Context: an optimization exercise on an open-source flow, tuned for small area, a short achievable clock period and few clock cycles. The choices shown serve that exercise and are no tape-out recipe.
At most, simulation tests tie the RTL to the original design; equivalence was not proved.
Some runs may be left out. An edit can pass the tests and still lose a function that they never use.
The RTL of runs 1 to 3 and 7 to 10 was laid out without a check of its function.

Fig. 1: run 1, signal metal coverage by tile
The die is cut into 27 by 27 equal tiles; white is low, dark blue is high, scaled to the fullest tile. Values are wire area over tile area, all layers added.
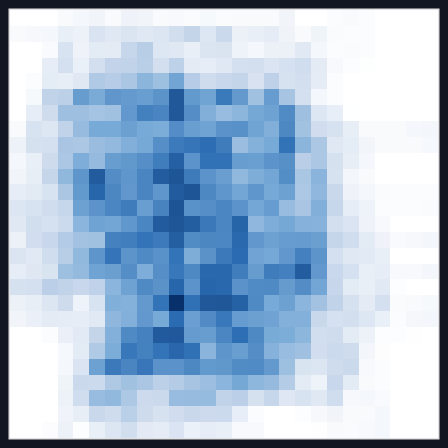
Fig. 2: run 1, routing congestion
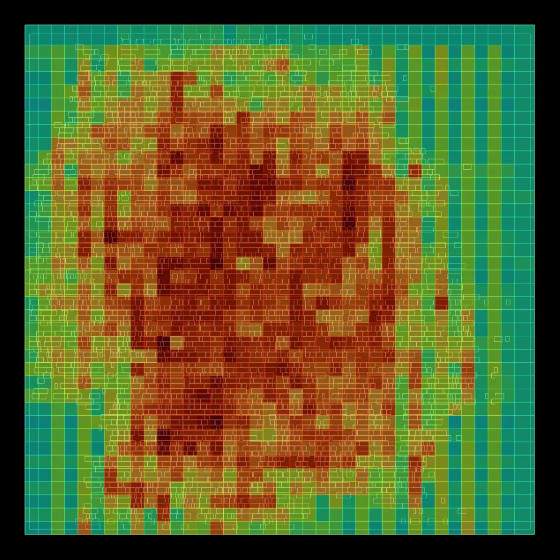
Fig. 3: run 1, M3 wires
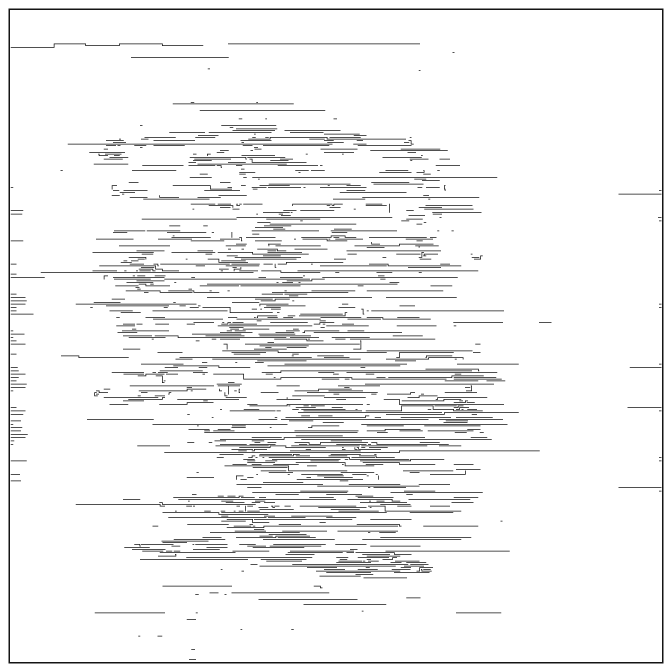
==> flow/config.mk <==
export PLATFORM = sky130hd
export DESIGN_NAME = mult
export DESIGN_NICKNAME = mult
export VERILOG_FILES = /design/flow/design.v
export SDC_FILE = /design/flow/constraint.sdc
export NUM_CORES = 4
export LEC_CHECK = 0
export ABC_AREA = 1
export CAP_MARGIN = 20
export CORE_MARGIN = 2
export CORE_UTILIZATION = 40
export PLACE_DENSITY = 0.6
export SLEW_MARGIN = 20
export SYNTH_HIERARCHICAL = 1
==> flow/design.v <==
module mult #(parameter XLEN = 32, parameter NUM_STAGE = 4)
(
    input clock, reset,
    input start,
    input [1:0] sign,
    input [XLEN-1:0] mcand, mplier,
    output [(2*XLEN)-1:0] product,
    output logic done
);
    wire [32:0] a = {sign[0] & mcand[31], mcand};
    wire [32:0] b = {sign[1] & mplier[31], mplier};
    wire one0_d = b[0] ^ 1'b0;
    wire two0_d = (b[1] & ~b[0] & ~1'b0) | (~b[1] & b[0] & 1'b0);
    wire neg0_d = b[1];
    wire one1_d = b[2] ^ b[1];
    wire two1_d = (b[3] & ~b[2] & ~b[1]) | (~b[3] & b[2] & b[1]);
    wire neg1_d = b[3];
    wire one2_d = b[4] ^ b[3];
    wire two2_d = (b[5] & ~b[4] & ~b[3]) | (~b[5] & b[4] & b[3]);
    wire neg2_d = b[5];
    wire one3_d = b[6] ^ b[5];
    wire two3_d = (b[7] & ~b[6] & ~b[5]) | (~b[7] & b[6] & b[5]);
    wire neg3_d = b[7];
    wire one4_d = b[8] ^ b[7];
    wire two4_d = (b[9] & ~b[8] & ~b[7]) | (~b[9] & b[8] & b[7]);
    wire neg4_d = b[9];
    wire one5_d = b[10] ^ b[9];
    wire two5_d = (b[11] & ~b[10] & ~b[9]) | (~b[11] & b[10] & b[9]);
    wire neg5_d = b[11];
    wire one6_d = b[12] ^ b[11];
    wire two6_d = (b[13] & ~b[12] & ~b[11]) | (~b[13] & b[12] & b[11]);
    wire neg6_d = b[13];
    wire one7_d = b[14] ^ b[13];
    wire two7_d = (b[15] & ~b[14] & ~b[13]) | (~b[15] & b[14] & b[13]);
    wire neg7_d = b[15];
    wire one8_d = b[16] ^ b[15];
    wire two8_d = (b[17] & ~b[16] & ~b[15]) | (~b[17] & b[16] & b[15]);
    wire neg8_d = b[17];
    wire one9_d = b[18] ^ b[17];
    wire two9_d = (b[19] & ~b[18] & ~b[17]) | (~b[19] & b[18] & b[17]);
    wire neg9_d = b[19];
    wire one10_d = b[20] ^ b[19];
    wire two10_d = (b[21] & ~b[20] & ~b[19]) | (~b[21] & b[20] & b[19]);
    wire neg10_d = b[21];
    wire one11_d = b[22] ^ b[21];
    wire two11_d = (b[23] & ~b[22] & ~b[21]) | (~b[23] & b[22] & b[21]);
    wire neg11_d = b[23];
    wire one12_d = b[24] ^ b[23];
    wire two12_d = (b[25] & ~b[24] & ~b[23]) | (~b[25] & b[24] & b[23]);
    wire neg12_d = b[25];
    wire one13_d = b[26] ^ b[25];
    wire two13_d = (b[27] & ~b[26] & ~b[25]) | (~b[27] & b[26] & b[25]);
    wire neg13_d = b[27];
    wire one14_d = b[28] ^ b[27];
    wire two14_d = (b[29] & ~b[28] & ~b[27]) | (~b[29] & b[28] & b[27]);
    wire neg14_d = b[29];
    wire one15_d = b[30] ^ b[29];
    wire two15_d = (b[31] & ~b[30] & ~b[29]) | (~b[31] & b[30] & b[29]);
    wire neg15_d = b[31];
    wire one16_d = b[32] ^ b[31];
    wire two16_d = (b[32] & ~b[32] & ~b[31]) | (~b[32] & b[32] & b[31]);
    wire neg16_d = b[32];
    logic [32:0] ar;
    logic [16:0] one, two, neg;
    wire pp0_0 = ((one[0] & ar[0]) | (two[0] & 1'b0)) ^ neg[0];
    wire pp0_1 = ((one[0] & ar[1]) | (two[0] & ar[0])) ^ neg[0];
    wire pp0_2 = ((one[0] & ar[2]) | (two[0] & ar[1])) ^ neg[0];
    wire pp0_3 = ((one[0] & ar[3]) | (two[0] & ar[2])) ^ neg[0];
    wire pp0_4 = ((one[0] & ar[4]) | (two[0] & ar[3])) ^ neg[0];
    wire pp0_5 = ((one[0] & ar[5]) | (two[0] & ar[4])) ^ neg[0];
    wire pp0_6 = ((one[0] & ar[6]) | (two[0] & ar[5])) ^ neg[0];
    wire pp0_7 = ((one[0] & ar[7]) | (two[0] & ar[6])) ^ neg[0];
    wire pp0_8 = ((one[0] & ar[8]) | (two[0] & ar[7])) ^ neg[0];
    wire pp0_9 = ((one[0] & ar[9]) | (two[0] & ar[8])) ^ neg[0];
    wire pp0_10 = ((one[0] & ar[10]) | (two[0] & ar[9])) ^ neg[0];
    wire pp0_11 = ((one[0] & ar[11]) | (two[0] & ar[10])) ^ neg[0];
    wire pp0_12 = ((one[0] & ar[12]) | (two[0] & ar[11])) ^ neg[0];
    wire pp0_13 = ((one[0] & ar[13]) | (two[0] & ar[12])) ^ neg[0];
    wire pp0_14 = ((one[0] & ar[14]) | (two[0] & ar[13])) ^ neg[0];
    wire pp0_15 = ((one[0] & ar[15]) | (two[0] & ar[14])) ^ neg[0];
    wire pp0_16 = ((one[0] & ar[16]) | (two[0] & ar[15])) ^ neg[0];
    wire pp0_17 = ((one[0] & ar[17]) | (two[0] & ar[16])) ^ neg[0];
    wire pp0_18 = ((one[0] & ar[18]) | (two[0] & ar[17])) ^ neg[0];
    wire pp0_19 = ((one[0] & ar[19]) | (two[0] & ar[18])) ^ neg[0];
    wire pp0_20 = ((one[0] & ar[20]) | (two[0] & ar[19])) ^ neg[0];
    wire pp0_21 = ((one[0] & ar[21]) | (two[0] & ar[20])) ^ neg[0];
    wire pp0_22 = ((one[0] & ar[22]) | (two[0] & ar[21])) ^ neg[0];
    wire pp0_23 = ((one[0] & ar[23]) | (two[0] & ar[22])) ^ neg[0];
    wire pp0_24 = ((one[0] & ar[24]) | (two[0] & ar[23])) ^ neg[0];
    wire pp0_25 = ((one[0] & ar[25]) | (two[0] & ar[24])) ^ neg[0];
    wire pp0_26 = ((one[0] & ar[26]) | (two[0] & ar[25])) ^ neg[0];
    wire pp0_27 = ((one[0] & ar[27]) | (two[0] & ar[26])) ^ neg[0];
    wire pp0_28 = ((one[0] & ar[28]) | (two[0] & ar[27])) ^ neg[0];
    wire pp0_29 = ((one[0] & ar[29]) | (two[0] & ar[28])) ^ neg[0];
    wire pp0_30 = ((one[0] & ar[30]) | (two[0] & ar[29])) ^ neg[0];
    wire pp0_31 = ((one[0] & ar[31]) | (two[0] & ar[30])) ^ neg[0];
    wire pp0_32 = ((one[0] & ar[32]) | (two[0] & ar[31])) ^ neg[0];
    wire pp0_33 = ~(((one[0] & ar[32]) | (two[0] & ar[32])) ^ neg[0]);
    wire pp1_0 = ((one[1] & ar[0]) | (two[1] & 1'b0)) ^ neg[1];
    wire pp1_1 = ((one[1] & ar[1]) | (two[1] & ar[0])) ^ neg[1];
    wire pp1_2 = ((one[1] & ar[2]) | (two[1] & ar[1])) ^ neg[1];
    wire pp1_3 = ((one[1] & ar[3]) | (two[1] & ar[2])) ^ neg[1];
    wire pp1_4 = ((one[1] & ar[4]) | (two[1] & ar[3])) ^ neg[1];
    wire pp1_5 = ((one[1] & ar[5]) | (two[1] & ar[4])) ^ neg[1];
    wire pp1_6 = ((one[1] & ar[6]) | (two[1] & ar[5])) ^ neg[1];
    wire pp1_7 = ((one[1] & ar[7]) | (two[1] & ar[6])) ^ neg[1];
    wire pp1_8 = ((one[1] & ar[8]) | (two[1] & ar[7])) ^ neg[1];
    wire pp1_9 = ((one[1] & ar[9]) | (two[1] & ar[8])) ^ neg[1];
    wire pp1_10 = ((one[1] & ar[10]) | (two[1] & ar[9])) ^ neg[1];
    wire pp1_11 = ((one[1] & ar[11]) | (two[1] & ar[10])) ^ neg[1];
    wire pp1_12 = ((one[1] & ar[12]) | (two[1] & ar[11])) ^ neg[1];
    wire pp1_13 = ((one[1] & ar[13]) | (two[1] & ar[12])) ^ neg[1];
    wire pp1_14 = ((one[1] & ar[14]) | (two[1] & ar[13])) ^ neg[1];
    wire pp1_15 = ((one[1] & ar[15]) | (two[1] & ar[14])) ^ neg[1];
    wire pp1_16 = ((one[1] & ar[16]) | (two[1] & ar[15])) ^ neg[1];
    wire pp1_17 = ((one[1] & ar[17]) | (two[1] & ar[16])) ^ neg[1];
    wire pp1_18 = ((one[1] & ar[18]) | (two[1] & ar[17])) ^ neg[1];
    wire pp1_19 = ((one[1] & ar[19]) | (two[1] & ar[18])) ^ neg[1];
    wire pp1_20 = ((one[1] & ar[20]) | (two[1] & ar[19])) ^ neg[1];
    wire pp1_21 = ((one[1] & ar[21]) | (two[1] & ar[20])) ^ neg[1];
    wire pp1_22 = ((one[1] & ar[22]) | (two[1] & ar[21])) ^ neg[1];
    wire pp1_23 = ((one[1] & ar[23]) | (two[1] & ar[22])) ^ neg[1];
    wire pp1_24 = ((one[1] & ar[24]) | (two[1] & ar[23])) ^ neg[1];
    wire pp1_25 = ((one[1] & ar[25]) | (two[1] & ar[24])) ^ neg[1];
    wire pp1_26 = ((one[1] & ar[26]) | (two[1] & ar[25])) ^ neg[1];
    wire pp1_27 = ((one[1] & ar[27]) | (two[1] & ar[26])) ^ neg[1];
    wire pp1_28 = ((one[1] & ar[28]) | (two[1] & ar[27])) ^ neg[1];
    wire pp1_29 = ((one[1] & ar[29]) | (two[1] & ar[28])) ^ neg[1];
    wire pp1_30 = ((one[1] & ar[30]) | (two[1] & ar[29])) ^ neg[1];
    wire pp1_31 = ((one[1] & ar[31]) | (two[1] & ar[30])) ^ neg[1];
    wire pp1_32 = ((one[1] & ar[32]) | (two[1] & ar[31])) ^ neg[1];
    wire pp1_33 = ~(((one[1] & ar[32]) | (two[1] & ar[32])) ^ neg[1]);
    wire pp2_0 = ((one[2] & ar[0]) | (two[2] & 1'b0)) ^ neg[2];
    wire pp2_1 = ((one[2] & ar[1]) | (two[2] & ar[0])) ^ neg[2];
    wire pp2_2 = ((one[2] & ar[2]) | (two[2] & ar[1])) ^ neg[2];
    wire pp2_3 = ((one[2] & ar[3]) | (two[2] & ar[2])) ^ neg[2];
    wire pp2_4 = ((one[2] & ar[4]) | (two[2] & ar[3])) ^ neg[2];
    wire pp2_5 = ((one[2] & ar[5]) | (two[2] & ar[4])) ^ neg[2];
    wire pp2_6 = ((one[2] & ar[6]) | (two[2] & ar[5])) ^ neg[2];
    wire pp2_7 = ((one[2] & ar[7]) | (two[2] & ar[6])) ^ neg[2];
    wire pp2_8 = ((one[2] & ar[8]) | (two[2] & ar[7])) ^ neg[2];
    wire pp2_9 = ((one[2] & ar[9]) | (two[2] & ar[8])) ^ neg[2];
    wire pp2_10 = ((one[2] & ar[10]) | (two[2] & ar[9])) ^ neg[2];
    wire pp2_11 = ((one[2] & ar[11]) | (two[2] & ar[10])) ^ neg[2];
    wire pp2_12 = ((one[2] & ar[12]) | (two[2] & ar[11])) ^ neg[2];
    wire pp2_13 = ((one[2] & ar[13]) | (two[2] & ar[12])) ^ neg[2];
    wire pp2_14 = ((one[2] & ar[14]) | (two[2] & ar[13])) ^ neg[2];
    wire pp2_15 = ((one[2] & ar[15]) | (two[2] & ar[14])) ^ neg[2];
    wire pp2_16 = ((one[2] & ar[16]) | (two[2] & ar[15])) ^ neg[2];
    wire pp2_17 = ((one[2] & ar[17]) | (two[2] & ar[16])) ^ neg[2];
    wire pp2_18 = ((one[2] & ar[18]) | (two[2] & ar[17])) ^ neg[2];
    wire pp2_19 = ((one[2] & ar[19]) | (two[2] & ar[18])) ^ neg[2];
    wire pp2_20 = ((one[2] & ar[20]) | (two[2] & ar[19])) ^ neg[2];
    wire pp2_21 = ((one[2] & ar[21]) | (two[2] & ar[20])) ^ neg[2];
    wire pp2_22 = ((one[2] & ar[22]) | (two[2] & ar[21])) ^ neg[2];
    wire pp2_23 = ((one[2] & ar[23]) | (two[2] & ar[22])) ^ neg[2];
    wire pp2_24 = ((one[2] & ar[24]) | (two[2] & ar[23])) ^ neg[2];
    wire pp2_25 = ((one[2] & ar[25]) | (two[2] & ar[24])) ^ neg[2];
    wire pp2_26 = ((one[2] & ar[26]) | (two[2] & ar[25])) ^ neg[2];
    wire pp2_27 = ((one[2] & ar[27]) | (two[2] & ar[26])) ^ neg[2];
    wire pp2_28 = ((one[2] & ar[28]) | (two[2] & ar[27])) ^ neg[2];
    wire pp2_29 = ((one[2] & ar[29]) | (two[2] & ar[28])) ^ neg[2];
    wire pp2_30 = ((one[2] & ar[30]) | (two[2] & ar[29])) ^ neg[2];
    wire pp2_31 = ((one[2] & ar[31]) | (two[2] & ar[30])) ^ neg[2];
    wire pp2_32 = ((one[2] & ar[32]) | (two[2] & ar[31])) ^ neg[2];
    wire pp2_33 = ~(((one[2] & ar[32]) | (two[2] & ar[32])) ^ neg[2]);
    wire pp3_0 = ((one[3] & ar[0]) | (two[3] & 1'b0)) ^ neg[3];
    wire pp3_1 = ((one[3] & ar[1]) | (two[3] & ar[0])) ^ neg[3];
    wire pp3_2 = ((one[3] & ar[2]) | (two[3] & ar[1])) ^ neg[3];
    wire pp3_3 = ((one[3] & ar[3]) | (two[3] & ar[2])) ^ neg[3];
    wire pp3_4 = ((one[3] & ar[4]) | (two[3] & ar[3])) ^ neg[3];
    wire pp3_5 = ((one[3] & ar[5]) | (two[3] & ar[4])) ^ neg[3];
    wire pp3_6 = ((one[3] & ar[6]) | (two[3] & ar[5])) ^ neg[3];
    wire pp3_7 = ((one[3] & ar[7]) | (two[3] & ar[6])) ^ neg[3];
    wire pp3_8 = ((one[3] & ar[8]) | (two[3] & ar[7])) ^ neg[3];
    wire pp3_9 = ((one[3] & ar[9]) | (two[3] & ar[8])) ^ neg[3];
    wire pp3_10 = ((one[3] & ar[10]) | (two[3] & ar[9])) ^ neg[3];
    wire pp3_11 = ((one[3] & ar[11]) | (two[3] & ar[10])) ^ neg[3];
    wire pp3_12 = ((one[3] & ar[12]) | (two[3] & ar[11])) ^ neg[3];
    wire pp3_13 = ((one[3] & ar[13]) | (two[3] & ar[12])) ^ neg[3];
    wire pp3_14 = ((one[3] & ar[14]) | (two[3] & ar[13])) ^ neg[3];
    wire pp3_15 = ((one[3] & ar[15]) | (two[3] & ar[14])) ^ neg[3];
    wire pp3_16 = ((one[3] & ar[16]) | (two[3] & ar[15])) ^ neg[3];
    wire pp3_17 = ((one[3] & ar[17]) | (two[3] & ar[16])) ^ neg[3];
    wire pp3_18 = ((one[3] & ar[18]) | (two[3] & ar[17])) ^ neg[3];
    wire pp3_19 = ((one[3] & ar[19]) | (two[3] & ar[18])) ^ neg[3];
    wire pp3_20 = ((one[3] & ar[20]) | (two[3] & ar[19])) ^ neg[3];
    wire pp3_21 = ((one[3] & ar[21]) | (two[3] & ar[20])) ^ neg[3];
    wire pp3_22 = ((one[3] & ar[22]) | (two[3] & ar[21])) ^ neg[3];
    wire pp3_23 = ((one[3] & ar[23]) | (two[3] & ar[22])) ^ neg[3];
    wire pp3_24 = ((one[3] & ar[24]) | (two[3] & ar[23])) ^ neg[3];
    wire pp3_25 = ((one[3] & ar[25]) | (two[3] & ar[24])) ^ neg[3];
    wire pp3_26 = ((one[3] & ar[26]) | (two[3] & ar[25])) ^ neg[3];
    wire pp3_27 = ((one[3] & ar[27]) | (two[3] & ar[26])) ^ neg[3];
    wire pp3_28 = ((one[3] & ar[28]) | (two[3] & ar[27])) ^ neg[3];
    wire pp3_29 = ((one[3] & ar[29]) | (two[3] & ar[28])) ^ neg[3];
    wire pp3_30 = ((one[3] & ar[30]) | (two[3] & ar[29])) ^ neg[3];
    wire pp3_31 = ((one[3] & ar[31]) | (two[3] & ar[30])) ^ neg[3];
    wire pp3_32 = ((one[3] & ar[32]) | (two[3] & ar[31])) ^ neg[3];
    wire pp3_33 = ~(((one[3] & ar[32]) | (two[3] & ar[32])) ^ neg[3]);
    wire pp4_0 = ((one[4] & ar[0]) | (two[4] & 1'b0)) ^ neg[4];
    wire pp4_1 = ((one[4] & ar[1]) | (two[4] & ar[0])) ^ neg[4];
    wire pp4_2 = ((one[4] & ar[2]) | (two[4] & ar[1])) ^ neg[4];
    wire pp4_3 = ((one[4] & ar[3]) | (two[4] & ar[2])) ^ neg[4];
    wire pp4_4 = ((one[4] & ar[4]) | (two[4] & ar[3])) ^ neg[4];
    wire pp4_5 = ((one[4] & ar[5]) | (two[4] & ar[4])) ^ neg[4];
    wire pp4_6 = ((one[4] & ar[6]) | (two[4] & ar[5])) ^ neg[4];
    wire pp4_7 = ((one[4] & ar[7]) | (two[4] & ar[6])) ^ neg[4];
    wire pp4_8 = ((one[4] & ar[8]) | (two[4] & ar[7])) ^ neg[4];
    wire pp4_9 = ((one[4] & ar[9]) | (two[4] & ar[8])) ^ neg[4];
    wire pp4_10 = ((one[4] & ar[10]) | (two[4] & ar[9])) ^ neg[4];
    wire pp4_11 = ((one[4] & ar[11]) | (two[4] & ar[10])) ^ neg[4];
    wire pp4_12 = ((one[4] & ar[12]) | (two[4] & ar[11])) ^ neg[4];
    wire pp4_13 = ((one[4] & ar[13]) | (two[4] & ar[12])) ^ neg[4];
    wire pp4_14 = ((one[4] & ar[14]) | (two[4] & ar[13])) ^ neg[4];
    wire pp4_15 = ((one[4] & ar[15]) | (two[4] & ar[14])) ^ neg[4];
    wire pp4_16 = ((one[4] & ar[16]) | (two[4] & ar[15])) ^ neg[4];
    wire pp4_17 = ((one[4] & ar[17]) | (two[4] & ar[16])) ^ neg[4];
    wire pp4_18 = ((one[4] & ar[18]) | (two[4] & ar[17])) ^ neg[4];
    wire pp4_19 = ((one[4] & ar[19]) | (two[4] & ar[18])) ^ neg[4];
    wire pp4_20 = ((one[4] & ar[20]) | (two[4] & ar[19])) ^ neg[4];
    wire pp4_21 = ((one[4] & ar[21]) | (two[4] & ar[20])) ^ neg[4];
    wire pp4_22 = ((one[4] & ar[22]) | (two[4] & ar[21])) ^ neg[4];
    wire pp4_23 = ((one[4] & ar[23]) | (two[4] & ar[22])) ^ neg[4];
    wire pp4_24 = ((one[4] & ar[24]) | (two[4] & ar[23])) ^ neg[4];
    wire pp4_25 = ((one[4] & ar[25]) | (two[4] & ar[24])) ^ neg[4];
    wire pp4_26 = ((one[4] & ar[26]) | (two[4] & ar[25])) ^ neg[4];
    wire pp4_27 = ((one[4] & ar[27]) | (two[4] & ar[26])) ^ neg[4];
    wire pp4_28 = ((one[4] & ar[28]) | (two[4] & ar[27])) ^ neg[4];
    wire pp4_29 = ((one[4] & ar[29]) | (two[4] & ar[28])) ^ neg[4];
    wire pp4_30 = ((one[4] & ar[30]) | (two[4] & ar[29])) ^ neg[4];
    wire pp4_31 = ((one[4] & ar[31]) | (two[4] & ar[30])) ^ neg[4];
    wire pp4_32 = ((one[4] & ar[32]) | (two[4] & ar[31])) ^ neg[4];
    wire pp4_33 = ~(((one[4] & ar[32]) | (two[4] & ar[32])) ^ neg[4]);
    wire pp5_0 = ((one[5] & ar[0]) | (two[5] & 1'b0)) ^ neg[5];
    wire pp5_1 = ((one[5] & ar[1]) | (two[5] & ar[0])) ^ neg[5];
    wire pp5_2 = ((one[5] & ar[2]) | (two[5] & ar[1])) ^ neg[5];
    wire pp5_3 = ((one[5] & ar[3]) | (two[5] & ar[2])) ^ neg[5];
    wire pp5_4 = ((one[5] & ar[4]) | (two[5] & ar[3])) ^ neg[5];
    wire pp5_5 = ((one[5] & ar[5]) | (two[5] & ar[4])) ^ neg[5];
    wire pp5_6 = ((one[5] & ar[6]) | (two[5] & ar[5])) ^ neg[5];
    wire pp5_7 = ((one[5] & ar[7]) | (two[5] & ar[6])) ^ neg[5];
    wire pp5_8 = ((one[5] & ar[8]) | (two[5] & ar[7])) ^ neg[5];
    wire pp5_9 = ((one[5] & ar[9]) | (two[5] & ar[8])) ^ neg[5];
    wire pp5_10 = ((one[5] & ar[10]) | (two[5] & ar[9])) ^ neg[5];
    wire pp5_11 = ((one[5] & ar[11]) | (two[5] & ar[10])) ^ neg[5];
    wire pp5_12 = ((one[5] & ar[12]) | (two[5] & ar[11])) ^ neg[5];
    wire pp5_13 = ((one[5] & ar[13]) | (two[5] & ar[12])) ^ neg[5];
    wire pp5_14 = ((one[5] & ar[14]) | (two[5] & ar[13])) ^ neg[5];
    wire pp5_15 = ((one[5] & ar[15]) | (two[5] & ar[14])) ^ neg[5];
    wire pp5_16 = ((one[5] & ar[16]) | (two[5] & ar[15])) ^ neg[5];
    wire pp5_17 = ((one[5] & ar[17]) | (two[5] & ar[16])) ^ neg[5];
    wire pp5_18 = ((one[5] & ar[18]) | (two[5] & ar[17])) ^ neg[5];
    wire pp5_19 = ((one[5] & ar[19]) | (two[5] & ar[18])) ^ neg[5];
    wire pp5_20 = ((one[5] & ar[20]) | (two[5] & ar[19])) ^ neg[5];
    wire pp5_21 = ((one[5] & ar[21]) | (two[5] & ar[20])) ^ neg[5];
    wire pp5_22 = ((one[5] & ar[22]) | (two[5] & ar[21])) ^ neg[5];
    wire pp5_23 = ((one[5] & ar[23]) | (two[5] & ar[22])) ^ neg[5];
    wire pp5_24 = ((one[5] & ar[24]) | (two[5] & ar[23])) ^ neg[5];
    wire pp5_25 = ((one[5] & ar[25]) | (two[5] & ar[24])) ^ neg[5];
    wire pp5_26 = ((one[5] & ar[26]) | (two[5] & ar[25])) ^ neg[5];
    wire pp5_27 = ((one[5] & ar[27]) | (two[5] & ar[26])) ^ neg[5];
    wire pp5_28 = ((one[5] & ar[28]) | (two[5] & ar[27])) ^ neg[5];
    wire pp5_29 = ((one[5] & ar[29]) | (two[5] & ar[28])) ^ neg[5];
    wire pp5_30 = ((one[5] & ar[30]) | (two[5] & ar[29])) ^ neg[5];
    wire pp5_31 = ((one[5] & ar[31]) | (two[5] & ar[30])) ^ neg[5];
    wire pp5_32 = ((one[5] & ar[32]) | (two[5] & ar[31])) ^ neg[5];
    wire pp5_33 = ~(((one[5] & ar[32]) | (two[5] & ar[32])) ^ neg[5]);
    wire pp6_0 = ((one[6] & ar[0]) | (two[6] & 1'b0)) ^ neg[6];
    wire pp6_1 = ((one[6] & ar[1]) | (two[6] & ar[0])) ^ neg[6];
    wire pp6_2 = ((one[6] & ar[2]) | (two[6] & ar[1])) ^ neg[6];
    wire pp6_3 = ((one[6] & ar[3]) | (two[6] & ar[2])) ^ neg[6];
    wire pp6_4 = ((one[6] & ar[4]) | (two[6] & ar[3])) ^ neg[6];
    wire pp6_5 = ((one[6] & ar[5]) | (two[6] & ar[4])) ^ neg[6];
    wire pp6_6 = ((one[6] & ar[6]) | (two[6] & ar[5])) ^ neg[6];
    wire pp6_7 = ((one[6] & ar[7]) | (two[6] & ar[6])) ^ neg[6];
    wire pp6_8 = ((one[6] & ar[8]) | (two[6] & ar[7])) ^ neg[6];
    wire pp6_9 = ((one[6] & ar[9]) | (two[6] & ar[8])) ^ neg[6];
    wire pp6_10 = ((one[6] & ar[10]) | (two[6] & ar[9])) ^ neg[6];
    wire pp6_11 = ((one[6] & ar[11]) | (two[6] & ar[10])) ^ neg[6];
    wire pp6_12 = ((one[6] & ar[12]) | (two[6] & ar[11])) ^ neg[6];
    wire pp6_13 = ((one[6] & ar[13]) | (two[6] & ar[12])) ^ neg[6];
    wire pp6_14 = ((one[6] & ar[14]) | (two[6] & ar[13])) ^ neg[6];
    wire pp6_15 = ((one[6] & ar[15]) | (two[6] & ar[14])) ^ neg[6];
    wire pp6_16 = ((one[6] & ar[16]) | (two[6] & ar[15])) ^ neg[6];
    wire pp6_17 = ((one[6] & ar[17]) | (two[6] & ar[16])) ^ neg[6];
    wire pp6_18 = ((one[6] & ar[18]) | (two[6] & ar[17])) ^ neg[6];
    wire pp6_19 = ((one[6] & ar[19]) | (two[6] & ar[18])) ^ neg[6];
    wire pp6_20 = ((one[6] & ar[20]) | (two[6] & ar[19])) ^ neg[6];
    wire pp6_21 = ((one[6] & ar[21]) | (two[6] & ar[20])) ^ neg[6];
    wire pp6_22 = ((one[6] & ar[22]) | (two[6] & ar[21])) ^ neg[6];
    wire pp6_23 = ((one[6] & ar[23]) | (two[6] & ar[22])) ^ neg[6];
    wire pp6_24 = ((one[6] & ar[24]) | (two[6] & ar[23])) ^ neg[6];
    wire pp6_25 = ((one[6] & ar[25]) | (two[6] & ar[24])) ^ neg[6];
    wire pp6_26 = ((one[6] & ar[26]) | (two[6] & ar[25])) ^ neg[6];
    wire pp6_27 = ((one[6] & ar[27]) | (two[6] & ar[26])) ^ neg[6];
    wire pp6_28 = ((one[6] & ar[28]) | (two[6] & ar[27])) ^ neg[6];
    wire pp6_29 = ((one[6] & ar[29]) | (two[6] & ar[28])) ^ neg[6];
    wire pp6_30 = ((one[6] & ar[30]) | (two[6] & ar[29])) ^ neg[6];
    wire pp6_31 = ((one[6] & ar[31]) | (two[6] & ar[30])) ^ neg[6];
    wire pp6_32 = ((one[6] & ar[32]) | (two[6] & ar[31])) ^ neg[6];
    wire pp6_33 = ~(((one[6] & ar[32]) | (two[6] & ar[32])) ^ neg[6]);
    wire pp7_0 = ((one[7] & ar[0]) | (two[7] & 1'b0)) ^ neg[7];
    wire pp7_1 = ((one[7] & ar[1]) | (two[7] & ar[0])) ^ neg[7];
    wire pp7_2 = ((one[7] & ar[2]) | (two[7] & ar[1])) ^ neg[7];
    wire pp7_3 = ((one[7] & ar[3]) | (two[7] & ar[2])) ^ neg[7];
    wire pp7_4 = ((one[7] & ar[4]) | (two[7] & ar[3])) ^ neg[7];
    wire pp7_5 = ((one[7] & ar[5]) | (two[7] & ar[4])) ^ neg[7];
    wire pp7_6 = ((one[7] & ar[6]) | (two[7] & ar[5])) ^ neg[7];
    wire pp7_7 = ((one[7] & ar[7]) | (two[7] & ar[6])) ^ neg[7];
    wire pp7_8 = ((one[7] & ar[8]) | (two[7] & ar[7])) ^ neg[7];
    wire pp7_9 = ((one[7] & ar[9]) | (two[7] & ar[8])) ^ neg[7];
    wire pp7_10 = ((one[7] & ar[10]) | (two[7] & ar[9])) ^ neg[7];
    wire pp7_11 = ((one[7] & ar[11]) | (two[7] & ar[10])) ^ neg[7];
    wire pp7_12 = ((one[7] & ar[12]) | (two[7] & ar[11])) ^ neg[7];
    wire pp7_13 = ((one[7] & ar[13]) | (two[7] & ar[12])) ^ neg[7];
    wire pp7_14 = ((one[7] & ar[14]) | (two[7] & ar[13])) ^ neg[7];
    wire pp7_15 = ((one[7] & ar[15]) | (two[7] & ar[14])) ^ neg[7];
    wire pp7_16 = ((one[7] & ar[16]) | (two[7] & ar[15])) ^ neg[7];
    wire pp7_17 = ((one[7] & ar[17]) | (two[7] & ar[16])) ^ neg[7];
    wire pp7_18 = ((one[7] & ar[18]) | (two[7] & ar[17])) ^ neg[7];
    wire pp7_19 = ((one[7] & ar[19]) | (two[7] & ar[18])) ^ neg[7];
    wire pp7_20 = ((one[7] & ar[20]) | (two[7] & ar[19])) ^ neg[7];
    wire pp7_21 = ((one[7] & ar[21]) | (two[7] & ar[20])) ^ neg[7];
    wire pp7_22 = ((one[7] & ar[22]) | (two[7] & ar[21])) ^ neg[7];
    wire pp7_23 = ((one[7] & ar[23]) | (two[7] & ar[22])) ^ neg[7];
    wire pp7_24 = ((one[7] & ar[24]) | (two[7] & ar[23])) ^ neg[7];
    wire pp7_25 = ((one[7] & ar[25]) | (two[7] & ar[24])) ^ neg[7];
    wire pp7_26 = ((one[7] & ar[26]) | (two[7] & ar[25])) ^ neg[7];
    wire pp7_27 = ((one[7] & ar[27]) | (two[7] & ar[26])) ^ neg[7];
    wire pp7_28 = ((one[7] & ar[28]) | (two[7] & ar[27])) ^ neg[7];
    wire pp7_29 = ((one[7] & ar[29]) | (two[7] & ar[28])) ^ neg[7];
    wire pp7_30 = ((one[7] & ar[30]) | (two[7] & ar[29])) ^ neg[7];
    wire pp7_31 = ((one[7] & ar[31]) | (two[7] & ar[30])) ^ neg[7];
    wire pp7_32 = ((one[7] & ar[32]) | (two[7] & ar[31])) ^ neg[7];
    wire pp7_33 = ~(((one[7] & ar[32]) | (two[7] & ar[32])) ^ neg[7]);
    wire pp8_0 = ((one[8] & ar[0]) | (two[8] & 1'b0)) ^ neg[8];
    wire pp8_1 = ((one[8] & ar[1]) | (two[8] & ar[0])) ^ neg[8];
    wire pp8_2 = ((one[8] & ar[2]) | (two[8] & ar[1])) ^ neg[8];
    wire pp8_3 = ((one[8] & ar[3]) | (two[8] & ar[2])) ^ neg[8];
    wire pp8_4 = ((one[8] & ar[4]) | (two[8] & ar[3])) ^ neg[8];
    wire pp8_5 = ((one[8] & ar[5]) | (two[8] & ar[4])) ^ neg[8];
    wire pp8_6 = ((one[8] & ar[6]) | (two[8] & ar[5])) ^ neg[8];
    wire pp8_7 = ((one[8] & ar[7]) | (two[8] & ar[6])) ^ neg[8];
    wire pp8_8 = ((one[8] & ar[8]) | (two[8] & ar[7])) ^ neg[8];
    wire pp8_9 = ((one[8] & ar[9]) | (two[8] & ar[8])) ^ neg[8];
    wire pp8_10 = ((one[8] & ar[10]) | (two[8] & ar[9])) ^ neg[8];
    wire pp8_11 = ((one[8] & ar[11]) | (two[8] & ar[10])) ^ neg[8];
    wire pp8_12 = ((one[8] & ar[12]) | (two[8] & ar[11])) ^ neg[8];
    wire pp8_13 = ((one[8] & ar[13]) | (two[8] & ar[12])) ^ neg[8];
    wire pp8_14 = ((one[8] & ar[14]) | (two[8] & ar[13])) ^ neg[8];
    wire pp8_15 = ((one[8] & ar[15]) | (two[8] & ar[14])) ^ neg[8];
    wire pp8_16 = ((one[8] & ar[16]) | (two[8] & ar[15])) ^ neg[8];
    wire pp8_17 = ((one[8] & ar[17]) | (two[8] & ar[16])) ^ neg[8];
    wire pp8_18 = ((one[8] & ar[18]) | (two[8] & ar[17])) ^ neg[8];
    wire pp8_19 = ((one[8] & ar[19]) | (two[8] & ar[18])) ^ neg[8];
    wire pp8_20 = ((one[8] & ar[20]) | (two[8] & ar[19])) ^ neg[8];
    wire pp8_21 = ((one[8] & ar[21]) | (two[8] & ar[20])) ^ neg[8];
    wire pp8_22 = ((one[8] & ar[22]) | (two[8] & ar[21])) ^ neg[8];
    wire pp8_23 = ((one[8] & ar[23]) | (two[8] & ar[22])) ^ neg[8];
    wire pp8_24 = ((one[8] & ar[24]) | (two[8] & ar[23])) ^ neg[8];
    wire pp8_25 = ((one[8] & ar[25]) | (two[8] & ar[24])) ^ neg[8];
    wire pp8_26 = ((one[8] & ar[26]) | (two[8] & ar[25])) ^ neg[8];
    wire pp8_27 = ((one[8] & ar[27]) | (two[8] & ar[26])) ^ neg[8];
    wire pp8_28 = ((one[8] & ar[28]) | (two[8] & ar[27])) ^ neg[8];
    wire pp8_29 = ((one[8] & ar[29]) | (two[8] & ar[28])) ^ neg[8];
    wire pp8_30 = ((one[8] & ar[30]) | (two[8] & ar[29])) ^ neg[8];
    wire pp8_31 = ((one[8] & ar[31]) | (two[8] & ar[30])) ^ neg[8];
    wire pp8_32 = ((one[8] & ar[32]) | (two[8] & ar[31])) ^ neg[8];
    wire pp8_33 = ~(((one[8] & ar[32]) | (two[8] & ar[32])) ^ neg[8]);
    wire pp9_0 = ((one[9] & ar[0]) | (two[9] & 1'b0)) ^ neg[9];
    wire pp9_1 = ((one[9] & ar[1]) | (two[9] & ar[0])) ^ neg[9];
    wire pp9_2 = ((one[9] & ar[2]) | (two[9] & ar[1])) ^ neg[9];
    wire pp9_3 = ((one[9] & ar[3]) | (two[9] & ar[2])) ^ neg[9];
    wire pp9_4 = ((one[9] & ar[4]) | (two[9] & ar[3])) ^ neg[9];
    wire pp9_5 = ((one[9] & ar[5]) | (two[9] & ar[4])) ^ neg[9];
    wire pp9_6 = ((one[9] & ar[6]) | (two[9] & ar[5])) ^ neg[9];
    wire pp9_7 = ((one[9] & ar[7]) | (two[9] & ar[6])) ^ neg[9];
    wire pp9_8 = ((one[9] & ar[8]) | (two[9] & ar[7])) ^ neg[9];
    wire pp9_9 = ((one[9] & ar[9]) | (two[9] & ar[8])) ^ neg[9];
    wire pp9_10 = ((one[9] & ar[10]) | (two[9] & ar[9])) ^ neg[9];
    wire pp9_11 = ((one[9] & ar[11]) | (two[9] & ar[10])) ^ neg[9];
    wire pp9_12 = ((one[9] & ar[12]) | (two[9] & ar[11])) ^ neg[9];
    wire pp9_13 = ((one[9] & ar[13]) | (two[9] & ar[12])) ^ neg[9];
    wire pp9_14 = ((one[9] & ar[14]) | (two[9] & ar[13])) ^ neg[9];
    wire pp9_15 = ((one[9] & ar[15]) | (two[9] & ar[14])) ^ neg[9];
    wire pp9_16 = ((one[9] & ar[16]) | (two[9] & ar[15])) ^ neg[9];
    wire pp9_17 = ((one[9] & ar[17]) | (two[9] & ar[16])) ^ neg[9];
    wire pp9_18 = ((one[9] & ar[18]) | (two[9] & ar[17])) ^ neg[9];
    wire pp9_19 = ((one[9] & ar[19]) | (two[9] & ar[18])) ^ neg[9];
    wire pp9_20 = ((one[9] & ar[20]) | (two[9] & ar[19])) ^ neg[9];
    wire pp9_21 = ((one[9] & ar[21]) | (two[9] & ar[20])) ^ neg[9];
    wire pp9_22 = ((one[9] & ar[22]) | (two[9] & ar[21])) ^ neg[9];
    wire pp9_23 = ((one[9] & ar[23]) | (two[9] & ar[22])) ^ neg[9];
    wire pp9_24 = ((one[9] & ar[24]) | (two[9] & ar[23])) ^ neg[9];
    wire pp9_25 = ((one[9] & ar[25]) | (two[9] & ar[24])) ^ neg[9];
    wire pp9_26 = ((one[9] & ar[26]) | (two[9] & ar[25])) ^ neg[9];
    wire pp9_27 = ((one[9] & ar[27]) | (two[9] & ar[26])) ^ neg[9];
    wire pp9_28 = ((one[9] & ar[28]) | (two[9] & ar[27])) ^ neg[9];
    wire pp9_29 = ((one[9] & ar[29]) | (two[9] & ar[28])) ^ neg[9];
    wire pp9_30 = ((one[9] & ar[30]) | (two[9] & ar[29])) ^ neg[9];
    wire pp9_31 = ((one[9] & ar[31]) | (two[9] & ar[30])) ^ neg[9];
    wire pp9_32 = ((one[9] & ar[32]) | (two[9] & ar[31])) ^ neg[9];
    wire pp9_33 = ~(((one[9] & ar[32]) | (two[9] & ar[32])) ^ neg[9]);
    wire pp10_0 = ((one[10] & ar[0]) | (two[10] & 1'b0)) ^ neg[10];
    wire pp10_1 = ((one[10] & ar[1]) | (two[10] & ar[0])) ^ neg[10];
    wire pp10_2 = ((one[10] & ar[2]) | (two[10] & ar[1])) ^ neg[10];
    wire pp10_3 = ((one[10] & ar[3]) | (two[10] & ar[2])) ^ neg[10];
    wire pp10_4 = ((one[10] & ar[4]) | (two[10] & ar[3])) ^ neg[10];
    wire pp10_5 = ((one[10] & ar[5]) | (two[10] & ar[4])) ^ neg[10];
    wire pp10_6 = ((one[10] & ar[6]) | (two[10] & ar[5])) ^ neg[10];
    wire pp10_7 = ((one[10] & ar[7]) | (two[10] & ar[6])) ^ neg[10];
    wire pp10_8 = ((one[10] & ar[8]) | (two[10] & ar[7])) ^ neg[10];
    wire pp10_9 = ((one[10] & ar[9]) | (two[10] & ar[8])) ^ neg[10];
    wire pp10_10 = ((one[10] & ar[10]) | (two[10] & ar[9])) ^ neg[10];
    wire pp10_11 = ((one[10] & ar[11]) | (two[10] & ar[10])) ^ neg[10];
    wire pp10_12 = ((one[10] & ar[12]) | (two[10] & ar[11])) ^ neg[10];
    wire pp10_13 = ((one[10] & ar[13]) | (two[10] & ar[12])) ^ neg[10];
    wire pp10_14 = ((one[10] & ar[14]) | (two[10] & ar[13])) ^ neg[10];
    wire pp10_15 = ((one[10] & ar[15]) | (two[10] & ar[14])) ^ neg[10];
    wire pp10_16 = ((one[10] & ar[16]) | (two[10] & ar[15])) ^ neg[10];
    wire pp10_17 = ((one[10] & ar[17]) | (two[10] & ar[16])) ^ neg[10];
    wire pp10_18 = ((one[10] & ar[18]) | (two[10] & ar[17])) ^ neg[10];
    wire pp10_19 = ((one[10] & ar[19]) | (two[10] & ar[18])) ^ neg[10];
    wire pp10_20 = ((one[10] & ar[20]) | (two[10] & ar[19])) ^ neg[10];
    wire pp10_21 = ((one[10] & ar[21]) | (two[10] & ar[20])) ^ neg[10];
    wire pp10_22 = ((one[10] & ar[22]) | (two[10] & ar[21])) ^ neg[10];
    wire pp10_23 = ((one[10] & ar[23]) | (two[10] & ar[22])) ^ neg[10];
    wire pp10_24 = ((one[10] & ar[24]) | (two[10] & ar[23])) ^ neg[10];
    wire pp10_25 = ((one[10] & ar[25]) | (two[10] & ar[24])) ^ neg[10];
    wire pp10_26 = ((one[10] & ar[26]) | (two[10] & ar[25])) ^ neg[10];
    wire pp10_27 = ((one[10] & ar[27]) | (two[10] & ar[26])) ^ neg[10];
    wire pp10_28 = ((one[10] & ar[28]) | (two[10] & ar[27])) ^ neg[10];
    wire pp10_29 = ((one[10] & ar[29]) | (two[10] & ar[28])) ^ neg[10];
    wire pp10_30 = ((one[10] & ar[30]) | (two[10] & ar[29])) ^ neg[10];
    wire pp10_31 = ((one[10] & ar[31]) | (two[10] & ar[30])) ^ neg[10];
    wire pp10_32 = ((one[10] & ar[32]) | (two[10] & ar[31])) ^ neg[10];
    wire pp10_33 = ~(((one[10] & ar[32]) | (two[10] & ar[32])) ^ neg[10]);
    wire pp11_0 = ((one[11] & ar[0]) | (two[11] & 1'b0)) ^ neg[11];
    wire pp11_1 = ((one[11] & ar[1]) | (two[11] & ar[0])) ^ neg[11];
    wire pp11_2 = ((one[11] & ar[2]) | (two[11] & ar[1])) ^ neg[11];
    wire pp11_3 = ((one[11] & ar[3]) | (two[11] & ar[2])) ^ neg[11];
    wire pp11_4 = ((one[11] & ar[4]) | (two[11] & ar[3])) ^ neg[11];
    wire pp11_5 = ((one[11] & ar[5]) | (two[11] & ar[4])) ^ neg[11];
    wire pp11_6 = ((one[11] & ar[6]) | (two[11] & ar[5])) ^ neg[11];
    wire pp11_7 = ((one[11] & ar[7]) | (two[11] & ar[6])) ^ neg[11];
    wire pp11_8 = ((one[11] & ar[8]) | (two[11] & ar[7])) ^ neg[11];
    wire pp11_9 = ((one[11] & ar[9]) | (two[11] & ar[8])) ^ neg[11];
    wire pp11_10 = ((one[11] & ar[10]) | (two[11] & ar[9])) ^ neg[11];
    wire pp11_11 = ((one[11] & ar[11]) | (two[11] & ar[10])) ^ neg[11];
    wire pp11_12 = ((one[11] & ar[12]) | (two[11] & ar[11])) ^ neg[11];
    wire pp11_13 = ((one[11] & ar[13]) | (two[11] & ar[12])) ^ neg[11];
    wire pp11_14 = ((one[11] & ar[14]) | (two[11] & ar[13])) ^ neg[11];
    wire pp11_15 = ((one[11] & ar[15]) | (two[11] & ar[14])) ^ neg[11];
    wire pp11_16 = ((one[11] & ar[16]) | (two[11] & ar[15])) ^ neg[11];
    wire pp11_17 = ((one[11] & ar[17]) | (two[11] & ar[16])) ^ neg[11];
    wire pp11_18 = ((one[11] & ar[18]) | (two[11] & ar[17])) ^ neg[11];
    wire pp11_19 = ((one[11] & ar[19]) | (two[11] & ar[18])) ^ neg[11];
    wire pp11_20 = ((one[11] & ar[20]) | (two[11] & ar[19])) ^ neg[11];
    wire pp11_21 = ((one[11] & ar[21]) | (two[11] & ar[20])) ^ neg[11];
    wire pp11_22 = ((one[11] & ar[22]) | (two[11] & ar[21])) ^ neg[11];
    wire pp11_23 = ((one[11] & ar[23]) | (two[11] & ar[22])) ^ neg[11];
    wire pp11_24 = ((one[11] & ar[24]) | (two[11] & ar[23])) ^ neg[11];
    wire pp11_25 = ((one[11] & ar[25]) | (two[11] & ar[24])) ^ neg[11];
    wire pp11_26 = ((one[11] & ar[26]) | (two[11] & ar[25])) ^ neg[11];
    wire pp11_27 = ((one[11] & ar[27]) | (two[11] & ar[26])) ^ neg[11];
    wire pp11_28 = ((one[11] & ar[28]) | (two[11] & ar[27])) ^ neg[11];
    wire pp11_29 = ((one[11] & ar[29]) | (two[11] & ar[28])) ^ neg[11];
    wire pp11_30 = ((one[11] & ar[30]) | (two[11] & ar[29])) ^ neg[11];
    wire pp11_31 = ((one[11] & ar[31]) | (two[11] & ar[30])) ^ neg[11];
    wire pp11_32 = ((one[11] & ar[32]) | (two[11] & ar[31])) ^ neg[11];
    wire pp11_33 = ~(((one[11] & ar[32]) | (two[11] & ar[32])) ^ neg[11]);
    wire pp12_0 = ((one[12] & ar[0]) | (two[12] & 1'b0)) ^ neg[12];
    wire pp12_1 = ((one[12] & ar[1]) | (two[12] & ar[0])) ^ neg[12];
    wire pp12_2 = ((one[12] & ar[2]) | (two[12] & ar[1])) ^ neg[12];
    wire pp12_3 = ((one[12] & ar[3]) | (two[12] & ar[2])) ^ neg[12];
    wire pp12_4 = ((one[12] & ar[4]) | (two[12] & ar[3])) ^ neg[12];
    wire pp12_5 = ((one[12] & ar[5]) | (two[12] & ar[4])) ^ neg[12];
    wire pp12_6 = ((one[12] & ar[6]) | (two[12] & ar[5])) ^ neg[12];
    wire pp12_7 = ((one[12] & ar[7]) | (two[12] & ar[6])) ^ neg[12];
    wire pp12_8 = ((one[12] & ar[8]) | (two[12] & ar[7])) ^ neg[12];
    wire pp12_9 = ((one[12] & ar[9]) | (two[12] & ar[8])) ^ neg[12];
    wire pp12_10 = ((one[12] & ar[10]) | (two[12] & ar[9])) ^ neg[12];
    wire pp12_11 = ((one[12] & ar[11]) | (two[12] & ar[10])) ^ neg[12];
    wire pp12_12 = ((one[12] & ar[12]) | (two[12] & ar[11])) ^ neg[12];
    wire pp12_13 = ((one[12] & ar[13]) | (two[12] & ar[12])) ^ neg[12];
    wire pp12_14 = ((one[12] & ar[14]) | (two[12] & ar[13])) ^ neg[12];
    wire pp12_15 = ((one[12] & ar[15]) | (two[12] & ar[14])) ^ neg[12];
    wire pp12_16 = ((one[12] & ar[16]) | (two[12] & ar[15])) ^ neg[12];
    wire pp12_17 = ((one[12] & ar[17]) | (two[12] & ar[16])) ^ neg[12];
    wire pp12_18 = ((one[12] & ar[18]) | (two[12] & ar[17])) ^ neg[12];
    wire pp12_19 = ((one[12] & ar[19]) | (two[12] & ar[18])) ^ neg[12];
    wire pp12_20 = ((one[12] & ar[20]) | (two[12] & ar[19])) ^ neg[12];
    wire pp12_21 = ((one[12] & ar[21]) | (two[12] & ar[20])) ^ neg[12];
    wire pp12_22 = ((one[12] & ar[22]) | (two[12] & ar[21])) ^ neg[12];
    wire pp12_23 = ((one[12] & ar[23]) | (two[12] & ar[22])) ^ neg[12];
    wire pp12_24 = ((one[12] & ar[24]) | (two[12] & ar[23])) ^ neg[12];
    wire pp12_25 = ((one[12] & ar[25]) | (two[12] & ar[24])) ^ neg[12];
    wire pp12_26 = ((one[12] & ar[26]) | (two[12] & ar[25])) ^ neg[12];
    wire pp12_27 = ((one[12] & ar[27]) | (two[12] & ar[26])) ^ neg[12];
    wire pp12_28 = ((one[12] & ar[28]) | (two[12] & ar[27])) ^ neg[12];
    wire pp12_29 = ((one[12] & ar[29]) | (two[12] & ar[28])) ^ neg[12];
    wire pp12_30 = ((one[12] & ar[30]) | (two[12] & ar[29])) ^ neg[12];
    wire pp12_31 = ((one[12] & ar[31]) | (two[12] & ar[30])) ^ neg[12];
    wire pp12_32 = ((one[12] & ar[32]) | (two[12] & ar[31])) ^ neg[12];
    wire pp12_33 = ~(((one[12] & ar[32]) | (two[12] & ar[32])) ^ neg[12]);
    wire pp13_0 = ((one[13] & ar[0]) | (two[13] & 1'b0)) ^ neg[13];
    wire pp13_1 = ((one[13] & ar[1]) | (two[13] & ar[0])) ^ neg[13];
    wire pp13_2 = ((one[13] & ar[2]) | (two[13] & ar[1])) ^ neg[13];
    wire pp13_3 = ((one[13] & ar[3]) | (two[13] & ar[2])) ^ neg[13];
    wire pp13_4 = ((one[13] & ar[4]) | (two[13] & ar[3])) ^ neg[13];
    wire pp13_5 = ((one[13] & ar[5]) | (two[13] & ar[4])) ^ neg[13];
    wire pp13_6 = ((one[13] & ar[6]) | (two[13] & ar[5])) ^ neg[13];
    wire pp13_7 = ((one[13] & ar[7]) | (two[13] & ar[6])) ^ neg[13];
    wire pp13_8 = ((one[13] & ar[8]) | (two[13] & ar[7])) ^ neg[13];
    wire pp13_9 = ((one[13] & ar[9]) | (two[13] & ar[8])) ^ neg[13];
    wire pp13_10 = ((one[13] & ar[10]) | (two[13] & ar[9])) ^ neg[13];
    wire pp13_11 = ((one[13] & ar[11]) | (two[13] & ar[10])) ^ neg[13];
    wire pp13_12 = ((one[13] & ar[12]) | (two[13] & ar[11])) ^ neg[13];
    wire pp13_13 = ((one[13] & ar[13]) | (two[13] & ar[12])) ^ neg[13];
    wire pp13_14 = ((one[13] & ar[14]) | (two[13] & ar[13])) ^ neg[13];
    wire pp13_15 = ((one[13] & ar[15]) | (two[13] & ar[14])) ^ neg[13];
    wire pp13_16 = ((one[13] & ar[16]) | (two[13] & ar[15])) ^ neg[13];
    wire pp13_17 = ((one[13] & ar[17]) | (two[13] & ar[16])) ^ neg[13];
    wire pp13_18 = ((one[13] & ar[18]) | (two[13] & ar[17])) ^ neg[13];
    wire pp13_19 = ((one[13] & ar[19]) | (two[13] & ar[18])) ^ neg[13];
    wire pp13_20 = ((one[13] & ar[20]) | (two[13] & ar[19])) ^ neg[13];
    wire pp13_21 = ((one[13] & ar[21]) | (two[13] & ar[20])) ^ neg[13];
    wire pp13_22 = ((one[13] & ar[22]) | (two[13] & ar[21])) ^ neg[13];
    wire pp13_23 = ((one[13] & ar[23]) | (two[13] & ar[22])) ^ neg[13];
    wire pp13_24 = ((one[13] & ar[24]) | (two[13] & ar[23])) ^ neg[13];
    wire pp13_25 = ((one[13] & ar[25]) | (two[13] & ar[24])) ^ neg[13];
    wire pp13_26 = ((one[13] & ar[26]) | (two[13] & ar[25])) ^ neg[13];
    wire pp13_27 = ((one[13] & ar[27]) | (two[13] & ar[26])) ^ neg[13];
    wire pp13_28 = ((one[13] & ar[28]) | (two[13] & ar[27])) ^ neg[13];
    wire pp13_29 = ((one[13] & ar[29]) | (two[13] & ar[28])) ^ neg[13];
    wire pp13_30 = ((one[13] & ar[30]) | (two[13] & ar[29])) ^ neg[13];
    wire pp13_31 = ((one[13] & ar[31]) | (two[13] & ar[30])) ^ neg[13];
    wire pp13_32 = ((one[13] & ar[32]) | (two[13] & ar[31])) ^ neg[13];
    wire pp13_33 = ~(((one[13] & ar[32]) | (two[13] & ar[32])) ^ neg[13]);
    wire pp14_0 = ((one[14] & ar[0]) | (two[14] & 1'b0)) ^ neg[14];
    wire pp14_1 = ((one[14] & ar[1]) | (two[14] & ar[0])) ^ neg[14];
    wire pp14_2 = ((one[14] & ar[2]) | (two[14] & ar[1])) ^ neg[14];
    wire pp14_3 = ((one[14] & ar[3]) | (two[14] & ar[2])) ^ neg[14];
    wire pp14_4 = ((one[14] & ar[4]) | (two[14] & ar[3])) ^ neg[14];
    wire pp14_5 = ((one[14] & ar[5]) | (two[14] & ar[4])) ^ neg[14];
    wire pp14_6 = ((one[14] & ar[6]) | (two[14] & ar[5])) ^ neg[14];
    wire pp14_7 = ((one[14] & ar[7]) | (two[14] & ar[6])) ^ neg[14];
    wire pp14_8 = ((one[14] & ar[8]) | (two[14] & ar[7])) ^ neg[14];
    wire pp14_9 = ((one[14] & ar[9]) | (two[14] & ar[8])) ^ neg[14];
    wire pp14_10 = ((one[14] & ar[10]) | (two[14] & ar[9])) ^ neg[14];
    wire pp14_11 = ((one[14] & ar[11]) | (two[14] & ar[10])) ^ neg[14];
    wire pp14_12 = ((one[14] & ar[12]) | (two[14] & ar[11])) ^ neg[14];
    wire pp14_13 = ((one[14] & ar[13]) | (two[14] & ar[12])) ^ neg[14];
    wire pp14_14 = ((one[14] & ar[14]) | (two[14] & ar[13])) ^ neg[14];
    wire pp14_15 = ((one[14] & ar[15]) | (two[14] & ar[14])) ^ neg[14];
    wire pp14_16 = ((one[14] & ar[16]) | (two[14] & ar[15])) ^ neg[14];
    wire pp14_17 = ((one[14] & ar[17]) | (two[14] & ar[16])) ^ neg[14];
    wire pp14_18 = ((one[14] & ar[18]) | (two[14] & ar[17])) ^ neg[14];
    wire pp14_19 = ((one[14] & ar[19]) | (two[14] & ar[18])) ^ neg[14];
    wire pp14_20 = ((one[14] & ar[20]) | (two[14] & ar[19])) ^ neg[14];
    wire pp14_21 = ((one[14] & ar[21]) | (two[14] & ar[20])) ^ neg[14];
    wire pp14_22 = ((one[14] & ar[22]) | (two[14] & ar[21])) ^ neg[14];
    wire pp14_23 = ((one[14] & ar[23]) | (two[14] & ar[22])) ^ neg[14];
    wire pp14_24 = ((one[14] & ar[24]) | (two[14] & ar[23])) ^ neg[14];
    wire pp14_25 = ((one[14] & ar[25]) | (two[14] & ar[24])) ^ neg[14];
    wire pp14_26 = ((one[14] & ar[26]) | (two[14] & ar[25])) ^ neg[14];
    wire pp14_27 = ((one[14] & ar[27]) | (two[14] & ar[26])) ^ neg[14];
    wire pp14_28 = ((one[14] & ar[28]) | (two[14] & ar[27])) ^ neg[14];
    wire pp14_29 = ((one[14] & ar[29]) | (two[14] & ar[28])) ^ neg[14];
    wire pp14_30 = ((one[14] & ar[30]) | (two[14] & ar[29])) ^ neg[14];
    wire pp14_31 = ((one[14] & ar[31]) | (two[14] & ar[30])) ^ neg[14];
    wire pp14_32 = ((one[14] & ar[32]) | (two[14] & ar[31])) ^ neg[14];
    wire pp14_33 = ~(((one[14] & ar[32]) | (two[14] & ar[32])) ^ neg[14]);
    wire pp15_0 = ((one[15] & ar[0]) | (two[15] & 1'b0)) ^ neg[15];
    wire pp15_1 = ((one[15] & ar[1]) | (two[15] & ar[0])) ^ neg[15];
    wire pp15_2 = ((one[15] & ar[2]) | (two[15] & ar[1])) ^ neg[15];
    wire pp15_3 = ((one[15] & ar[3]) | (two[15] & ar[2])) ^ neg[15];
    wire pp15_4 = ((one[15] & ar[4]) | (two[15] & ar[3])) ^ neg[15];
    wire pp15_5 = ((one[15] & ar[5]) | (two[15] & ar[4])) ^ neg[15];
    wire pp15_6 = ((one[15] & ar[6]) | (two[15] & ar[5])) ^ neg[15];
    wire pp15_7 = ((one[15] & ar[7]) | (two[15] & ar[6])) ^ neg[15];
    wire pp15_8 = ((one[15] & ar[8]) | (two[15] & ar[7])) ^ neg[15];
    wire pp15_9 = ((one[15] & ar[9]) | (two[15] & ar[8])) ^ neg[15];
    wire pp15_10 = ((one[15] & ar[10]) | (two[15] & ar[9])) ^ neg[15];
    wire pp15_11 = ((one[15] & ar[11]) | (two[15] & ar[10])) ^ neg[15];
    wire pp15_12 = ((one[15] & ar[12]) | (two[15] & ar[11])) ^ neg[15];
    wire pp15_13 = ((one[15] & ar[13]) | (two[15] & ar[12])) ^ neg[15];
    wire pp15_14 = ((one[15] & ar[14]) | (two[15] & ar[13])) ^ neg[15];
    wire pp15_15 = ((one[15] & ar[15]) | (two[15] & ar[14])) ^ neg[15];
    wire pp15_16 = ((one[15] & ar[16]) | (two[15] & ar[15])) ^ neg[15];
    wire pp15_17 = ((one[15] & ar[17]) | (two[15] & ar[16])) ^ neg[15];
    wire pp15_18 = ((one[15] & ar[18]) | (two[15] & ar[17])) ^ neg[15];
    wire pp15_19 = ((one[15] & ar[19]) | (two[15] & ar[18])) ^ neg[15];
    wire pp15_20 = ((one[15] & ar[20]) | (two[15] & ar[19])) ^ neg[15];
    wire pp15_21 = ((one[15] & ar[21]) | (two[15] & ar[20])) ^ neg[15];
    wire pp15_22 = ((one[15] & ar[22]) | (two[15] & ar[21])) ^ neg[15];
    wire pp15_23 = ((one[15] & ar[23]) | (two[15] & ar[22])) ^ neg[15];
    wire pp15_24 = ((one[15] & ar[24]) | (two[15] & ar[23])) ^ neg[15];
    wire pp15_25 = ((one[15] & ar[25]) | (two[15] & ar[24])) ^ neg[15];
    wire pp15_26 = ((one[15] & ar[26]) | (two[15] & ar[25])) ^ neg[15];
    wire pp15_27 = ((one[15] & ar[27]) | (two[15] & ar[26])) ^ neg[15];
    wire pp15_28 = ((one[15] & ar[28]) | (two[15] & ar[27])) ^ neg[15];
    wire pp15_29 = ((one[15] & ar[29]) | (two[15] & ar[28])) ^ neg[15];
    wire pp15_30 = ((one[15] & ar[30]) | (two[15] & ar[29])) ^ neg[15];
    wire pp15_31 = ((one[15] & ar[31]) | (two[15] & ar[30])) ^ neg[15];
    wire pp15_32 = ((one[15] & ar[32]) | (two[15] & ar[31])) ^ neg[15];
    wire pp15_33 = ~(((one[15] & ar[32]) | (two[15] & ar[32])) ^ neg[15]);
    wire pp16_0 = ((one[16] & ar[0]) | (two[16] & 1'b0)) ^ neg[16];
    wire pp16_1 = ((one[16] & ar[1]) | (two[16] & ar[0])) ^ neg[16];
    wire pp16_2 = ((one[16] & ar[2]) | (two[16] & ar[1])) ^ neg[16];
    wire pp16_3 = ((one[16] & ar[3]) | (two[16] & ar[2])) ^ neg[16];
    wire pp16_4 = ((one[16] & ar[4]) | (two[16] & ar[3])) ^ neg[16];
    wire pp16_5 = ((one[16] & ar[5]) | (two[16] & ar[4])) ^ neg[16];
    wire pp16_6 = ((one[16] & ar[6]) | (two[16] & ar[5])) ^ neg[16];
    wire pp16_7 = ((one[16] & ar[7]) | (two[16] & ar[6])) ^ neg[16];
    wire pp16_8 = ((one[16] & ar[8]) | (two[16] & ar[7])) ^ neg[16];
    wire pp16_9 = ((one[16] & ar[9]) | (two[16] & ar[8])) ^ neg[16];
    wire pp16_10 = ((one[16] & ar[10]) | (two[16] & ar[9])) ^ neg[16];
    wire pp16_11 = ((one[16] & ar[11]) | (two[16] & ar[10])) ^ neg[16];
    wire pp16_12 = ((one[16] & ar[12]) | (two[16] & ar[11])) ^ neg[16];
    wire pp16_13 = ((one[16] & ar[13]) | (two[16] & ar[12])) ^ neg[16];
    wire pp16_14 = ((one[16] & ar[14]) | (two[16] & ar[13])) ^ neg[16];
    wire pp16_15 = ((one[16] & ar[15]) | (two[16] & ar[14])) ^ neg[16];
    wire pp16_16 = ((one[16] & ar[16]) | (two[16] & ar[15])) ^ neg[16];
    wire pp16_17 = ((one[16] & ar[17]) | (two[16] & ar[16])) ^ neg[16];
    wire pp16_18 = ((one[16] & ar[18]) | (two[16] & ar[17])) ^ neg[16];
    wire pp16_19 = ((one[16] & ar[19]) | (two[16] & ar[18])) ^ neg[16];
    wire pp16_20 = ((one[16] & ar[20]) | (two[16] & ar[19])) ^ neg[16];
    wire pp16_21 = ((one[16] & ar[21]) | (two[16] & ar[20])) ^ neg[16];
    wire pp16_22 = ((one[16] & ar[22]) | (two[16] & ar[21])) ^ neg[16];
    wire pp16_23 = ((one[16] & ar[23]) | (two[16] & ar[22])) ^ neg[16];
    wire pp16_24 = ((one[16] & ar[24]) | (two[16] & ar[23])) ^ neg[16];
    wire pp16_25 = ((one[16] & ar[25]) | (two[16] & ar[24])) ^ neg[16];
    wire pp16_26 = ((one[16] & ar[26]) | (two[16] & ar[25])) ^ neg[16];
    wire pp16_27 = ((one[16] & ar[27]) | (two[16] & ar[26])) ^ neg[16];
    wire pp16_28 = ((one[16] & ar[28]) | (two[16] & ar[27])) ^ neg[16];
    wire pp16_29 = ((one[16] & ar[29]) | (two[16] & ar[28])) ^ neg[16];
    wire pp16_30 = ((one[16] & ar[30]) | (two[16] & ar[29])) ^ neg[16];
    wire pp16_31 = ((one[16] & ar[31]) | (two[16] & ar[30])) ^ neg[16];
    wire hs24_0, hc24_0;
    mult_ha v0 (.a(pp0_24), .b(pp1_22), .s(hs24_0), .co(hc24_0));
    wire hs25_1, hc25_1;
    mult_ha v1 (.a(pp0_25), .b(pp1_23), .s(hs25_1), .co(hc25_1));
    wire s26_0, c26_0;
    mult_fa u0 (.a(pp0_26), .b(pp1_24), .c(pp2_22), .s(s26_0), .co(c26_0));
    wire hs26_2, hc26_2;
    mult_ha v2 (.a(pp3_20), .b(pp4_18), .s(hs26_2), .co(hc26_2));
    wire s27_1, c27_1;
    mult_fa u1 (.a(pp0_27), .b(pp1_25), .c(pp2_23), .s(s27_1), .co(c27_1));
    wire hs27_3, hc27_3;
    mult_ha v3 (.a(pp3_21), .b(pp4_19), .s(hs27_3), .co(hc27_3));
    wire s28_2, c28_2;
    mult_fa u2 (.a(pp0_28), .b(pp1_26), .c(pp2_24), .s(s28_2), .co(c28_2));
    wire s28_3, c28_3;
    mult_fa u3 (.a(pp3_22), .b(pp4_20), .c(pp5_18), .s(s28_3), .co(c28_3));
    wire hs28_4, hc28_4;
    mult_ha v4 (.a(pp6_16), .b(pp7_14), .s(hs28_4), .co(hc28_4));
    wire s29_4, c29_4;
    mult_fa u4 (.a(pp0_29), .b(pp1_27), .c(pp2_25), .s(s29_4), .co(c29_4));
    wire s29_5, c29_5;
    mult_fa u5 (.a(pp3_23), .b(pp4_21), .c(pp5_19), .s(s29_5), .co(c29_5));
    wire hs29_5, hc29_5;
    mult_ha v5 (.a(pp6_17), .b(pp7_15), .s(hs29_5), .co(hc29_5));
    wire s30_6, c30_6;
    mult_fa u6 (.a(pp0_30), .b(pp1_28), .c(pp2_26), .s(s30_6), .co(c30_6));
    wire s30_7, c30_7;
    mult_fa u7 (.a(pp3_24), .b(pp4_22), .c(pp5_20), .s(s30_7), .co(c30_7));
    wire s30_8, c30_8;
    mult_fa u8 (.a(pp6_18), .b(pp7_16), .c(pp8_14), .s(s30_8), .co(c30_8));
    wire hs30_6, hc30_6;
    mult_ha v6 (.a(pp9_12), .b(pp10_10), .s(hs30_6), .co(hc30_6));
    wire s31_9, c31_9;
    mult_fa u9 (.a(pp0_31), .b(pp1_29), .c(pp2_27), .s(s31_9), .co(c31_9));
    wire s31_10, c31_10;
    mult_fa u10 (.a(pp3_25), .b(pp4_23), .c(pp5_21), .s(s31_10), .co(c31_10));
    wire s31_11, c31_11;
    mult_fa u11 (.a(pp6_19), .b(pp7_17), .c(pp8_15), .s(s31_11), .co(c31_11));
    wire hs31_7, hc31_7;
    mult_ha v7 (.a(pp9_13), .b(pp10_11), .s(hs31_7), .co(hc31_7));
    wire s32_12, c32_12;
    mult_fa u12 (.a(pp0_32), .b(pp1_30), .c(pp2_28), .s(s32_12), .co(c32_12));
    wire s32_13, c32_13;
    mult_fa u13 (.a(pp3_26), .b(pp4_24), .c(pp5_22), .s(s32_13), .co(c32_13));
    wire s32_14, c32_14;
    mult_fa u14 (.a(pp6_20), .b(pp7_18), .c(pp8_16), .s(s32_14), .co(c32_14));
    wire s32_15, c32_15;
    mult_fa u15 (.a(pp9_14), .b(pp10_12), .c(pp11_10), .s(s32_15), .co(c32_15));
    wire hs32_8, hc32_8;
    mult_ha v8 (.a(pp12_8), .b(pp13_6), .s(hs32_8), .co(hc32_8));
    wire s33_16, c33_16;
    mult_fa u16 (.a(pp0_33), .b(pp1_31), .c(pp2_29), .s(s33_16), .co(c33_16));
    wire s33_17, c33_17;
    mult_fa u17 (.a(pp3_27), .b(pp4_25), .c(pp5_23), .s(s33_17), .co(c33_17));
    wire s33_18, c33_18;
    mult_fa u18 (.a(pp6_21), .b(pp7_19), .c(pp8_17), .s(s33_18), .co(c33_18));
    wire s33_19, c33_19;
    mult_fa u19 (.a(pp9_15), .b(pp10_13), .c(pp11_11), .s(s33_19), .co(c33_19));
    wire s33_20, c33_20;
    mult_fa u20 (.a(pp12_9), .b(pp13_7), .c(pp14_5), .s(s33_20), .co(c33_20));
    wire s34_21, c34_21;
    mult_fa u21 (.a(pp1_32), .b(pp2_30), .c(pp3_28), .s(s34_21), .co(c34_21));
    wire s34_22, c34_22;
    mult_fa u22 (.a(pp4_26), .b(pp5_24), .c(pp6_22), .s(s34_22), .co(c34_22));
    wire s34_23, c34_23;
    mult_fa u23 (.a(pp7_20), .b(pp8_18), .c(pp9_16), .s(s34_23), .co(c34_23));
    wire s34_24, c34_24;
    mult_fa u24 (.a(pp10_14), .b(pp11_12), .c(pp12_10), .s(s34_24), .co(c34_24));
    wire hs34_9, hc34_9;
    mult_ha v9 (.a(pp13_8), .b(pp14_6), .s(hs34_9), .co(hc34_9));
    wire s35_25, c35_25;
    mult_fa u25 (.a(pp1_33), .b(pp2_31), .c(pp3_29), .s(s35_25), .co(c35_25));
    wire s35_26, c35_26;
    mult_fa u26 (.a(pp4_27), .b(pp5_25), .c(pp6_23), .s(s35_26), .co(c35_26));
    wire s35_27, c35_27;
    mult_fa u27 (.a(pp7_21), .b(pp8_19), .c(pp9_17), .s(s35_27), .co(c35_27));
    wire s35_28, c35_28;
    mult_fa u28 (.a(pp10_15), .b(pp11_13), .c(pp12_11), .s(s35_28), .co(c35_28));
    wire s36_29, c36_29;
    mult_fa u29 (.a(pp2_32), .b(pp3_30), .c(pp4_28), .s(s36_29), .co(c36_29));
    wire s36_30, c36_30;
    mult_fa u30 (.a(pp5_26), .b(pp6_24), .c(pp7_22), .s(s36_30), .co(c36_30));
    wire s36_31, c36_31;
    mult_fa u31 (.a(pp8_20), .b(pp9_18), .c(pp10_16), .s(s36_31), .co(c36_31));
    wire hs36_10, hc36_10;
    mult_ha v10 (.a(pp11_14), .b(pp12_12), .s(hs36_10), .co(hc36_10));
    wire s37_32, c37_32;
    mult_fa u32 (.a(pp2_33), .b(pp3_31), .c(pp4_29), .s(s37_32), .co(c37_32));
    wire s37_33, c37_33;
    mult_fa u33 (.a(pp5_27), .b(pp6_25), .c(pp7_23), .s(s37_33), .co(c37_33));
    wire s37_34, c37_34;
    mult_fa u34 (.a(pp8_21), .b(pp9_19), .c(pp10_17), .s(s37_34), .co(c37_34));
    wire s38_35, c38_35;
    mult_fa u35 (.a(pp3_32), .b(pp4_30), .c(pp5_28), .s(s38_35), .co(c38_35));
    wire s38_36, c38_36;
    mult_fa u36 (.a(pp6_26), .b(pp7_24), .c(pp8_22), .s(s38_36), .co(c38_36));
    wire hs38_11, hc38_11;
    mult_ha v11 (.a(pp9_20), .b(pp10_18), .s(hs38_11), .co(hc38_11));
    wire s39_37, c39_37;
    mult_fa u37 (.a(pp3_33), .b(pp4_31), .c(pp5_29), .s(s39_37), .co(c39_37));
    wire s39_38, c39_38;
    mult_fa u38 (.a(pp6_27), .b(pp7_25), .c(pp8_23), .s(s39_38), .co(c39_38));
    wire s40_39, c40_39;
    mult_fa u39 (.a(pp4_32), .b(pp5_30), .c(pp6_28), .s(s40_39), .co(c40_39));
    wire hs40_12, hc40_12;
    mult_ha v12 (.a(pp7_26), .b(pp8_24), .s(hs40_12), .co(hc40_12));
    wire s41_40, c41_40;
    mult_fa u40 (.a(pp4_33), .b(pp5_31), .c(pp6_29), .s(s41_40), .co(c41_40));
    wire hs42_13, hc42_13;
    mult_ha v13 (.a(pp5_32), .b(pp6_30), .s(hs42_13), .co(hc42_13));
    wire hs16_14, hc16_14;
    mult_ha v14 (.a(pp0_16), .b(pp1_14), .s(hs16_14), .co(hc16_14));
    wire hs17_15, hc17_15;
    mult_ha v15 (.a(pp0_17), .b(pp1_15), .s(hs17_15), .co(hc17_15));
    wire s18_41, c18_41;
    mult_fa u41 (.a(pp0_18), .b(pp1_16), .c(pp2_14), .s(s18_41), .co(c18_41));
    wire hs18_16, hc18_16;
    mult_ha v16 (.a(pp3_12), .b(pp4_10), .s(hs18_16), .co(hc18_16));
    wire s19_42, c19_42;
    mult_fa u42 (.a(pp0_19), .b(pp1_17), .c(pp2_15), .s(s19_42), .co(c19_42));
    wire hs19_17, hc19_17;
    mult_ha v17 (.a(pp3_13), .b(pp4_11), .s(hs19_17), .co(hc19_17));
    wire s20_43, c20_43;
    mult_fa u43 (.a(pp0_20), .b(pp1_18), .c(pp2_16), .s(s20_43), .co(c20_43));
    wire s20_44, c20_44;
    mult_fa u44 (.a(pp3_14), .b(pp4_12), .c(pp5_10), .s(s20_44), .co(c20_44));
    wire hs20_18, hc20_18;
    mult_ha v18 (.a(pp6_8), .b(pp7_6), .s(hs20_18), .co(hc20_18));
    wire s21_45, c21_45;
    mult_fa u45 (.a(pp0_21), .b(pp1_19), .c(pp2_17), .s(s21_45), .co(c21_45));
    wire s21_46, c21_46;
    mult_fa u46 (.a(pp3_15), .b(pp4_13), .c(pp5_11), .s(s21_46), .co(c21_46));
    wire hs21_19, hc21_19;
    mult_ha v19 (.a(pp6_9), .b(pp7_7), .s(hs21_19), .co(hc21_19));
    wire s22_47, c22_47;
    mult_fa u47 (.a(pp0_22), .b(pp1_20), .c(pp2_18), .s(s22_47), .co(c22_47));
    wire s22_48, c22_48;
    mult_fa u48 (.a(pp3_16), .b(pp4_14), .c(pp5_12), .s(s22_48), .co(c22_48));
    wire s22_49, c22_49;
    mult_fa u49 (.a(pp6_10), .b(pp7_8), .c(pp8_6), .s(s22_49), .co(c22_49));
    wire hs22_20, hc22_20;
    mult_ha v20 (.a(pp9_4), .b(pp10_2), .s(hs22_20), .co(hc22_20));
    wire s23_50, c23_50;
    mult_fa u50 (.a(pp0_23), .b(pp1_21), .c(pp2_19), .s(s23_50), .co(c23_50));
    wire s23_51, c23_51;
    mult_fa u51 (.a(pp3_17), .b(pp4_15), .c(pp5_13), .s(s23_51), .co(c23_51));
    wire s23_52, c23_52;
    mult_fa u52 (.a(pp6_11), .b(pp7_9), .c(pp8_7), .s(s23_52), .co(c23_52));
    wire hs23_21, hc23_21;
    mult_ha v21 (.a(pp9_5), .b(pp10_3), .s(hs23_21), .co(hc23_21));
    wire s24_53, c24_53;
    mult_fa u53 (.a(pp2_20), .b(pp3_18), .c(pp4_16), .s(s24_53), .co(c24_53));
    wire s24_54, c24_54;
    mult_fa u54 (.a(pp5_14), .b(pp6_12), .c(pp7_10), .s(s24_54), .co(c24_54));
    wire s24_55, c24_55;
    mult_fa u55 (.a(pp8_8), .b(pp9_6), .c(pp10_4), .s(s24_55), .co(c24_55));
    wire s24_56, c24_56;
    mult_fa u56 (.a(pp11_2), .b(pp12_0), .c(neg[12]), .s(s24_56), .co(c24_56));
    wire s25_57, c25_57;
    mult_fa u57 (.a(pp2_21), .b(pp3_19), .c(pp4_17), .s(s25_57), .co(c25_57));
    wire s25_58, c25_58;
    mult_fa u58 (.a(pp5_15), .b(pp6_13), .c(pp7_11), .s(s25_58), .co(c25_58));
    wire s25_59, c25_59;
    mult_fa u59 (.a(pp8_9), .b(pp9_7), .c(pp10_5), .s(s25_59), .co(c25_59));
    wire s25_60, c25_60;
    mult_fa u60 (.a(pp11_3), .b(pp12_1), .c(hc24_0), .s(s25_60), .co(c25_60));
    wire s26_61, c26_61;
    mult_fa u61 (.a(pp5_16), .b(pp6_14), .c(pp7_12), .s(s26_61), .co(c26_61));
    wire s26_62, c26_62;
    mult_fa u62 (.a(pp8_10), .b(pp9_8), .c(pp10_6), .s(s26_62), .co(c26_62));
    wire s26_63, c26_63;
    mult_fa u63 (.a(pp11_4), .b(pp12_2), .c(pp13_0), .s(s26_63), .co(c26_63));
    wire s26_64, c26_64;
    mult_fa u64 (.a(neg[13]), .b(hc25_1), .c(s26_0), .s(s26_64), .co(c26_64));
    wire s27_65, c27_65;
    mult_fa u65 (.a(pp5_17), .b(pp6_15), .c(pp7_13), .s(s27_65), .co(c27_65));
    wire s27_66, c27_66;
    mult_fa u66 (.a(pp8_11), .b(pp9_9), .c(pp10_7), .s(s27_66), .co(c27_66));
    wire s27_67, c27_67;
    mult_fa u67 (.a(pp11_5), .b(pp12_3), .c(pp13_1), .s(s27_67), .co(c27_67));
    wire s27_68, c27_68;
    mult_fa u68 (.a(c26_0), .b(hc26_2), .c(s27_1), .s(s27_68), .co(c27_68));
    wire s28_69, c28_69;
    mult_fa u69 (.a(pp8_12), .b(pp9_10), .c(pp10_8), .s(s28_69), .co(c28_69));
    wire s28_70, c28_70;
    mult_fa u70 (.a(pp11_6), .b(pp12_4), .c(pp13_2), .s(s28_70), .co(c28_70));
    wire s28_71, c28_71;
    mult_fa u71 (.a(pp14_0), .b(neg[14]), .c(c27_1), .s(s28_71), .co(c28_71));
    wire s28_72, c28_72;
    mult_fa u72 (.a(hc27_3), .b(s28_2), .c(s28_3), .s(s28_72), .co(c28_72));
    wire s29_73, c29_73;
    mult_fa u73 (.a(pp8_13), .b(pp9_11), .c(pp10_9), .s(s29_73), .co(c29_73));
    wire s29_74, c29_74;
    mult_fa u74 (.a(pp11_7), .b(pp12_5), .c(pp13_3), .s(s29_74), .co(c29_74));
    wire s29_75, c29_75;
    mult_fa u75 (.a(pp14_1), .b(c28_2), .c(c28_3), .s(s29_75), .co(c29_75));
    wire s29_76, c29_76;
    mult_fa u76 (.a(hc28_4), .b(s29_4), .c(s29_5), .s(s29_76), .co(c29_76));
    wire s30_77, c30_77;
    mult_fa u77 (.a(pp11_8), .b(pp12_6), .c(pp13_4), .s(s30_77), .co(c30_77));
    wire s30_78, c30_78;
    mult_fa u78 (.a(pp14_2), .b(pp15_0), .c(neg[15]), .s(s30_78), .co(c30_78));
    wire s30_79, c30_79;
    mult_fa u79 (.a(c29_4), .b(c29_5), .c(hc29_5), .s(s30_79), .co(c30_79));
    wire s30_80, c30_80;
    mult_fa u80 (.a(s30_6), .b(s30_7), .c(s30_8), .s(s30_80), .co(c30_80));
    wire s31_81, c31_81;
    mult_fa u81 (.a(pp11_9), .b(pp12_7), .c(pp13_5), .s(s31_81), .co(c31_81));
    wire s31_82, c31_82;
    mult_fa u82 (.a(pp14_3), .b(pp15_1), .c(c30_6), .s(s31_82), .co(c31_82));
    wire s31_83, c31_83;
    mult_fa u83 (.a(c30_7), .b(c30_8), .c(hc30_6), .s(s31_83), .co(c31_83));
    wire s31_84, c31_84;
    mult_fa u84 (.a(s31_9), .b(s31_10), .c(s31_11), .s(s31_84), .co(c31_84));
    wire s32_85, c32_85;
    mult_fa u85 (.a(pp14_4), .b(pp15_2), .c(pp16_0), .s(s32_85), .co(c32_85));
    wire s32_86, c32_86;
    mult_fa u86 (.a(neg[16]), .b(c31_9), .c(c31_10), .s(s32_86), .co(c32_86));
    wire s32_87, c32_87;
    mult_fa u87 (.a(c31_11), .b(hc31_7), .c(s32_12), .s(s32_87), .co(c32_87));
    wire s32_88, c32_88;
    mult_fa u88 (.a(s32_13), .b(s32_14), .c(s32_15), .s(s32_88), .co(c32_88));
    wire s33_89, c33_89;
    mult_fa u89 (.a(pp15_3), .b(pp16_1), .c(1'b1), .s(s33_89), .co(c33_89));
    wire s33_90, c33_90;
    mult_fa u90 (.a(c32_12), .b(c32_13), .c(c32_14), .s(s33_90), .co(c33_90));
    wire s33_91, c33_91;
    mult_fa u91 (.a(c32_15), .b(hc32_8), .c(s33_16), .s(s33_91), .co(c33_91));
    wire s33_92, c33_92;
    mult_fa u92 (.a(s33_17), .b(s33_18), .c(s33_19), .s(s33_92), .co(c33_92));
    wire s34_93, c34_93;
    mult_fa u93 (.a(pp15_4), .b(pp16_2), .c(1'b1), .s(s34_93), .co(c34_93));
    wire s34_94, c34_94;
    mult_fa u94 (.a(c33_16), .b(c33_17), .c(c33_18), .s(s34_94), .co(c34_94));
    wire s34_95, c34_95;
    mult_fa u95 (.a(c33_19), .b(c33_20), .c(s34_21), .s(s34_95), .co(c34_95));
    wire s34_96, c34_96;
    mult_fa u96 (.a(s34_22), .b(s34_23), .c(s34_24), .s(s34_96), .co(c34_96));
    wire s35_97, c35_97;
    mult_fa u97 (.a(pp13_9), .b(pp14_7), .c(pp15_5), .s(s35_97), .co(c35_97));
    wire s35_98, c35_98;
    mult_fa u98 (.a(pp16_3), .b(c34_21), .c(c34_22), .s(s35_98), .co(c35_98));
    wire s35_99, c35_99;
    mult_fa u99 (.a(c34_23), .b(c34_24), .c(hc34_9), .s(s35_99), .co(c35_99));
    wire s35_100, c35_100;
    mult_fa u100 (.a(s35_25), .b(s35_26), .c(s35_27), .s(s35_100), .co(c35_100));
    wire s36_101, c36_101;
    mult_fa u101 (.a(pp13_10), .b(pp14_8), .c(pp15_6), .s(s36_101), .co(c36_101));
    wire s36_102, c36_102;
    mult_fa u102 (.a(pp16_4), .b(1'b1), .c(c35_25), .s(s36_102), .co(c36_102));
    wire s36_103, c36_103;
    mult_fa u103 (.a(c35_26), .b(c35_27), .c(c35_28), .s(s36_103), .co(c36_103));
    wire s36_104, c36_104;
    mult_fa u104 (.a(s36_29), .b(s36_30), .c(s36_31), .s(s36_104), .co(c36_104));
    wire s37_105, c37_105;
    mult_fa u105 (.a(pp11_15), .b(pp12_13), .c(pp13_11), .s(s37_105), .co(c37_105));
    wire s37_106, c37_106;
    mult_fa u106 (.a(pp14_9), .b(pp15_7), .c(pp16_5), .s(s37_106), .co(c37_106));
    wire s37_107, c37_107;
    mult_fa u107 (.a(c36_29), .b(c36_30), .c(c36_31), .s(s37_107), .co(c37_107));
    wire s37_108, c37_108;
    mult_fa u108 (.a(hc36_10), .b(s37_32), .c(s37_33), .s(s37_108), .co(c37_108));
    wire s38_109, c38_109;
    mult_fa u109 (.a(pp11_16), .b(pp12_14), .c(pp13_12), .s(s38_109), .co(c38_109));
    wire s38_110, c38_110;
    mult_fa u110 (.a(pp14_10), .b(pp15_8), .c(pp16_6), .s(s38_110), .co(c38_110));
    wire s38_111, c38_111;
    mult_fa u111 (.a(1'b1), .b(c37_32), .c(c37_33), .s(s38_111), .co(c38_111));
    wire s38_112, c38_112;
    mult_fa u112 (.a(c37_34), .b(s38_35), .c(s38_36), .s(s38_112), .co(c38_112));
    wire s39_113, c39_113;
    mult_fa u113 (.a(pp9_21), .b(pp10_19), .c(pp11_17), .s(s39_113), .co(c39_113));
    wire s39_114, c39_114;
    mult_fa u114 (.a(pp12_15), .b(pp13_13), .c(pp14_11), .s(s39_114), .co(c39_114));
    wire s39_115, c39_115;
    mult_fa u115 (.a(pp15_9), .b(pp16_7), .c(c38_35), .s(s39_115), .co(c39_115));
    wire s39_116, c39_116;
    mult_fa u116 (.a(c38_36), .b(hc38_11), .c(s39_37), .s(s39_116), .co(c39_116));
    wire s40_117, c40_117;
    mult_fa u117 (.a(pp9_22), .b(pp10_20), .c(pp11_18), .s(s40_117), .co(c40_117));
    wire s40_118, c40_118;
    mult_fa u118 (.a(pp12_16), .b(pp13_14), .c(pp14_12), .s(s40_118), .co(c40_118));
    wire s40_119, c40_119;
    mult_fa u119 (.a(pp15_10), .b(pp16_8), .c(1'b1), .s(s40_119), .co(c40_119));
    wire s40_120, c40_120;
    mult_fa u120 (.a(c39_37), .b(c39_38), .c(s40_39), .s(s40_120), .co(c40_120));
    wire s41_121, c41_121;
    mult_fa u121 (.a(pp7_27), .b(pp8_25), .c(pp9_23), .s(s41_121), .co(c41_121));
    wire s41_122, c41_122;
    mult_fa u122 (.a(pp10_21), .b(pp11_19), .c(pp12_17), .s(s41_122), .co(c41_122));
    wire s41_123, c41_123;
    mult_fa u123 (.a(pp13_15), .b(pp14_13), .c(pp15_11), .s(s41_123), .co(c41_123));
    wire s41_124, c41_124;
    mult_fa u124 (.a(pp16_9), .b(c40_39), .c(hc40_12), .s(s41_124), .co(c41_124));
    wire s42_125, c42_125;
    mult_fa u125 (.a(pp7_28), .b(pp8_26), .c(pp9_24), .s(s42_125), .co(c42_125));
    wire s42_126, c42_126;
    mult_fa u126 (.a(pp10_22), .b(pp11_20), .c(pp12_18), .s(s42_126), .co(c42_126));
    wire s42_127, c42_127;
    mult_fa u127 (.a(pp13_16), .b(pp14_14), .c(pp15_12), .s(s42_127), .co(c42_127));
    wire s42_128, c42_128;
    mult_fa u128 (.a(pp16_10), .b(1'b1), .c(c41_40), .s(s42_128), .co(c42_128));
    wire s43_129, c43_129;
    mult_fa u129 (.a(pp5_33), .b(pp6_31), .c(pp7_29), .s(s43_129), .co(c43_129));
    wire s43_130, c43_130;
    mult_fa u130 (.a(pp8_27), .b(pp9_25), .c(pp10_23), .s(s43_130), .co(c43_130));
    wire s43_131, c43_131;
    mult_fa u131 (.a(pp11_21), .b(pp12_19), .c(pp13_17), .s(s43_131), .co(c43_131));
    wire s43_132, c43_132;
    mult_fa u132 (.a(pp14_15), .b(pp15_13), .c(pp16_11), .s(s43_132), .co(c43_132));
    wire s44_133, c44_133;
    mult_fa u133 (.a(pp6_32), .b(pp7_30), .c(pp8_28), .s(s44_133), .co(c44_133));
    wire s44_134, c44_134;
    mult_fa u134 (.a(pp9_26), .b(pp10_24), .c(pp11_22), .s(s44_134), .co(c44_134));
    wire s44_135, c44_135;
    mult_fa u135 (.a(pp12_20), .b(pp13_18), .c(pp14_16), .s(s44_135), .co(c44_135));
    wire hs44_22, hc44_22;
    mult_ha v22 (.a(pp15_14), .b(pp16_12), .s(hs44_22), .co(hc44_22));
    wire s45_136, c45_136;
    mult_fa u136 (.a(pp6_33), .b(pp7_31), .c(pp8_29), .s(s45_136), .co(c45_136));
    wire s45_137, c45_137;
    mult_fa u137 (.a(pp9_27), .b(pp10_25), .c(pp11_23), .s(s45_137), .co(c45_137));
    wire s45_138, c45_138;
    mult_fa u138 (.a(pp12_21), .b(pp13_19), .c(pp14_17), .s(s45_138), .co(c45_138));
    wire s46_139, c46_139;
    mult_fa u139 (.a(pp7_32), .b(pp8_30), .c(pp9_28), .s(s46_139), .co(c46_139));
    wire s46_140, c46_140;
    mult_fa u140 (.a(pp10_26), .b(pp11_24), .c(pp12_22), .s(s46_140), .co(c46_140));
    wire hs46_23, hc46_23;
    mult_ha v23 (.a(pp13_20), .b(pp14_18), .s(hs46_23), .co(hc46_23));
    wire s47_141, c47_141;
    mult_fa u141 (.a(pp7_33), .b(pp8_31), .c(pp9_29), .s(s47_141), .co(c47_141));
    wire s47_142, c47_142;
    mult_fa u142 (.a(pp10_27), .b(pp11_25), .c(pp12_23), .s(s47_142), .co(c47_142));
    wire s48_143, c48_143;
    mult_fa u143 (.a(pp8_32), .b(pp9_30), .c(pp10_28), .s(s48_143), .co(c48_143));
    wire hs48_24, hc48_24;
    mult_ha v24 (.a(pp11_26), .b(pp12_24), .s(hs48_24), .co(hc48_24));
    wire s49_144, c49_144;
    mult_fa u144 (.a(pp8_33), .b(pp9_31), .c(pp10_29), .s(s49_144), .co(c49_144));
    wire hs50_25, hc50_25;
    mult_ha v25 (.a(pp9_32), .b(pp10_30), .s(hs50_25), .co(hc50_25));
    wire hs10_26, hc10_26;
    mult_ha v26 (.a(pp0_10), .b(pp1_8), .s(hs10_26), .co(hc10_26));
    wire hs11_27, hc11_27;
    mult_ha v27 (.a(pp0_11), .b(pp1_9), .s(hs11_27), .co(hc11_27));
    wire s12_145, c12_145;
    mult_fa u145 (.a(pp0_12), .b(pp1_10), .c(pp2_8), .s(s12_145), .co(c12_145));
    wire hs12_28, hc12_28;
    mult_ha v28 (.a(pp3_6), .b(pp4_4), .s(hs12_28), .co(hc12_28));
    wire s13_146, c13_146;
    mult_fa u146 (.a(pp0_13), .b(pp1_11), .c(pp2_9), .s(s13_146), .co(c13_146));
    wire hs13_29, hc13_29;
    mult_ha v29 (.a(pp3_7), .b(pp4_5), .s(hs13_29), .co(hc13_29));
    wire s14_147, c14_147;
    mult_fa u147 (.a(pp0_14), .b(pp1_12), .c(pp2_10), .s(s14_147), .co(c14_147));
    wire s14_148, c14_148;
    mult_fa u148 (.a(pp3_8), .b(pp4_6), .c(pp5_4), .s(s14_148), .co(c14_148));
    wire hs14_30, hc14_30;
    mult_ha v30 (.a(pp6_2), .b(pp7_0), .s(hs14_30), .co(hc14_30));
    wire s15_149, c15_149;
    mult_fa u149 (.a(pp0_15), .b(pp1_13), .c(pp2_11), .s(s15_149), .co(c15_149));
    wire s15_150, c15_150;
    mult_fa u150 (.a(pp3_9), .b(pp4_7), .c(pp5_5), .s(s15_150), .co(c15_150));
    wire hs15_31, hc15_31;
    mult_ha v31 (.a(pp6_3), .b(pp7_1), .s(hs15_31), .co(hc15_31));
    wire s16_151, c16_151;
    mult_fa u151 (.a(pp2_12), .b(pp3_10), .c(pp4_8), .s(s16_151), .co(c16_151));
    wire s16_152, c16_152;
    mult_fa u152 (.a(pp5_6), .b(pp6_4), .c(pp7_2), .s(s16_152), .co(c16_152));
    wire s16_153, c16_153;
    mult_fa u153 (.a(pp8_0), .b(neg[8]), .c(hs16_14), .s(s16_153), .co(c16_153));
    wire s17_154, c17_154;
    mult_fa u154 (.a(pp2_13), .b(pp3_11), .c(pp4_9), .s(s17_154), .co(c17_154));
    wire s17_155, c17_155;
    mult_fa u155 (.a(pp5_7), .b(pp6_5), .c(pp7_3), .s(s17_155), .co(c17_155));
    wire s17_156, c17_156;
    mult_fa u156 (.a(pp8_1), .b(hc16_14), .c(hs17_15), .s(s17_156), .co(c17_156));
    wire s18_157, c18_157;
    mult_fa u157 (.a(pp5_8), .b(pp6_6), .c(pp7_4), .s(s18_157), .co(c18_157));
    wire s18_158, c18_158;
    mult_fa u158 (.a(pp8_2), .b(pp9_0), .c(neg[9]), .s(s18_158), .co(c18_158));
    wire s18_159, c18_159;
    mult_fa u159 (.a(hc17_15), .b(s18_41), .c(hs18_16), .s(s18_159), .co(c18_159));
    wire s19_160, c19_160;
    mult_fa u160 (.a(pp5_9), .b(pp6_7), .c(pp7_5), .s(s19_160), .co(c19_160));
    wire s19_161, c19_161;
    mult_fa u161 (.a(pp8_3), .b(pp9_1), .c(c18_41), .s(s19_161), .co(c19_161));
    wire s19_162, c19_162;
    mult_fa u162 (.a(hc18_16), .b(s19_42), .c(hs19_17), .s(s19_162), .co(c19_162));
    wire s20_163, c20_163;
    mult_fa u163 (.a(pp8_4), .b(pp9_2), .c(pp10_0), .s(s20_163), .co(c20_163));
    wire s20_164, c20_164;
    mult_fa u164 (.a(neg[10]), .b(c19_42), .c(hc19_17), .s(s20_164), .co(c20_164));
    wire s20_165, c20_165;
    mult_fa u165 (.a(s20_43), .b(s20_44), .c(hs20_18), .s(s20_165), .co(c20_165));
    wire s21_166, c21_166;
    mult_fa u166 (.a(pp8_5), .b(pp9_3), .c(pp10_1), .s(s21_166), .co(c21_166));
    wire s21_167, c21_167;
    mult_fa u167 (.a(c20_43), .b(c20_44), .c(hc20_18), .s(s21_167), .co(c21_167));
    wire s21_168, c21_168;
    mult_fa u168 (.a(s21_45), .b(s21_46), .c(hs21_19), .s(s21_168), .co(c21_168));
    wire s22_169, c22_169;
    mult_fa u169 (.a(pp11_0), .b(neg[11]), .c(c21_45), .s(s22_169), .co(c22_169));
    wire s22_170, c22_170;
    mult_fa u170 (.a(c21_46), .b(hc21_19), .c(s22_47), .s(s22_170), .co(c22_170));
    wire s22_171, c22_171;
    mult_fa u171 (.a(s22_48), .b(s22_49), .c(hs22_20), .s(s22_171), .co(c22_171));
    wire s23_172, c23_172;
    mult_fa u172 (.a(pp11_1), .b(c22_47), .c(c22_48), .s(s23_172), .co(c23_172));
    wire s23_173, c23_173;
    mult_fa u173 (.a(c22_49), .b(hc22_20), .c(s23_50), .s(s23_173), .co(c23_173));
    wire s23_174, c23_174;
    mult_fa u174 (.a(s23_51), .b(s23_52), .c(hs23_21), .s(s23_174), .co(c23_174));
    wire s24_175, c24_175;
    mult_fa u175 (.a(hs24_0), .b(c23_50), .c(c23_51), .s(s24_175), .co(c24_175));
    wire s24_176, c24_176;
    mult_fa u176 (.a(c23_52), .b(hc23_21), .c(s24_53), .s(s24_176), .co(c24_176));
    wire s24_177, c24_177;
    mult_fa u177 (.a(s24_54), .b(s24_55), .c(s24_56), .s(s24_177), .co(c24_177));
    wire s25_178, c25_178;
    mult_fa u178 (.a(hs25_1), .b(c24_53), .c(c24_54), .s(s25_178), .co(c25_178));
    wire s25_179, c25_179;
    mult_fa u179 (.a(c24_55), .b(c24_56), .c(s25_57), .s(s25_179), .co(c25_179));
    wire s25_180, c25_180;
    mult_fa u180 (.a(s25_58), .b(s25_59), .c(s25_60), .s(s25_180), .co(c25_180));
    wire s26_181, c26_181;
    mult_fa u181 (.a(hs26_2), .b(c25_57), .c(c25_58), .s(s26_181), .co(c26_181));
    wire s26_182, c26_182;
    mult_fa u182 (.a(c25_59), .b(c25_60), .c(s26_61), .s(s26_182), .co(c26_182));
    wire s26_183, c26_183;
    mult_fa u183 (.a(s26_62), .b(s26_63), .c(s26_64), .s(s26_183), .co(c26_183));
    wire s27_184, c27_184;
    mult_fa u184 (.a(hs27_3), .b(c26_61), .c(c26_62), .s(s27_184), .co(c27_184));
    wire s27_185, c27_185;
    mult_fa u185 (.a(c26_63), .b(c26_64), .c(s27_65), .s(s27_185), .co(c27_185));
    wire s27_186, c27_186;
    mult_fa u186 (.a(s27_66), .b(s27_67), .c(s27_68), .s(s27_186), .co(c27_186));
    wire s28_187, c28_187;
    mult_fa u187 (.a(hs28_4), .b(c27_65), .c(c27_66), .s(s28_187), .co(c28_187));
    wire s28_188, c28_188;
    mult_fa u188 (.a(c27_67), .b(c27_68), .c(s28_69), .s(s28_188), .co(c28_188));
    wire s28_189, c28_189;
    mult_fa u189 (.a(s28_70), .b(s28_71), .c(s28_72), .s(s28_189), .co(c28_189));
    wire s29_190, c29_190;
    mult_fa u190 (.a(hs29_5), .b(c28_69), .c(c28_70), .s(s29_190), .co(c29_190));
    wire s29_191, c29_191;
    mult_fa u191 (.a(c28_71), .b(c28_72), .c(s29_73), .s(s29_191), .co(c29_191));
    wire s29_192, c29_192;
    mult_fa u192 (.a(s29_74), .b(s29_75), .c(s29_76), .s(s29_192), .co(c29_192));
    wire s30_193, c30_193;
    mult_fa u193 (.a(hs30_6), .b(c29_73), .c(c29_74), .s(s30_193), .co(c30_193));
    wire s30_194, c30_194;
    mult_fa u194 (.a(c29_75), .b(c29_76), .c(s30_77), .s(s30_194), .co(c30_194));
    wire s30_195, c30_195;
    mult_fa u195 (.a(s30_78), .b(s30_79), .c(s30_80), .s(s30_195), .co(c30_195));
    wire s31_196, c31_196;
    mult_fa u196 (.a(hs31_7), .b(c30_77), .c(c30_78), .s(s31_196), .co(c31_196));
    wire s31_197, c31_197;
    mult_fa u197 (.a(c30_79), .b(c30_80), .c(s31_81), .s(s31_197), .co(c31_197));
    wire s31_198, c31_198;
    mult_fa u198 (.a(s31_82), .b(s31_83), .c(s31_84), .s(s31_198), .co(c31_198));
    wire s32_199, c32_199;
    mult_fa u199 (.a(hs32_8), .b(c31_81), .c(c31_82), .s(s32_199), .co(c32_199));
    wire s32_200, c32_200;
    mult_fa u200 (.a(c31_83), .b(c31_84), .c(s32_85), .s(s32_200), .co(c32_200));
    wire s32_201, c32_201;
    mult_fa u201 (.a(s32_86), .b(s32_87), .c(s32_88), .s(s32_201), .co(c32_201));
    wire s33_202, c33_202;
    mult_fa u202 (.a(s33_20), .b(c32_85), .c(c32_86), .s(s33_202), .co(c33_202));
    wire s33_203, c33_203;
    mult_fa u203 (.a(c32_87), .b(c32_88), .c(s33_89), .s(s33_203), .co(c33_203));
    wire s33_204, c33_204;
    mult_fa u204 (.a(s33_90), .b(s33_91), .c(s33_92), .s(s33_204), .co(c33_204));
    wire s34_205, c34_205;
    mult_fa u205 (.a(hs34_9), .b(c33_89), .c(c33_90), .s(s34_205), .co(c34_205));
    wire s34_206, c34_206;
    mult_fa u206 (.a(c33_91), .b(c33_92), .c(s34_93), .s(s34_206), .co(c34_206));
    wire s34_207, c34_207;
    mult_fa u207 (.a(s34_94), .b(s34_95), .c(s34_96), .s(s34_207), .co(c34_207));
    wire s35_208, c35_208;
    mult_fa u208 (.a(s35_28), .b(c34_93), .c(c34_94), .s(s35_208), .co(c35_208));
    wire s35_209, c35_209;
    mult_fa u209 (.a(c34_95), .b(c34_96), .c(s35_97), .s(s35_209), .co(c35_209));
    wire s35_210, c35_210;
    mult_fa u210 (.a(s35_98), .b(s35_99), .c(s35_100), .s(s35_210), .co(c35_210));
    wire s36_211, c36_211;
    mult_fa u211 (.a(hs36_10), .b(c35_97), .c(c35_98), .s(s36_211), .co(c36_211));
    wire s36_212, c36_212;
    mult_fa u212 (.a(c35_99), .b(c35_100), .c(s36_101), .s(s36_212), .co(c36_212));
    wire s36_213, c36_213;
    mult_fa u213 (.a(s36_102), .b(s36_103), .c(s36_104), .s(s36_213), .co(c36_213));
    wire s37_214, c37_214;
    mult_fa u214 (.a(s37_34), .b(c36_101), .c(c36_102), .s(s37_214), .co(c37_214));
    wire s37_215, c37_215;
    mult_fa u215 (.a(c36_103), .b(c36_104), .c(s37_105), .s(s37_215), .co(c37_215));
    wire s37_216, c37_216;
    mult_fa u216 (.a(s37_106), .b(s37_107), .c(s37_108), .s(s37_216), .co(c37_216));
    wire s38_217, c38_217;
    mult_fa u217 (.a(hs38_11), .b(c37_105), .c(c37_106), .s(s38_217), .co(c38_217));
    wire s38_218, c38_218;
    mult_fa u218 (.a(c37_107), .b(c37_108), .c(s38_109), .s(s38_218), .co(c38_218));
    wire s38_219, c38_219;
    mult_fa u219 (.a(s38_110), .b(s38_111), .c(s38_112), .s(s38_219), .co(c38_219));
    wire s39_220, c39_220;
    mult_fa u220 (.a(s39_38), .b(c38_109), .c(c38_110), .s(s39_220), .co(c39_220));
    wire s39_221, c39_221;
    mult_fa u221 (.a(c38_111), .b(c38_112), .c(s39_113), .s(s39_221), .co(c39_221));
    wire s39_222, c39_222;
    mult_fa u222 (.a(s39_114), .b(s39_115), .c(s39_116), .s(s39_222), .co(c39_222));
    wire s40_223, c40_223;
    mult_fa u223 (.a(hs40_12), .b(c39_113), .c(c39_114), .s(s40_223), .co(c40_223));
    wire s40_224, c40_224;
    mult_fa u224 (.a(c39_115), .b(c39_116), .c(s40_117), .s(s40_224), .co(c40_224));
    wire s40_225, c40_225;
    mult_fa u225 (.a(s40_118), .b(s40_119), .c(s40_120), .s(s40_225), .co(c40_225));
    wire s41_226, c41_226;
    mult_fa u226 (.a(s41_40), .b(c40_117), .c(c40_118), .s(s41_226), .co(c41_226));
    wire s41_227, c41_227;
    mult_fa u227 (.a(c40_119), .b(c40_120), .c(s41_121), .s(s41_227), .co(c41_227));
    wire s41_228, c41_228;
    mult_fa u228 (.a(s41_122), .b(s41_123), .c(s41_124), .s(s41_228), .co(c41_228));
    wire s42_229, c42_229;
    mult_fa u229 (.a(hs42_13), .b(c41_121), .c(c41_122), .s(s42_229), .co(c42_229));
    wire s42_230, c42_230;
    mult_fa u230 (.a(c41_123), .b(c41_124), .c(s42_125), .s(s42_230), .co(c42_230));
    wire s42_231, c42_231;
    mult_fa u231 (.a(s42_126), .b(s42_127), .c(s42_128), .s(s42_231), .co(c42_231));
    wire s43_232, c43_232;
    mult_fa u232 (.a(hc42_13), .b(c42_125), .c(c42_126), .s(s43_232), .co(c43_232));
    wire s43_233, c43_233;
    mult_fa u233 (.a(c42_127), .b(c42_128), .c(s43_129), .s(s43_233), .co(c43_233));
    wire s43_234, c43_234;
    mult_fa u234 (.a(s43_130), .b(s43_131), .c(s43_132), .s(s43_234), .co(c43_234));
    wire s44_235, c44_235;
    mult_fa u235 (.a(1'b1), .b(c43_129), .c(c43_130), .s(s44_235), .co(c44_235));
    wire s44_236, c44_236;
    mult_fa u236 (.a(c43_131), .b(c43_132), .c(s44_133), .s(s44_236), .co(c44_236));
    wire s44_237, c44_237;
    mult_fa u237 (.a(s44_134), .b(s44_135), .c(hs44_22), .s(s44_237), .co(c44_237));
    wire s45_238, c45_238;
    mult_fa u238 (.a(pp15_15), .b(pp16_13), .c(c44_133), .s(s45_238), .co(c45_238));
    wire s45_239, c45_239;
    mult_fa u239 (.a(c44_134), .b(c44_135), .c(hc44_22), .s(s45_239), .co(c45_239));
    wire s45_240, c45_240;
    mult_fa u240 (.a(s45_136), .b(s45_137), .c(s45_138), .s(s45_240), .co(c45_240));
    wire s46_241, c46_241;
    mult_fa u241 (.a(pp15_16), .b(pp16_14), .c(1'b1), .s(s46_241), .co(c46_241));
    wire s46_242, c46_242;
    mult_fa u242 (.a(c45_136), .b(c45_137), .c(c45_138), .s(s46_242), .co(c46_242));
    wire s46_243, c46_243;
    mult_fa u243 (.a(s46_139), .b(s46_140), .c(hs46_23), .s(s46_243), .co(c46_243));
    wire s47_244, c47_244;
    mult_fa u244 (.a(pp13_21), .b(pp14_19), .c(pp15_17), .s(s47_244), .co(c47_244));
    wire s47_245, c47_245;
    mult_fa u245 (.a(pp16_15), .b(c46_139), .c(c46_140), .s(s47_245), .co(c47_245));
    wire s47_246, c47_246;
    mult_fa u246 (.a(hc46_23), .b(s47_141), .c(s47_142), .s(s47_246), .co(c47_246));
    wire s48_247, c48_247;
    mult_fa u247 (.a(pp13_22), .b(pp14_20), .c(pp15_18), .s(s48_247), .co(c48_247));
    wire s48_248, c48_248;
    mult_fa u248 (.a(pp16_16), .b(1'b1), .c(c47_141), .s(s48_248), .co(c48_248));
    wire s48_249, c48_249;
    mult_fa u249 (.a(c47_142), .b(s48_143), .c(hs48_24), .s(s48_249), .co(c48_249));
    wire s49_250, c49_250;
    mult_fa u250 (.a(pp11_27), .b(pp12_25), .c(pp13_23), .s(s49_250), .co(c49_250));
    wire s49_251, c49_251;
    mult_fa u251 (.a(pp14_21), .b(pp15_19), .c(pp16_17), .s(s49_251), .co(c49_251));
    wire s49_252, c49_252;
    mult_fa u252 (.a(c48_143), .b(hc48_24), .c(s49_144), .s(s49_252), .co(c49_252));
    wire s50_253, c50_253;
    mult_fa u253 (.a(pp11_28), .b(pp12_26), .c(pp13_24), .s(s50_253), .co(c50_253));
    wire s50_254, c50_254;
    mult_fa u254 (.a(pp14_22), .b(pp15_20), .c(pp16_18), .s(s50_254), .co(c50_254));
    wire s50_255, c50_255;
    mult_fa u255 (.a(1'b1), .b(c49_144), .c(hs50_25), .s(s50_255), .co(c50_255));
    wire s51_256, c51_256;
    mult_fa u256 (.a(pp9_33), .b(pp10_31), .c(pp11_29), .s(s51_256), .co(c51_256));
    wire s51_257, c51_257;
    mult_fa u257 (.a(pp12_27), .b(pp13_25), .c(pp14_23), .s(s51_257), .co(c51_257));
    wire s51_258, c51_258;
    mult_fa u258 (.a(pp15_21), .b(pp16_19), .c(hc50_25), .s(s51_258), .co(c51_258));
    wire s52_259, c52_259;
    mult_fa u259 (.a(pp10_32), .b(pp11_30), .c(pp12_28), .s(s52_259), .co(c52_259));
    wire s52_260, c52_260;
    mult_fa u260 (.a(pp13_26), .b(pp14_24), .c(pp15_22), .s(s52_260), .co(c52_260));
    wire hs52_32, hc52_32;
    mult_ha v32 (.a(pp16_20), .b(1'b1), .s(hs52_32), .co(hc52_32));
    wire s53_261, c53_261;
    mult_fa u261 (.a(pp10_33), .b(pp11_31), .c(pp12_29), .s(s53_261), .co(c53_261));
    wire s53_262, c53_262;
    mult_fa u262 (.a(pp13_27), .b(pp14_25), .c(pp15_23), .s(s53_262), .co(c53_262));
    wire s54_263, c54_263;
    mult_fa u263 (.a(pp11_32), .b(pp12_30), .c(pp13_28), .s(s54_263), .co(c54_263));
    wire hs54_33, hc54_33;
    mult_ha v33 (.a(pp14_26), .b(pp15_24), .s(hs54_33), .co(hc54_33));
    wire s55_264, c55_264;
    mult_fa u264 (.a(pp11_33), .b(pp12_31), .c(pp13_29), .s(s55_264), .co(c55_264));
    wire hs56_34, hc56_34;
    mult_ha v34 (.a(pp12_32), .b(pp13_30), .s(hs56_34), .co(hc56_34));
    wire hs6_35, hc6_35;
    mult_ha v35 (.a(pp0_6), .b(pp1_4), .s(hs6_35), .co(hc6_35));
    wire hs7_36, hc7_36;
    mult_ha v36 (.a(pp0_7), .b(pp1_5), .s(hs7_36), .co(hc7_36));
    wire s8_265, c8_265;
    mult_fa u265 (.a(pp0_8), .b(pp1_6), .c(pp2_4), .s(s8_265), .co(c8_265));
    wire hs8_37, hc8_37;
    mult_ha v37 (.a(pp3_2), .b(pp4_0), .s(hs8_37), .co(hc8_37));
    wire s9_266, c9_266;
    mult_fa u266 (.a(pp0_9), .b(pp1_7), .c(pp2_5), .s(s9_266), .co(c9_266));
    wire hs9_38, hc9_38;
    mult_ha v38 (.a(pp3_3), .b(pp4_1), .s(hs9_38), .co(hc9_38));
    wire s10_267, c10_267;
    mult_fa u267 (.a(pp2_6), .b(pp3_4), .c(pp4_2), .s(s10_267), .co(c10_267));
    wire s10_268, c10_268;
    mult_fa u268 (.a(pp5_0), .b(neg[5]), .c(hs10_26), .s(s10_268), .co(c10_268));
    wire s11_269, c11_269;
    mult_fa u269 (.a(pp2_7), .b(pp3_5), .c(pp4_3), .s(s11_269), .co(c11_269));
    wire s11_270, c11_270;
    mult_fa u270 (.a(pp5_1), .b(hc10_26), .c(hs11_27), .s(s11_270), .co(c11_270));
    wire s12_271, c12_271;
    mult_fa u271 (.a(pp5_2), .b(pp6_0), .c(neg[6]), .s(s12_271), .co(c12_271));
    wire s12_272, c12_272;
    mult_fa u272 (.a(hc11_27), .b(s12_145), .c(hs12_28), .s(s12_272), .co(c12_272));
    wire s13_273, c13_273;
    mult_fa u273 (.a(pp5_3), .b(pp6_1), .c(c12_145), .s(s13_273), .co(c13_273));
    wire s13_274, c13_274;
    mult_fa u274 (.a(hc12_28), .b(s13_146), .c(hs13_29), .s(s13_274), .co(c13_274));
    wire s14_275, c14_275;
    mult_fa u275 (.a(neg[7]), .b(c13_146), .c(hc13_29), .s(s14_275), .co(c14_275));
    wire s14_276, c14_276;
    mult_fa u276 (.a(s14_147), .b(s14_148), .c(hs14_30), .s(s14_276), .co(c14_276));
    wire s15_277, c15_277;
    mult_fa u277 (.a(c14_147), .b(c14_148), .c(hc14_30), .s(s15_277), .co(c15_277));
    wire s15_278, c15_278;
    mult_fa u278 (.a(s15_149), .b(s15_150), .c(hs15_31), .s(s15_278), .co(c15_278));
    wire s16_279, c16_279;
    mult_fa u279 (.a(c15_149), .b(c15_150), .c(hc15_31), .s(s16_279), .co(c16_279));
    wire s16_280, c16_280;
    mult_fa u280 (.a(s16_151), .b(s16_152), .c(s16_153), .s(s16_280), .co(c16_280));
    wire s17_281, c17_281;
    mult_fa u281 (.a(c16_151), .b(c16_152), .c(c16_153), .s(s17_281), .co(c17_281));
    wire s17_282, c17_282;
    mult_fa u282 (.a(s17_154), .b(s17_155), .c(s17_156), .s(s17_282), .co(c17_282));
    wire s18_283, c18_283;
    mult_fa u283 (.a(c17_154), .b(c17_155), .c(c17_156), .s(s18_283), .co(c18_283));
    wire s18_284, c18_284;
    mult_fa u284 (.a(s18_157), .b(s18_158), .c(s18_159), .s(s18_284), .co(c18_284));
    wire s19_285, c19_285;
    mult_fa u285 (.a(c18_157), .b(c18_158), .c(c18_159), .s(s19_285), .co(c19_285));
    wire s19_286, c19_286;
    mult_fa u286 (.a(s19_160), .b(s19_161), .c(s19_162), .s(s19_286), .co(c19_286));
    wire s20_287, c20_287;
    mult_fa u287 (.a(c19_160), .b(c19_161), .c(c19_162), .s(s20_287), .co(c20_287));
    wire s20_288, c20_288;
    mult_fa u288 (.a(s20_163), .b(s20_164), .c(s20_165), .s(s20_288), .co(c20_288));
    wire s21_289, c21_289;
    mult_fa u289 (.a(c20_163), .b(c20_164), .c(c20_165), .s(s21_289), .co(c21_289));
    wire s21_290, c21_290;
    mult_fa u290 (.a(s21_166), .b(s21_167), .c(s21_168), .s(s21_290), .co(c21_290));
    wire s22_291, c22_291;
    mult_fa u291 (.a(c21_166), .b(c21_167), .c(c21_168), .s(s22_291), .co(c22_291));
    wire s22_292, c22_292;
    mult_fa u292 (.a(s22_169), .b(s22_170), .c(s22_171), .s(s22_292), .co(c22_292));
    wire s23_293, c23_293;
    mult_fa u293 (.a(c22_169), .b(c22_170), .c(c22_171), .s(s23_293), .co(c23_293));
    wire s23_294, c23_294;
    mult_fa u294 (.a(s23_172), .b(s23_173), .c(s23_174), .s(s23_294), .co(c23_294));
    wire s24_295, c24_295;
    mult_fa u295 (.a(c23_172), .b(c23_173), .c(c23_174), .s(s24_295), .co(c24_295));
    wire s24_296, c24_296;
    mult_fa u296 (.a(s24_175), .b(s24_176), .c(s24_177), .s(s24_296), .co(c24_296));
    wire s25_297, c25_297;
    mult_fa u297 (.a(c24_175), .b(c24_176), .c(c24_177), .s(s25_297), .co(c25_297));
    wire s25_298, c25_298;
    mult_fa u298 (.a(s25_178), .b(s25_179), .c(s25_180), .s(s25_298), .co(c25_298));
    wire s26_299, c26_299;
    mult_fa u299 (.a(c25_178), .b(c25_179), .c(c25_180), .s(s26_299), .co(c26_299));
    wire s26_300, c26_300;
    mult_fa u300 (.a(s26_181), .b(s26_182), .c(s26_183), .s(s26_300), .co(c26_300));
    wire s27_301, c27_301;
    mult_fa u301 (.a(c26_181), .b(c26_182), .c(c26_183), .s(s27_301), .co(c27_301));
    wire s27_302, c27_302;
    mult_fa u302 (.a(s27_184), .b(s27_185), .c(s27_186), .s(s27_302), .co(c27_302));
    wire s28_303, c28_303;
    mult_fa u303 (.a(c27_184), .b(c27_185), .c(c27_186), .s(s28_303), .co(c28_303));
    wire s28_304, c28_304;
    mult_fa u304 (.a(s28_187), .b(s28_188), .c(s28_189), .s(s28_304), .co(c28_304));
    wire s29_305, c29_305;
    mult_fa u305 (.a(c28_187), .b(c28_188), .c(c28_189), .s(s29_305), .co(c29_305));
    wire s29_306, c29_306;
    mult_fa u306 (.a(s29_190), .b(s29_191), .c(s29_192), .s(s29_306), .co(c29_306));
    wire s30_307, c30_307;
    mult_fa u307 (.a(c29_190), .b(c29_191), .c(c29_192), .s(s30_307), .co(c30_307));
    wire s30_308, c30_308;
    mult_fa u308 (.a(s30_193), .b(s30_194), .c(s30_195), .s(s30_308), .co(c30_308));
    wire s31_309, c31_309;
    mult_fa u309 (.a(c30_193), .b(c30_194), .c(c30_195), .s(s31_309), .co(c31_309));
    wire s31_310, c31_310;
    mult_fa u310 (.a(s31_196), .b(s31_197), .c(s31_198), .s(s31_310), .co(c31_310));
    wire s32_311, c32_311;
    mult_fa u311 (.a(c31_196), .b(c31_197), .c(c31_198), .s(s32_311), .co(c32_311));
    wire s32_312, c32_312;
    mult_fa u312 (.a(s32_199), .b(s32_200), .c(s32_201), .s(s32_312), .co(c32_312));
    wire s33_313, c33_313;
    mult_fa u313 (.a(c32_199), .b(c32_200), .c(c32_201), .s(s33_313), .co(c33_313));
    wire s33_314, c33_314;
    mult_fa u314 (.a(s33_202), .b(s33_203), .c(s33_204), .s(s33_314), .co(c33_314));
    wire s34_315, c34_315;
    mult_fa u315 (.a(c33_202), .b(c33_203), .c(c33_204), .s(s34_315), .co(c34_315));
    wire s34_316, c34_316;
    mult_fa u316 (.a(s34_205), .b(s34_206), .c(s34_207), .s(s34_316), .co(c34_316));
    wire s35_317, c35_317;
    mult_fa u317 (.a(c34_205), .b(c34_206), .c(c34_207), .s(s35_317), .co(c35_317));
    wire s35_318, c35_318;
    mult_fa u318 (.a(s35_208), .b(s35_209), .c(s35_210), .s(s35_318), .co(c35_318));
    wire s36_319, c36_319;
    mult_fa u319 (.a(c35_208), .b(c35_209), .c(c35_210), .s(s36_319), .co(c36_319));
    wire s36_320, c36_320;
    mult_fa u320 (.a(s36_211), .b(s36_212), .c(s36_213), .s(s36_320), .co(c36_320));
    wire s37_321, c37_321;
    mult_fa u321 (.a(c36_211), .b(c36_212), .c(c36_213), .s(s37_321), .co(c37_321));
    wire s37_322, c37_322;
    mult_fa u322 (.a(s37_214), .b(s37_215), .c(s37_216), .s(s37_322), .co(c37_322));
    wire s38_323, c38_323;
    mult_fa u323 (.a(c37_214), .b(c37_215), .c(c37_216), .s(s38_323), .co(c38_323));
    wire s38_324, c38_324;
    mult_fa u324 (.a(s38_217), .b(s38_218), .c(s38_219), .s(s38_324), .co(c38_324));
    wire s39_325, c39_325;
    mult_fa u325 (.a(c38_217), .b(c38_218), .c(c38_219), .s(s39_325), .co(c39_325));
    wire s39_326, c39_326;
    mult_fa u326 (.a(s39_220), .b(s39_221), .c(s39_222), .s(s39_326), .co(c39_326));
    wire s40_327, c40_327;
    mult_fa u327 (.a(c39_220), .b(c39_221), .c(c39_222), .s(s40_327), .co(c40_327));
    wire s40_328, c40_328;
    mult_fa u328 (.a(s40_223), .b(s40_224), .c(s40_225), .s(s40_328), .co(c40_328));
    wire s41_329, c41_329;
    mult_fa u329 (.a(c40_223), .b(c40_224), .c(c40_225), .s(s41_329), .co(c41_329));
    wire s41_330, c41_330;
    mult_fa u330 (.a(s41_226), .b(s41_227), .c(s41_228), .s(s41_330), .co(c41_330));
    wire s42_331, c42_331;
    mult_fa u331 (.a(c41_226), .b(c41_227), .c(c41_228), .s(s42_331), .co(c42_331));
    wire s42_332, c42_332;
    mult_fa u332 (.a(s42_229), .b(s42_230), .c(s42_231), .s(s42_332), .co(c42_332));
    wire s43_333, c43_333;
    mult_fa u333 (.a(c42_229), .b(c42_230), .c(c42_231), .s(s43_333), .co(c43_333));
    wire s43_334, c43_334;
    mult_fa u334 (.a(s43_232), .b(s43_233), .c(s43_234), .s(s43_334), .co(c43_334));
    wire s44_335, c44_335;
    mult_fa u335 (.a(c43_232), .b(c43_233), .c(c43_234), .s(s44_335), .co(c44_335));
    wire s44_336, c44_336;
    mult_fa u336 (.a(s44_235), .b(s44_236), .c(s44_237), .s(s44_336), .co(c44_336));
    wire s45_337, c45_337;
    mult_fa u337 (.a(c44_235), .b(c44_236), .c(c44_237), .s(s45_337), .co(c45_337));
    wire s45_338, c45_338;
    mult_fa u338 (.a(s45_238), .b(s45_239), .c(s45_240), .s(s45_338), .co(c45_338));
    wire s46_339, c46_339;
    mult_fa u339 (.a(c45_238), .b(c45_239), .c(c45_240), .s(s46_339), .co(c46_339));
    wire s46_340, c46_340;
    mult_fa u340 (.a(s46_241), .b(s46_242), .c(s46_243), .s(s46_340), .co(c46_340));
    wire s47_341, c47_341;
    mult_fa u341 (.a(c46_241), .b(c46_242), .c(c46_243), .s(s47_341), .co(c47_341));
    wire s47_342, c47_342;
    mult_fa u342 (.a(s47_244), .b(s47_245), .c(s47_246), .s(s47_342), .co(c47_342));
    wire s48_343, c48_343;
    mult_fa u343 (.a(c47_244), .b(c47_245), .c(c47_246), .s(s48_343), .co(c48_343));
    wire s48_344, c48_344;
    mult_fa u344 (.a(s48_247), .b(s48_248), .c(s48_249), .s(s48_344), .co(c48_344));
    wire s49_345, c49_345;
    mult_fa u345 (.a(c48_247), .b(c48_248), .c(c48_249), .s(s49_345), .co(c49_345));
    wire s49_346, c49_346;
    mult_fa u346 (.a(s49_250), .b(s49_251), .c(s49_252), .s(s49_346), .co(c49_346));
    wire s50_347, c50_347;
    mult_fa u347 (.a(c49_250), .b(c49_251), .c(c49_252), .s(s50_347), .co(c50_347));
    wire s50_348, c50_348;
    mult_fa u348 (.a(s50_253), .b(s50_254), .c(s50_255), .s(s50_348), .co(c50_348));
    wire s51_349, c51_349;
    mult_fa u349 (.a(c50_253), .b(c50_254), .c(c50_255), .s(s51_349), .co(c51_349));
    wire s51_350, c51_350;
    mult_fa u350 (.a(s51_256), .b(s51_257), .c(s51_258), .s(s51_350), .co(c51_350));
    wire s52_351, c52_351;
    mult_fa u351 (.a(c51_256), .b(c51_257), .c(c51_258), .s(s52_351), .co(c52_351));
    wire s52_352, c52_352;
    mult_fa u352 (.a(s52_259), .b(s52_260), .c(hs52_32), .s(s52_352), .co(c52_352));
    wire s53_353, c53_353;
    mult_fa u353 (.a(pp16_21), .b(c52_259), .c(c52_260), .s(s53_353), .co(c53_353));
    wire s53_354, c53_354;
    mult_fa u354 (.a(hc52_32), .b(s53_261), .c(s53_262), .s(s53_354), .co(c53_354));
    wire s54_355, c54_355;
    mult_fa u355 (.a(pp16_22), .b(1'b1), .c(c53_261), .s(s54_355), .co(c54_355));
    wire s54_356, c54_356;
    mult_fa u356 (.a(c53_262), .b(s54_263), .c(hs54_33), .s(s54_356), .co(c54_356));
    wire s55_357, c55_357;
    mult_fa u357 (.a(pp14_27), .b(pp15_25), .c(pp16_23), .s(s55_357), .co(c55_357));
    wire s55_358, c55_358;
    mult_fa u358 (.a(c54_263), .b(hc54_33), .c(s55_264), .s(s55_358), .co(c55_358));
    wire s56_359, c56_359;
    mult_fa u359 (.a(pp14_28), .b(pp15_26), .c(pp16_24), .s(s56_359), .co(c56_359));
    wire s56_360, c56_360;
    mult_fa u360 (.a(1'b1), .b(c55_264), .c(hs56_34), .s(s56_360), .co(c56_360));
    wire s57_361, c57_361;
    mult_fa u361 (.a(pp12_33), .b(pp13_31), .c(pp14_29), .s(s57_361), .co(c57_361));
    wire s57_362, c57_362;
    mult_fa u362 (.a(pp15_27), .b(pp16_25), .c(hc56_34), .s(s57_362), .co(c57_362));
    wire s58_363, c58_363;
    mult_fa u363 (.a(pp13_32), .b(pp14_30), .c(pp15_28), .s(s58_363), .co(c58_363));
    wire hs58_39, hc58_39;
    mult_ha v39 (.a(pp16_26), .b(1'b1), .s(hs58_39), .co(hc58_39));
    wire s59_364, c59_364;
    mult_fa u364 (.a(pp13_33), .b(pp14_31), .c(pp15_29), .s(s59_364), .co(c59_364));
    wire hs60_40, hc60_40;
    mult_ha v40 (.a(pp14_32), .b(pp15_30), .s(hs60_40), .co(hc60_40));
    wire hs4_41, hc4_41;
    mult_ha v41 (.a(pp0_4), .b(pp1_2), .s(hs4_41), .co(hc4_41));
    wire hs5_42, hc5_42;
    mult_ha v42 (.a(pp0_5), .b(pp1_3), .s(hs5_42), .co(hc5_42));
    wire s6_365, c6_365;
    mult_fa u365 (.a(pp2_2), .b(pp3_0), .c(neg[3]), .s(s6_365), .co(c6_365));
    wire s7_366, c7_366;
    mult_fa u366 (.a(pp2_3), .b(pp3_1), .c(hc6_35), .s(s7_366), .co(c7_366));
    wire s8_367, c8_367;
    mult_fa u367 (.a(neg[4]), .b(hc7_36), .c(s8_265), .s(s8_367), .co(c8_367));
    wire s9_368, c9_368;
    mult_fa u368 (.a(c8_265), .b(hc8_37), .c(s9_266), .s(s9_368), .co(c9_368));
    wire s10_369, c10_369;
    mult_fa u369 (.a(c9_266), .b(hc9_38), .c(s10_267), .s(s10_369), .co(c10_369));
    wire s11_370, c11_370;
    mult_fa u370 (.a(c10_267), .b(c10_268), .c(s11_269), .s(s11_370), .co(c11_370));
    wire s12_371, c12_371;
    mult_fa u371 (.a(c11_269), .b(c11_270), .c(s12_271), .s(s12_371), .co(c12_371));
    wire s13_372, c13_372;
    mult_fa u372 (.a(c12_271), .b(c12_272), .c(s13_273), .s(s13_372), .co(c13_372));
    wire s14_373, c14_373;
    mult_fa u373 (.a(c13_273), .b(c13_274), .c(s14_275), .s(s14_373), .co(c14_373));
    wire s15_374, c15_374;
    mult_fa u374 (.a(c14_275), .b(c14_276), .c(s15_277), .s(s15_374), .co(c15_374));
    wire s16_375, c16_375;
    mult_fa u375 (.a(c15_277), .b(c15_278), .c(s16_279), .s(s16_375), .co(c16_375));
    wire s17_376, c17_376;
    mult_fa u376 (.a(c16_279), .b(c16_280), .c(s17_281), .s(s17_376), .co(c17_376));
    wire s18_377, c18_377;
    mult_fa u377 (.a(c17_281), .b(c17_282), .c(s18_283), .s(s18_377), .co(c18_377));
    wire s19_378, c19_378;
    mult_fa u378 (.a(c18_283), .b(c18_284), .c(s19_285), .s(s19_378), .co(c19_378));
    wire s20_379, c20_379;
    mult_fa u379 (.a(c19_285), .b(c19_286), .c(s20_287), .s(s20_379), .co(c20_379));
    wire s21_380, c21_380;
    mult_fa u380 (.a(c20_287), .b(c20_288), .c(s21_289), .s(s21_380), .co(c21_380));
    wire s22_381, c22_381;
    mult_fa u381 (.a(c21_289), .b(c21_290), .c(s22_291), .s(s22_381), .co(c22_381));
    wire s23_382, c23_382;
    mult_fa u382 (.a(c22_291), .b(c22_292), .c(s23_293), .s(s23_382), .co(c23_382));
    wire s24_383, c24_383;
    mult_fa u383 (.a(c23_293), .b(c23_294), .c(s24_295), .s(s24_383), .co(c24_383));
    wire s25_384, c25_384;
    mult_fa u384 (.a(c24_295), .b(c24_296), .c(s25_297), .s(s25_384), .co(c25_384));
    wire s26_385, c26_385;
    mult_fa u385 (.a(c25_297), .b(c25_298), .c(s26_299), .s(s26_385), .co(c26_385));
    wire s27_386, c27_386;
    mult_fa u386 (.a(c26_299), .b(c26_300), .c(s27_301), .s(s27_386), .co(c27_386));
    wire s28_387, c28_387;
    mult_fa u387 (.a(c27_301), .b(c27_302), .c(s28_303), .s(s28_387), .co(c28_387));
    wire s29_388, c29_388;
    mult_fa u388 (.a(c28_303), .b(c28_304), .c(s29_305), .s(s29_388), .co(c29_388));
    wire s30_389, c30_389;
    mult_fa u389 (.a(c29_305), .b(c29_306), .c(s30_307), .s(s30_389), .co(c30_389));
    wire s31_390, c31_390;
    mult_fa u390 (.a(c30_307), .b(c30_308), .c(s31_309), .s(s31_390), .co(c31_390));
    wire s32_391, c32_391;
    mult_fa u391 (.a(c31_309), .b(c31_310), .c(s32_311), .s(s32_391), .co(c32_391));
    wire s33_392, c33_392;
    mult_fa u392 (.a(c32_311), .b(c32_312), .c(s33_313), .s(s33_392), .co(c33_392));
    wire s34_393, c34_393;
    mult_fa u393 (.a(c33_313), .b(c33_314), .c(s34_315), .s(s34_393), .co(c34_393));
    wire s35_394, c35_394;
    mult_fa u394 (.a(c34_315), .b(c34_316), .c(s35_317), .s(s35_394), .co(c35_394));
    wire s36_395, c36_395;
    mult_fa u395 (.a(c35_317), .b(c35_318), .c(s36_319), .s(s36_395), .co(c36_395));
    wire s37_396, c37_396;
    mult_fa u396 (.a(c36_319), .b(c36_320), .c(s37_321), .s(s37_396), .co(c37_396));
    wire s38_397, c38_397;
    mult_fa u397 (.a(c37_321), .b(c37_322), .c(s38_323), .s(s38_397), .co(c38_397));
    wire s39_398, c39_398;
    mult_fa u398 (.a(c38_323), .b(c38_324), .c(s39_325), .s(s39_398), .co(c39_398));
    wire s40_399, c40_399;
    mult_fa u399 (.a(c39_325), .b(c39_326), .c(s40_327), .s(s40_399), .co(c40_399));
    wire s41_400, c41_400;
    mult_fa u400 (.a(c40_327), .b(c40_328), .c(s41_329), .s(s41_400), .co(c41_400));
    wire s42_401, c42_401;
    mult_fa u401 (.a(c41_329), .b(c41_330), .c(s42_331), .s(s42_401), .co(c42_401));
    wire s43_402, c43_402;
    mult_fa u402 (.a(c42_331), .b(c42_332), .c(s43_333), .s(s43_402), .co(c43_402));
    wire s44_403, c44_403;
    mult_fa u403 (.a(c43_333), .b(c43_334), .c(s44_335), .s(s44_403), .co(c44_403));
    wire s45_404, c45_404;
    mult_fa u404 (.a(c44_335), .b(c44_336), .c(s45_337), .s(s45_404), .co(c45_404));
    wire s46_405, c46_405;
    mult_fa u405 (.a(c45_337), .b(c45_338), .c(s46_339), .s(s46_405), .co(c46_405));
    wire s47_406, c47_406;
    mult_fa u406 (.a(c46_339), .b(c46_340), .c(s47_341), .s(s47_406), .co(c47_406));
    wire s48_407, c48_407;
    mult_fa u407 (.a(c47_341), .b(c47_342), .c(s48_343), .s(s48_407), .co(c48_407));
    wire s49_408, c49_408;
    mult_fa u408 (.a(c48_343), .b(c48_344), .c(s49_345), .s(s49_408), .co(c49_408));
    wire s50_409, c50_409;
    mult_fa u409 (.a(c49_345), .b(c49_346), .c(s50_347), .s(s50_409), .co(c50_409));
    wire s51_410, c51_410;
    mult_fa u410 (.a(c50_347), .b(c50_348), .c(s51_349), .s(s51_410), .co(c51_410));
    wire s52_411, c52_411;
    mult_fa u411 (.a(c51_349), .b(c51_350), .c(s52_351), .s(s52_411), .co(c52_411));
    wire s53_412, c53_412;
    mult_fa u412 (.a(c52_351), .b(c52_352), .c(s53_353), .s(s53_412), .co(c53_412));
    wire s54_413, c54_413;
    mult_fa u413 (.a(c53_353), .b(c53_354), .c(s54_355), .s(s54_413), .co(c54_413));
    wire s55_414, c55_414;
    mult_fa u414 (.a(c54_355), .b(c54_356), .c(s55_357), .s(s55_414), .co(c55_414));
    wire s56_415, c56_415;
    mult_fa u415 (.a(c55_357), .b(c55_358), .c(s56_359), .s(s56_415), .co(c56_415));
    wire s57_416, c57_416;
    mult_fa u416 (.a(c56_359), .b(c56_360), .c(s57_361), .s(s57_416), .co(c57_416));
    wire s58_417, c58_417;
    mult_fa u417 (.a(c57_361), .b(c57_362), .c(s58_363), .s(s58_417), .co(c58_417));
    wire s59_418, c59_418;
    mult_fa u418 (.a(pp16_27), .b(c58_363), .c(hc58_39), .s(s59_418), .co(c59_418));
    wire s60_419, c60_419;
    mult_fa u419 (.a(pp16_28), .b(1'b1), .c(c59_364), .s(s60_419), .co(c60_419));
    wire s61_420, c61_420;
    mult_fa u420 (.a(pp14_33), .b(pp15_31), .c(pp16_29), .s(s61_420), .co(c61_420));
    wire hs62_43, hc62_43;
    mult_ha v43 (.a(pp15_32), .b(pp16_30), .s(hs62_43), .co(hc62_43));
    wire hs2_44, hc2_44;
    mult_ha v44 (.a(pp0_2), .b(pp1_0), .s(hs2_44), .co(hc2_44));
    wire hs3_45, hc3_45;
    mult_ha v45 (.a(pp0_3), .b(pp1_1), .s(hs3_45), .co(hc3_45));
    wire s4_421, c4_421;
    mult_fa u421 (.a(pp2_0), .b(neg[2]), .c(hs4_41), .s(s4_421), .co(c4_421));
    wire s5_422, c5_422;
    mult_fa u422 (.a(pp2_1), .b(hc4_41), .c(hs5_42), .s(s5_422), .co(c5_422));
    wire s6_423, c6_423;
    mult_fa u423 (.a(hs6_35), .b(hc5_42), .c(s6_365), .s(s6_423), .co(c6_423));
    wire s7_424, c7_424;
    mult_fa u424 (.a(hs7_36), .b(c6_365), .c(s7_366), .s(s7_424), .co(c7_424));
    wire s8_425, c8_425;
    mult_fa u425 (.a(hs8_37), .b(c7_366), .c(s8_367), .s(s8_425), .co(c8_425));
    wire s9_426, c9_426;
    mult_fa u426 (.a(hs9_38), .b(c8_367), .c(s9_368), .s(s9_426), .co(c9_426));
    wire s10_427, c10_427;
    mult_fa u427 (.a(s10_268), .b(c9_368), .c(s10_369), .s(s10_427), .co(c10_427));
    wire s11_428, c11_428;
    mult_fa u428 (.a(s11_270), .b(c10_369), .c(s11_370), .s(s11_428), .co(c11_428));
    wire s12_429, c12_429;
    mult_fa u429 (.a(s12_272), .b(c11_370), .c(s12_371), .s(s12_429), .co(c12_429));
    wire s13_430, c13_430;
    mult_fa u430 (.a(s13_274), .b(c12_371), .c(s13_372), .s(s13_430), .co(c13_430));
    wire s14_431, c14_431;
    mult_fa u431 (.a(s14_276), .b(c13_372), .c(s14_373), .s(s14_431), .co(c14_431));
    wire s15_432, c15_432;
    mult_fa u432 (.a(s15_278), .b(c14_373), .c(s15_374), .s(s15_432), .co(c15_432));
    wire s16_433, c16_433;
    mult_fa u433 (.a(s16_280), .b(c15_374), .c(s16_375), .s(s16_433), .co(c16_433));
    wire s17_434, c17_434;
    mult_fa u434 (.a(s17_282), .b(c16_375), .c(s17_376), .s(s17_434), .co(c17_434));
    wire s18_435, c18_435;
    mult_fa u435 (.a(s18_284), .b(c17_376), .c(s18_377), .s(s18_435), .co(c18_435));
    wire s19_436, c19_436;
    mult_fa u436 (.a(s19_286), .b(c18_377), .c(s19_378), .s(s19_436), .co(c19_436));
    wire s20_437, c20_437;
    mult_fa u437 (.a(s20_288), .b(c19_378), .c(s20_379), .s(s20_437), .co(c20_437));
    wire s21_438, c21_438;
    mult_fa u438 (.a(s21_290), .b(c20_379), .c(s21_380), .s(s21_438), .co(c21_438));
    wire s22_439, c22_439;
    mult_fa u439 (.a(s22_292), .b(c21_380), .c(s22_381), .s(s22_439), .co(c22_439));
    wire s23_440, c23_440;
    mult_fa u440 (.a(s23_294), .b(c22_381), .c(s23_382), .s(s23_440), .co(c23_440));
    wire s24_441, c24_441;
    mult_fa u441 (.a(s24_296), .b(c23_382), .c(s24_383), .s(s24_441), .co(c24_441));
    wire s25_442, c25_442;
    mult_fa u442 (.a(s25_298), .b(c24_383), .c(s25_384), .s(s25_442), .co(c25_442));
    wire s26_443, c26_443;
    mult_fa u443 (.a(s26_300), .b(c25_384), .c(s26_385), .s(s26_443), .co(c26_443));
    wire s27_444, c27_444;
    mult_fa u444 (.a(s27_302), .b(c26_385), .c(s27_386), .s(s27_444), .co(c27_444));
    wire s28_445, c28_445;
    mult_fa u445 (.a(s28_304), .b(c27_386), .c(s28_387), .s(s28_445), .co(c28_445));
    wire s29_446, c29_446;
    mult_fa u446 (.a(s29_306), .b(c28_387), .c(s29_388), .s(s29_446), .co(c29_446));
    wire s30_447, c30_447;
    mult_fa u447 (.a(s30_308), .b(c29_388), .c(s30_389), .s(s30_447), .co(c30_447));
    wire s31_448, c31_448;
    mult_fa u448 (.a(s31_310), .b(c30_389), .c(s31_390), .s(s31_448), .co(c31_448));
    wire s32_449, c32_449;
    mult_fa u449 (.a(s32_312), .b(c31_390), .c(s32_391), .s(s32_449), .co(c32_449));
    wire s33_450, c33_450;
    mult_fa u450 (.a(s33_314), .b(c32_391), .c(s33_392), .s(s33_450), .co(c33_450));
    wire s34_451, c34_451;
    mult_fa u451 (.a(s34_316), .b(c33_392), .c(s34_393), .s(s34_451), .co(c34_451));
    wire s35_452, c35_452;
    mult_fa u452 (.a(s35_318), .b(c34_393), .c(s35_394), .s(s35_452), .co(c35_452));
    wire s36_453, c36_453;
    mult_fa u453 (.a(s36_320), .b(c35_394), .c(s36_395), .s(s36_453), .co(c36_453));
    wire s37_454, c37_454;
    mult_fa u454 (.a(s37_322), .b(c36_395), .c(s37_396), .s(s37_454), .co(c37_454));
    wire s38_455, c38_455;
    mult_fa u455 (.a(s38_324), .b(c37_396), .c(s38_397), .s(s38_455), .co(c38_455));
    wire s39_456, c39_456;
    mult_fa u456 (.a(s39_326), .b(c38_397), .c(s39_398), .s(s39_456), .co(c39_456));
    wire s40_457, c40_457;
    mult_fa u457 (.a(s40_328), .b(c39_398), .c(s40_399), .s(s40_457), .co(c40_457));
    wire s41_458, c41_458;
    mult_fa u458 (.a(s41_330), .b(c40_399), .c(s41_400), .s(s41_458), .co(c41_458));
    wire s42_459, c42_459;
    mult_fa u459 (.a(s42_332), .b(c41_400), .c(s42_401), .s(s42_459), .co(c42_459));
    wire s43_460, c43_460;
    mult_fa u460 (.a(s43_334), .b(c42_401), .c(s43_402), .s(s43_460), .co(c43_460));
    wire s44_461, c44_461;
    mult_fa u461 (.a(s44_336), .b(c43_402), .c(s44_403), .s(s44_461), .co(c44_461));
    wire s45_462, c45_462;
    mult_fa u462 (.a(s45_338), .b(c44_403), .c(s45_404), .s(s45_462), .co(c45_462));
    wire s46_463, c46_463;
    mult_fa u463 (.a(s46_340), .b(c45_404), .c(s46_405), .s(s46_463), .co(c46_463));
    wire s47_464, c47_464;
    mult_fa u464 (.a(s47_342), .b(c46_405), .c(s47_406), .s(s47_464), .co(c47_464));
    wire s48_465, c48_465;
    mult_fa u465 (.a(s48_344), .b(c47_406), .c(s48_407), .s(s48_465), .co(c48_465));
    wire s49_466, c49_466;
    mult_fa u466 (.a(s49_346), .b(c48_407), .c(s49_408), .s(s49_466), .co(c49_466));
    wire s50_467, c50_467;
    mult_fa u467 (.a(s50_348), .b(c49_408), .c(s50_409), .s(s50_467), .co(c50_467));
    wire s51_468, c51_468;
    mult_fa u468 (.a(s51_350), .b(c50_409), .c(s51_410), .s(s51_468), .co(c51_468));
    wire s52_469, c52_469;
    mult_fa u469 (.a(s52_352), .b(c51_410), .c(s52_411), .s(s52_469), .co(c52_469));
    wire s53_470, c53_470;
    mult_fa u470 (.a(s53_354), .b(c52_411), .c(s53_412), .s(s53_470), .co(c53_470));
    wire s54_471, c54_471;
    mult_fa u471 (.a(s54_356), .b(c53_412), .c(s54_413), .s(s54_471), .co(c54_471));
    wire s55_472, c55_472;
    mult_fa u472 (.a(s55_358), .b(c54_413), .c(s55_414), .s(s55_472), .co(c55_472));
    wire s56_473, c56_473;
    mult_fa u473 (.a(s56_360), .b(c55_414), .c(s56_415), .s(s56_473), .co(c56_473));
    wire s57_474, c57_474;
    mult_fa u474 (.a(s57_362), .b(c56_415), .c(s57_416), .s(s57_474), .co(c57_474));
    wire s58_475, c58_475;
    mult_fa u475 (.a(hs58_39), .b(c57_416), .c(s58_417), .s(s58_475), .co(c58_475));
    wire s59_476, c59_476;
    mult_fa u476 (.a(s59_364), .b(c58_417), .c(s59_418), .s(s59_476), .co(c59_476));
    wire s60_477, c60_477;
    mult_fa u477 (.a(hs60_40), .b(c59_418), .c(s60_419), .s(s60_477), .co(c60_477));
    wire s61_478, c61_478;
    mult_fa u478 (.a(hc60_40), .b(c60_419), .c(s61_420), .s(s61_478), .co(c61_478));
    wire s62_479, c62_479;
    mult_fa u479 (.a(1'b1), .b(c61_420), .c(hs62_43), .s(s62_479), .co(c62_479));
    wire s63_480, c63_480;
    mult_fa u480 (.a(pp15_33), .b(pp16_31), .c(hc62_43), .s(s63_480), .co(c63_480));
    logic [126:0] t6;
    wire [63:0] row0 = {t6[125], t6[123], t6[121], t6[119], t6[117], t6[115], t6[113], t6[111], t6[109], t6[107], t6[105], t6[103], t6[101], t6[99], t6[97], t6[95], t6[93], t6[91], t6[89], t6[87], t6[85], t6[83], t6[81], t6[79], t6[77], t6[75], t6[73], t6[71], t6[69], t6[67], t6[65], t6[63], t6[61], t6[59], t6[57], t6[55], t6[53], t6[51], t6[49], t6[47], t6[45], t6[43], t6[41], t6[39], t6[37], t6[35], t6[33], t6[31], t6[29], t6[27], t6[25], t6[23], t6[21], t6[19], t6[17], t6[15], t6[13], t6[11], t6[9], t6[7], t6[5], t6[3], t6[2], t6[0]};
    wire [63:0] row1 = {t6[126], t6[124], t6[122], t6[120], t6[118], t6[116], t6[114], t6[112], t6[110], t6[108], t6[106], t6[104], t6[102], t6[100], t6[98], t6[96], t6[94], t6[92], t6[90], t6[88], t6[86], t6[84], t6[82], t6[80], t6[78], t6[76], t6[74], t6[72], t6[70], t6[68], t6[66], t6[64], t6[62], t6[60], t6[58], t6[56], t6[54], t6[52], t6[50], t6[48], t6[46], t6[44], t6[42], t6[40], t6[38], t6[36], t6[34], t6[32], t6[30], t6[28], t6[26], t6[24], t6[22], t6[20], t6[18], t6[16], t6[14], t6[12], t6[10], t6[8], t6[6], t6[4], 1'b0, t6[1]};
  wire [63:0] kg0 = row0 & row1;
  wire [63:0] kp0 = row0 ^ row1;
  wire kG0 = kg0[1] | (kp0[1] & kg0[0]);
  wire kG1 = kg0[3] | (kp0[3] & kg0[2]);
  wire kP1 = kp0[3] & kp0[2];
  wire kG2 = kg0[5] | (kp0[5] & kg0[4]);
  wire kP2 = kp0[5] & kp0[4];
  wire kG3 = kg0[7] | (kp0[7] & kg0[6]);
  wire kP3 = kp0[7] & kp0[6];
  wire kG4 = kg0[9] | (kp0[9] & kg0[8]);
  wire kP4 = kp0[9] & kp0[8];
  wire kG5 = kg0[11] | (kp0[11] & kg0[10]);
  wire kP5 = kp0[11] & kp0[10];
  wire kG6 = kg0[13] | (kp0[13] & kg0[12]);
  wire kP6 = kp0[13] & kp0[12];
  wire kG7 = kg0[15] | (kp0[15] & kg0[14]);
  wire kP7 = kp0[15] & kp0[14];
  wire kG8 = kg0[17] | (kp0[17] & kg0[16]);
  wire kP8 = kp0[17] & kp0[16];
  wire kG9 = kg0[19] | (kp0[19] & kg0[18]);
  wire kP9 = kp0[19] & kp0[18];
  wire kG10 = kg0[21] | (kp0[21] & kg0[20]);
  wire kP10 = kp0[21] & kp0[20];
  wire kG11 = kg0[23] | (kp0[23] & kg0[22]);
  wire kP11 = kp0[23] & kp0[22];
  wire kG12 = kg0[25] | (kp0[25] & kg0[24]);
  wire kP12 = kp0[25] & kp0[24];
  wire kG13 = kg0[27] | (kp0[27] & kg0[26]);
  wire kP13 = kp0[27] & kp0[26];
  wire kG14 = kg0[29] | (kp0[29] & kg0[28]);
  wire kP14 = kp0[29] & kp0[28];
  wire kG15 = kg0[31] | (kp0[31] & kg0[30]);
  wire kP15 = kp0[31] & kp0[30];
  wire kG16 = kg0[33] | (kp0[33] & kg0[32]);
  wire kP16 = kp0[33] & kp0[32];
  wire kG17 = kg0[35] | (kp0[35] & kg0[34]);
  wire kP17 = kp0[35] & kp0[34];
  wire kG18 = kg0[37] | (kp0[37] & kg0[36]);
  wire kP18 = kp0[37] & kp0[36];
  wire kG19 = kg0[39] | (kp0[39] & kg0[38]);
  wire kP19 = kp0[39] & kp0[38];
  wire kG20 = kg0[41] | (kp0[41] & kg0[40]);
  wire kP20 = kp0[41] & kp0[40];
  wire kG21 = kg0[43] | (kp0[43] & kg0[42]);
  wire kP21 = kp0[43] & kp0[42];
  wire kG22 = kg0[45] | (kp0[45] & kg0[44]);
  wire kP22 = kp0[45] & kp0[44];
  wire kG23 = kg0[47] | (kp0[47] & kg0[46]);
  wire kP23 = kp0[47] & kp0[46];
  wire kG24 = kg0[49] | (kp0[49] & kg0[48]);
  wire kP24 = kp0[49] & kp0[48];
  wire kG25 = kg0[51] | (kp0[51] & kg0[50]);
  wire kP25 = kp0[51] & kp0[50];
  wire kG26 = kg0[53] | (kp0[53] & kg0[52]);
  wire kP26 = kp0[53] & kp0[52];
  wire kG27 = kg0[55] | (kp0[55] & kg0[54]);
  wire kP27 = kp0[55] & kp0[54];
  wire kG28 = kg0[57] | (kp0[57] & kg0[56]);
  wire kP28 = kp0[57] & kp0[56];
  wire kG29 = kg0[59] | (kp0[59] & kg0[58]);
  wire kP29 = kp0[59] & kp0[58];
  wire kG30 = kg0[61] | (kp0[61] & kg0[60]);
  wire kP30 = kp0[61] & kp0[60];
  wire kG31 = kg0[63] | (kp0[63] & kg0[62]);
  wire kP31 = kp0[63] & kp0[62];
  wire kG32 = kG1 | (kP1 & kG0);
  wire kG33 = kG3 | (kP3 & kG2);
  wire kP33 = kP3 & kP2;
  wire kG34 = kG5 | (kP5 & kG4);
  wire kP34 = kP5 & kP4;
  wire kG35 = kG7 | (kP7 & kG6);
  wire kP35 = kP7 & kP6;
  wire kG36 = kG9 | (kP9 & kG8);
  wire kP36 = kP9 & kP8;
  wire kG37 = kG11 | (kP11 & kG10);
  wire kP37 = kP11 & kP10;
  wire kG38 = kG13 | (kP13 & kG12);
  wire kP38 = kP13 & kP12;
  wire kG39 = kG15 | (kP15 & kG14);
  wire kP39 = kP15 & kP14;
  wire kG40 = kG17 | (kP17 & kG16);
  wire kP40 = kP17 & kP16;
  wire kG41 = kG19 | (kP19 & kG18);
  wire kP41 = kP19 & kP18;
  wire kG42 = kG21 | (kP21 & kG20);
  wire kP42 = kP21 & kP20;
  wire kG43 = kG23 | (kP23 & kG22);
  wire kP43 = kP23 & kP22;
  wire kG44 = kG25 | (kP25 & kG24);
  wire kP44 = kP25 & kP24;
  wire kG45 = kG27 | (kP27 & kG26);
  wire kP45 = kP27 & kP26;
  wire kG46 = kG29 | (kP29 & kG28);
  wire kP46 = kP29 & kP28;
  wire kG47 = kG31 | (kP31 & kG30);
  wire kP47 = kP31 & kP30;
  wire kG48 = kG33 | (kP33 & kG32);
  wire kG49 = kG35 | (kP35 & kG34);
  wire kP49 = kP35 & kP34;
  wire kG50 = kG37 | (kP37 & kG36);
  wire kP50 = kP37 & kP36;
  wire kG51 = kG39 | (kP39 & kG38);
  wire kP51 = kP39 & kP38;
  wire kG52 = kG41 | (kP41 & kG40);
  wire kP52 = kP41 & kP40;
  wire kG53 = kG43 | (kP43 & kG42);
  wire kP53 = kP43 & kP42;
  wire kG54 = kG45 | (kP45 & kG44);
  wire kP54 = kP45 & kP44;
  wire kG55 = kG47 | (kP47 & kG46);
  wire kP55 = kP47 & kP46;
  wire kG56 = kG49 | (kP49 & kG48);
  wire kG57 = kG51 | (kP51 & kG50);
  wire kP57 = kP51 & kP50;
  wire kG58 = kG53 | (kP53 & kG52);
  wire kP58 = kP53 & kP52;
  wire kG59 = kG55 | (kP55 & kG54);
  wire kP59 = kP55 & kP54;
  wire kG60 = kG57 | (kP57 & kG56);
  wire kG61 = kG59 | (kP59 & kG58);
  wire kP61 = kP59 & kP58;
  wire kG62 = kG61 | (kP61 & kG60);
  wire kG63 = kG58 | (kP58 & kG60);
  wire kG64 = kG50 | (kP50 & kG56);
  wire kG65 = kG52 | (kP52 & kG60);
  wire kG66 = kG54 | (kP54 & kG63);
  wire kG67 = kG34 | (kP34 & kG48);
  wire kG68 = kG36 | (kP36 & kG56);
  wire kG69 = kG38 | (kP38 & kG64);
  wire kG70 = kG40 | (kP40 & kG60);
  wire kG71 = kG42 | (kP42 & kG65);
  wire kG72 = kG44 | (kP44 & kG63);
  wire kG73 = kG46 | (kP46 & kG66);
  wire kG74 = kG2 | (kP2 & kG32);
  wire kG75 = kG4 | (kP4 & kG48);
  wire kG76 = kG6 | (kP6 & kG67);
  wire kG77 = kG8 | (kP8 & kG56);
  wire kG78 = kG10 | (kP10 & kG68);
  wire kG79 = kG12 | (kP12 & kG64);
  wire kG80 = kG14 | (kP14 & kG69);
  wire kG81 = kG16 | (kP16 & kG60);
  wire kG82 = kG18 | (kP18 & kG70);
  wire kG83 = kG20 | (kP20 & kG65);
  wire kG84 = kG22 | (kP22 & kG71);
  wire kG85 = kG24 | (kP24 & kG63);
  wire kG86 = kG26 | (kP26 & kG72);
  wire kG87 = kG28 | (kP28 & kG66);
  wire kG88 = kG30 | (kP30 & kG73);
  wire kG89 = kg0[2] | (kp0[2] & kG0);
  wire kG90 = kg0[4] | (kp0[4] & kG32);
  wire kG91 = kg0[6] | (kp0[6] & kG74);
  wire kG92 = kg0[8] | (kp0[8] & kG48);
  wire kG93 = kg0[10] | (kp0[10] & kG75);
  wire kG94 = kg0[12] | (kp0[12] & kG67);
  wire kG95 = kg0[14] | (kp0[14] & kG76);
  wire kG96 = kg0[16] | (kp0[16] & kG56);
  wire kG97 = kg0[18] | (kp0[18] & kG77);
  wire kG98 = kg0[20] | (kp0[20] & kG68);
  wire kG99 = kg0[22] | (kp0[22] & kG78);
  wire kG100 = kg0[24] | (kp0[24] & kG64);
  wire kG101 = kg0[26] | (kp0[26] & kG79);
  wire kG102 = kg0[28] | (kp0[28] & kG69);
  wire kG103 = kg0[30] | (kp0[30] & kG80);
  wire kG104 = kg0[32] | (kp0[32] & kG60);
  wire kG105 = kg0[34] | (kp0[34] & kG81);
  wire kG106 = kg0[36] | (kp0[36] & kG70);
  wire kG107 = kg0[38] | (kp0[38] & kG82);
  wire kG108 = kg0[40] | (kp0[40] & kG65);
  wire kG109 = kg0[42] | (kp0[42] & kG83);
  wire kG110 = kg0[44] | (kp0[44] & kG71);
  wire kG111 = kg0[46] | (kp0[46] & kG84);
  wire kG112 = kg0[48] | (kp0[48] & kG63);
  wire kG113 = kg0[50] | (kp0[50] & kG85);
  wire kG114 = kg0[52] | (kp0[52] & kG72);
  wire kG115 = kg0[54] | (kp0[54] & kG86);
  wire kG116 = kg0[56] | (kp0[56] & kG66);
  wire kG117 = kg0[58] | (kp0[58] & kG87);
  wire kG118 = kg0[60] | (kp0[60] & kG73);
  wire kG119 = kg0[62] | (kp0[62] & kG88);
  assign product = {kp0[63] ^ kG119, kp0[62] ^ kG88, kp0[61] ^ kG118, kp0[60] ^ kG73, kp0[59] ^ kG117, kp0[58] ^ kG87, kp0[57] ^ kG116, kp0[56] ^ kG66, kp0[55] ^ kG115, kp0[54] ^ kG86, kp0[53] ^ kG114, kp0[52] ^ kG72, kp0[51] ^ kG113, kp0[50] ^ kG85, kp0[49] ^ kG112, kp0[48] ^ kG63, kp0[47] ^ kG111, kp0[46] ^ kG84, kp0[45] ^ kG110, kp0[44] ^ kG71, kp0[43] ^ kG109, kp0[42] ^ kG83, kp0[41] ^ kG108, kp0[40] ^ kG65, kp0[39] ^ kG107, kp0[38] ^ kG82, kp0[37] ^ kG106, kp0[36] ^ kG70, kp0[35] ^ kG105, kp0[34] ^ kG81, kp0[33] ^ kG104, kp0[32] ^ kG60, kp0[31] ^ kG103, kp0[30] ^ kG80, kp0[29] ^ kG102, kp0[28] ^ kG69, kp0[27] ^ kG101, kp0[26] ^ kG79, kp0[25] ^ kG100, kp0[24] ^ kG64, kp0[23] ^ kG99, kp0[22] ^ kG78, kp0[21] ^ kG98, kp0[20] ^ kG68, kp0[19] ^ kG97, kp0[18] ^ kG77, kp0[17] ^ kG96, kp0[16] ^ kG56, kp0[15] ^ kG95, kp0[14] ^ kG76, kp0[13] ^ kG94, kp0[12] ^ kG67, kp0[11] ^ kG93, kp0[10] ^ kG75, kp0[9] ^ kG92, kp0[8] ^ kG48, kp0[7] ^ kG91, kp0[6] ^ kG74, kp0[5] ^ kG90, kp0[4] ^ kG32, kp0[3] ^ kG89, kp0[2] ^ kG0, kp0[1] ^ kg0[0], kp0[0]};
    always_ff @(posedge clock) begin
        ar <= a;
        one[0] <= one0_d;
        two[0] <= two0_d;
        neg[0] <= neg0_d;
        one[1] <= one1_d;
        two[1] <= two1_d;
        neg[1] <= neg1_d;
        one[2] <= one2_d;
        two[2] <= two2_d;
        neg[2] <= neg2_d;
        one[3] <= one3_d;
        two[3] <= two3_d;
        neg[3] <= neg3_d;
        one[4] <= one4_d;
        two[4] <= two4_d;
        neg[4] <= neg4_d;
        one[5] <= one5_d;
        two[5] <= two5_d;
        neg[5] <= neg5_d;
        one[6] <= one6_d;
        two[6] <= two6_d;
        neg[6] <= neg6_d;
        one[7] <= one7_d;
        two[7] <= two7_d;
        neg[7] <= neg7_d;
        one[8] <= one8_d;
        two[8] <= two8_d;
        neg[8] <= neg8_d;
        one[9] <= one9_d;
        two[9] <= two9_d;
        neg[9] <= neg9_d;
        one[10] <= one10_d;
        two[10] <= two10_d;
        neg[10] <= neg10_d;
        one[11] <= one11_d;
        two[11] <= two11_d;
        neg[11] <= neg11_d;
        one[12] <= one12_d;
        two[12] <= two12_d;
        neg[12] <= neg12_d;
        one[13] <= one13_d;
        two[13] <= two13_d;
        neg[13] <= neg13_d;
        one[14] <= one14_d;
        two[14] <= two14_d;
        neg[14] <= neg14_d;
        one[15] <= one15_d;
        two[15] <= two15_d;
        neg[15] <= neg15_d;
        one[16] <= one16_d;
        two[16] <= two16_d;
        neg[16] <= neg16_d;
        t6[0] <= pp0_0;
        t6[1] <= neg[0];
        t6[2] <= pp0_1;
        t6[3] <= neg[1];
        t6[4] <= hs2_44;
        t6[5] <= hc2_44;
        t6[6] <= hs3_45;
        t6[7] <= hc3_45;
        t6[8] <= s4_421;
        t6[9] <= c4_421;
        t6[10] <= s5_422;
        t6[11] <= c5_422;
        t6[12] <= s6_423;
        t6[13] <= c6_423;
        t6[14] <= s7_424;
        t6[15] <= c7_424;
        t6[16] <= s8_425;
        t6[17] <= c8_425;
        t6[18] <= s9_426;
        t6[19] <= c9_426;
        t6[20] <= s10_427;
        t6[21] <= c10_427;
        t6[22] <= s11_428;
        t6[23] <= c11_428;
        t6[24] <= s12_429;
        t6[25] <= c12_429;
        t6[26] <= s13_430;
        t6[27] <= c13_430;
        t6[28] <= s14_431;
        t6[29] <= c14_431;
        t6[30] <= s15_432;
        t6[31] <= c15_432;
        t6[32] <= s16_433;
        t6[33] <= c16_433;
        t6[34] <= s17_434;
        t6[35] <= c17_434;
        t6[36] <= s18_435;
        t6[37] <= c18_435;
        t6[38] <= s19_436;
        t6[39] <= c19_436;
        t6[40] <= s20_437;
        t6[41] <= c20_437;
        t6[42] <= s21_438;
        t6[43] <= c21_438;
        t6[44] <= s22_439;
        t6[45] <= c22_439;
        t6[46] <= s23_440;
        t6[47] <= c23_440;
        t6[48] <= s24_441;
        t6[49] <= c24_441;
        t6[50] <= s25_442;
        t6[51] <= c25_442;
        t6[52] <= s26_443;
        t6[53] <= c26_443;
        t6[54] <= s27_444;
        t6[55] <= c27_444;
        t6[56] <= s28_445;
        t6[57] <= c28_445;
        t6[58] <= s29_446;
        t6[59] <= c29_446;
        t6[60] <= s30_447;
        t6[61] <= c30_447;
        t6[62] <= s31_448;
        t6[63] <= c31_448;
        t6[64] <= s32_449;
        t6[65] <= c32_449;
        t6[66] <= s33_450;
        t6[67] <= c33_450;
        t6[68] <= s34_451;
        t6[69] <= c34_451;
        t6[70] <= s35_452;
        t6[71] <= c35_452;
        t6[72] <= s36_453;
        t6[73] <= c36_453;
        t6[74] <= s37_454;
        t6[75] <= c37_454;
        t6[76] <= s38_455;
        t6[77] <= c38_455;
        t6[78] <= s39_456;
        t6[79] <= c39_456;
        t6[80] <= s40_457;
        t6[81] <= c40_457;
        t6[82] <= s41_458;
        t6[83] <= c41_458;
        t6[84] <= s42_459;
        t6[85] <= c42_459;
        t6[86] <= s43_460;
        t6[87] <= c43_460;
        t6[88] <= s44_461;
        t6[89] <= c44_461;
        t6[90] <= s45_462;
        t6[91] <= c45_462;
        t6[92] <= s46_463;
        t6[93] <= c46_463;
        t6[94] <= s47_464;
        t6[95] <= c47_464;
        t6[96] <= s48_465;
        t6[97] <= c48_465;
        t6[98] <= s49_466;
        t6[99] <= c49_466;
        t6[100] <= s50_467;
        t6[101] <= c50_467;
        t6[102] <= s51_468;
        t6[103] <= c51_468;
        t6[104] <= s52_469;
        t6[105] <= c52_469;
        t6[106] <= s53_470;
        t6[107] <= c53_470;
        t6[108] <= s54_471;
        t6[109] <= c54_471;
        t6[110] <= s55_472;
        t6[111] <= c55_472;
        t6[112] <= s56_473;
        t6[113] <= c56_473;
        t6[114] <= s57_474;
        t6[115] <= c57_474;
        t6[116] <= s58_475;
        t6[117] <= c58_475;
        t6[118] <= s59_476;
        t6[119] <= c59_476;
        t6[120] <= s60_477;
        t6[121] <= c60_477;
        t6[122] <= s61_478;
        t6[123] <= c61_478;
        t6[124] <= s62_479;
        t6[125] <= c62_479;
        t6[126] <= s63_480;
    end
    logic [1:0] vld;
    always_ff @(posedge clock) begin
        if (reset) vld <= '0;
        else vld <= {vld[0:0], start};
    end
    assign done = vld[1];
endmodule
module mult_fa (input a, b, c, output s, co);
    assign s = a ^ b ^ c;
    assign co = (a & b) | (a & c) | (b & c);
endmodule
module mult_ha (input a, b, output s, co);
    assign s = a ^ b;
    assign co = a & b;
endmodule
==> flow/standard.sh <==
#!/bin/bash
# synth_recipe.tcl (not shown) runs the flow's synth.tcl, then flattens the netlist and writes it again
# the make line also repeats each setting of config.mk as NAME=value (left out here)
make -C /OpenROAD-flow-scripts/flow DESIGN_CONFIG=/design/flow/config.mk WORK_HOME=/design/flow/orfs CLKGATE_MAP_FILE= SYNTH_SCRIPT=/design/flow/synth_recipe.tcl "${@:-finish}"
==> flow/constraint.sdc <==
create_clock -name core_clock -period 10.0 [get_ports {clock}]
set_input_delay 2.0000 -clock core_clock [delete_from_list [all_inputs] [get_ports {clock}]]
set_output_delay 2.0000 -clock core_clock [all_outputs]
set_load 0.01 [all_outputs]
==> flow/flow/run.sh <==
#!/bin/bash
set -euo pipefail
bash standard.sh SETUP_SLACK_MARGIN=6.3 finish > flow_make.log 2>&1
==> results by group, run 1 <==
Final layout
  – Fraction of layout cells with a size suffix above 1: 0.391
  – Finished Layout Cells: 3,673
  – Biggest Area Class: multi-input combinational cells
  – # fillers: 5,475
  – Commonest cells after routing, fill and taps aside: 489 x xor2_1, 374 x o22ai_1, 279 x fa_1
  – Seq/total area: 0.123
  – Multi-input gate area: 25,100 um^2
  – Storage element area: 4480 um^2
  – Fraction of area in multi-input gates: 0.689
  – Clock buffer count: 34
  – Final clock-cell share: 0.0217
  – Non-Clock Inverter Count: 166
  – Most common cell after layout, fill and taps aside: xor2_1
  – Comb_multi_in: 2,044
  – Seq_cells: 212
  – P&R area growth vs syn: 32.7%
  – Fin nets: 3,469
  – Ant diodes: 1
  – Buffer share of cell area: 0.102
  – Count of plain and timing-repair buffers: 331

CTS
  – Hold buffers post-CTS: 0
  – CTS tree: built
  – Postcts setup bufs: 98
  – CTS resizes: 847
  – Clock-pin slew on the worst setup and hold paths: 0.06 ns
  – H-tree depth: 1
  – CTS Buf Count: 25
  – Max Root-Sink Buffers: 3
  – Clock sink count: 212
  – Skew-Pair Late Insertion Delay: 0.59 ns
  – Root buf cell: clkbuf_16

Logic synthesis
  – Synthesized area per cell: 10.3 um^2
  – Synth Area in Simple Gates: 0.0316
  – Number of synthesized register bits: 212
  – Cell Area, Synth: 27,400 um^2
  – Synth area leader: fa_1
  – Asr flop ratio synth: 0
  – Mapped Cells: 2,653
  – Main combinational cell family by area after synthesis: adder cells
  – Post-synth EDFFs: 0
  – Most frequent cell after synthesis: xor2_1
  – Ranking of synthesized cells by area: fa_1 37%, xor2_1 19%, dfxtp_1 15%
  – Yosys top cell area share: 0.374
  – Register area share after synthesis: 0.155
  – Adder-Cell Fraction of Synth Area: 0.423
  – YS warnings: 7
  – Post-synth top cells: 582 x xor2_1, 512 x fa_1, 512 x o22ai_1
  – Complex-gate fraction of the synthesized area: 0.131
  – Synthesized-area fraction occupied by xor and xnor cells: 0.194

Die
  – I/O Pins: 134
  – Total Die Area: 70,600 um^2
  – DIE WIDTH: 266 um
  – Num rows: 95
  – Initial Utilization: 0.406
  – Die Span Y: 266 um
  – Core area: 67,500 um^2
  – Taps Inserted: 873

STA
  – RSZ-0062 raised after global routing: true
  – F_max: 191 MHz
  – Final-report max-slew violation count: 0
  – Hold Vio Cnt, Final: 0
  – Period utilization: 0.524
  – Worst slew pin tran: 0.779 ns
  – Final Setup Violations: 0
  – Final worst slack: 4.76 ns
  – Setup TNS: 0 ns
  – Clock Skew: 0.0102 ns

Worst setup path
  – CP Capture Point: product[54]
  – Worst r2r src: one[0]
  – Worst Path Arrival: 3.24 ns
  – CP required: 8.00 ns
  – FF-to-FF End: t6[66]
  – Worst path buffer plus inverter count: 3
  – Critical path launch point type: flop
  – CP Cell Sequence: ha_4 -> nand2_2 -> nor2_1 -> nand2_2 -> nor2_2 -> nand2_4 -> nand2_8 -> nand2_4 -> nand2_8 -> buf_12 -> clkinv_8 -> o21bai_4 -> nand3_2 -> nand2_2 -> fa_2 -> buf_6
  – Crit-path max FO: 4
  – Worst path max stage delay: 0.44 ns
  – R2R Setup Slk: 5.71 ns
  – Largest delay share family, worst path: simple AND/OR/NAND/NOR gates
  – Worst reg-to-reg path cell count: 9
  – Setup CP Type: flop to output pin
  – CP most frequent cell: nand2_2

Detailed routing
  – Routed Antenna Nets: 0
  – Iter 0 DRT Violations: 2,988
  – Routed length on met3: 12.0 mm
  – Routed wl met2: 46.9 mm
  – DRC viols: 0
  – Wire length on met1: 37.2 mm
  – Drt pass-1 iters: 8
  – Vias/cell: 6.18

Min path
  – Hold Path Class: flop to flop
  – Hold depth: 2
  – Hold worst-path end: vld[1]
  – Hold wc startpoint: vld[0]

Place
  – DP Wirelength: 62.9 mm
  – Cell Count Post-Placement: 3,462
  – Gpl congestion: 0.878
  – IO Port Bufs: 133
  – Pre-CTS setup slack: 4.73 ns

Global route
  – Largest net degree at the start of global routing: 36
  – Initial antenna violation count: 1
  – Grt ovf: 0
  – Vias in the first global route: 24,400

Status
  – Status: complete, no violations
Back to the opening pictures, Fig. 1:
The emptiest ninth of the die: north-east. The mean over all tiles is 0.25. 19% of the tiles are nearly empty. The densest ninth of the die: center.
drt total wl: 102 mm
Global Route Usage Sum: 0.282
drt wl/cell: 27.8 um

Back to the opening pictures, Fig. 2:
final core utilization: 0.539
GR Util met1: 0.347
met3 usage: 0.0857
GRT Max-Usage Layer: met2

Back to the opening pictures, Fig. 3:
The layer carries 12,000 um of wire. The layer holds 12% of the routed length.
routed vias: 22,700

==> run 1: state kept, by name (all words and copies together) (netlist names) <==
register / flops
neg: 17
ar: 33
one: 17
two: 16
vld: 2
t6: 127
==> run 1: cell families after synthesis <==
group                    Yosys count
AO/OA/AOI/OAI                    574
buffers and inverters            412
adder cells (fa/ha/maj)          620
AND/OR/NAND/NOR                  212
other                              1
multiplexers                      14
XOR/XNOR                         608
flip-flops                       212
==> run 1: layer usage <==
layer / vias up / global-route usage
met5: - / 0
met3: 388 / 0.0857
li1: 9065 / -
met1: 11500 / 0.347
met4: 0 / 0.158
met2: 1710 / 0.440
==> run 1: metrics by stage <==
stage / hold slack (ns) / cell area [um^2] / util
2_1_floorplan: 0.330 / 29000 / -
3_3_place_gp: 0.395 / 30000 / 0.444
3_5_place_dp: 0.400 / 30000 / 0.444
4_1_cts: 0.404 / 34500 / 0.512
5_1_grt: 0.432 / 36400 / 0.539
6_report: 0.401 / 36400 / 0.539
## Run 2: what changed since run 1
==> flow/run.sh (new file) <==
#!/bin/bash
# synth_recipe.tcl (not shown) runs the flow's synth.tcl, then flattens the netlist and writes it again
# the make line also repeats each setting of config.mk as NAME=value (left out here)
make -C /OpenROAD-flow-scripts/flow DESIGN_CONFIG=/design/flow/config.mk WORK_HOME=/design/flow/orfs CLKGATE_MAP_FILE= SYNTH_SCRIPT=/design/flow/synth_recipe.tcl finish
removed: flow/flow/run.sh
removed: flow/standard.sh
==> run 2 against run 1 <==
Cell area shrank 17%; sequential cell count is the same; sequential share of layout area is 1.7 points higher; still clean on timing, DRC and antenna; register-to-register slack lost 0.44 ns; non-clock buffer count shrank 116.
==> results by group, run 2 <==
Status
  – Status: complete, no violations

Global route
  – Largest net degree at the start of global routing: 36 (unchanged)
  – First-pass GRT wire length: 139 mm
  – Vias in the first global route: 23,000 (-5.9%)
  – GRT Max-Usage Layer: met2
  – Initial antenna violation count: 1 (unchanged)
  – Grt ovf: 0 (unchanged)

Logic synthesis
  – Complex-gate fraction of the synthesized area: 0.131 (unchanged)
  – Main combinational cell family by area after synthesis: adder cells
  – Most frequent cell after synthesis: xor2_1
  – Synthesized area per cell: 10.3 um^2 (unchanged)
  – Yosys top cell area share: 0.374 (unchanged)
  – Asr flop ratio synth: 0 (unchanged)
  – Number of synthesized register bits: 212 (unchanged)
  – Mapped Cells: 2,653 (unchanged)
  – Prevailing post-synth register cell: dfxtp_1
  – Register area share after synthesis: 0.155 (unchanged)
  – YS warnings: 7 (unchanged)
  – Adder-Cell Fraction of Synth Area: 0.423 (unchanged)
  – Post-synth EDFFs: 0 (unchanged)
  – Post-synth top cells: 582 x xor2_1, 512 x fa_1, 512 x o22ai_1
  – Synthesized-area fraction occupied by xor and xnor cells: 0.194 (unchanged)
  – Mux cell area share after synthesis: 0.00575
  – Cell Area, Synth: 27,400 um^2 (unchanged)
  – Synth Area in Simple Gates: 0.0316 (unchanged)
  – Distinct cells, synth: 35
  – Synth area leader: fa_1
  – Ranking of synthesized cells by area: fa_1 37%, xor2_1 19%, dfxtp_1 15%

Final layout
  – P&R area growth vs syn: 10.6%
  – Commonest cells after routing, fill and taps aside: 582 x xor2_1, 512 x o22ai_1, 512 x fa_1
  – Largest register FFs: 127 (unchanged)
  – Most flops, register: t6
  – Most common cell after layout, fill and taps aside: xor2_1
  – Fin nets: 3,334 (-3.9%)
  – Fraction of layout cells with a size suffix above 1: 0.0664 (-0.325)
  – Final Cell Area: 30,300 um^2 (-17%)
  – Largest registers: t6 x127, ar x33

Die
  – Core area: 67,500 um^2 (unchanged)
  – Die Span Y: 266 um (unchanged)
  – Total Die Area: 70,600 um^2 (unchanged)
  – Num rows: 95 (unchanged)
  – Initial Utilization: 0.406 (unchanged)
  – DIE WIDTH: 266 um (unchanged)
  – I/O Pins: 134 (unchanged)

Worst setup path
  – Critical path's slowest cell: clkdlybuf4s50_1
  – Critical path launch point type: flop
  – Worst Path Arrival: 3.86 ns (+0.62 ns)
  – CP Cell Sequence: ha_1 -> nand2_1 -> inv_1 -> a21oi_1 -> nand2_2 -> nand2_1 -> nand2_2 -> nand2_2 -> nand2_4 -> nand2_2 -> nand2_2 -> nand2_1 -> nand2_1 -> nand2_1 -> nand2_2 -> nand2_2 -> nand2_2 -> fa_1 -> xnor2_1 -> clkdlybuf4s50_1
  – Worst path max stage delay: 0.55 ns (+0.11 ns)
  – Worst setup startpoint: t6[13]
  – Worst r2r src: one[9]
  – Largest delay share family, worst path: simple AND/OR/NAND/NOR gates
  – Worst path buffer plus inverter count: 2 (-1)
  – CP Capture Type: output pin
  – Crit-path max FO: 5 (+1)
  – Setup CP Type: flop to output pin
  – CP required: 8.00 ns (about the same)
  – CP most frequent cell: nand2_2

STA
  – Slew HR: 0.257
  – Setup TNS: 0 ns (unchanged)
  – Final Setup Violations: 0 (unchanged)
  – F_max: 171 MHz (-11%)
  – Period utilization: 0.586 (+0.0617)
  – Final-report max-slew violation count: 0 (unchanged)
  – Hold Vio Cnt, Final: 0 (unchanged)
  – Worst slew pin tran: 1.11 ns (+0.334 ns)
  – Clock Skew: 0.0141 ns (+0.00391 ns)
  – Final Critical Period: 5.86 ns
  – RSZ-0062 raised after global routing: false

Detailed routing
  – Drt pass-1 iters: 5 (-3)
  – Iter 0 DRT Violations: 2,278 (-24%)
  – Top sig layer: met4
  – DRC viols: 0 (unchanged)
  – Routed Antenna Nets: 0 (unchanged)
  – Vias/cell: 6.03 (-2.3%)
  – Routed length on met3: 10.3 mm (-14%)
  – Wire length on met1: 34.5 mm (-7.3%)
  – Routed wl met2: 41.4 mm (-12%)

CTS
  – Clock sink count: 212 (unchanged)
  – CTS Buf Count: 25 (unchanged)
  – CTS resizes: 0 (-100%)
  – Hold buffers post-CTS: 0 (unchanged)
  – H-tree depth: 1 (unchanged)
  – Postcts setup bufs: 0 (-100%)
  – Root buf cell: clkbuf_16
  – Max Root-Sink Buffers: 3 (unchanged)
  – Skew-Pair Late Insertion Delay: 0.58 ns (about the same)
  – CTS tree: built
  – Clock-pin slew on the worst setup and hold paths: 0.06 ns (about the same)

Min path
  – Hold Path Class: flop to flop
  – Hold wc startpoint: vld[0]

Place
  – DP Wirelength: 62.7 mm (-0.41%)
  – IO Port Bufs: 133 (unchanged)
  – Gpl congestion: 0.898 (+2.2%)
  – Placed instance area: 29,500 um^2 (-1.8%)

Run
  – Max Cap Viol: 0
[run 2: stage by stage]
step	hold slack [ns]	instances	setup WS (ns)
after floorplan	0.329	2668	5.71
after global placement	0.391	3491	4.71
after detailed placement	0.397	3491	4.74
after CTS	0.416	3537	4.10
after global routing	0.439	3538	3.86
final	0.413	3538	4.14
[run 2: final cells by class]
type,instances,area [um^2]
Clock buffer,33,696
Sequential cell,212,4260
Antenna cell,1,2.50
Timing Repair Buffer,215,1950
Tap cell,873,1090
Multi-Input combinational cell,2044,21600
Clock inverter,13,168
Inverter,147,552
Fill cell,6231,37200
[run 2: worst paths after layout]
kind,end,depth (start not counted),slack (ns)
worst min-delay path,vld[1],2,0.41
worst max register to register,t6[74],10,5.27
worst min register to register,vld[1],2,0.41
worst max-delay path,product[63],20,4.14
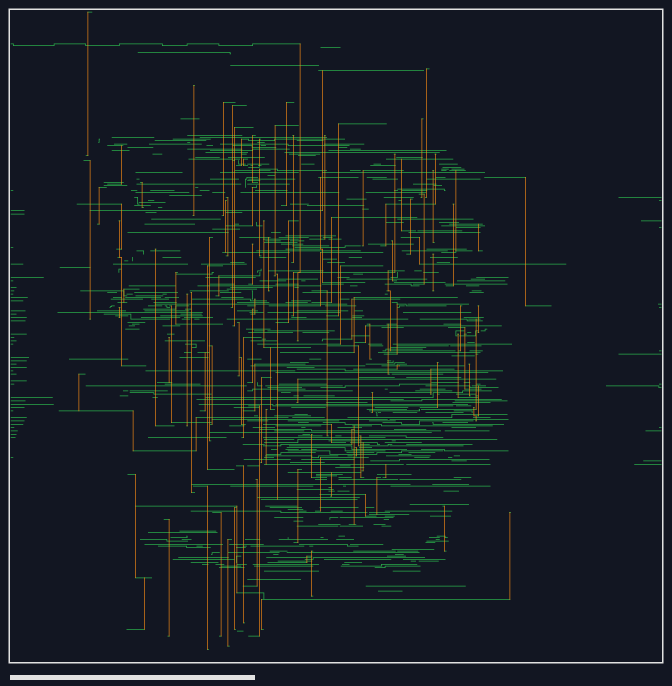
Fig. 4. Routed metal, one color a layer (run 2).
The bar under the picture is 100 um long. Two of the layers only.
Key: metal 3 = green [wire length 10,300 um]; metal 4 = orange [wire length 4,040 um]
drt wl/cell: 25.5 um
Global Route Usage Sum: 0.255
routed vias: 21,300
drt total wl: 90.2 mm

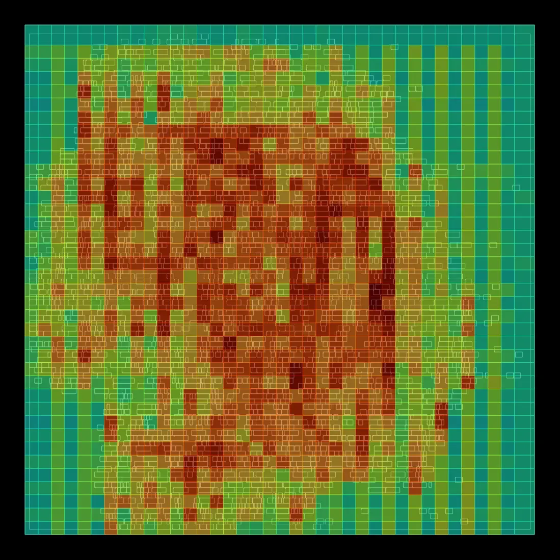
Fig. 5. Routing congestion (run 2).
final core utilization: 0.449
GR Util met1: 0.331
met3 usage: 0.0677
GR Util met2: 0.402

--- run 3: outline of the changes from run 2 ---
flow/design.v: 2073 -> 2009 lines; modules unchanged: 2
  mult: edited, 2065 -> 2001 lines
==> run 3 against run 2 <==
Highest routed layer is now met5; clock-buffer cell count rose by 16; first-iteration DRC count rose by 40%; synthesized cell count rose by 40%; worst setup slack got worse by 0.38 ns; still clean on timing, DRC and antenna; sequential share of layout area rose by 4.0 points; routed wire length rose by 34%; critical path depth fell by 6.
==> results by group, run 3 <==
Status
  – Status: complete, no violations

STA
  – Final Critical Period: 6.24 ns (+0.384 ns)
  – Slew HR: 0.316 (+0.0593)
  – Final Setup Violations: 0 (unchanged)
  – Final-report max-slew violation count: 0 (unchanged)
  – Setup TNS: 0 ns (unchanged)
  – Hold Vio Cnt, Final: 0 (unchanged)
  – Worst slew pin tran: 1.02 ns (-0.0884 ns)
  – Clock Skew: 0.0224 ns (+0.00828 ns)
  – F_max: 160 MHz (-6.1%)
  – Final worst slack: 3.76 ns (-0.384 ns)
  – RSZ-0062 raised after global routing: false

Final layout
  – P&R area growth vs syn: 10.9%
  – Seq_cells: 327 (+54%)
  – Fraction of layout cells with a size suffix above 1: 0.0560 (-0.0105)
  – Fraction of area in multi-input gates: 0.652 (-0.0605)
  – Most flops, register: t4
  – Final Cell Area: 36,400 um^2 (+20%)
  – Multi-input gate area: 23,700 um^2 (+9.7%)
  – # fillers: 7,812 (+25%)
  – Biggest Area Class: multi-input combinational cells
  – Largest register FFs: 242 (+91%)
  – Fin nets: 4,364 (+31%)
  – Commonest cells after routing, fill and taps aside: 678 x nand2_1, 591 x xor2_1, 512 x o22ai_1
  – Comb_multi_in: 2,719 (+33%)
  – Ant diodes: 1 (unchanged)
  – Non-Clock Inverter Count: 409 (+180%)
  – Seq/total area: 0.181 (+0.0400)
  – Clock buffer count: 49 (+48%)
  – Finished Layout Cells: 4,795 (+36%)
  – Most common cell after layout, fill and taps aside: nand2_1
  – Storage element area: 6570 um^2 (+54%)
  – Final clock-cell share: 0.0362 (+0.00774)

Die
  – DIE WIDTH: 290 um (+9.2%)
  – Initial Utilization: 0.406 (about the same)
  – I/O Pins: 134 (unchanged)
  – Taps Inserted: 1,060 (+21%)
  – Core area: 80,800 um^2 (+20%)
  – Total Die Area: 84,300 um^2 (+19%)
  – Num rows: 104 (+9.5%)
  – Die Span Y: 290 um (+9.2%)

Worst setup path
  – CP most frequent cell: nand2_1
  – FF-to-FF End: t4[130]
  – CP Capture Type: output pin
  – Worst path buffer plus inverter count: 1 (-1)
  – Worst Path Arrival: 4.24 ns (+0.38 ns)
  – Critical path's slowest cell: clkdlybuf4s50_1
  – Critical path launch point type: flop
  – Worst r2r src: one[12]
  – Worst path max stage delay: 0.57 ns (+0.02 ns)
  – CP required: 8.00 ns (about the same)
  – R2R Setup Slk: 6.04 ns (+0.77 ns)
  – CP Depth: 14 (-30%)
  – CP Cell Sequence: fa_1 -> fa_1 -> ha_1 -> nand2_1 -> nor2_1 -> nand3_1 -> nand2_1 -> nand2_1 -> nand2_1 -> nand2_1 -> nand2_1 -> nand2_1 -> nand2_1 -> clkdlybuf4s50_1
  – Setup CP Type: flop to output pin

Global route
  – GR Util met1: 0.367 (+0.0354)
  – Vias in the first global route: 27,800 (+21%)
  – First-pass GRT wire length: 179 mm (+28%)
  – GRT Max-Usage Layer: met2
  – Initial antenna violation count: 7 (+6)
  – GR Util met2: 0.425 (+0.0225)

CTS
  – Hold buffers post-CTS: 0 (unchanged)
  – Postcts setup bufs: 0 (unchanged)
  – Clock sink count: 327 (+54%)
  – CTS Buf Count: 38 (+52%)
  – Clock-pin slew on the worst setup and hold paths: 0.06 ns (about the same)
  – Max Root-Sink Buffers: 3 (unchanged)
  – CTS resizes: 0 (unchanged)
  – Root buf cell: clkbuf_16
  – H-tree depth: 2 (+1)
  – CTS tree: built

Logic synthesis
  – YS warnings: 7 (unchanged)
  – Number of synthesized register bits: 327 (+54%)
  – Distinct cells, synth: 30 (-14%)
  – Synth area leader: fa_1
  – Yosys top cell area share: 0.294 (-0.0802)
  – Most frequent cell after synthesis: nand2_1
  – Synthesized area per cell: 8.85 um^2 (-14%)
  – Post-synth top cells: 678 x nand2_1, 591 x xor2_1, 512 x o22ai_1
  – Post-synth EDFFs: 0 (unchanged)
  – Register area share after synthesis: 0.200 (+0.0448)
  – Cell Area, Synth: 32,800 um^2 (+20%)
  – Asr flop ratio synth: 0 (unchanged)
  – Mapped Cells: 3,704 (+40%)
  – Ranking of synthesized cells by area: fa_1 29%, dfxtp_1 20%, xor2_1 16%
  – Prevailing post-synth register cell: dfxtp_1

Place
  – Placed instance area: 35,000 um^2 (+19%)
  – DP Wirelength: 82.2 mm (+31%)
  – IO Port Bufs: 133 (unchanged)
  – Cell Count Post-Placement: 4,725 (+35%)
  – Pre-CTS setup slack: 4.32 ns (-0.418 ns)
  – Gpl congestion: 0.923 (+2.8%)

Detailed routing
  – Vias/cell: 5.68 (-5.8%)
  – Routed wl met2: 52.0 mm (+26%)
  – Wire length on met1: 47.6 mm (+38%)
  – Routed Antenna Nets: 0 (unchanged)
  – Top sig layer: met5
  – DRC viols: 0 (unchanged)
  – Routed length on met3: 15.2 mm (+47%)

Run
  – Max Cap Viol: 0 (unchanged)

Min path
  – Hold depth: 2 (unchanged)
  – Hold Path Class: flop to flop
  – Hold worst-path end: vld[1]
  – Hold wc startpoint: vld[0]
-- run 3: cell types whose count changed in the layout (fill, tap and decap cells not counted), moves of 11 or more --
cell       before  now
fa_1          512  481
nand2_1       133  678
inv_1         144  380
nor3_1          0   11
clkinv_1        0   17
nand3_1        12   51
a21oi_1        19   46
dfxtp_1       196  311
clkbuf_16      25   39
nor2_1         49  138
-- run 3: per-module statistics from Yosys (local to each module, per instance) --
| module | flops+latches | area (um^2) | cells inside | copies in the design |
|---|---|---|---|---|
| mult_ha | 0 | 12.5 | 1 | 46 |
| mult_fa | 0 | 20.0 | 1 | 481 |
| mult | 327 | 22600 | 3177 | 1 |
-- run 3: kinds of logic after synthesis --
family	synth area share
DFF	0.200
xor gates and xnor gates	0.162
other	0.000114
and+or+nand+nor	0.110
buffers and inverters	0.0790
adders and majority gates	0.335
muxes	0.00481
AOI/OAI and AO/OA	0.109
-- run 3: per-stage QoR --
step,utilization,hold slack [ns]
floorplan,-,0.329
global placement,0.434,0.392
detailed placement,0.434,0.395
CTS,0.450,0.407
global route,0.450,0.450
finish,0.450,0.406
-- run 3: worst max path at each step --
stage / endpoint
floorplan: product[32]
global placement: product[59]
detailed placement: product[59]
CTS: product[59]
global route: product[59]
finish: product[59]
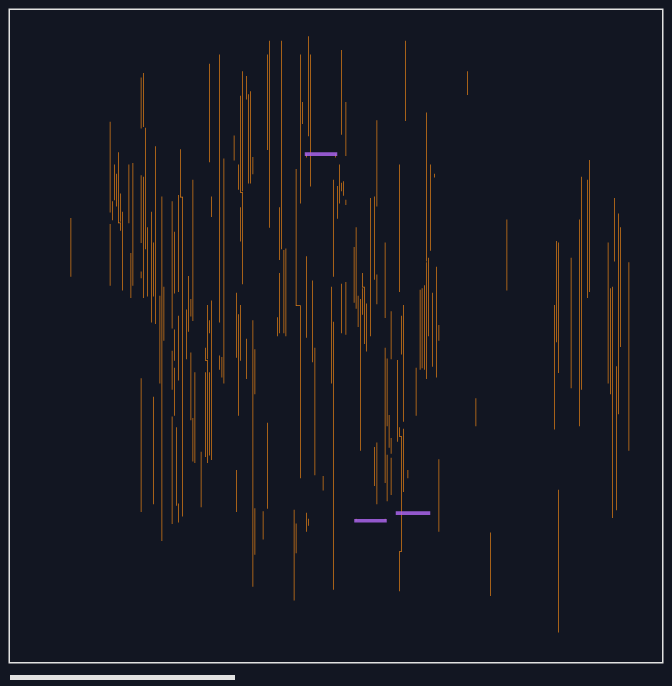
Fig. 6. Routed metal, one color a layer (run 3).
The bar under the picture is 100 um long. Two of the layers only.
Key: metal 4 = orange [wire length 6,580 um]; metal 5 = purple [wire length 39.6 um]
drt wl/cell: 25.3 um
drt total wl: 121 mm
routed vias: 27,200
Global Route Usage Sum: 0.283

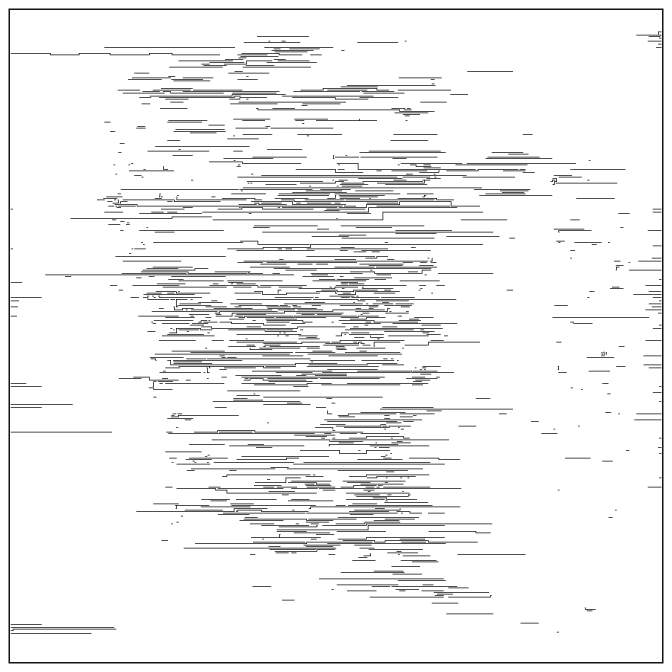
Fig. 7. M3 wires (run 3).
The wires run mostly horizontal. The layer holds 13% of the routed length. The layer carries 15,200 um of wire.
met3 usage: 0.0864

## Run 4: what changed since run 3
--- a/flow/design.v
+++ b/flow/design.v
@@ -1695,7 +1695,8 @@
     mult_fa u480 (.a(t4[240]), .b(t4[241]), .c(hc62_43), .s(s63_480), .co(c63_480));
     wire [63:0] row0 = {c62_479, c61_478, c60_477, c59_476, c58_475, c57_474, c56_473, c55_472, c54_471, c53_470, c52_469, c51_468, c50_467, c49_466, c48_465, c47_464, c46_463, c45_462, c44_461, c43_460, c42_459, c41_458, c40_457, c39_456, c38_455, c37_454, c36_453, c35_452, c34_451, c33_450, c32_449, c31_448, c30_447, c29_446, c28_445, c27_444, c26_443, c25_442, c24_441, c23_440, c22_439, c21_438, c20_437, c19_436, c18_435, c17_434, c16_433, c15_432, c14_431, c13_430, c12_429, c11_428, c10_427, c9_426, c8_425, c7_424, c6_423, c5_422, c4_421, hc3_45, hc2_44, t4[5], t4[2], t4[0]};
     wire [63:0] row1 = {s63_480, s62_479, s61_478, s60_477, s59_476, s58_475, s57_474, s56_473, s55_472, s54_471, s53_470, s52_469, s51_468, s50_467, s49_466, s48_465, s47_464, s46_463, s45_462, s44_461, s43_460, s42_459, s41_458, s40_457, s39_456, s38_455, s37_454, s36_453, s35_452, s34_451, s33_450, s32_449, s31_448, s30_447, s29_446, s28_445, s27_444, s26_443, s25_442, s24_441, s23_440, s22_439, s21_438, s20_437, s19_436, s18_435, s17_434, s16_433, s15_432, s14_431, s13_430, s12_429, s11_428, s10_427, s9_426, s8_425, s7_424, s6_423, s5_422, s4_421, hs3_45, hs2_44, 1'b0, t4[1]};
-    assign product = row0 + row1;
+    logic [63:0] p;
+    assign product = p;
     always_ff @(posedge clock) begin
         ar <= a;
         one[0] <= one0_d;
@@ -1991,13 +1992,14 @@
         t4[239] <= pp16_30;
         t4[240] <= pp15_33;
         t4[241] <= pp16_31;
+        p <= row0 + row1;
     end
-    logic [1:0] vld;
+    logic [2:0] vld;
     always_ff @(posedge clock) begin
         if (reset) vld <= '0;
-        else vld <= {vld[0:0], start};
+        else vld <= {vld[1:0], start};
     end
-    assign done = vld[1];
+    assign done = vld[2];
 endmodule
 module mult_fa (input a, b, c, output s, co);
     assign s = a ^ b ^ c;
==> run 4 against run 3 <==
Cell count up 3.6%; sequential cell count increased by 65; utilization down 0.069 points; sequential share of layout area rose by 2.6 points; clock skew increased by 0.014 ns; non-clock buffer count rose by 6; via count is 0.59% higher; hold slack worse by 0.0064 ns.
==> results by group, run 4 <==
Status
  – Status: complete, no violations

Final layout
  – Largest register FFs: 242 (unchanged)
  – P&R area growth vs syn: 11.8%
  – Final Cell Area: 38,100 um^2 (+4.9%)
  – Most flops, register: t4
  – # fillers: 8,290 (+6.1%)
  – Finished Layout Cells: 4,966 (+3.6%)
  – Most common cell after layout, fill and taps aside: nand2_1
  – Commonest cells after routing, fill and taps aside: 673 x nand2_1, 591 x xor2_1, 512 x o22ai_1
  – Fin nets: 4,445 (+1.9%)
  – Largest registers: t4 x242, p x64, ar x33
  – Fraction of layout cells with a size suffix above 1: 0.0597 (+0.00370)

STA
  – Clock Skew: 0.0367 ns (+0.0142 ns)
  – F_max: 265 MHz (+65%)
  – Final-report max-slew violation count: 0 (unchanged)
  – Period utilization: 0.377
  – Hold Vio Cnt, Final: 0 (unchanged)
  – Hold_ws: 0.400 ns (-0.00641 ns)
  – Slew HR: 0.442 (+0.126)
  – Final Setup Violations: 0 (unchanged)
  – Final Critical Period: 3.77 ns (-2.47 ns)
  – Setup TNS: 0 ns (unchanged)
  – RSZ-0062 raised after global routing: false
  – Worst slew pin tran: 0.836 ns (-0.189 ns)
  – Final worst slack: 6.23 ns (+2.47 ns)

Logic synthesis
  – Number of synthesized register bits: 392 (+20%)
  – Mux cell area share after synthesis: 0.00462 (-0.000188)
  – Main combinational cell family by area after synthesis: adder cells
  – Yosys top cell area share: 0.282 (-0.0115)
  – Synth area leader: fa_1
  – Synthesized area per cell: 9.05 um^2 (+2.3%)
  – YS warnings: 7 (unchanged)
  – Post-synth EDFFs: 0 (unchanged)
  – Mapped Cells: 3,769 (+1.8%)
  – Post-synth top cells: 673 x nand2_1, 591 x xor2_1, 512 x o22ai_1
  – Prevailing post-synth register cell: dfxtp_1
  – Most frequent cell after synthesis: nand2_1
  – Synthesized-area fraction occupied by xor and xnor cells: 0.156 (-0.00634)
  – Cell Area, Synth: 34,100 um^2 (+4.1%)
  – Adder-Cell Fraction of Synth Area: 0.322 (-0.0131)
  – Asr flop ratio synth: 0 (unchanged)
  – Distinct cells, synth: 31 (+3.3%)
  – Complex-gate fraction of the synthesized area: 0.104 (-0.00446)
  – Ranking of synthesized cells by area: fa_1 28%, dfxtp_1 23%, xor2_1 15%
  – Register area share after synthesis: 0.230 (+0.0303)
  – Synth Area in Simple Gates: 0.107 (-0.00327)

Detailed routing
  – Routed length on met3: 13.4 mm (-11%)
  – Vias/cell: 5.52 (-2.9%)
  – DRC viols: 0 (unchanged)
  – Iter 0 DRT Violations: 3,009
  – Drt pass-1 iters: 5
  – Routed Antenna Nets: 0 (unchanged)
  – Top sig layer: met4
  – Routed wl met2: 51.8 mm (-0.25%)
  – Wire length on met1: 47.0 mm (-1.1%)

Worst setup path
  – Crit-path max FO: 17
  – Worst Path Arrival: 4.27 ns (+0.03 ns)
  – Critical path launch point type: flop
  – CP Capture Type: flop
  – CP Cell Sequence: buf_4 -> inv_1 -> o22ai_1 -> xor2_1 -> fa_1 -> fa_1 -> fa_1 -> fa_1
  – CP most frequent cell: fa_1
  – Worst path buffer plus inverter count: 2 (+1)
  – CP required: 10.50 ns (+2.50 ns)
  – Worst path max stage delay: 0.65 ns (+0.08 ns)
  – Setup CP Type: flop to flop
  – Critical path's slowest cell: inv_1
  – Largest delay share family, worst path: adder cells

Min path
  – Hold Path Class: flop to flop

Global route
  – Grt ovf: 0
  – First-pass GRT wire length: 177 mm (-0.88%)
  – Initial antenna violation count: 0 (-7)
  – Vias in the first global route: 27,800 (-0.18%)
  – Largest net degree at the start of global routing: 36

CTS
  – Clock sink count: 392 (+20%)
  – Skew-Pair Late Insertion Delay: 0.62 ns
  – CTS Buf Count: 48 (+26%)
  – CTS resizes: 0 (unchanged)
  – Clock-pin slew on the worst setup and hold paths: 0.06 ns (about the same)
  – Postcts setup bufs: 0 (unchanged)
  – Hold buffers post-CTS: 0 (unchanged)
  – H-tree depth: 2 (unchanged)
  – CTS tree: built
  – Root buf cell: clkbuf_16
  – Max Root-Sink Buffers: 3 (unchanged)

Place
  – IO Port Bufs: 133 (unchanged)
  – Placed instance area: 36,500 um^2 (+4.2%)
  – Pre-CTS setup slack: 6.32 ns (+2.00 ns)
  – Cell Count Post-Placement: 4,880 (+3.3%)
  – Gpl congestion: 0.929 (+0.65%)
  – DP Wirelength: 82.7 mm (+0.52%)

Die
  – Initial Utilization: 0.402 (-0.00376)
  – DIE WIDTH: 296 um (+2.0%)
  – Num rows: 107 (+2.9%)
  – Die Span Y: 296 um (+2.0%)
  – I/O Pins: 134 (unchanged)
  – Core area: 84,900 um^2 (+5.0%)
  – Total Die Area: 87,600 um^2 (+4.0%)

Run
  – Max Cap Viol: 0 (unchanged)
Testbench counts for the RTL of run 4, summed over its fixed seeds: cycles 7,056.
[run 4: cell count changes after synthesis, sizes merged]
cell	before	now
dfxtp	327	392
buf	68	62
clkbuf	196	202
a21oi	46	43
nand4	7	9
clkinv	0	1
nor2	147	146
o21a	0	1
[run 4: tightest hold or removal path, delay by kind of cell (launching register included)]
family	cells	cell delay, ns
AND/OR/NAND/NOR	1	0.03
flip-flops	1	0.29
buffers and inverters	1	0.04
[run 4: final timing paths]
kind           from       to  slack (ns)  depth (start not counted)
max          ar[32]  t4[130]        6.23                          8
max reg2reg  ar[32]  t4[130]        6.23                          8
min          vld[1]   vld[2]        0.40                          2
min reg2reg  vld[1]   vld[2]        0.40                          2
[run 4: metal layers]
metal / up-vias / GRT usage
met3: 377 / 0.0781
met1: 13300 / 0.351
met5: - / 0
met2: 1648 / 0.417
li1: 12100 / -
met4: 0 / 0.133
[run 4: area by class of cell]
class                           instances  area [um^2]  area share
Antenna cell                            1         2.50   0.0000656
Multi-Input combinational cell       2718        23700       0.622
Clock buffer                           63         1340      0.0351
Sequential cell                       392         7870       0.206
Tap cell                             1144         1430      0.0375
Clock inverter                         22          269     0.00705
Inverter                              410         1540      0.0404
Timing Repair Buffer                  216         1950      0.0513
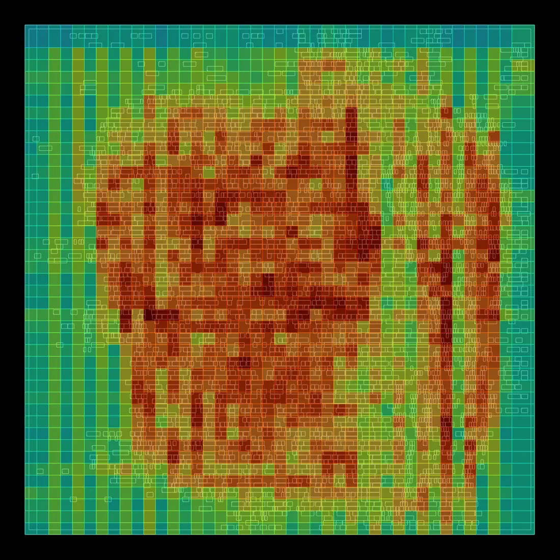
Fig. 8. Routing congestion (run 4).
GR Util met2: 0.417
final core utilization: 0.449

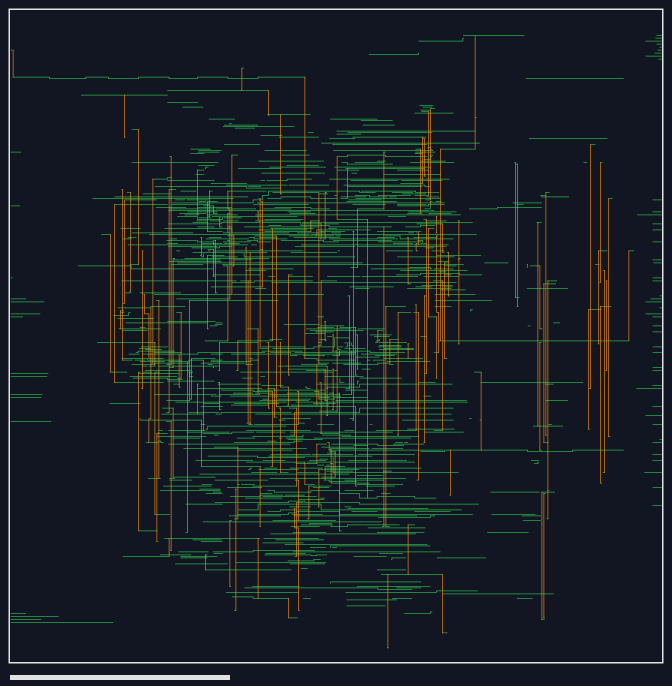
Fig. 9. Routed metal, one color a layer (run 4).
The bar under the picture is 100 um long. Two of the layers only.
Global Route Usage Sum: 0.272
routed vias: 27,400
drt total wl: 119 mm
drt wl/cell: 23.9 um

## Run 5: what changed since run 4
==> flow/flow/run.sh (new file) <==
#!/bin/bash
set -euo pipefail
bash standard.sh SETUP_SLACK_MARGIN=6.6 finish > flow_make.log 2>&1
==> flow/standard.sh (new file) <==
#!/bin/bash
# synth_recipe.tcl (not shown) runs the flow's synth.tcl, then flattens the netlist and writes it again
# the make line also repeats each setting of config.mk as NAME=value (left out here)
make -C /OpenROAD-flow-scripts/flow DESIGN_CONFIG=/design/flow/config.mk WORK_HOME=/design/flow/orfs CLKGATE_MAP_FILE= SYNTH_SCRIPT=/design/flow/synth_recipe.tcl "${@:-finish}"
removed: flow/run.sh
==> run 5 against run 4 <==
Die area stayed put; register-to-register slack better by 0.39 ns; non-clock buffer count is 10 higher; synthesized cell count stayed put; worst setup slack better by 0.39 ns; critical path type unchanged.
==> results by group, run 5 <==
Final layout
  – Most flops, register: t4
  – Ant diodes: 1 (unchanged)
  – # fillers: 8,335 (+0.54%)
  – Multi-input gate area: 23,800 um^2 (+0.17%)
  – P&R area growth vs syn: 12.1%
  – Storage element area: 7870 um^2 (unchanged)
  – Fin nets: 4,455 (+0.22%)
  – Final clock-cell share: 0.0420 (-0.000142)
  – Seq_cells: 392 (unchanged)
  – Biggest Area Class: multi-input combinational cells
  – Commonest cells after routing, fill and taps aside: 673 x nand2_1, 590 x xor2_1, 508 x o22ai_1
  – Seq/total area: 0.206 (-0.000695)
  – Final Cell Area: 38,300 um^2 (+0.34%)
  – Fraction of layout cells with a size suffix above 1: 0.0645 (+0.00480)
  – Clock buffer count: 63 (unchanged)
  – Count of plain and timing-repair buffers: 226 (+4.6%)
  – Buffer share of cell area: 0.0529 (+0.00169)
  – Non-Clock Inverter Count: 410 (unchanged)
  – Comb_multi_in: 2,718 (unchanged)
  – Largest registers: t4 x242, p x64, ar x33
  – Final core utilization: 0.451 (+0.00152)
  – Largest register FFs: 242 (unchanged)

Detailed routing
  – Vias/cell: 5.53 (+0.14%)
  – Routed Antenna Nets: 0 (unchanged)
  – Drt pass-1 iters: 6 (+1)
  – DRC viols: 0 (unchanged)
  – Iter 0 DRT Violations: 3,002 (-0.23%)

Place
  – Cell Count Post-Placement: 4,880 (unchanged)
  – IO Port Bufs: 133 (unchanged)
  – Gpl congestion: 0.929 (unchanged)
  – Placed instance area: 36,500 um^2 (unchanged)
  – Pre-CTS setup slack: 6.32 ns (unchanged)
  – DP Wirelength: 82.7 mm (unchanged)

Logic synthesis
  – Post-synth top cells: 673 x nand2_1, 591 x xor2_1, 512 x o22ai_1
  – Yosys top cell area share: 0.282 (unchanged)
  – YS warnings: 7 (unchanged)
  – Number of synthesized register bits: 392 (unchanged)
  – Synth area leader: fa_1
  – Register area share after synthesis: 0.230 (unchanged)
  – Prevailing post-synth register cell: dfxtp_1
  – Ranking of synthesized cells by area: fa_1 28%, dfxtp_1 23%, xor2_1 15%
  – Asr flop ratio synth: 0 (unchanged)
  – Cell Area, Synth: 34,100 um^2 (unchanged)
  – Post-synth EDFFs: 0 (unchanged)
  – Mapped Cells: 3,769 (unchanged)
  – Most frequent cell after synthesis: nand2_1
  – Synthesized area per cell: 9.05 um^2 (unchanged)
  – Distinct cells, synth: 31 (unchanged)

Worst setup path
  – Worst setup startpoint: one[14]
  – Crit-path max FO: 18 (+1)
  – Worst r2r src: one[14]
  – Critical path launch point type: flop
  – CP Cell Sequence: clkinvlp_4 -> buf_4 -> o22ai_1 -> xor2_1 -> fa_1 -> fa_1 -> fa_1
  – CP required: 10.48 ns (-0.02 ns)
  – CP most frequent cell: fa_1
  – CP Capture Type: flop
  – Worst path buffer plus inverter count: 2 (unchanged)
  – Worst path max stage delay: 0.53 ns (-0.12 ns)
  – Worst Path Arrival: 3.87 ns (-0.40 ns)
  – Critical path's slowest cell: fa_1
  – Largest delay share family, worst path: adder cells
  – Setup CP Type: flop to flop

Global route
  – Grt ovf: 0 (unchanged)
  – Initial antenna violation count: 0 (unchanged)
  – Largest net degree at the start of global routing: 36 (unchanged)
  – First-pass GRT wire length: 177 mm (about the same)
  – Vias in the first global route: 27,800 (+0.21%)

CTS
  – CTS tree: built
  – Postcts setup bufs: 3 (+3)
  – H-tree depth: 2 (unchanged)
  – Clock-pin slew on the worst setup and hold paths: 0.06 ns (about the same)
  – Root buf cell: clkbuf_16
  – Clock sink count: 392 (unchanged)
  – Max Root-Sink Buffers: 3 (unchanged)
  – Skew-Pair Late Insertion Delay: 0.62 ns (about the same)
  – CTS Buf Count: 48 (unchanged)
  – CTS resizes: 68 (+68)
  – Hold buffers post-CTS: 0 (unchanged)

STA
  – Worst slew pin tran: 0.776 ns (-0.0593 ns)
  – Setup TNS: 0 ns (unchanged)
  – Slew HR: 0.477 (+0.0347)
  – RSZ-0062 raised after global routing: false
  – F_max: 295 MHz (+11%)
  – Period utilization: 0.339 (-0.0387)
  – Final worst slack: 6.61 ns (+0.387 ns)
  – Final Setup Violations: 0 (unchanged)
  – Hold_ws: 0.400 ns (+0.00000100 ns)
  – Final Critical Period: 3.39 ns (-0.387 ns)
  – Clock Skew: 0.0366 ns (-0.0000914 ns)
  – Final-report max-slew violation count: 0 (unchanged)
  – Hold Vio Cnt, Final: 0 (unchanged)

Run
  – Max Cap Viol: 0 (unchanged)

Die
  – Initial Utilization: 0.402 (unchanged)
  – Die Span Y: 296 um (unchanged)
  – Num rows: 107 (unchanged)
  – Core area: 84,900 um^2 (unchanged)
  – Taps Inserted: 1,144 (unchanged)
  – I/O Pins: 134 (unchanged)
  – DIE WIDTH: 296 um (unchanged)
  – Total Die Area: 87,600 um^2 (unchanged)

Min path
  – Hold Path Class: flop to flop
  – Hold wc startpoint: vld[1]

Status
  – Status: complete, no violations
## run 5: per-module statistics from Yosys (local to each module, per instance)
module	flops+latches	copies in the design	cells inside
mult_fa	0	481	1
mult	392	1	3242
mult_ha	0	46	1
## run 5: cells by family (layout without fill, tap and decap cells)
kind of cell	count (synthesis)	count (layout)	synth area share
compound gates	579	579	0.104
xor+xnor	608	608	0.156
fa+ha+maj	590	590	0.322
buf+inv	674	721	0.0761
flops	392	392	0.230
mux	14	14	0.00462
other cells	1	17	0.000110
simple gates	911	911	0.107
## run 5: path summary, 6_finish.rpt
check | slack (ns) | endpoint | cells after the start
worst max-delay path | 6.61 | t4[110] | 7
worst min-delay path | 0.40 | vld[2] | 2
worst max register to register | 6.61 | t4[110] | 7
worst min register to register | 0.40 | vld[2] | 2
## run 5: worst register-to-register path, stage by stage (launching register included)
cell and delay [ns]:
dfxtp_1 0.46, clkinvlp_4 0.40, buf_4 0.37, o22ai_1 0.25
xor2_1 0.36, fa_1 0.48, fa_1 0.53, fa_1 0.41
## run 5: routing by layer
metal,part of all wire,up-vias,track usage
li1,-,12100,-
met1,0.39,13300,0.349
met2,0.43,1730,0.418
met3,0.12,368,0.0798
met4,0.055,0,0.131
met5,0,-,0
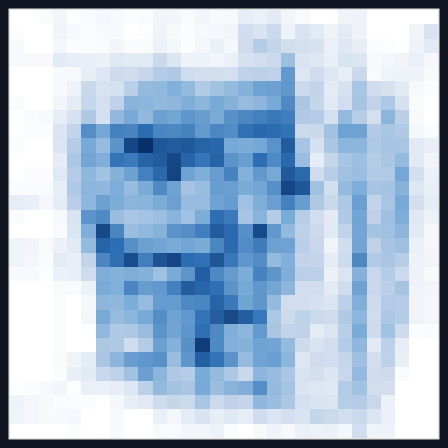
Fig. 10. Signal metal coverage by tile (run 5).
The die is cut into 30 by 30 equal tiles; white is low, dark blue is high, scaled to the fullest tile. Values are wire area over tile area, all layers added.
The mean over all tiles is 0.24. 14% of the tiles are nearly empty. The densest ninth of the die: center. 21% of the tiles are over half the peak.
drt total wl: 119 mm
drt wl/cell: 24.0 um
routed vias: 27,500
Global Route Usage Sum: 0.272

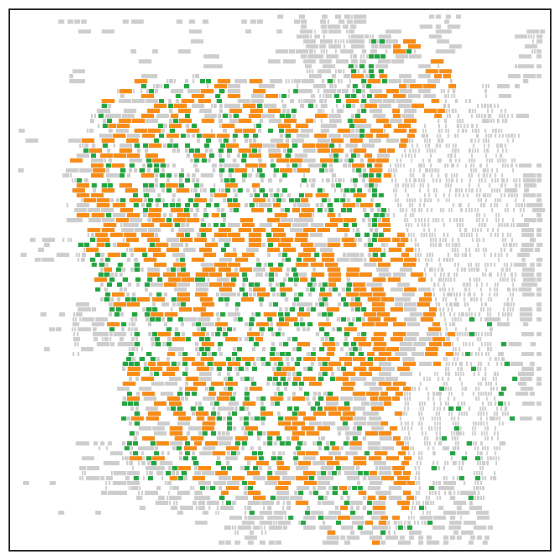
Fig. 11. Selected gate families (run 5).
Key: XOR/XNOR gates = green [cells 608]; adder and majority cells = orange [cells 590]
fraction of area in multi-input gates: 0.621
most common cell after layout, fill and taps aside: nand2_1
Finished Layout Cells: 4,976

## Run 6: what changed since run 5
==> flow/flow/run.sh (replaced) <==
#!/bin/bash
set -euo pipefail
bash standard.sh SETUP_SLACK_MARGIN=6.6 "BUFFER_PORTS_ARGS=-buffer_cell sky130_fd_sc_hd__buf_2" finish > flow_make.log 2>&1
==> run 6 against run 5 <==
Highest routed layer is now met5; still clean.
==> results by group, run 6 <==
Status
  – Status: complete, no violations

Place
  – Placed instance area: 35,800 um^2 (-1.8%)
  – DP Wirelength: 83.3 mm (+0.80%)
  – Gpl congestion: 0.961 (+3.5%)
  – IO Port Bufs: 133 (unchanged)

CTS
  – Skew-Pair Late Insertion Delay: 0.63 ns (about the same)
  – H-tree depth: 2 (unchanged)
  – Postcts setup bufs: 9 (+6)
  – Clock sink count: 392 (unchanged)
  – Max Root-Sink Buffers: 3 (unchanged)
  – Root buf cell: clkbuf_16
  – CTS resizes: 5 (-93%)
  – CTS tree: built
  – Clock-pin slew on the worst setup and hold paths: 0.06 ns (about the same)
  – CTS Buf Count: 49 (+2.1%)
  – Hold buffers post-CTS: 0 (unchanged)

Worst setup path
  – Critical path launch point type: flop
  – Worst setup startpoint: one[15]
  – FF-to-FF End: t4[142]
  – R2R Setup Slk: 6.63 ns (+0.02 ns)
  – Worst path max stage delay: 0.58 ns (+0.05 ns)
  – Critical path's slowest cell: fa_1
  – CP required: 10.48 ns (about the same)
  – Worst path buffer plus inverter count: 2 (unchanged)
  – CP Cell Sequence: inv_1 -> buf_4 -> o22ai_1 -> xor2_1 -> fa_1 -> fa_1 -> fa_1
  – Worst Path Arrival: 3.85 ns (-0.02 ns)
  – Crit-path max FO: 17 (-1)
  – CP Capture Point: t4[142]
  – Setup CP Type: flop to flop
  – CP Depth: 7 (unchanged)
  – Largest delay share family, worst path: adder cells
  – CP most frequent cell: fa_1
  – CP Capture Type: flop
  – Worst reg-to-reg path cell count: 7 (unchanged)
  – Worst r2r src: one[15]

Final layout
  – Most flops, register: t4
  – Largest register FFs: 242 (unchanged)
  – Fin nets: 4,468 (+0.29%)
  – Most common cell after layout, fill and taps aside: nand2_1
  – P&R area growth vs syn: 11.5%
  – Ant diodes: 0 (-1)
  – Final Cell Area: 38,000 um^2 (-0.60%)
  – Commonest cells after routing, fill and taps aside: 673 x nand2_1, 589 x xor2_1, 509 x o22ai_1
  – Fraction of layout cells with a size suffix above 1: 0.107 (+0.0428)
  – Largest registers: t4 x242, p x64, ar x33

Global route
  – Largest net degree at the start of global routing: 36 (unchanged)
  – Initial antenna violation count: 1 (+1)
  – First-pass GRT wire length: 179 mm (+0.87%)
  – GRT Max-Usage Layer: met2
  – Met3 usage: 0.0805 (+0.000675)
  – Grt ovf: 0 (unchanged)
  – Vias in the first global route: 28,200 (+1.3%)
  – GR Util met1: 0.350 (about the same)
  – GR Util met2: 0.422 (+0.00383)

Logic synthesis
  – Asr flop ratio synth: 0 (unchanged)
  – Mapped Cells: 3,769 (unchanged)
  – Distinct cells, synth: 31 (unchanged)
  – YS warnings: 7 (unchanged)
  – Ranking of synthesized cells by area: fa_1 28%, dfxtp_1 23%, xor2_1 15%
  – Register area share after synthesis: 0.230 (unchanged)
  – Prevailing post-synth register cell: dfxtp_1
  – Most frequent cell after synthesis: nand2_1
  – Synth area leader: fa_1
  – Yosys top cell area share: 0.282 (unchanged)
  – Post-synth EDFFs: 0 (unchanged)
  – Cell Area, Synth: 34,100 um^2 (unchanged)
  – Synthesized area per cell: 9.05 um^2 (unchanged)
  – Post-synth top cells: 673 x nand2_1, 591 x xor2_1, 512 x o22ai_1
  – Number of synthesized register bits: 392 (unchanged)

STA
  – Setup TNS: 0 ns (unchanged)
  – Clock Skew: 0.0310 ns (-0.00556 ns)
  – Period utilization: 0.337 (-0.00152)
  – RSZ-0062 raised after global routing: true
  – Slew HR: 0.249 (-0.228)
  – Final-report max-slew violation count: 0 (unchanged)
  – Final Critical Period: 3.37 ns (-0.0152 ns)
  – F_max: 297 MHz (+0.45%)
  – Hold Vio Cnt, Final: 0 (unchanged)
  – Worst slew pin tran: 1.11 ns (+0.338 ns)
  – Final Setup Violations: 0 (unchanged)

Min path
  – Hold worst-path end: vld[2]
  – Hold wc startpoint: vld[1]
  – Hold depth: 2 (unchanged)
  – Hold Path Class: flop to flop

Die
  – Total Die Area: 87,600 um^2 (unchanged)
  – DIE WIDTH: 296 um (unchanged)
  – Core area: 84,900 um^2 (unchanged)
  – Num rows: 107 (unchanged)
  – I/O Pins: 134 (unchanged)
  – Initial Utilization: 0.402 (unchanged)
  – Die Span Y: 296 um (unchanged)

Run
  – Max Cap Viol: 0 (unchanged)

Detailed routing
  – Routed Antenna Nets: 0 (unchanged)
  – Wire length on met1: 47.4 mm (+0.89%)
  – Routed wl met2: 53.0 mm (+2.2%)
  – Top sig layer: met5
  – Vias/cell: 5.55 (+0.49%)
  – Routed length on met3: 13.6 mm (-1.7%)
  – Iter 0 DRT Violations: 3,217 (+7.2%)
  – Drt pass-1 iters: 8 (+2)
  – DRC viols: 0 (unchanged)
## run 6: through the flow
step	util	cells	hold slack (ns)	setup WS [ns]
3_3_place_gp	0.422	4879	0.393	6.33
4_1_cts	0.445	4981	0.407	6.57
6_report	0.448	4993	0.405	6.63
3_5_place_dp	0.422	4879	0.398	6.25
2_1_floorplan	-	3784	0.329	6.91
5_1_grt	0.448	4993	0.423	6.59
## run 6: cells by family (layout without fill, tap and decap cells)
logic type / Yosys count / after routing / share of synthesized area
compound gates: 579 / 579 / 0.104
xor+xnor: 608 / 608 / 0.156
fa+ha+maj: 590 / 590 / 0.322
buf+inv: 674 / 739 / 0.0761
flops: 392 / 392 / 0.230
mux: 14 / 14 / 0.00462
other cells: 1 / 16 / 0.000110
simple gates: 911 / 911 / 0.107
## run 6: layout make-up
cell class | count | area, um^2
Multi-Input combinational cell | 2718 | 23800
Timing Repair Buffer | 235 | 1560
Sequential cell | 392 | 7880
Tap cell | 1144 | 1430
Clock buffer | 61 | 1380
Fill cell | 8333 | 46800
Clock inverter | 30 | 420
Inverter | 410 | 1570
Timing Repair inverter | 3 | 20.0
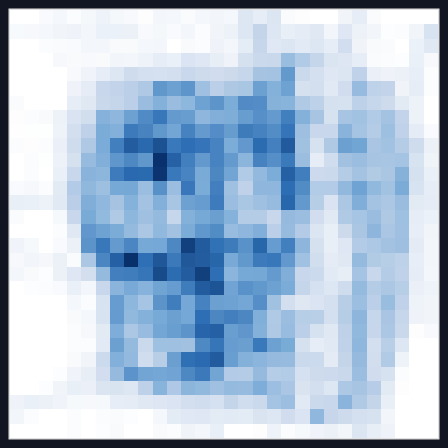
Fig. 12. Signal metal coverage by tile (run 6).
The die is cut into 30 by 30 equal tiles; white is low, dark blue is high, scaled to the fullest tile. Values are wire area over tile area, all layers added.
drt total wl: 121 mm
drt wl/cell: 24.2 um

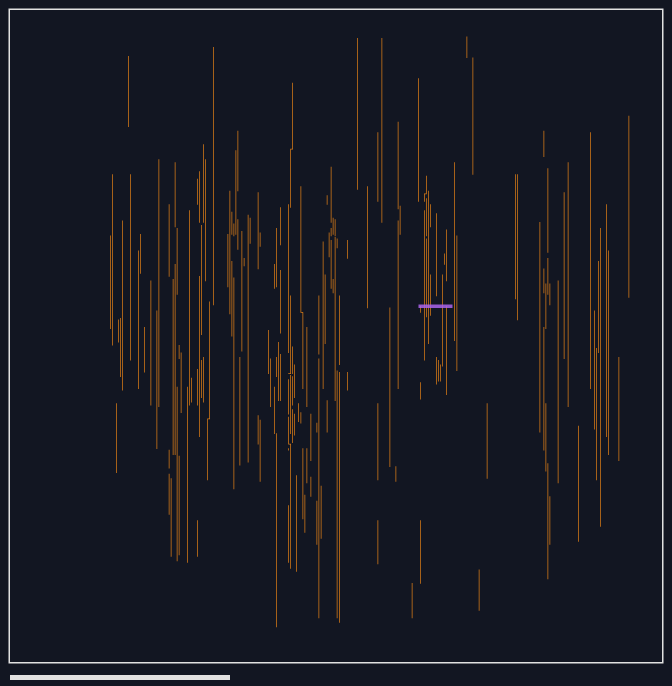
Fig. 13. Routed metal, one color a layer (run 6).
The bar under the picture is 100 um long. Two of the layers only.
Key: metal 5 = purple [wire length 13.8 um]; metal 4 = orange [wire length 7,000 um]
Global Route Usage Sum: 0.275
routed vias: 27,700

--- run 7: outline of the changes from run 6 ---
flow/design.v: 2011 -> 2014 lines; modules unchanged: 2
  mult: edited, 2003 -> 2006 lines
==> run 7 against run 6 <==
Cell area decreased by 0.55%; hold slack gained 0.0078 ns; fmax rose by 0.83%; clock-buffer cell count is 3 higher; routed wire length is 1.8% lower; worst setup slack improved by 0.028 ns; via count decreased by 1.5%; still clean on timing, DRC and antenna; cell count is the same; area after synthesis grew 0.11%; die area up 0.10%.
==> results by group, run 7 <==
Logic synthesis
  – Cell Area, Synth: 34,200 um^2 (+0.11%)
  – YS warnings: 7 (unchanged)
  – Main combinational cell family by area after synthesis: adder cells
  – Asr flop ratio synth: 0 (unchanged)
  – Adder-Cell Fraction of Synth Area: 0.322 (-0.000342)
  – Ranking of synthesized cells by area: fa_1 28%, dfxtp_1 23%, xor2_1 15%
  – Synth Area in Simple Gates: 0.107 (+0.000180)
  – Mapped Cells: 3,769 (unchanged)
  – Mux cell area share after synthesis: 0.00462 (-0.00000491)
  – Register area share after synthesis: 0.230 (+0.000342)
  – Complex-gate fraction of the synthesized area: 0.104 (+0.000182)
  – Number of synthesized register bits: 393 (+0.26%)
  – Yosys top cell area share: 0.282 (-0.000300)
  – Synth area leader: fa_1
  – Post-synth top cells: 671 x nand2_1, 591 x xor2_1, 512 x o22ai_1
  – Distinct cells, synth: 30 (-3.2%)
  – Most frequent cell after synthesis: nand2_1
  – Synthesized-area fraction occupied by xor and xnor cells: 0.156 (-0.000166)
  – Post-synth EDFFs: 0 (unchanged)
  – Prevailing post-synth register cell: dfxtp_1
  – Synthesized area per cell: 9.06 um^2 (+0.11%)

Worst setup path
  – Largest delay share family, worst path: adder cells
  – Critical path launch point type: flop
  – CP most frequent cell: fa_1
  – CP Cell Sequence: buf_12 -> clkinvlp_4 -> buf_4 -> o22ai_2 -> xor2_1 -> fa_1 -> fa_1 -> fa_1 -> fa_1
  – Setup CP Type: flop to flop
  – CP Capture Type: flop
  – Critical path's slowest cell: fa_1
  – Worst path max stage delay: 0.58 ns (about the same)
  – Worst Path Arrival: 3.85 ns (about the same)
  – Worst path buffer plus inverter count: 3 (+1)
  – CP required: 10.50 ns (+0.02 ns)
  – Crit-path max FO: 17 (unchanged)

Detailed routing
  – Routed Antenna Nets: 0 (unchanged)
  – Routed length on met3: 13.6 mm (about the same)
  – Iter 0 DRT Violations: 3,235 (+0.56%)
  – Wire length on met1: 48.0 mm (+1.4%)
  – Routed wl met2: 51.3 mm (-3.2%)
  – Vias/cell: 5.47 (-1.5%)
  – Drt pass-1 iters: 6 (-2)
  – DRC viols: 0 (unchanged)
  – Top sig layer: met5

Final layout
  – # fillers: 8,314 (-0.23%)
  – Largest register FFs: 243 (+0.41%)
  – Most flops, register: t4
  – Most common cell after layout, fill and taps aside: nand2_1
  – Final Cell Area: 37,800 um^2 (-0.55%)
  – Commonest cells after routing, fill and taps aside: 671 x nand2_1, 591 x xor2_1, 511 x o22ai_1
  – Largest registers: t4 x243, p x64, ar x33
  – Final core utilization: 0.446 (-0.00246)
  – P&R area growth vs syn: 10.7%
  – Fraction of layout cells with a size suffix above 1: 0.103 (-0.00384)
  – Multi-input gate area: 23,800 um^2 (about the same)
  – Storage element area: 7890 um^2 (+0.17%)
  – Fin nets: 4,467 (-0.022%)

STA
  – F_max: 299 MHz (+0.83%)
  – Final-report max-slew violation count: 0 (unchanged)
  – Period utilization: 0.334 (-0.00277)
  – Worst slew pin tran: 1.03 ns (-0.0883 ns)
  – RSZ-0062 raised after global routing: false
  – Clock Skew: 0.0307 ns (-0.000325 ns)
  – Setup TNS: 0 ns (unchanged)
  – Slew HR: 0.309 (+0.0595)
  – Final worst slack: 6.66 ns (+0.0277 ns)
  – Final Critical Period: 3.34 ns (-0.0277 ns)
  – Hold Vio Cnt, Final: 0 (unchanged)
  – Final Setup Violations: 0 (unchanged)

CTS
  – CTS tree: built
  – Hold buffers post-CTS: 0 (unchanged)
  – H-tree depth: 2 (unchanged)
  – Clock sink count: 393 (+0.26%)
  – Clock-pin slew on the worst setup and hold paths: 0.06 ns (about the same)
  – Root buf cell: clkbuf_16
  – Skew-Pair Late Insertion Delay: 0.63 ns (about the same)
  – CTS Buf Count: 48 (-2.0%)
  – Max Root-Sink Buffers: 3 (unchanged)

Die
  – Total Die Area: 87,700 um^2 (+0.10%)
  – Num rows: 107 (unchanged)
  – I/O Pins: 134 (unchanged)
  – DIE WIDTH: 296 um (about the same)
  – Initial Utilization: 0.402 (+0.000427)
  – Core area: 84,900 um^2 (unchanged)
  – Die Span Y: 296 um (about the same)

Place
  – Cell Count Post-Placement: 4,877 (-0.041%)
  – DP Wirelength: 83.4 mm (about the same)
  – Placed instance area: 35,900 um^2 (about the same)
  – IO Port Bufs: 133 (unchanged)
  – Gpl congestion: 0.966 (+0.48%)
  – Pre-CTS setup slack: 6.19 ns (-0.0613 ns)

Run
  – Max Cap Viol: 0 (unchanged)

Global route
  – Largest net degree at the start of global routing: 36 (unchanged)
  – Grt ovf: 0 (unchanged)
  – Initial antenna violation count: 5 (+4)
  – First-pass GRT wire length: 177 mm (-1.1%)
  – Vias in the first global route: 27,300 (-3.0%)

Status
  – Status: complete, no violations

Min path
  – Hold Path Class: flop to flop
-- run 7: final timing paths --
kind	cells past startpoint	startpoint	endpoint	slack, ns
max	9	ar[32]	t4[130]	6.66
min	2	vld[1]	vld[2]	0.41
max reg2reg	9	ar[32]	t4[130]	6.66
min reg2reg	2	vld[1]	vld[2]	0.41
-- run 7: metal layers --
metal  up-vias  GRT usage
li1      12200          -
met2      1647      0.410
met1     13200      0.355
met4         8      0.111
met5         -          0
met3       315     0.0882
-- run 7: metrics by stage --
| stage | hold slack, ns |
|---|---|
| floorplan | 0.329 |
| global placement | 0.395 |
| detailed placement | 0.403 |
| CTS | 0.413 |
| global route | 0.422 |
| finish | 0.413 |
-- run 7: repair_timing --
action                                  in CTS  in global routing
resized for setup                            7                 20
endpoints found under the setup margin      46                 33
setup buffers                                6                 16
pin swaps                                    0                  2
cloned                                       3                  0
-- run 7: cell type report --
type,instances,share of cell area
timing repair inverter,3,0.000529
multi-input combinational,2718,0.628
inverter,409,0.0413
tap,1144,0.0378
sequential,393,0.209
timing repair buffer,235,0.0397
clock buffer,64,0.0360
clock inverter,25,0.00777
antenna,2,0.000132
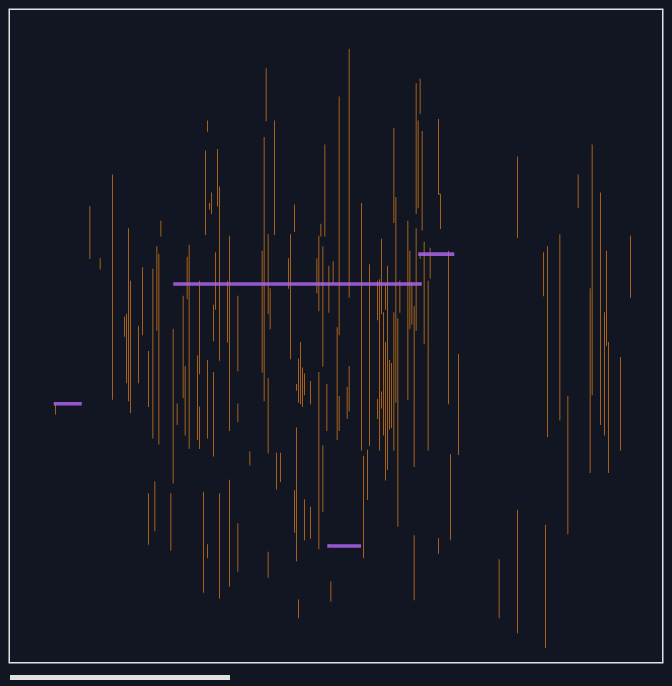
Fig. 14. Routed metal, one color a layer (run 7).
The bar under the picture is 100 um long. Two of the layers only.
Global Route Usage Sum: 0.270
drt wl/cell: 23.8 um
drt total wl: 119 mm
routed vias: 27,300

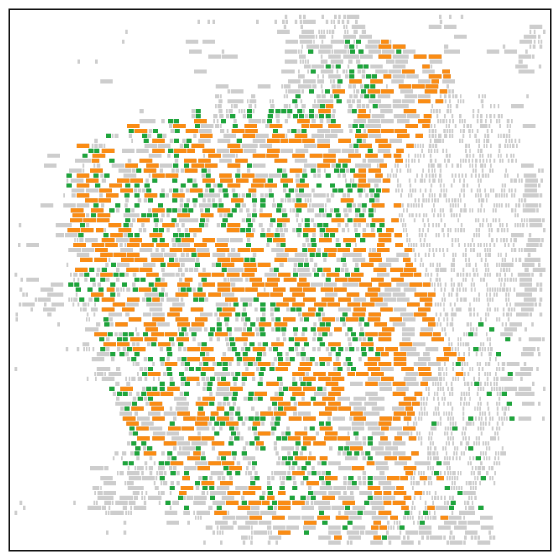
Fig. 15. Selected gate families (run 7).
Finished Layout Cells: 4,993
fraction of area in multi-input gates: 0.628

## Run 8: what changed since run 7
--- a/flow/config.mk
+++ b/flow/config.mk
@@ -9,6 +9,8 @@
 export CAP_MARGIN = 20
 export CORE_MARGIN = 2
 export CORE_UTILIZATION = 40
+export CTS_BUF_LIST = sky130_fd_sc_hd__clkbuf_8
+export CTS_CLUSTER_SIZE = 30
 export PLACE_DENSITY = 0.6
 export SLEW_MARGIN = 20
 export SYNTH_HIERARCHICAL = 1
==> run 8 against run 7 <==
Via count grew 0.52%; worst setup slack lost 0.021 ns; cell area fell by 0.12%; clock-buffer cell count rose by 34; clock skew grew 0.033 ns; global-route usage about the same; synthesized cell count stayed put; first-iteration DRC count increased by 3.7%; critical path type unchanged.
==> results by group, run 8 <==
Final layout
  – Storage element area: 7890 um^2 (unchanged)
  – Fin nets: 4,493 (+0.58%)
  – Most common cell after layout, fill and taps aside: nand2_1
  – Commonest cells after routing, fill and taps aside: 671 x nand2_1, 590 x xor2_1, 509 x o22ai_1
  – Final core utilization: 0.445 (-0.000530)
  – Non-Clock Inverter Count: 412 (unchanged)
  – Ant diodes: 2 (unchanged)
  – Count of plain and timing-repair buffers: 232 (-1.3%)
  – Buffer share of cell area: 0.0396 (-0.0000851)
  – Largest register FFs: 243 (unchanged)
  – Comb_multi_in: 2,718 (unchanged)
  – Final Cell Area: 37,800 um^2 (-0.12%)
  – Seq/total area: 0.209 (+0.000248)
  – Multi-input gate area: 23,800 um^2 (+0.12%)

Worst setup path
  – Worst Path Arrival: 3.94 ns (+0.09 ns)
  – FF-to-FF End: t4[130]
  – Worst r2r src: ar[25]
  – R2R Setup Slk: 6.64 ns (-0.02 ns)
  – CP Capture Type: flop
  – Critical path's slowest cell: fa_1
  – Worst reg-to-reg path cell count: 8 (-1)
  – Setup CP Type: flop to flop
  – Critical path launch point type: flop
  – CP Cell Sequence: inv_1 -> buf_4 -> o22ai_1 -> xor2_1 -> fa_1 -> fa_1 -> fa_1 -> fa_1
  – CP required: 10.58 ns (+0.08 ns)

Min path
  – Hold worst-path end: vld[1]
  – Hold depth: 2 (unchanged)

Die
  – Die Span Y: 296 um (unchanged)
  – DIE WIDTH: 296 um (unchanged)
  – Initial Utilization: 0.402 (unchanged)
  – Num rows: 107 (unchanged)
  – Taps Inserted: 1,144 (unchanged)
  – Core area: 84,900 um^2 (unchanged)

Place
  – IO Port Bufs: 133 (unchanged)
  – Gpl congestion: 0.966 (unchanged)
  – Cell Count Post-Placement: 4,877 (unchanged)

Run
  – Max Cap Viol: 0 (unchanged)

STA
  – Period utilization: 0.336 (+0.00209)
  – Worst slew pin tran: 1.02 ns (-0.00794 ns)
  – Hold Vio Cnt, Final: 0 (unchanged)
  – Final Setup Violations: 0 (unchanged)
  – Hold_ws: 0.413 ns (-0.0000750 ns)
  – Clock Skew: 0.0635 ns (+0.0328 ns)
  – Final worst slack: 6.64 ns (-0.0209 ns)

Detailed routing
  – Routed Antenna Nets: 0 (unchanged)
  – Iter 0 DRT Violations: 3,355 (+3.7%)
  – Drt total wl: 119 mm (about the same)
  – Routed wl met2: 50.8 mm (-0.95%)

CTS
  – CTS tree: built
  – Skew-Pair Late Insertion Delay: 0.71 ns (+0.08 ns)

Global route
  – Grt ovf: 0 (unchanged)
  – Vias in the first global route: 27,700 (+1.1%)
  – Met3 usage: 0.0952 (+0.00697)
  – GR Util met2: 0.405 (-0.00490)

Logic synthesis
  – Post-synth top cells: 671 x nand2_1, 591 x xor2_1, 512 x o22ai_1
  – Post-synth EDFFs: 0 (unchanged)
  – Register area share after synthesis: 0.230 (unchanged)
  – Ranking of synthesized cells by area: fa_1 28%, dfxtp_1 23%, xor2_1 15%
  – Prevailing post-synth register cell: dfxtp_1
  – Yosys top cell area share: 0.282 (unchanged)
  – Cell Area, Synth: 34,200 um^2 (unchanged)
  – Most frequent cell after synthesis: nand2_1
  – Synth area leader: fa_1
  – Mapped Cells: 3,769 (unchanged)

Status
  – Status: complete, no violations
run 8: changes by cell type in the layout (fill, tap and decap cells not counted), moves of 6 or more:
cell / previous run / this run
clkbuf_1: 7 / 0
clkbuf_16: 49 / 0
clkinvlp_4: 18 / 12
clkbuf_8: 8 / 98
inv_1: 398 / 418
clkinv_2: 6 / 12
run 8: worst max path at each step:
stage	start	end	slack, ns
after floorplan	ar[32]	t4[134]	6.92
after global placement	ar[32]	t4[126]	6.21
after detailed placement	ar[32]	t4[130]	6.19
after CTS	ar[32]	t4[130]	6.59
after global routing	two[11]	t4[138]	6.60
final	ar[25]	t4[130]	6.64
run 8: worst min-delay path, cell delays in order (launching register included):
cell,delay (ns)
dfxtp_1,0.30
inv_1,0.05
nor2_1,0.03
run 8: repair_timing:
action / CTS / global route
buffers inserted: 7 / 12
pin swaps: 0 / 3
endpoints found under the setup margin: 46 / 40
gates cloned: 3 / 0
gates resized for setup: 5 / 24
run 8: logic make-up after synthesis:
kind of cell,Yosys count,synth area share
simple gates,909,0.107
buf+inv,673,0.0759
xor+xnor,608,0.156
fa+ha+maj,590,0.322
compound gates,581,0.104
mux,14,0.00462
other cells,1,0.000110
flops,393,0.230
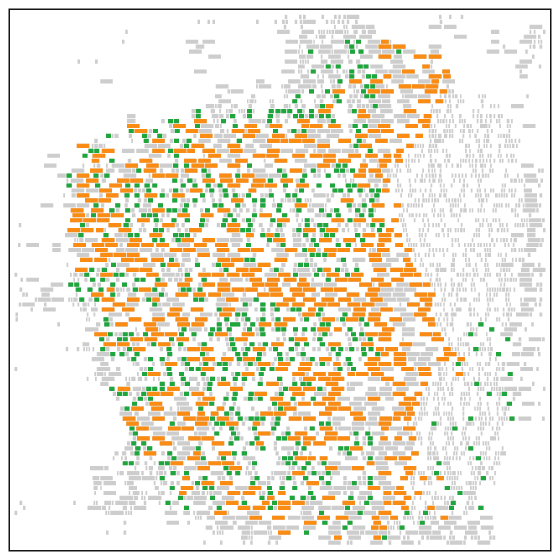
Fig. 16. Selected gate families (run 8).
Key: XOR/XNOR gates = green [cells 608]; adder and majority cells = orange [cells 590]
Finished Layout Cells: 5,040
fraction of area in multi-input gates: 0.630

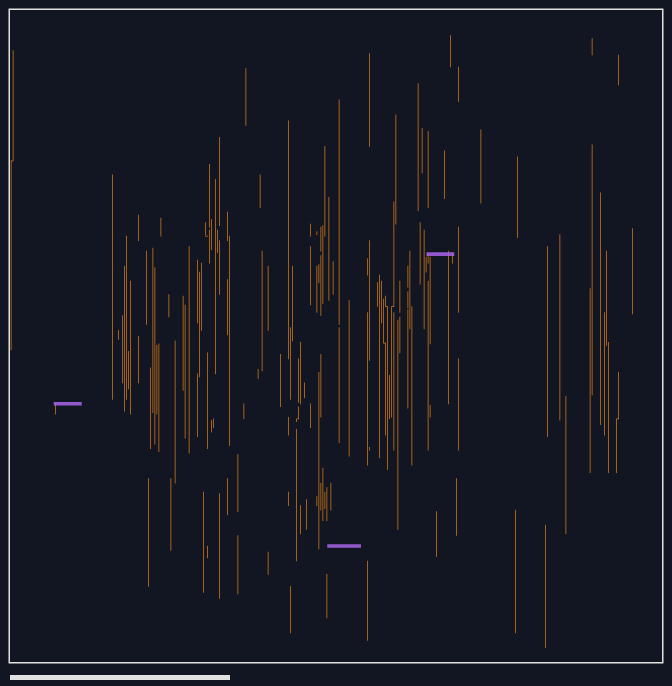
Fig. 17. Routed metal, one color a layer (run 8).
The bar under the picture is 100 um long. Two of the layers only.
Key: metal 5 = purple [wire length 35.9 um]; metal 4 = orange [wire length 5,660 um]
drt wl/cell: 23.5 um
Global Route Usage Sum: 0.271
routed vias: 27,500

## Run 9: what changed since run 8
--- a/flow/config.mk
+++ b/flow/config.mk
@@ -9,8 +9,8 @@
 export CAP_MARGIN = 20
 export CORE_MARGIN = 2
 export CORE_UTILIZATION = 40
-export CTS_BUF_LIST = sky130_fd_sc_hd__clkbuf_8
-export CTS_CLUSTER_SIZE = 30
+export CTS_BUF_LIST = sky130_fd_sc_hd__clkbuf_4 sky130_fd_sc_hd__clkbuf_8
+export CTS_CLUSTER_SIZE = 20
 export PLACE_DENSITY = 0.6
 export SLEW_MARGIN = 20
 export SYNTH_HIERARCHICAL = 1
==> run 9 against run 8 <==
Clock skew is 0.0065 ns higher; area after synthesis stayed put; still clean on timing, DRC and antenna; critical endpoint is now t4[142]; cell count hardly changed; clock-buffer cell count is 20 higher; highest routed layer unchanged; non-clock buffer count is 1 lower.
==> results by group, run 9 <==
Detailed routing
  – Iter 0 DRT Violations: 3,141 (-6.4%)
  – Top sig layer: met5
  – Routed wl met2: 51.1 mm (+0.64%)
  – Vias/cell: 5.44
  – DRC viols: 0
  – Routed length on met3: 14.8 mm
  – Routed Antenna Nets: 0 (unchanged)
  – Wire length on met1: 47.6 mm
  – Drt pass-1 iters: 6

Worst setup path
  – Worst path max stage delay: 0.61 ns
  – CP required: 10.56 ns (-0.02 ns)
  – Worst setup startpoint: ar[25]
  – Setup CP Type: flop to flop
  – Worst path buffer plus inverter count: 2
  – Worst r2r src: ar[25]
  – CP Depth: 8
  – Largest delay share family, worst path: adder cells
  – FF-to-FF End: t4[142]
  – Critical path launch point type: flop
  – Crit-path max FO: 32
  – Worst Path Arrival: 3.93 ns (about the same)
  – Worst reg-to-reg path cell count: 8 (unchanged)
  – R2R Setup Slk: 6.63 ns (about the same)
  – CP Cell Sequence: inv_1 -> buf_4 -> o22ai_1 -> xor2_1 -> fa_1 -> fa_1 -> fa_1 -> fa_1
  – Critical path's slowest cell: fa_1
  – CP most frequent cell: fa_1
  – CP Capture Type: flop

Global route
  – Largest net degree at the start of global routing: 36
  – GRT Max-Usage Layer: met2
  – Grt ovf: 0 (unchanged)
  – Initial antenna violation count: 5
  – GR Util met1: 0.353
  – GR Util met2: 0.404 (about the same)
  – Met3 usage: 0.0970 (+0.00180)
  – Vias in the first global route: 27,600 (-0.10%)
  – First-pass GRT wire length: 176 mm

Place
  – Pre-CTS setup slack: 6.19 ns
  – Cell Count Post-Placement: 4,877 (unchanged)
  – IO Port Bufs: 133 (unchanged)
  – Placed instance area: 35,900 um^2
  – DP Wirelength: 83.4 mm
  – Gpl congestion: 0.966 (unchanged)

STA
  – Final Setup Violations: 0 (unchanged)
  – Final-report max-slew violation count: 0
  – Worst slew pin tran: 0.983 ns (-0.0344 ns)
  – Slew HR: 0.337
  – Period utilization: 0.337 (about the same)
  – F_max: 297 MHz
  – Hold Vio Cnt, Final: 0 (unchanged)
  – Final Critical Period: 3.37 ns
  – Setup TNS: 0 ns
  – Final worst slack: 6.63 ns (-0.00255 ns)
  – RSZ-0062 raised after global routing: false
  – Clock Skew: 0.0700 ns (+0.00653 ns)
  – Hold_ws: 0.413 ns (-0.0000190 ns)

Final layout
  – Storage element area: 7890 um^2 (about the same)
  – Largest registers: t4 x243, p x64, ar x33
  – # fillers: 8,324
  – Final core utilization: 0.446 (+0.000796)
  – Final Cell Area: 37,800 um^2 (+0.18%)
  – Most flops, register: t4
  – Multi-input gate area: 23,800 um^2 (unchanged)
  – P&R area growth vs syn: 10.8%
  – Largest register FFs: 243 (unchanged)
  – Commonest cells after routing, fill and taps aside: 671 x nand2_1, 590 x xor2_1, 509 x o22ai_1
  – Most common cell after layout, fill and taps aside: nand2_1
  – Fin nets: 4,492 (-0.022%)
  – Fraction of layout cells with a size suffix above 1: 0.116

Die
  – Initial Utilization: 0.402 (unchanged)
  – Core area: 84,900 um^2 (unchanged)
  – I/O Pins: 134
  – Die Span Y: 296 um (unchanged)
  – Num rows: 107 (unchanged)
  – Total Die Area: 87,700 um^2
  – DIE WIDTH: 296 um (unchanged)

Logic synthesis
  – Ranking of synthesized cells by area: fa_1 28%, dfxtp_1 23%, xor2_1 15%
  – Prevailing post-synth register cell: dfxtp_1
  – Adder-Cell Fraction of Synth Area: 0.322 (unchanged)
  – Complex-gate fraction of the synthesized area: 0.104 (unchanged)
  – Yosys top cell area share: 0.282 (unchanged)
  – Mux cell area share after synthesis: 0.00462 (unchanged)
  – Post-synth EDFFs: 0 (unchanged)
  – Register area share after synthesis: 0.230 (unchanged)
  – Synth Area in Simple Gates: 0.107 (unchanged)
  – Cell Area, Synth: 34,200 um^2 (unchanged)
  – Mapped Cells: 3,769 (unchanged)
  – YS warnings: 7
  – Number of synthesized register bits: 393
  – Synthesized-area fraction occupied by xor and xnor cells: 0.156 (unchanged)
  – Main combinational cell family by area after synthesis: adder cells
  – Synthesized area per cell: 9.06 um^2
  – Most frequent cell after synthesis: nand2_1
  – Asr flop ratio synth: 0
  – Post-synth top cells: 671 x nand2_1, 591 x xor2_1, 512 x o22ai_1
  – Synth area leader: fa_1
  – Distinct cells, synth: 30

CTS
  – Postcts setup bufs: 5 (-2)
  – CTS tree: built
  – Clock sink count: 393
  – Hold buffers post-CTS: 0
  – Clock-pin slew on the worst setup and hold paths: 0.06 ns
  – Max Root-Sink Buffers: 3
  – Root buf cell: clkbuf_8
  – Skew-Pair Late Insertion Delay: 0.71 ns (about the same)
  – CTS Buf Count: 77
  – H-tree depth: 3
  – CTS resizes: 5 (unchanged)

Min path
  – Hold worst-path end: vld[1]
  – Hold wc startpoint: vld[0]
  – Hold depth: 2 (unchanged)
  – Hold Path Class: flop to flop

Status
  – Status: complete, no violations

Run
  – Max Cap Viol: 0 (unchanged)
## run 9: worst max-delay path by stage
stage	end	slack (ns)
2_1_floorplan	t4[134]	6.92
3_3_place_gp	t4[126]	6.21
3_5_place_dp	t4[130]	6.19
4_1_cts	t4[130]	6.60
5_1_grt	t4[138]	6.60
6_report	t4[142]	6.63
## run 9: cell type report
| cell class | count | area share |
|---|---|---|
| multi-input cells | 2718 | 0.629 |
| flip-flops and latches | 393 | 0.208 |
| inverters | 409 | 0.0412 |
| clock buffers | 118 | 0.0396 |
| repair buffers | 231 | 0.0394 |
| well taps | 1144 | 0.0378 |
| clock inverters | 21 | 0.00436 |
| repair inverters | 3 | 0.000529 |
| diodes | 1 | 0.0000661 |
## run 9: cell families after synthesis
group	after synthesis
mux	14
flops	393
buf+inv	673
compound gates	581
other cells	1
xor+xnor	608
fa+ha+maj	590
simple gates	909
## run 9: modules after synthesis, one instance, submodules excluded
module	cell area, um^2	times used
mult_fa	20.0	481
mult	23900	1
mult_ha	12.5	46
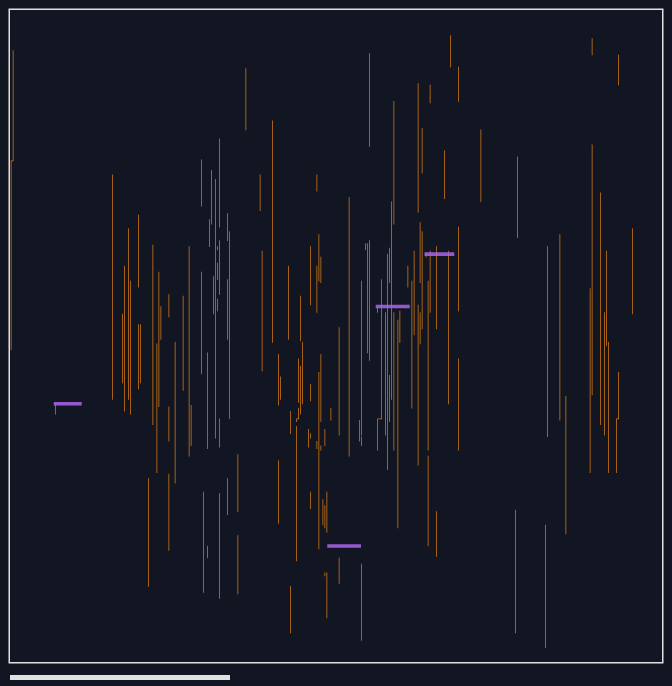
Fig. 18. Routed metal, one color a layer (run 9).
The bar under the picture is 100 um long. Two of the layers only.
Key: metal 5 = purple [wire length 50.6 um]; metal 4 = orange [wire length 5,340 um]
drt wl/cell: 23.6 um
Global Route Usage Sum: 0.271
routed vias: 27,400
drt total wl: 119 mm

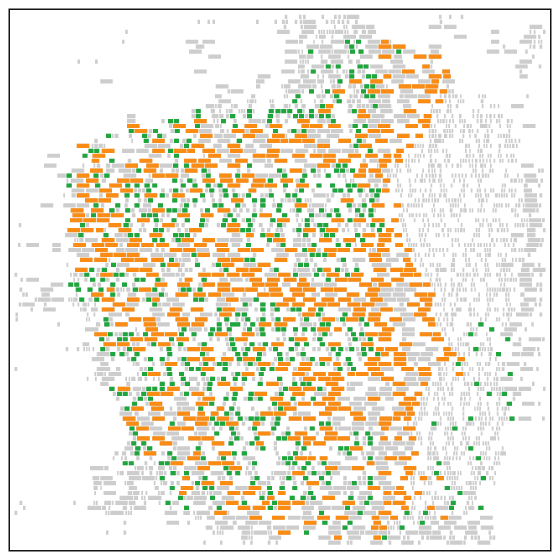
Fig. 19. Selected gate families (run 9).
Key: XOR/XNOR gates = green [cells 608]; adder and majority cells = orange [cells 590]
Finished Layout Cells: 5,038
fraction of area in multi-input gates: 0.629

## Run 10: what changed since run 9
--- a/flow/design.v
+++ b/flow/design.v
@@ -1698,7 +1698,330 @@
     logic [63:0] p;
     wire [63:0] sum;
     assign product = p;
-    assign sum = row0 + row1;
+  wire [63:0] kg0 = row0 & row1;
+  wire [63:0] kp0 = row0 ^ row1;
+  wire kG0 = kg0[1] | (kp0[1] & kg0[0]);
+  wire kG1 = kg0[3] | (kp0[3] & kg0[2]);
+  wire kP1 = kp0[3] & kp0[2];
+  wire kG2 = kg0[5] | (kp0[5] & kg0[4]);
+  wire kP2 = kp0[5] & kp0[4];
+  wire kG3 = kg0[7] | (kp0[7] & kg0[6]);
+  wire kP3 = kp0[7] & kp0[6];
+  wire kG4 = kg0[9] | (kp0[9] & kg0[8]);
+  wire kP4 = kp0[9] & kp0[8];
+  wire kG5 = kg0[11] | (kp0[11] & kg0[10]);
+  wire kP5 = kp0[11] & kp0[10];
+  wire kG6 = kg0[13] | (kp0[13] & kg0[12]);
+  wire kP6 = kp0[13] & kp0[12];
+  wire kG7 = kg0[15] | (kp0[15] & kg0[14]);
+  wire kP7 = kp0[15] & kp0[14];
+  wire kG8 = kg0[17] | (kp0[17] & kg0[16]);
+  wire kP8 = kp0[17] & kp0[16];
+  wire kG9 = kg0[19] | (kp0[19] & kg0[18]);
+  wire kP9 = kp0[19] & kp0[18];
+  wire kG10 = kg0[21] | (kp0[21] & kg0[20]);
+  wire kP10 = kp0[21] & kp0[20];
+  wire kG11 = kg0[23] | (kp0[23] & kg0[22]);
+  wire kP11 = kp0[23] & kp0[22];
+  wire kG12 = kg0[25] | (kp0[25] & kg0[24]);
+  wire kP12 = kp0[25] & kp0[24];
+  wire kG13 = kg0[27] | (kp0[27] & kg0[26]);
+  wire kP13 = kp0[27] & kp0[26];
+  wire kG14 = kg0[29] | (kp0[29] & kg0[28]);
+  wire kP14 = kp0[29] & kp0[28];
+  wire kG15 = kg0[31] | (kp0[31] & kg0[30]);
+  wire kP15 = kp0[31] & kp0[30];
+  wire kG16 = kg0[33] | (kp0[33] & kg0[32]);
+  wire kP16 = kp0[33] & kp0[32];
+  wire kG17 = kg0[35] | (kp0[35] & kg0[34]);
+  wire kP17 = kp0[35] & kp0[34];
+  wire kG18 = kg0[37] | (kp0[37] & kg0[36]);
+  wire kP18 = kp0[37] & kp0[36];
+  wire kG19 = kg0[39] | (kp0[39] & kg0[38]);
+  wire kP19 = kp0[39] & kp0[38];
+  wire kG20 = kg0[41] | (kp0[41] & kg0[40]);
+  wire kP20 = kp0[41] & kp0[40];
+  wire kG21 = kg0[43] | (kp0[43] & kg0[42]);
+  wire kP21 = kp0[43] & kp0[42];
+  wire kG22 = kg0[45] | (kp0[45] & kg0[44]);
+  wire kP22 = kp0[45] & kp0[44];
+  wire kG23 = kg0[47] | (kp0[47] & kg0[46]);
+  wire kP23 = kp0[47] & kp0[46];
+  wire kG24 = kg0[49] | (kp0[49] & kg0[48]);
+  wire kP24 = kp0[49] & kp0[48];
+  wire kG25 = kg0[51] | (kp0[51] & kg0[50]);
+  wire kP25 = kp0[51] & kp0[50];
+  wire kG26 = kg0[53] | (kp0[53] & kg0[52]);
+  wire kP26 = kp0[53] & kp0[52];
+  wire kG27 = kg0[55] | (kp0[55] & kg0[54]);
+  wire kP27 = kp0[55] & kp0[54];
+  wire kG28 = kg0[57] | (kp0[57] & kg0[56]);
+  wire kP28 = kp0[57] & kp0[56];
+  wire kG29 = kg0[59] | (kp0[59] & kg0[58]);
+  wire kP29 = kp0[59] & kp0[58];
+  wire kG30 = kg0[61] | (kp0[61] & kg0[60]);
+  wire kP30 = kp0[61] & kp0[60];
+  wire kG31 = kg0[63] | (kp0[63] & kg0[62]);
+  wire kP31 = kp0[63] & kp0[62];
+  wire kG32 = kG1 | (kP1 & kG0);
+  wire kG33 = kG2 | (kP2 & kG1);
+  wire kP33 = kP2 & kP1;
+  wire kG34 = kG3 | (kP3 & kG2);
+  wire kP34 = kP3 & kP2;
+  wire kG35 = kG4 | (kP4 & kG3);
+  wire kP35 = kP4 & kP3;
+  wire kG36 = kG5 | (kP5 & kG4);
+  wire kP36 = kP5 & kP4;
+  wire kG37 = kG6 | (kP6 & kG5);
+  wire kP37 = kP6 & kP5;
+  wire kG38 = kG7 | (kP7 & kG6);
+  wire kP38 = kP7 & kP6;
+  wire kG39 = kG8 | (kP8 & kG7);
+  wire kP39 = kP8 & kP7;
+  wire kG40 = kG9 | (kP9 & kG8);
+  wire kP40 = kP9 & kP8;
+  wire kG41 = kG10 | (kP10 & kG9);
+  wire kP41 = kP10 & kP9;
+  wire kG42 = kG11 | (kP11 & kG10);
+  wire kP42 = kP11 & kP10;
+  wire kG43 = kG12 | (kP12 & kG11);
+  wire kP43 = kP12 & kP11;
+  wire kG44 = kG13 | (kP13 & kG12);
+  wire kP44 = kP13 & kP12;
+  wire kG45 = kG14 | (kP14 & kG13);
+  wire kP45 = kP14 & kP13;
+  wire kG46 = kG15 | (kP15 & kG14);
+  wire kP46 = kP15 & kP14;
+  wire kG47 = kG16 | (kP16 & kG15);
+  wire kP47 = kP16 & kP15;
+  wire kG48 = kG17 | (kP17 & kG16);
+  wire kP48 = kP17 & kP16;
+  wire kG49 = kG18 | (kP18 & kG17);
+  wire kP49 = kP18 & kP17;
+  wire kG50 = kG19 | (kP19 & kG18);
+  wire kP50 = kP19 & kP18;
+  wire kG51 = kG20 | (kP20 & kG19);
+  wire kP51 = kP20 & kP19;
+  wire kG52 = kG21 | (kP21 & kG20);
+  wire kP52 = kP21 & kP20;
+  wire kG53 = kG22 | (kP22 & kG21);
+  wire kP53 = kP22 & kP21;
+  wire kG54 = kG23 | (kP23 & kG22);
+  wire kP54 = kP23 & kP22;
+  wire kG55 = kG24 | (kP24 & kG23);
+  wire kP55 = kP24 & kP23;
+  wire kG56 = kG25 | (kP25 & kG24);
+  wire kP56 = kP25 & kP24;
+  wire kG57 = kG26 | (kP26 & kG25);
+  wire kP57 = kP26 & kP25;
+  wire kG58 = kG27 | (kP27 & kG26);
+  wire kP58 = kP27 & kP26;
+  wire kG59 = kG28 | (kP28 & kG27);
+  wire kP59 = kP28 & kP27;
+  wire kG60 = kG29 | (kP29 & kG28);
+  wire kP60 = kP29 & kP28;
+  wire kG61 = kG30 | (kP30 & kG29);
+  wire kP61 = kP30 & kP29;
+  wire kG62 = kG31 | (kP31 & kG30);
+  wire kP62 = kP31 & kP30;
+  wire kG63 = kG33 | (kP33 & kG0);
+  wire kG64 = kG34 | (kP34 & kG32);
+  wire kG65 = kG35 | (kP35 & kG33);
+  wire kP65 = kP35 & kP33;
+  wire kG66 = kG36 | (kP36 & kG34);
+  wire kP66 = kP36 & kP34;
+  wire kG67 = kG37 | (kP37 & kG35);
+  wire kP67 = kP37 & kP35;
+  wire kG68 = kG38 | (kP38 & kG36);
+  wire kP68 = kP38 & kP36;
+  wire kG69 = kG39 | (kP39 & kG37);
+  wire kP69 = kP39 & kP37;
+  wire kG70 = kG40 | (kP40 & kG38);
+  wire kP70 = kP40 & kP38;
+  wire kG71 = kG41 | (kP41 & kG39);
+  wire kP71 = kP41 & kP39;
+  wire kG72 = kG42 | (kP42 & kG40);
+  wire kP72 = kP42 & kP40;
+  wire kG73 = kG43 | (kP43 & kG41);
+  wire kP73 = kP43 & kP41;
+  wire kG74 = kG44 | (kP44 & kG42);
+  wire kP74 = kP44 & kP42;
+  wire kG75 = kG45 | (kP45 & kG43);
+  wire kP75 = kP45 & kP43;
+  wire kG76 = kG46 | (kP46 & kG44);
+  wire kP76 = kP46 & kP44;
+  wire kG77 = kG47 | (kP47 & kG45);
+  wire kP77 = kP47 & kP45;
+  wire kG78 = kG48 | (kP48 & kG46);
+  wire kP78 = kP48 & kP46;
+  wire kG79 = kG49 | (kP49 & kG47);
+  wire kP79 = kP49 & kP47;
+  wire kG80 = kG50 | (kP50 & kG48);
+  wire kP80 = kP50 & kP48;
+  wire kG81 = kG51 | (kP51 & kG49);
+  wire kP81 = kP51 & kP49;
+  wire kG82 = kG52 | (kP52 & kG50);
+  wire kP82 = kP52 & kP50;
+  wire kG83 = kG53 | (kP53 & kG51);
+  wire kP83 = kP53 & kP51;
+  wire kG84 = kG54 | (kP54 & kG52);
+  wire kP84 = kP54 & kP52;
+  wire kG85 = kG55 | (kP55 & kG53);
+  wire kP85 = kP55 & kP53;
+  wire kG86 = kG56 | (kP56 & kG54);
+  wire kP86 = kP56 & kP54;
+  wire kG87 = kG57 | (kP57 & kG55);
+  wire kP87 = kP57 & kP55;
+  wire kG88 = kG58 | (kP58 & kG56);
+  wire kP88 = kP58 & kP56;
+  wire kG89 = kG59 | (kP59 & kG57);
+  wire kP89 = kP59 & kP57;
+  wire kG90 = kG60 | (kP60 & kG58);
+  wire kP90 = kP60 & kP58;
+  wire kG91 = kG61 | (kP61 & kG59);
+  wire kP91 = kP61 & kP59;
+  wire kG92 = kG62 | (kP62 & kG60);
+  wire kP92 = kP62 & kP60;
+  wire kG93 = kG65 | (kP65 & kG0);
+  wire kG94 = kG66 | (kP66 & kG32);
+  wire kG95 = kG67 | (kP67 & kG63);
+  wire kG96 = kG68 | (kP68 & kG64);
+  wire kG97 = kG69 | (kP69 & kG65);
+  wire kP97 = kP69 & kP65;
+  wire kG98 = kG70 | (kP70 & kG66);
+  wire kP98 = kP70 & kP66;
+  wire kG99 = kG71 | (kP71 & kG67);
+  wire kP99 = kP71 & kP67;
+  wire kG100 = kG72 | (kP72 & kG68);
+  wire kP100 = kP72 & kP68;
+  wire kG101 = kG73 | (kP73 & kG69);
+  wire kP101 = kP73 & kP69;
+  wire kG102 = kG74 | (kP74 & kG70);
+  wire kP102 = kP74 & kP70;
+  wire kG103 = kG75 | (kP75 & kG71);
+  wire kP103 = kP75 & kP71;
+  wire kG104 = kG76 | (kP76 & kG72);
+  wire kP104 = kP76 & kP72;
+  wire kG105 = kG77 | (kP77 & kG73);
+  wire kP105 = kP77 & kP73;
+  wire kG106 = kG78 | (kP78 & kG74);
+  wire kP106 = kP78 & kP74;
+  wire kG107 = kG79 | (kP79 & kG75);
+  wire kP107 = kP79 & kP75;
+  wire kG108 = kG80 | (kP80 & kG76);
+  wire kP108 = kP80 & kP76;
+  wire kG109 = kG81 | (kP81 & kG77);
+  wire kP109 = kP81 & kP77;
+  wire kG110 = kG82 | (kP82 & kG78);
+  wire kP110 = kP82 & kP78;
+  wire kG111 = kG83 | (kP83 & kG79);
+  wire kP111 = kP83 & kP79;
+  wire kG112 = kG84 | (kP84 & kG80);
+  wire kP112 = kP84 & kP80;
+  wire kG113 = kG85 | (kP85 & kG81);
+  wire kP113 = kP85 & kP81;
+  wire kG114 = kG86 | (kP86 & kG82);
+  wire kP114 = kP86 & kP82;
+  wire kG115 = kG87 | (kP87 & kG83);
+  wire kP115 = kP87 & kP83;
+  wire kG116 = kG88 | (kP88 & kG84);
+  wire kP116 = kP88 & kP84;
+  wire kG117 = kG89 | (kP89 & kG85);
+  wire kP117 = kP89 & kP85;
+  wire kG118 = kG90 | (kP90 & kG86);
+  wire kP118 = kP90 & kP86;
+  wire kG119 = kG91 | (kP91 & kG87);
+  wire kP119 = kP91 & kP87;
+  wire kG120 = kG92 | (kP92 & kG88);
+  wire kP120 = kP92 & kP88;
+  wire kG121 = kG97 | (kP97 & kG0);
+  wire kG122 = kG98 | (kP98 & kG32);
+  wire kG123 = kG99 | (kP99 & kG63);
+  wire kG124 = kG100 | (kP100 & kG64);
+  wire kG125 = kG101 | (kP101 & kG93);
+  wire kG126 = kG102 | (kP102 & kG94);
+  wire kG127 = kG103 | (kP103 & kG95);
+  wire kG128 = kG104 | (kP104 & kG96);
+  wire kG129 = kG105 | (kP105 & kG97);
+  wire kP129 = kP105 & kP97;
+  wire kG130 = kG106 | (kP106 & kG98);
+  wire kP130 = kP106 & kP98;
+  wire kG131 = kG107 | (kP107 & kG99);
+  wire kP131 = kP107 & kP99;
+  wire kG132 = kG108 | (kP108 & kG100);
+  wire kP132 = kP108 & kP100;
+  wire kG133 = kG109 | (kP109 & kG101);
+  wire kP133 = kP109 & kP101;
+  wire kG134 = kG110 | (kP110 & kG102);
+  wire kP134 = kP110 & kP102;
+  wire kG135 = kG111 | (kP111 & kG103);
+  wire kP135 = kP111 & kP103;
+  wire kG136 = kG112 | (kP112 & kG104);
+  wire kP136 = kP112 & kP104;
+  wire kG137 = kG113 | (kP113 & kG105);
+  wire kP137 = kP113 & kP105;
+  wire kG138 = kG114 | (kP114 & kG106);
+  wire kP138 = kP114 & kP106;
+  wire kG139 = kG115 | (kP115 & kG107);
+  wire kP139 = kP115 & kP107;
+  wire kG140 = kG116 | (kP116 & kG108);
+  wire kP140 = kP116 & kP108;
+  wire kG141 = kG117 | (kP117 & kG109);
+  wire kP141 = kP117 & kP109;
+  wire kG142 = kG118 | (kP118 & kG110);
+  wire kP142 = kP118 & kP110;
+  wire kG143 = kG119 | (kP119 & kG111);
+  wire kP143 = kP119 & kP111;
+  wire kG144 = kG120 | (kP120 & kG112);
+  wire kP144 = kP120 & kP112;
+  wire kG145 = kG129 | (kP129 & kG0);
+  wire kG146 = kG130 | (kP130 & kG32);
+  wire kG147 = kG131 | (kP131 & kG63);
+  wire kG148 = kG132 | (kP132 & kG64);
+  wire kG149 = kG133 | (kP133 & kG93);
+  wire kG150 = kG134 | (kP134 & kG94);
+  wire kG151 = kG135 | (kP135 & kG95);
+  wire kG152 = kG136 | (kP136 & kG96);
+  wire kG153 = kG137 | (kP137 & kG121);
+  wire kG154 = kG138 | (kP138 & kG122);
+  wire kG155 = kG139 | (kP139 & kG123);
+  wire kG156 = kG140 | (kP140 & kG124);
+  wire kG157 = kG141 | (kP141 & kG125);
+  wire kG158 = kG142 | (kP142 & kG126);
+  wire kG159 = kG143 | (kP143 & kG127);
+  wire kG160 = kG144 | (kP144 & kG128);
+  wire kG161 = kg0[2] | (kp0[2] & kG0);
+  wire kG162 = kg0[4] | (kp0[4] & kG32);
+  wire kG163 = kg0[6] | (kp0[6] & kG63);
+  wire kG164 = kg0[8] | (kp0[8] & kG64);
+  wire kG165 = kg0[10] | (kp0[10] & kG93);
+  wire kG166 = kg0[12] | (kp0[12] & kG94);
+  wire kG167 = kg0[14] | (kp0[14] & kG95);
+  wire kG168 = kg0[16] | (kp0[16] & kG96);
+  wire kG169 = kg0[18] | (kp0[18] & kG121);
+  wire kG170 = kg0[20] | (kp0[20] & kG122);
+  wire kG171 = kg0[22] | (kp0[22] & kG123);
+  wire kG172 = kg0[24] | (kp0[24] & kG124);
+  wire kG173 = kg0[26] | (kp0[26] & kG125);
+  wire kG174 = kg0[28] | (kp0[28] & kG126);
+  wire kG175 = kg0[30] | (kp0[30] & kG127);
+  wire kG176 = kg0[32] | (kp0[32] & kG128);
+  wire kG177 = kg0[34] | (kp0[34] & kG145);
+  wire kG178 = kg0[36] | (kp0[36] & kG146);
+  wire kG179 = kg0[38] | (kp0[38] & kG147);
+  wire kG180 = kg0[40] | (kp0[40] & kG148);
+  wire kG181 = kg0[42] | (kp0[42] & kG149);
+  wire kG182 = kg0[44] | (kp0[44] & kG150);
+  wire kG183 = kg0[46] | (kp0[46] & kG151);
+  wire kG184 = kg0[48] | (kp0[48] & kG152);
+  wire kG185 = kg0[50] | (kp0[50] & kG153);
+  wire kG186 = kg0[52] | (kp0[52] & kG154);
+  wire kG187 = kg0[54] | (kp0[54] & kG155);
+  wire kG188 = kg0[56] | (kp0[56] & kG156);
+  wire kG189 = kg0[58] | (kp0[58] & kG157);
+  wire kG190 = kg0[60] | (kp0[60] & kG158);
+  wire kG191 = kg0[62] | (kp0[62] & kG159);
+  assign sum = {kp0[63] ^ kG191, kp0[62] ^ kG159, kp0[61] ^ kG190, kp0[60] ^ kG158, kp0[59] ^ kG189, kp0[58] ^ kG157, kp0[57] ^ kG188, kp0[56] ^ kG156, kp0[55] ^ kG187, kp0[54] ^ kG155, kp0[53] ^ kG186, kp0[52] ^ kG154, kp0[51] ^ kG185, kp0[50] ^ kG153, kp0[49] ^ kG184, kp0[48] ^ kG152, kp0[47] ^ kG183, kp0[46] ^ kG151, kp0[45] ^ kG182, kp0[44] ^ kG150, kp0[43] ^ kG181, kp0[42] ^ kG149, kp0[41] ^ kG180, kp0[40] ^ kG148, kp0[39] ^ kG179, kp0[38] ^ kG147, kp0[37] ^ kG178, kp0[36] ^ kG146, kp0[35] ^ kG177, kp0[34] ^ kG145, kp0[33] ^ kG176, kp0[32] ^ kG128, kp0[31] ^ kG175, kp0[30] ^ kG127, kp0[29] ^ kG174, kp0[28] ^ kG126, kp0[27] ^ kG173, kp0[26] ^ kG125, kp0[25] ^ kG172, kp0[24] ^ kG124, kp0[23] ^ kG171, kp0[22] ^ kG123, kp0[21] ^ kG170, kp0[20] ^ kG122, kp0[19] ^ kG169, kp0[18] ^ kG121, kp0[17] ^ kG168, kp0[16] ^ kG96, kp0[15] ^ kG167, kp0[14] ^ kG95, kp0[13] ^ kG166, kp0[12] ^ kG94, kp0[11] ^ kG165, kp0[10] ^ kG93, kp0[9] ^ kG164, kp0[8] ^ kG64, kp0[7] ^ kG163, kp0[6] ^ kG63, kp0[5] ^ kG162, kp0[4] ^ kG32, kp0[3] ^ kG161, kp0[2] ^ kG0, kp0[1] ^ kg0[0], kp0[0]};
     always_ff @(posedge clock) begin
         ar <= a;
         one[0] <= one0_d;
--- a/flow/config.mk
+++ b/flow/config.mk
@@ -9,8 +9,6 @@
 export CAP_MARGIN = 20
 export CORE_MARGIN = 2
 export CORE_UTILIZATION = 40
-export CTS_BUF_LIST = sky130_fd_sc_hd__clkbuf_4 sky130_fd_sc_hd__clkbuf_8
-export CTS_CLUSTER_SIZE = 20
 export PLACE_DENSITY = 0.6
 export SLEW_MARGIN = 20
 export SYNTH_HIERARCHICAL = 1
==> run 10 against run 9 <==
First-iteration DRC count decreased by 18%; area after synthesis decreased by 5.4%; cell area decreased by 3.1%; hold slack got worse by 0.011 ns; clock-buffer cell count decreased by 57; synthesized cell count decreased by 16%.
==> results by group, run 10 <==
Status
  – Status: complete, no violations

CTS
  – CTS Buf Count: 48 (-38%)
  – Clock-pin slew on the worst setup and hold paths: 0.06 ns (about the same)
  – Clock sink count: 393 (unchanged)
  – Root buf cell: clkbuf_16
  – CTS tree: built
  – Skew-Pair Late Insertion Delay: 0.62 ns (-0.09 ns)
  – Max Root-Sink Buffers: 3 (unchanged)
  – H-tree depth: 2 (-1)
  – Hold buffers post-CTS: 0 (unchanged)

Logic synthesis
  – Most frequent cell after synthesis: xor2_1
  – Distinct cells, synth: 29 (-3.3%)
  – Post-synth EDFFs: 0 (unchanged)
  – Number of synthesized register bits: 393 (unchanged)
  – Synthesized area per cell: 10.2 um^2 (+13%)
  – YS warnings: 7 (unchanged)
  – Post-synth top cells: 582 x xor2_1, 512 x fa_1, 512 x o22ai_1
  – Register area share after synthesis: 0.243 (+0.0131)
  – Prevailing post-synth register cell: dfxtp_1
  – Cell Area, Synth: 32,300 um^2 (-5.4%)
  – Synth area leader: fa_1
  – Asr flop ratio synth: 0 (unchanged)
  – Yosys top cell area share: 0.317 (+0.0352)
  – Ranking of synthesized cells by area: fa_1 32%, dfxtp_1 24%, xor2_1 16%
  – Mapped Cells: 3,158 (-16%)

STA
  – Clock Skew: 0.0368 ns (-0.0332 ns)
  – Final Critical Period: 3.46 ns (+0.0903 ns)
  – RSZ-0062 raised after global routing: true
  – Final-report max-slew violation count: 0 (unchanged)
  – Setup TNS: 0 ns (unchanged)
  – Slew HR: 0.418 (+0.0803)
  – Period utilization: 0.346 (+0.00903)
  – Final Setup Violations: 0 (unchanged)
  – F_max: 289 MHz (-2.6%)
  – Worst slew pin tran: 0.870 ns (-0.113 ns)
  – Hold Vio Cnt, Final: 0 (unchanged)
  – Hold_ws: 0.401 ns (-0.0115 ns)
  – Final worst slack: 6.54 ns (-0.0903 ns)

Worst setup path
  – CP Cell Sequence: fa_1 -> fa_1 -> ha_1 -> nand2_2 -> o21ai_1 -> a21oi_2 -> nand2_1 -> a21oi_2 -> nand2_4 -> fa_1 -> xor2_1
  – CP Capture Point: p[61]
  – Critical path launch point type: flop
  – Worst path max stage delay: 0.56 ns (-0.05 ns)
  – Worst setup startpoint: t4[223]
  – FF-to-FF End: p[61]
  – Critical path's slowest cell: fa_1
  – Worst Path Arrival: 3.94 ns (about the same)
  – R2R Setup Slk: 6.54 ns (-0.09 ns)
  – Worst reg-to-reg path cell count: 11 (+3)
  – Worst path buffer plus inverter count: 0 (-2)
  – CP most frequent cell: fa_1
  – CP required: 10.48 ns (-0.08 ns)
  – CP Capture Type: flop
  – CP Depth: 11 (+3)
  – Worst r2r src: t4[223]
  – Setup CP Type: flop to flop
  – Largest delay share family, worst path: adder cells
  – Crit-path max FO: 3 (-91%)

Place
  – Gpl congestion: 0.924 (-4.3%)
  – IO Port Bufs: 133 (unchanged)
  – Pre-CTS setup slack: 6.07 ns (-0.120 ns)
  – Placed instance area: 33,900 um^2 (-5.4%)
  – DP Wirelength: 73.4 mm (-12%)
  – Cell Count Post-Placement: 4,184 (-14%)

Detailed routing
  – Top sig layer: met5
  – Drt pass-1 iters: 6 (unchanged)
  – DRC viols: 0 (unchanged)
  – Routed length on met3: 14.2 mm (-4.0%)
  – Vias/cell: 5.65 (+3.8%)
  – Routed wl met2: 47.6 mm (-6.7%)
  – Routed Antenna Nets: 0 (unchanged)
  – Wire length on met1: 42.6 mm (-11%)
  – Iter 0 DRT Violations: 2,573 (-18%)

Die
  – Num rows: 104 (-2.8%)
  – DIE WIDTH: 288 um (-2.7%)
  – Core area: 80,300 um^2 (-5.4%)
  – Die Span Y: 288 um (-2.7%)
  – Total Die Area: 83,100 um^2 (-5.3%)
  – Initial Utilization: 0.403 (about the same)
  – I/O Pins: 134 (unchanged)

Global route
  – Largest net degree at the start of global routing: 36 (unchanged)
  – Initial antenna violation count: 4 (-1)
  – GRT Max-Usage Layer: met2
  – Grt ovf: 0 (unchanged)
  – GR Util met1: 0.337 (-0.0158)
  – First-pass GRT wire length: 163 mm (-7.5%)
  – Vias in the first global route: 25,100 (-9.0%)

Run
  – Max Cap Viol: 0 (unchanged)

Min path
  – Hold worst-path end: vld[2]
  – Hold wc startpoint: vld[1]
  – Hold Path Class: flop to flop
  – Hold depth: 2 (unchanged)

Final layout
  – Largest registers: t4 x243, p x64, ar x33
  – Fraction of layout cells with a size suffix above 1: 0.172 (+0.0557)
  – Fin nets: 3,898 (-13%)
  – Most common cell after layout, fill and taps aside: xor2_1
  – Finished Layout Cells: 4,310 (-14%)
  – P&R area growth vs syn: 13.4%
  – Most flops, register: t4
  – Largest register FFs: 243 (unchanged)
  – Commonest cells after routing, fill and taps aside: 574 x xor2_1, 512 x o22ai_1, 499 x fa_1
  – Final Cell Area: 36,700 um^2 (-3.1%)
-- run 10: cell types whose count changed after synthesis, moves of 8 or more --
cell      previous run  this run
a21oi_1             45        26
buf_1               21        10
buf_2               52        71
clkbuf_1           191       183
fa_1               481       512
inv_1              405       249
nand2_1            671       307
nand3_1             48        18
nor2_1             134        61
nor2_2               9        17
xnor2_1             17        26
xor2_1             591       582
-- run 10: layout make-up --
| cell class | count | area [um^2] |
|---|---|---|
| sequential | 393 | 7890 |
| clock inverter | 29 | 285 |
| antenna | 1 | 2.50 |
| fill | 7454 | 43600 |
| tap | 1060 | 1330 |
| timing repair buffer | 250 | 1630 |
| multi-input combinational | 2257 | 23200 |
| clock buffer | 61 | 1320 |
| inverter | 259 | 1020 |
-- run 10: kinds of logic after synthesis --
group,count (synthesis),share of synthesized area
compound gates,562,0.107
xor+xnor,608,0.165
fa+ha+maj,620,0.359
buf+inv,523,0.0635
flops,393,0.243
mux,14,0.00488
other cells,1,0.000116
simple gates,437,0.0570
-- run 10: repair_timing --
action | CTS | global route
buffers inserted | 17 | 18
setup endpoints to repair | 82 | 61
gates resized for setup | 80 | 106
pin swaps | 3 | 18
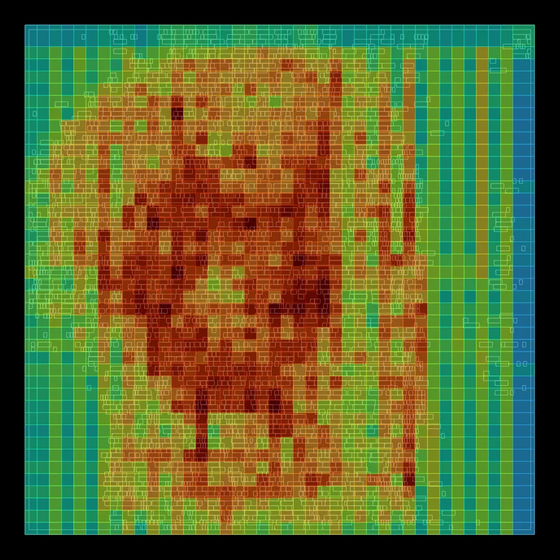
Fig. 20. Routing congestion (run 10).
Global Route Usage Sum: 0.266
GR Util met2: 0.397
final core utilization: 0.457
met3 usage: 0.107
drt wl/cell: 25.6 um

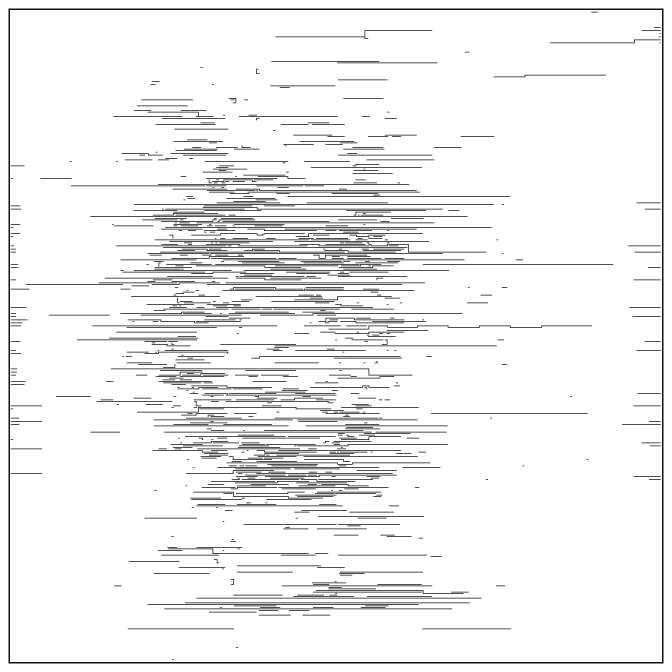
Fig. 21. M3 wires (run 10).
drt total wl: 110 mm
routed vias: 24,300

static timing again, ports no longer ideal:
How much do the figures lean on ideal ports? The routed layouts below were timed once more, with nothing changed but the port constraints.
Step 1, drivers: a clkbuf_16 drives clock and a buf_2 each remaining input, both assumed.
Step 2, shift: input delay + t, output delay - t, t = (earliest + latest rising clock arrival at the registers) / 2. This alone moves slack from input paths to output paths.
Three values: ideal, step 1, step 2; two values: the first two.
run	t, ns	slack for setup (ns)	hold WS [ns]	worst setup path after step 2
run 1	0.649	4.758 / 4.696 / 5.344	0.401 / 0.401 / 0.401	register to output
run 2	0.631	4.141 / 4.079 / 4.710	0.413 / 0.413 / 0.413	register to output
run 3	0.631	3.757 / 3.694 / 4.325	0.406 / 0.406 / 0.406	register to output
run 4	0.672	6.227 / 6.227 / 6.227	0.400 / 0.400 / 0.400	register to register
run 5	0.669	6.614 / 6.614 / 6.614	0.400 / 0.400 / 0.400	register to register
run 6	0.681	6.629 / 6.629 / 6.629	0.405 / 0.405 / 0.405	register to register
run 7	0.679	6.657 / 6.657 / 6.657	0.413 / 0.413 / 0.413	register to register
run 8	0.744	6.636 / 6.636 / 6.636	0.413 / 0.413 / 0.413	register to register
run 9	0.738	6.633 / 6.633 / 6.633	0.413 / 0.413 / 0.413	register to register
run 10	0.665	6.543 / 6.543 / 6.543	0.401 / 0.401 / 0.401	register to register
After both steps every run listed still meets setup and hold.
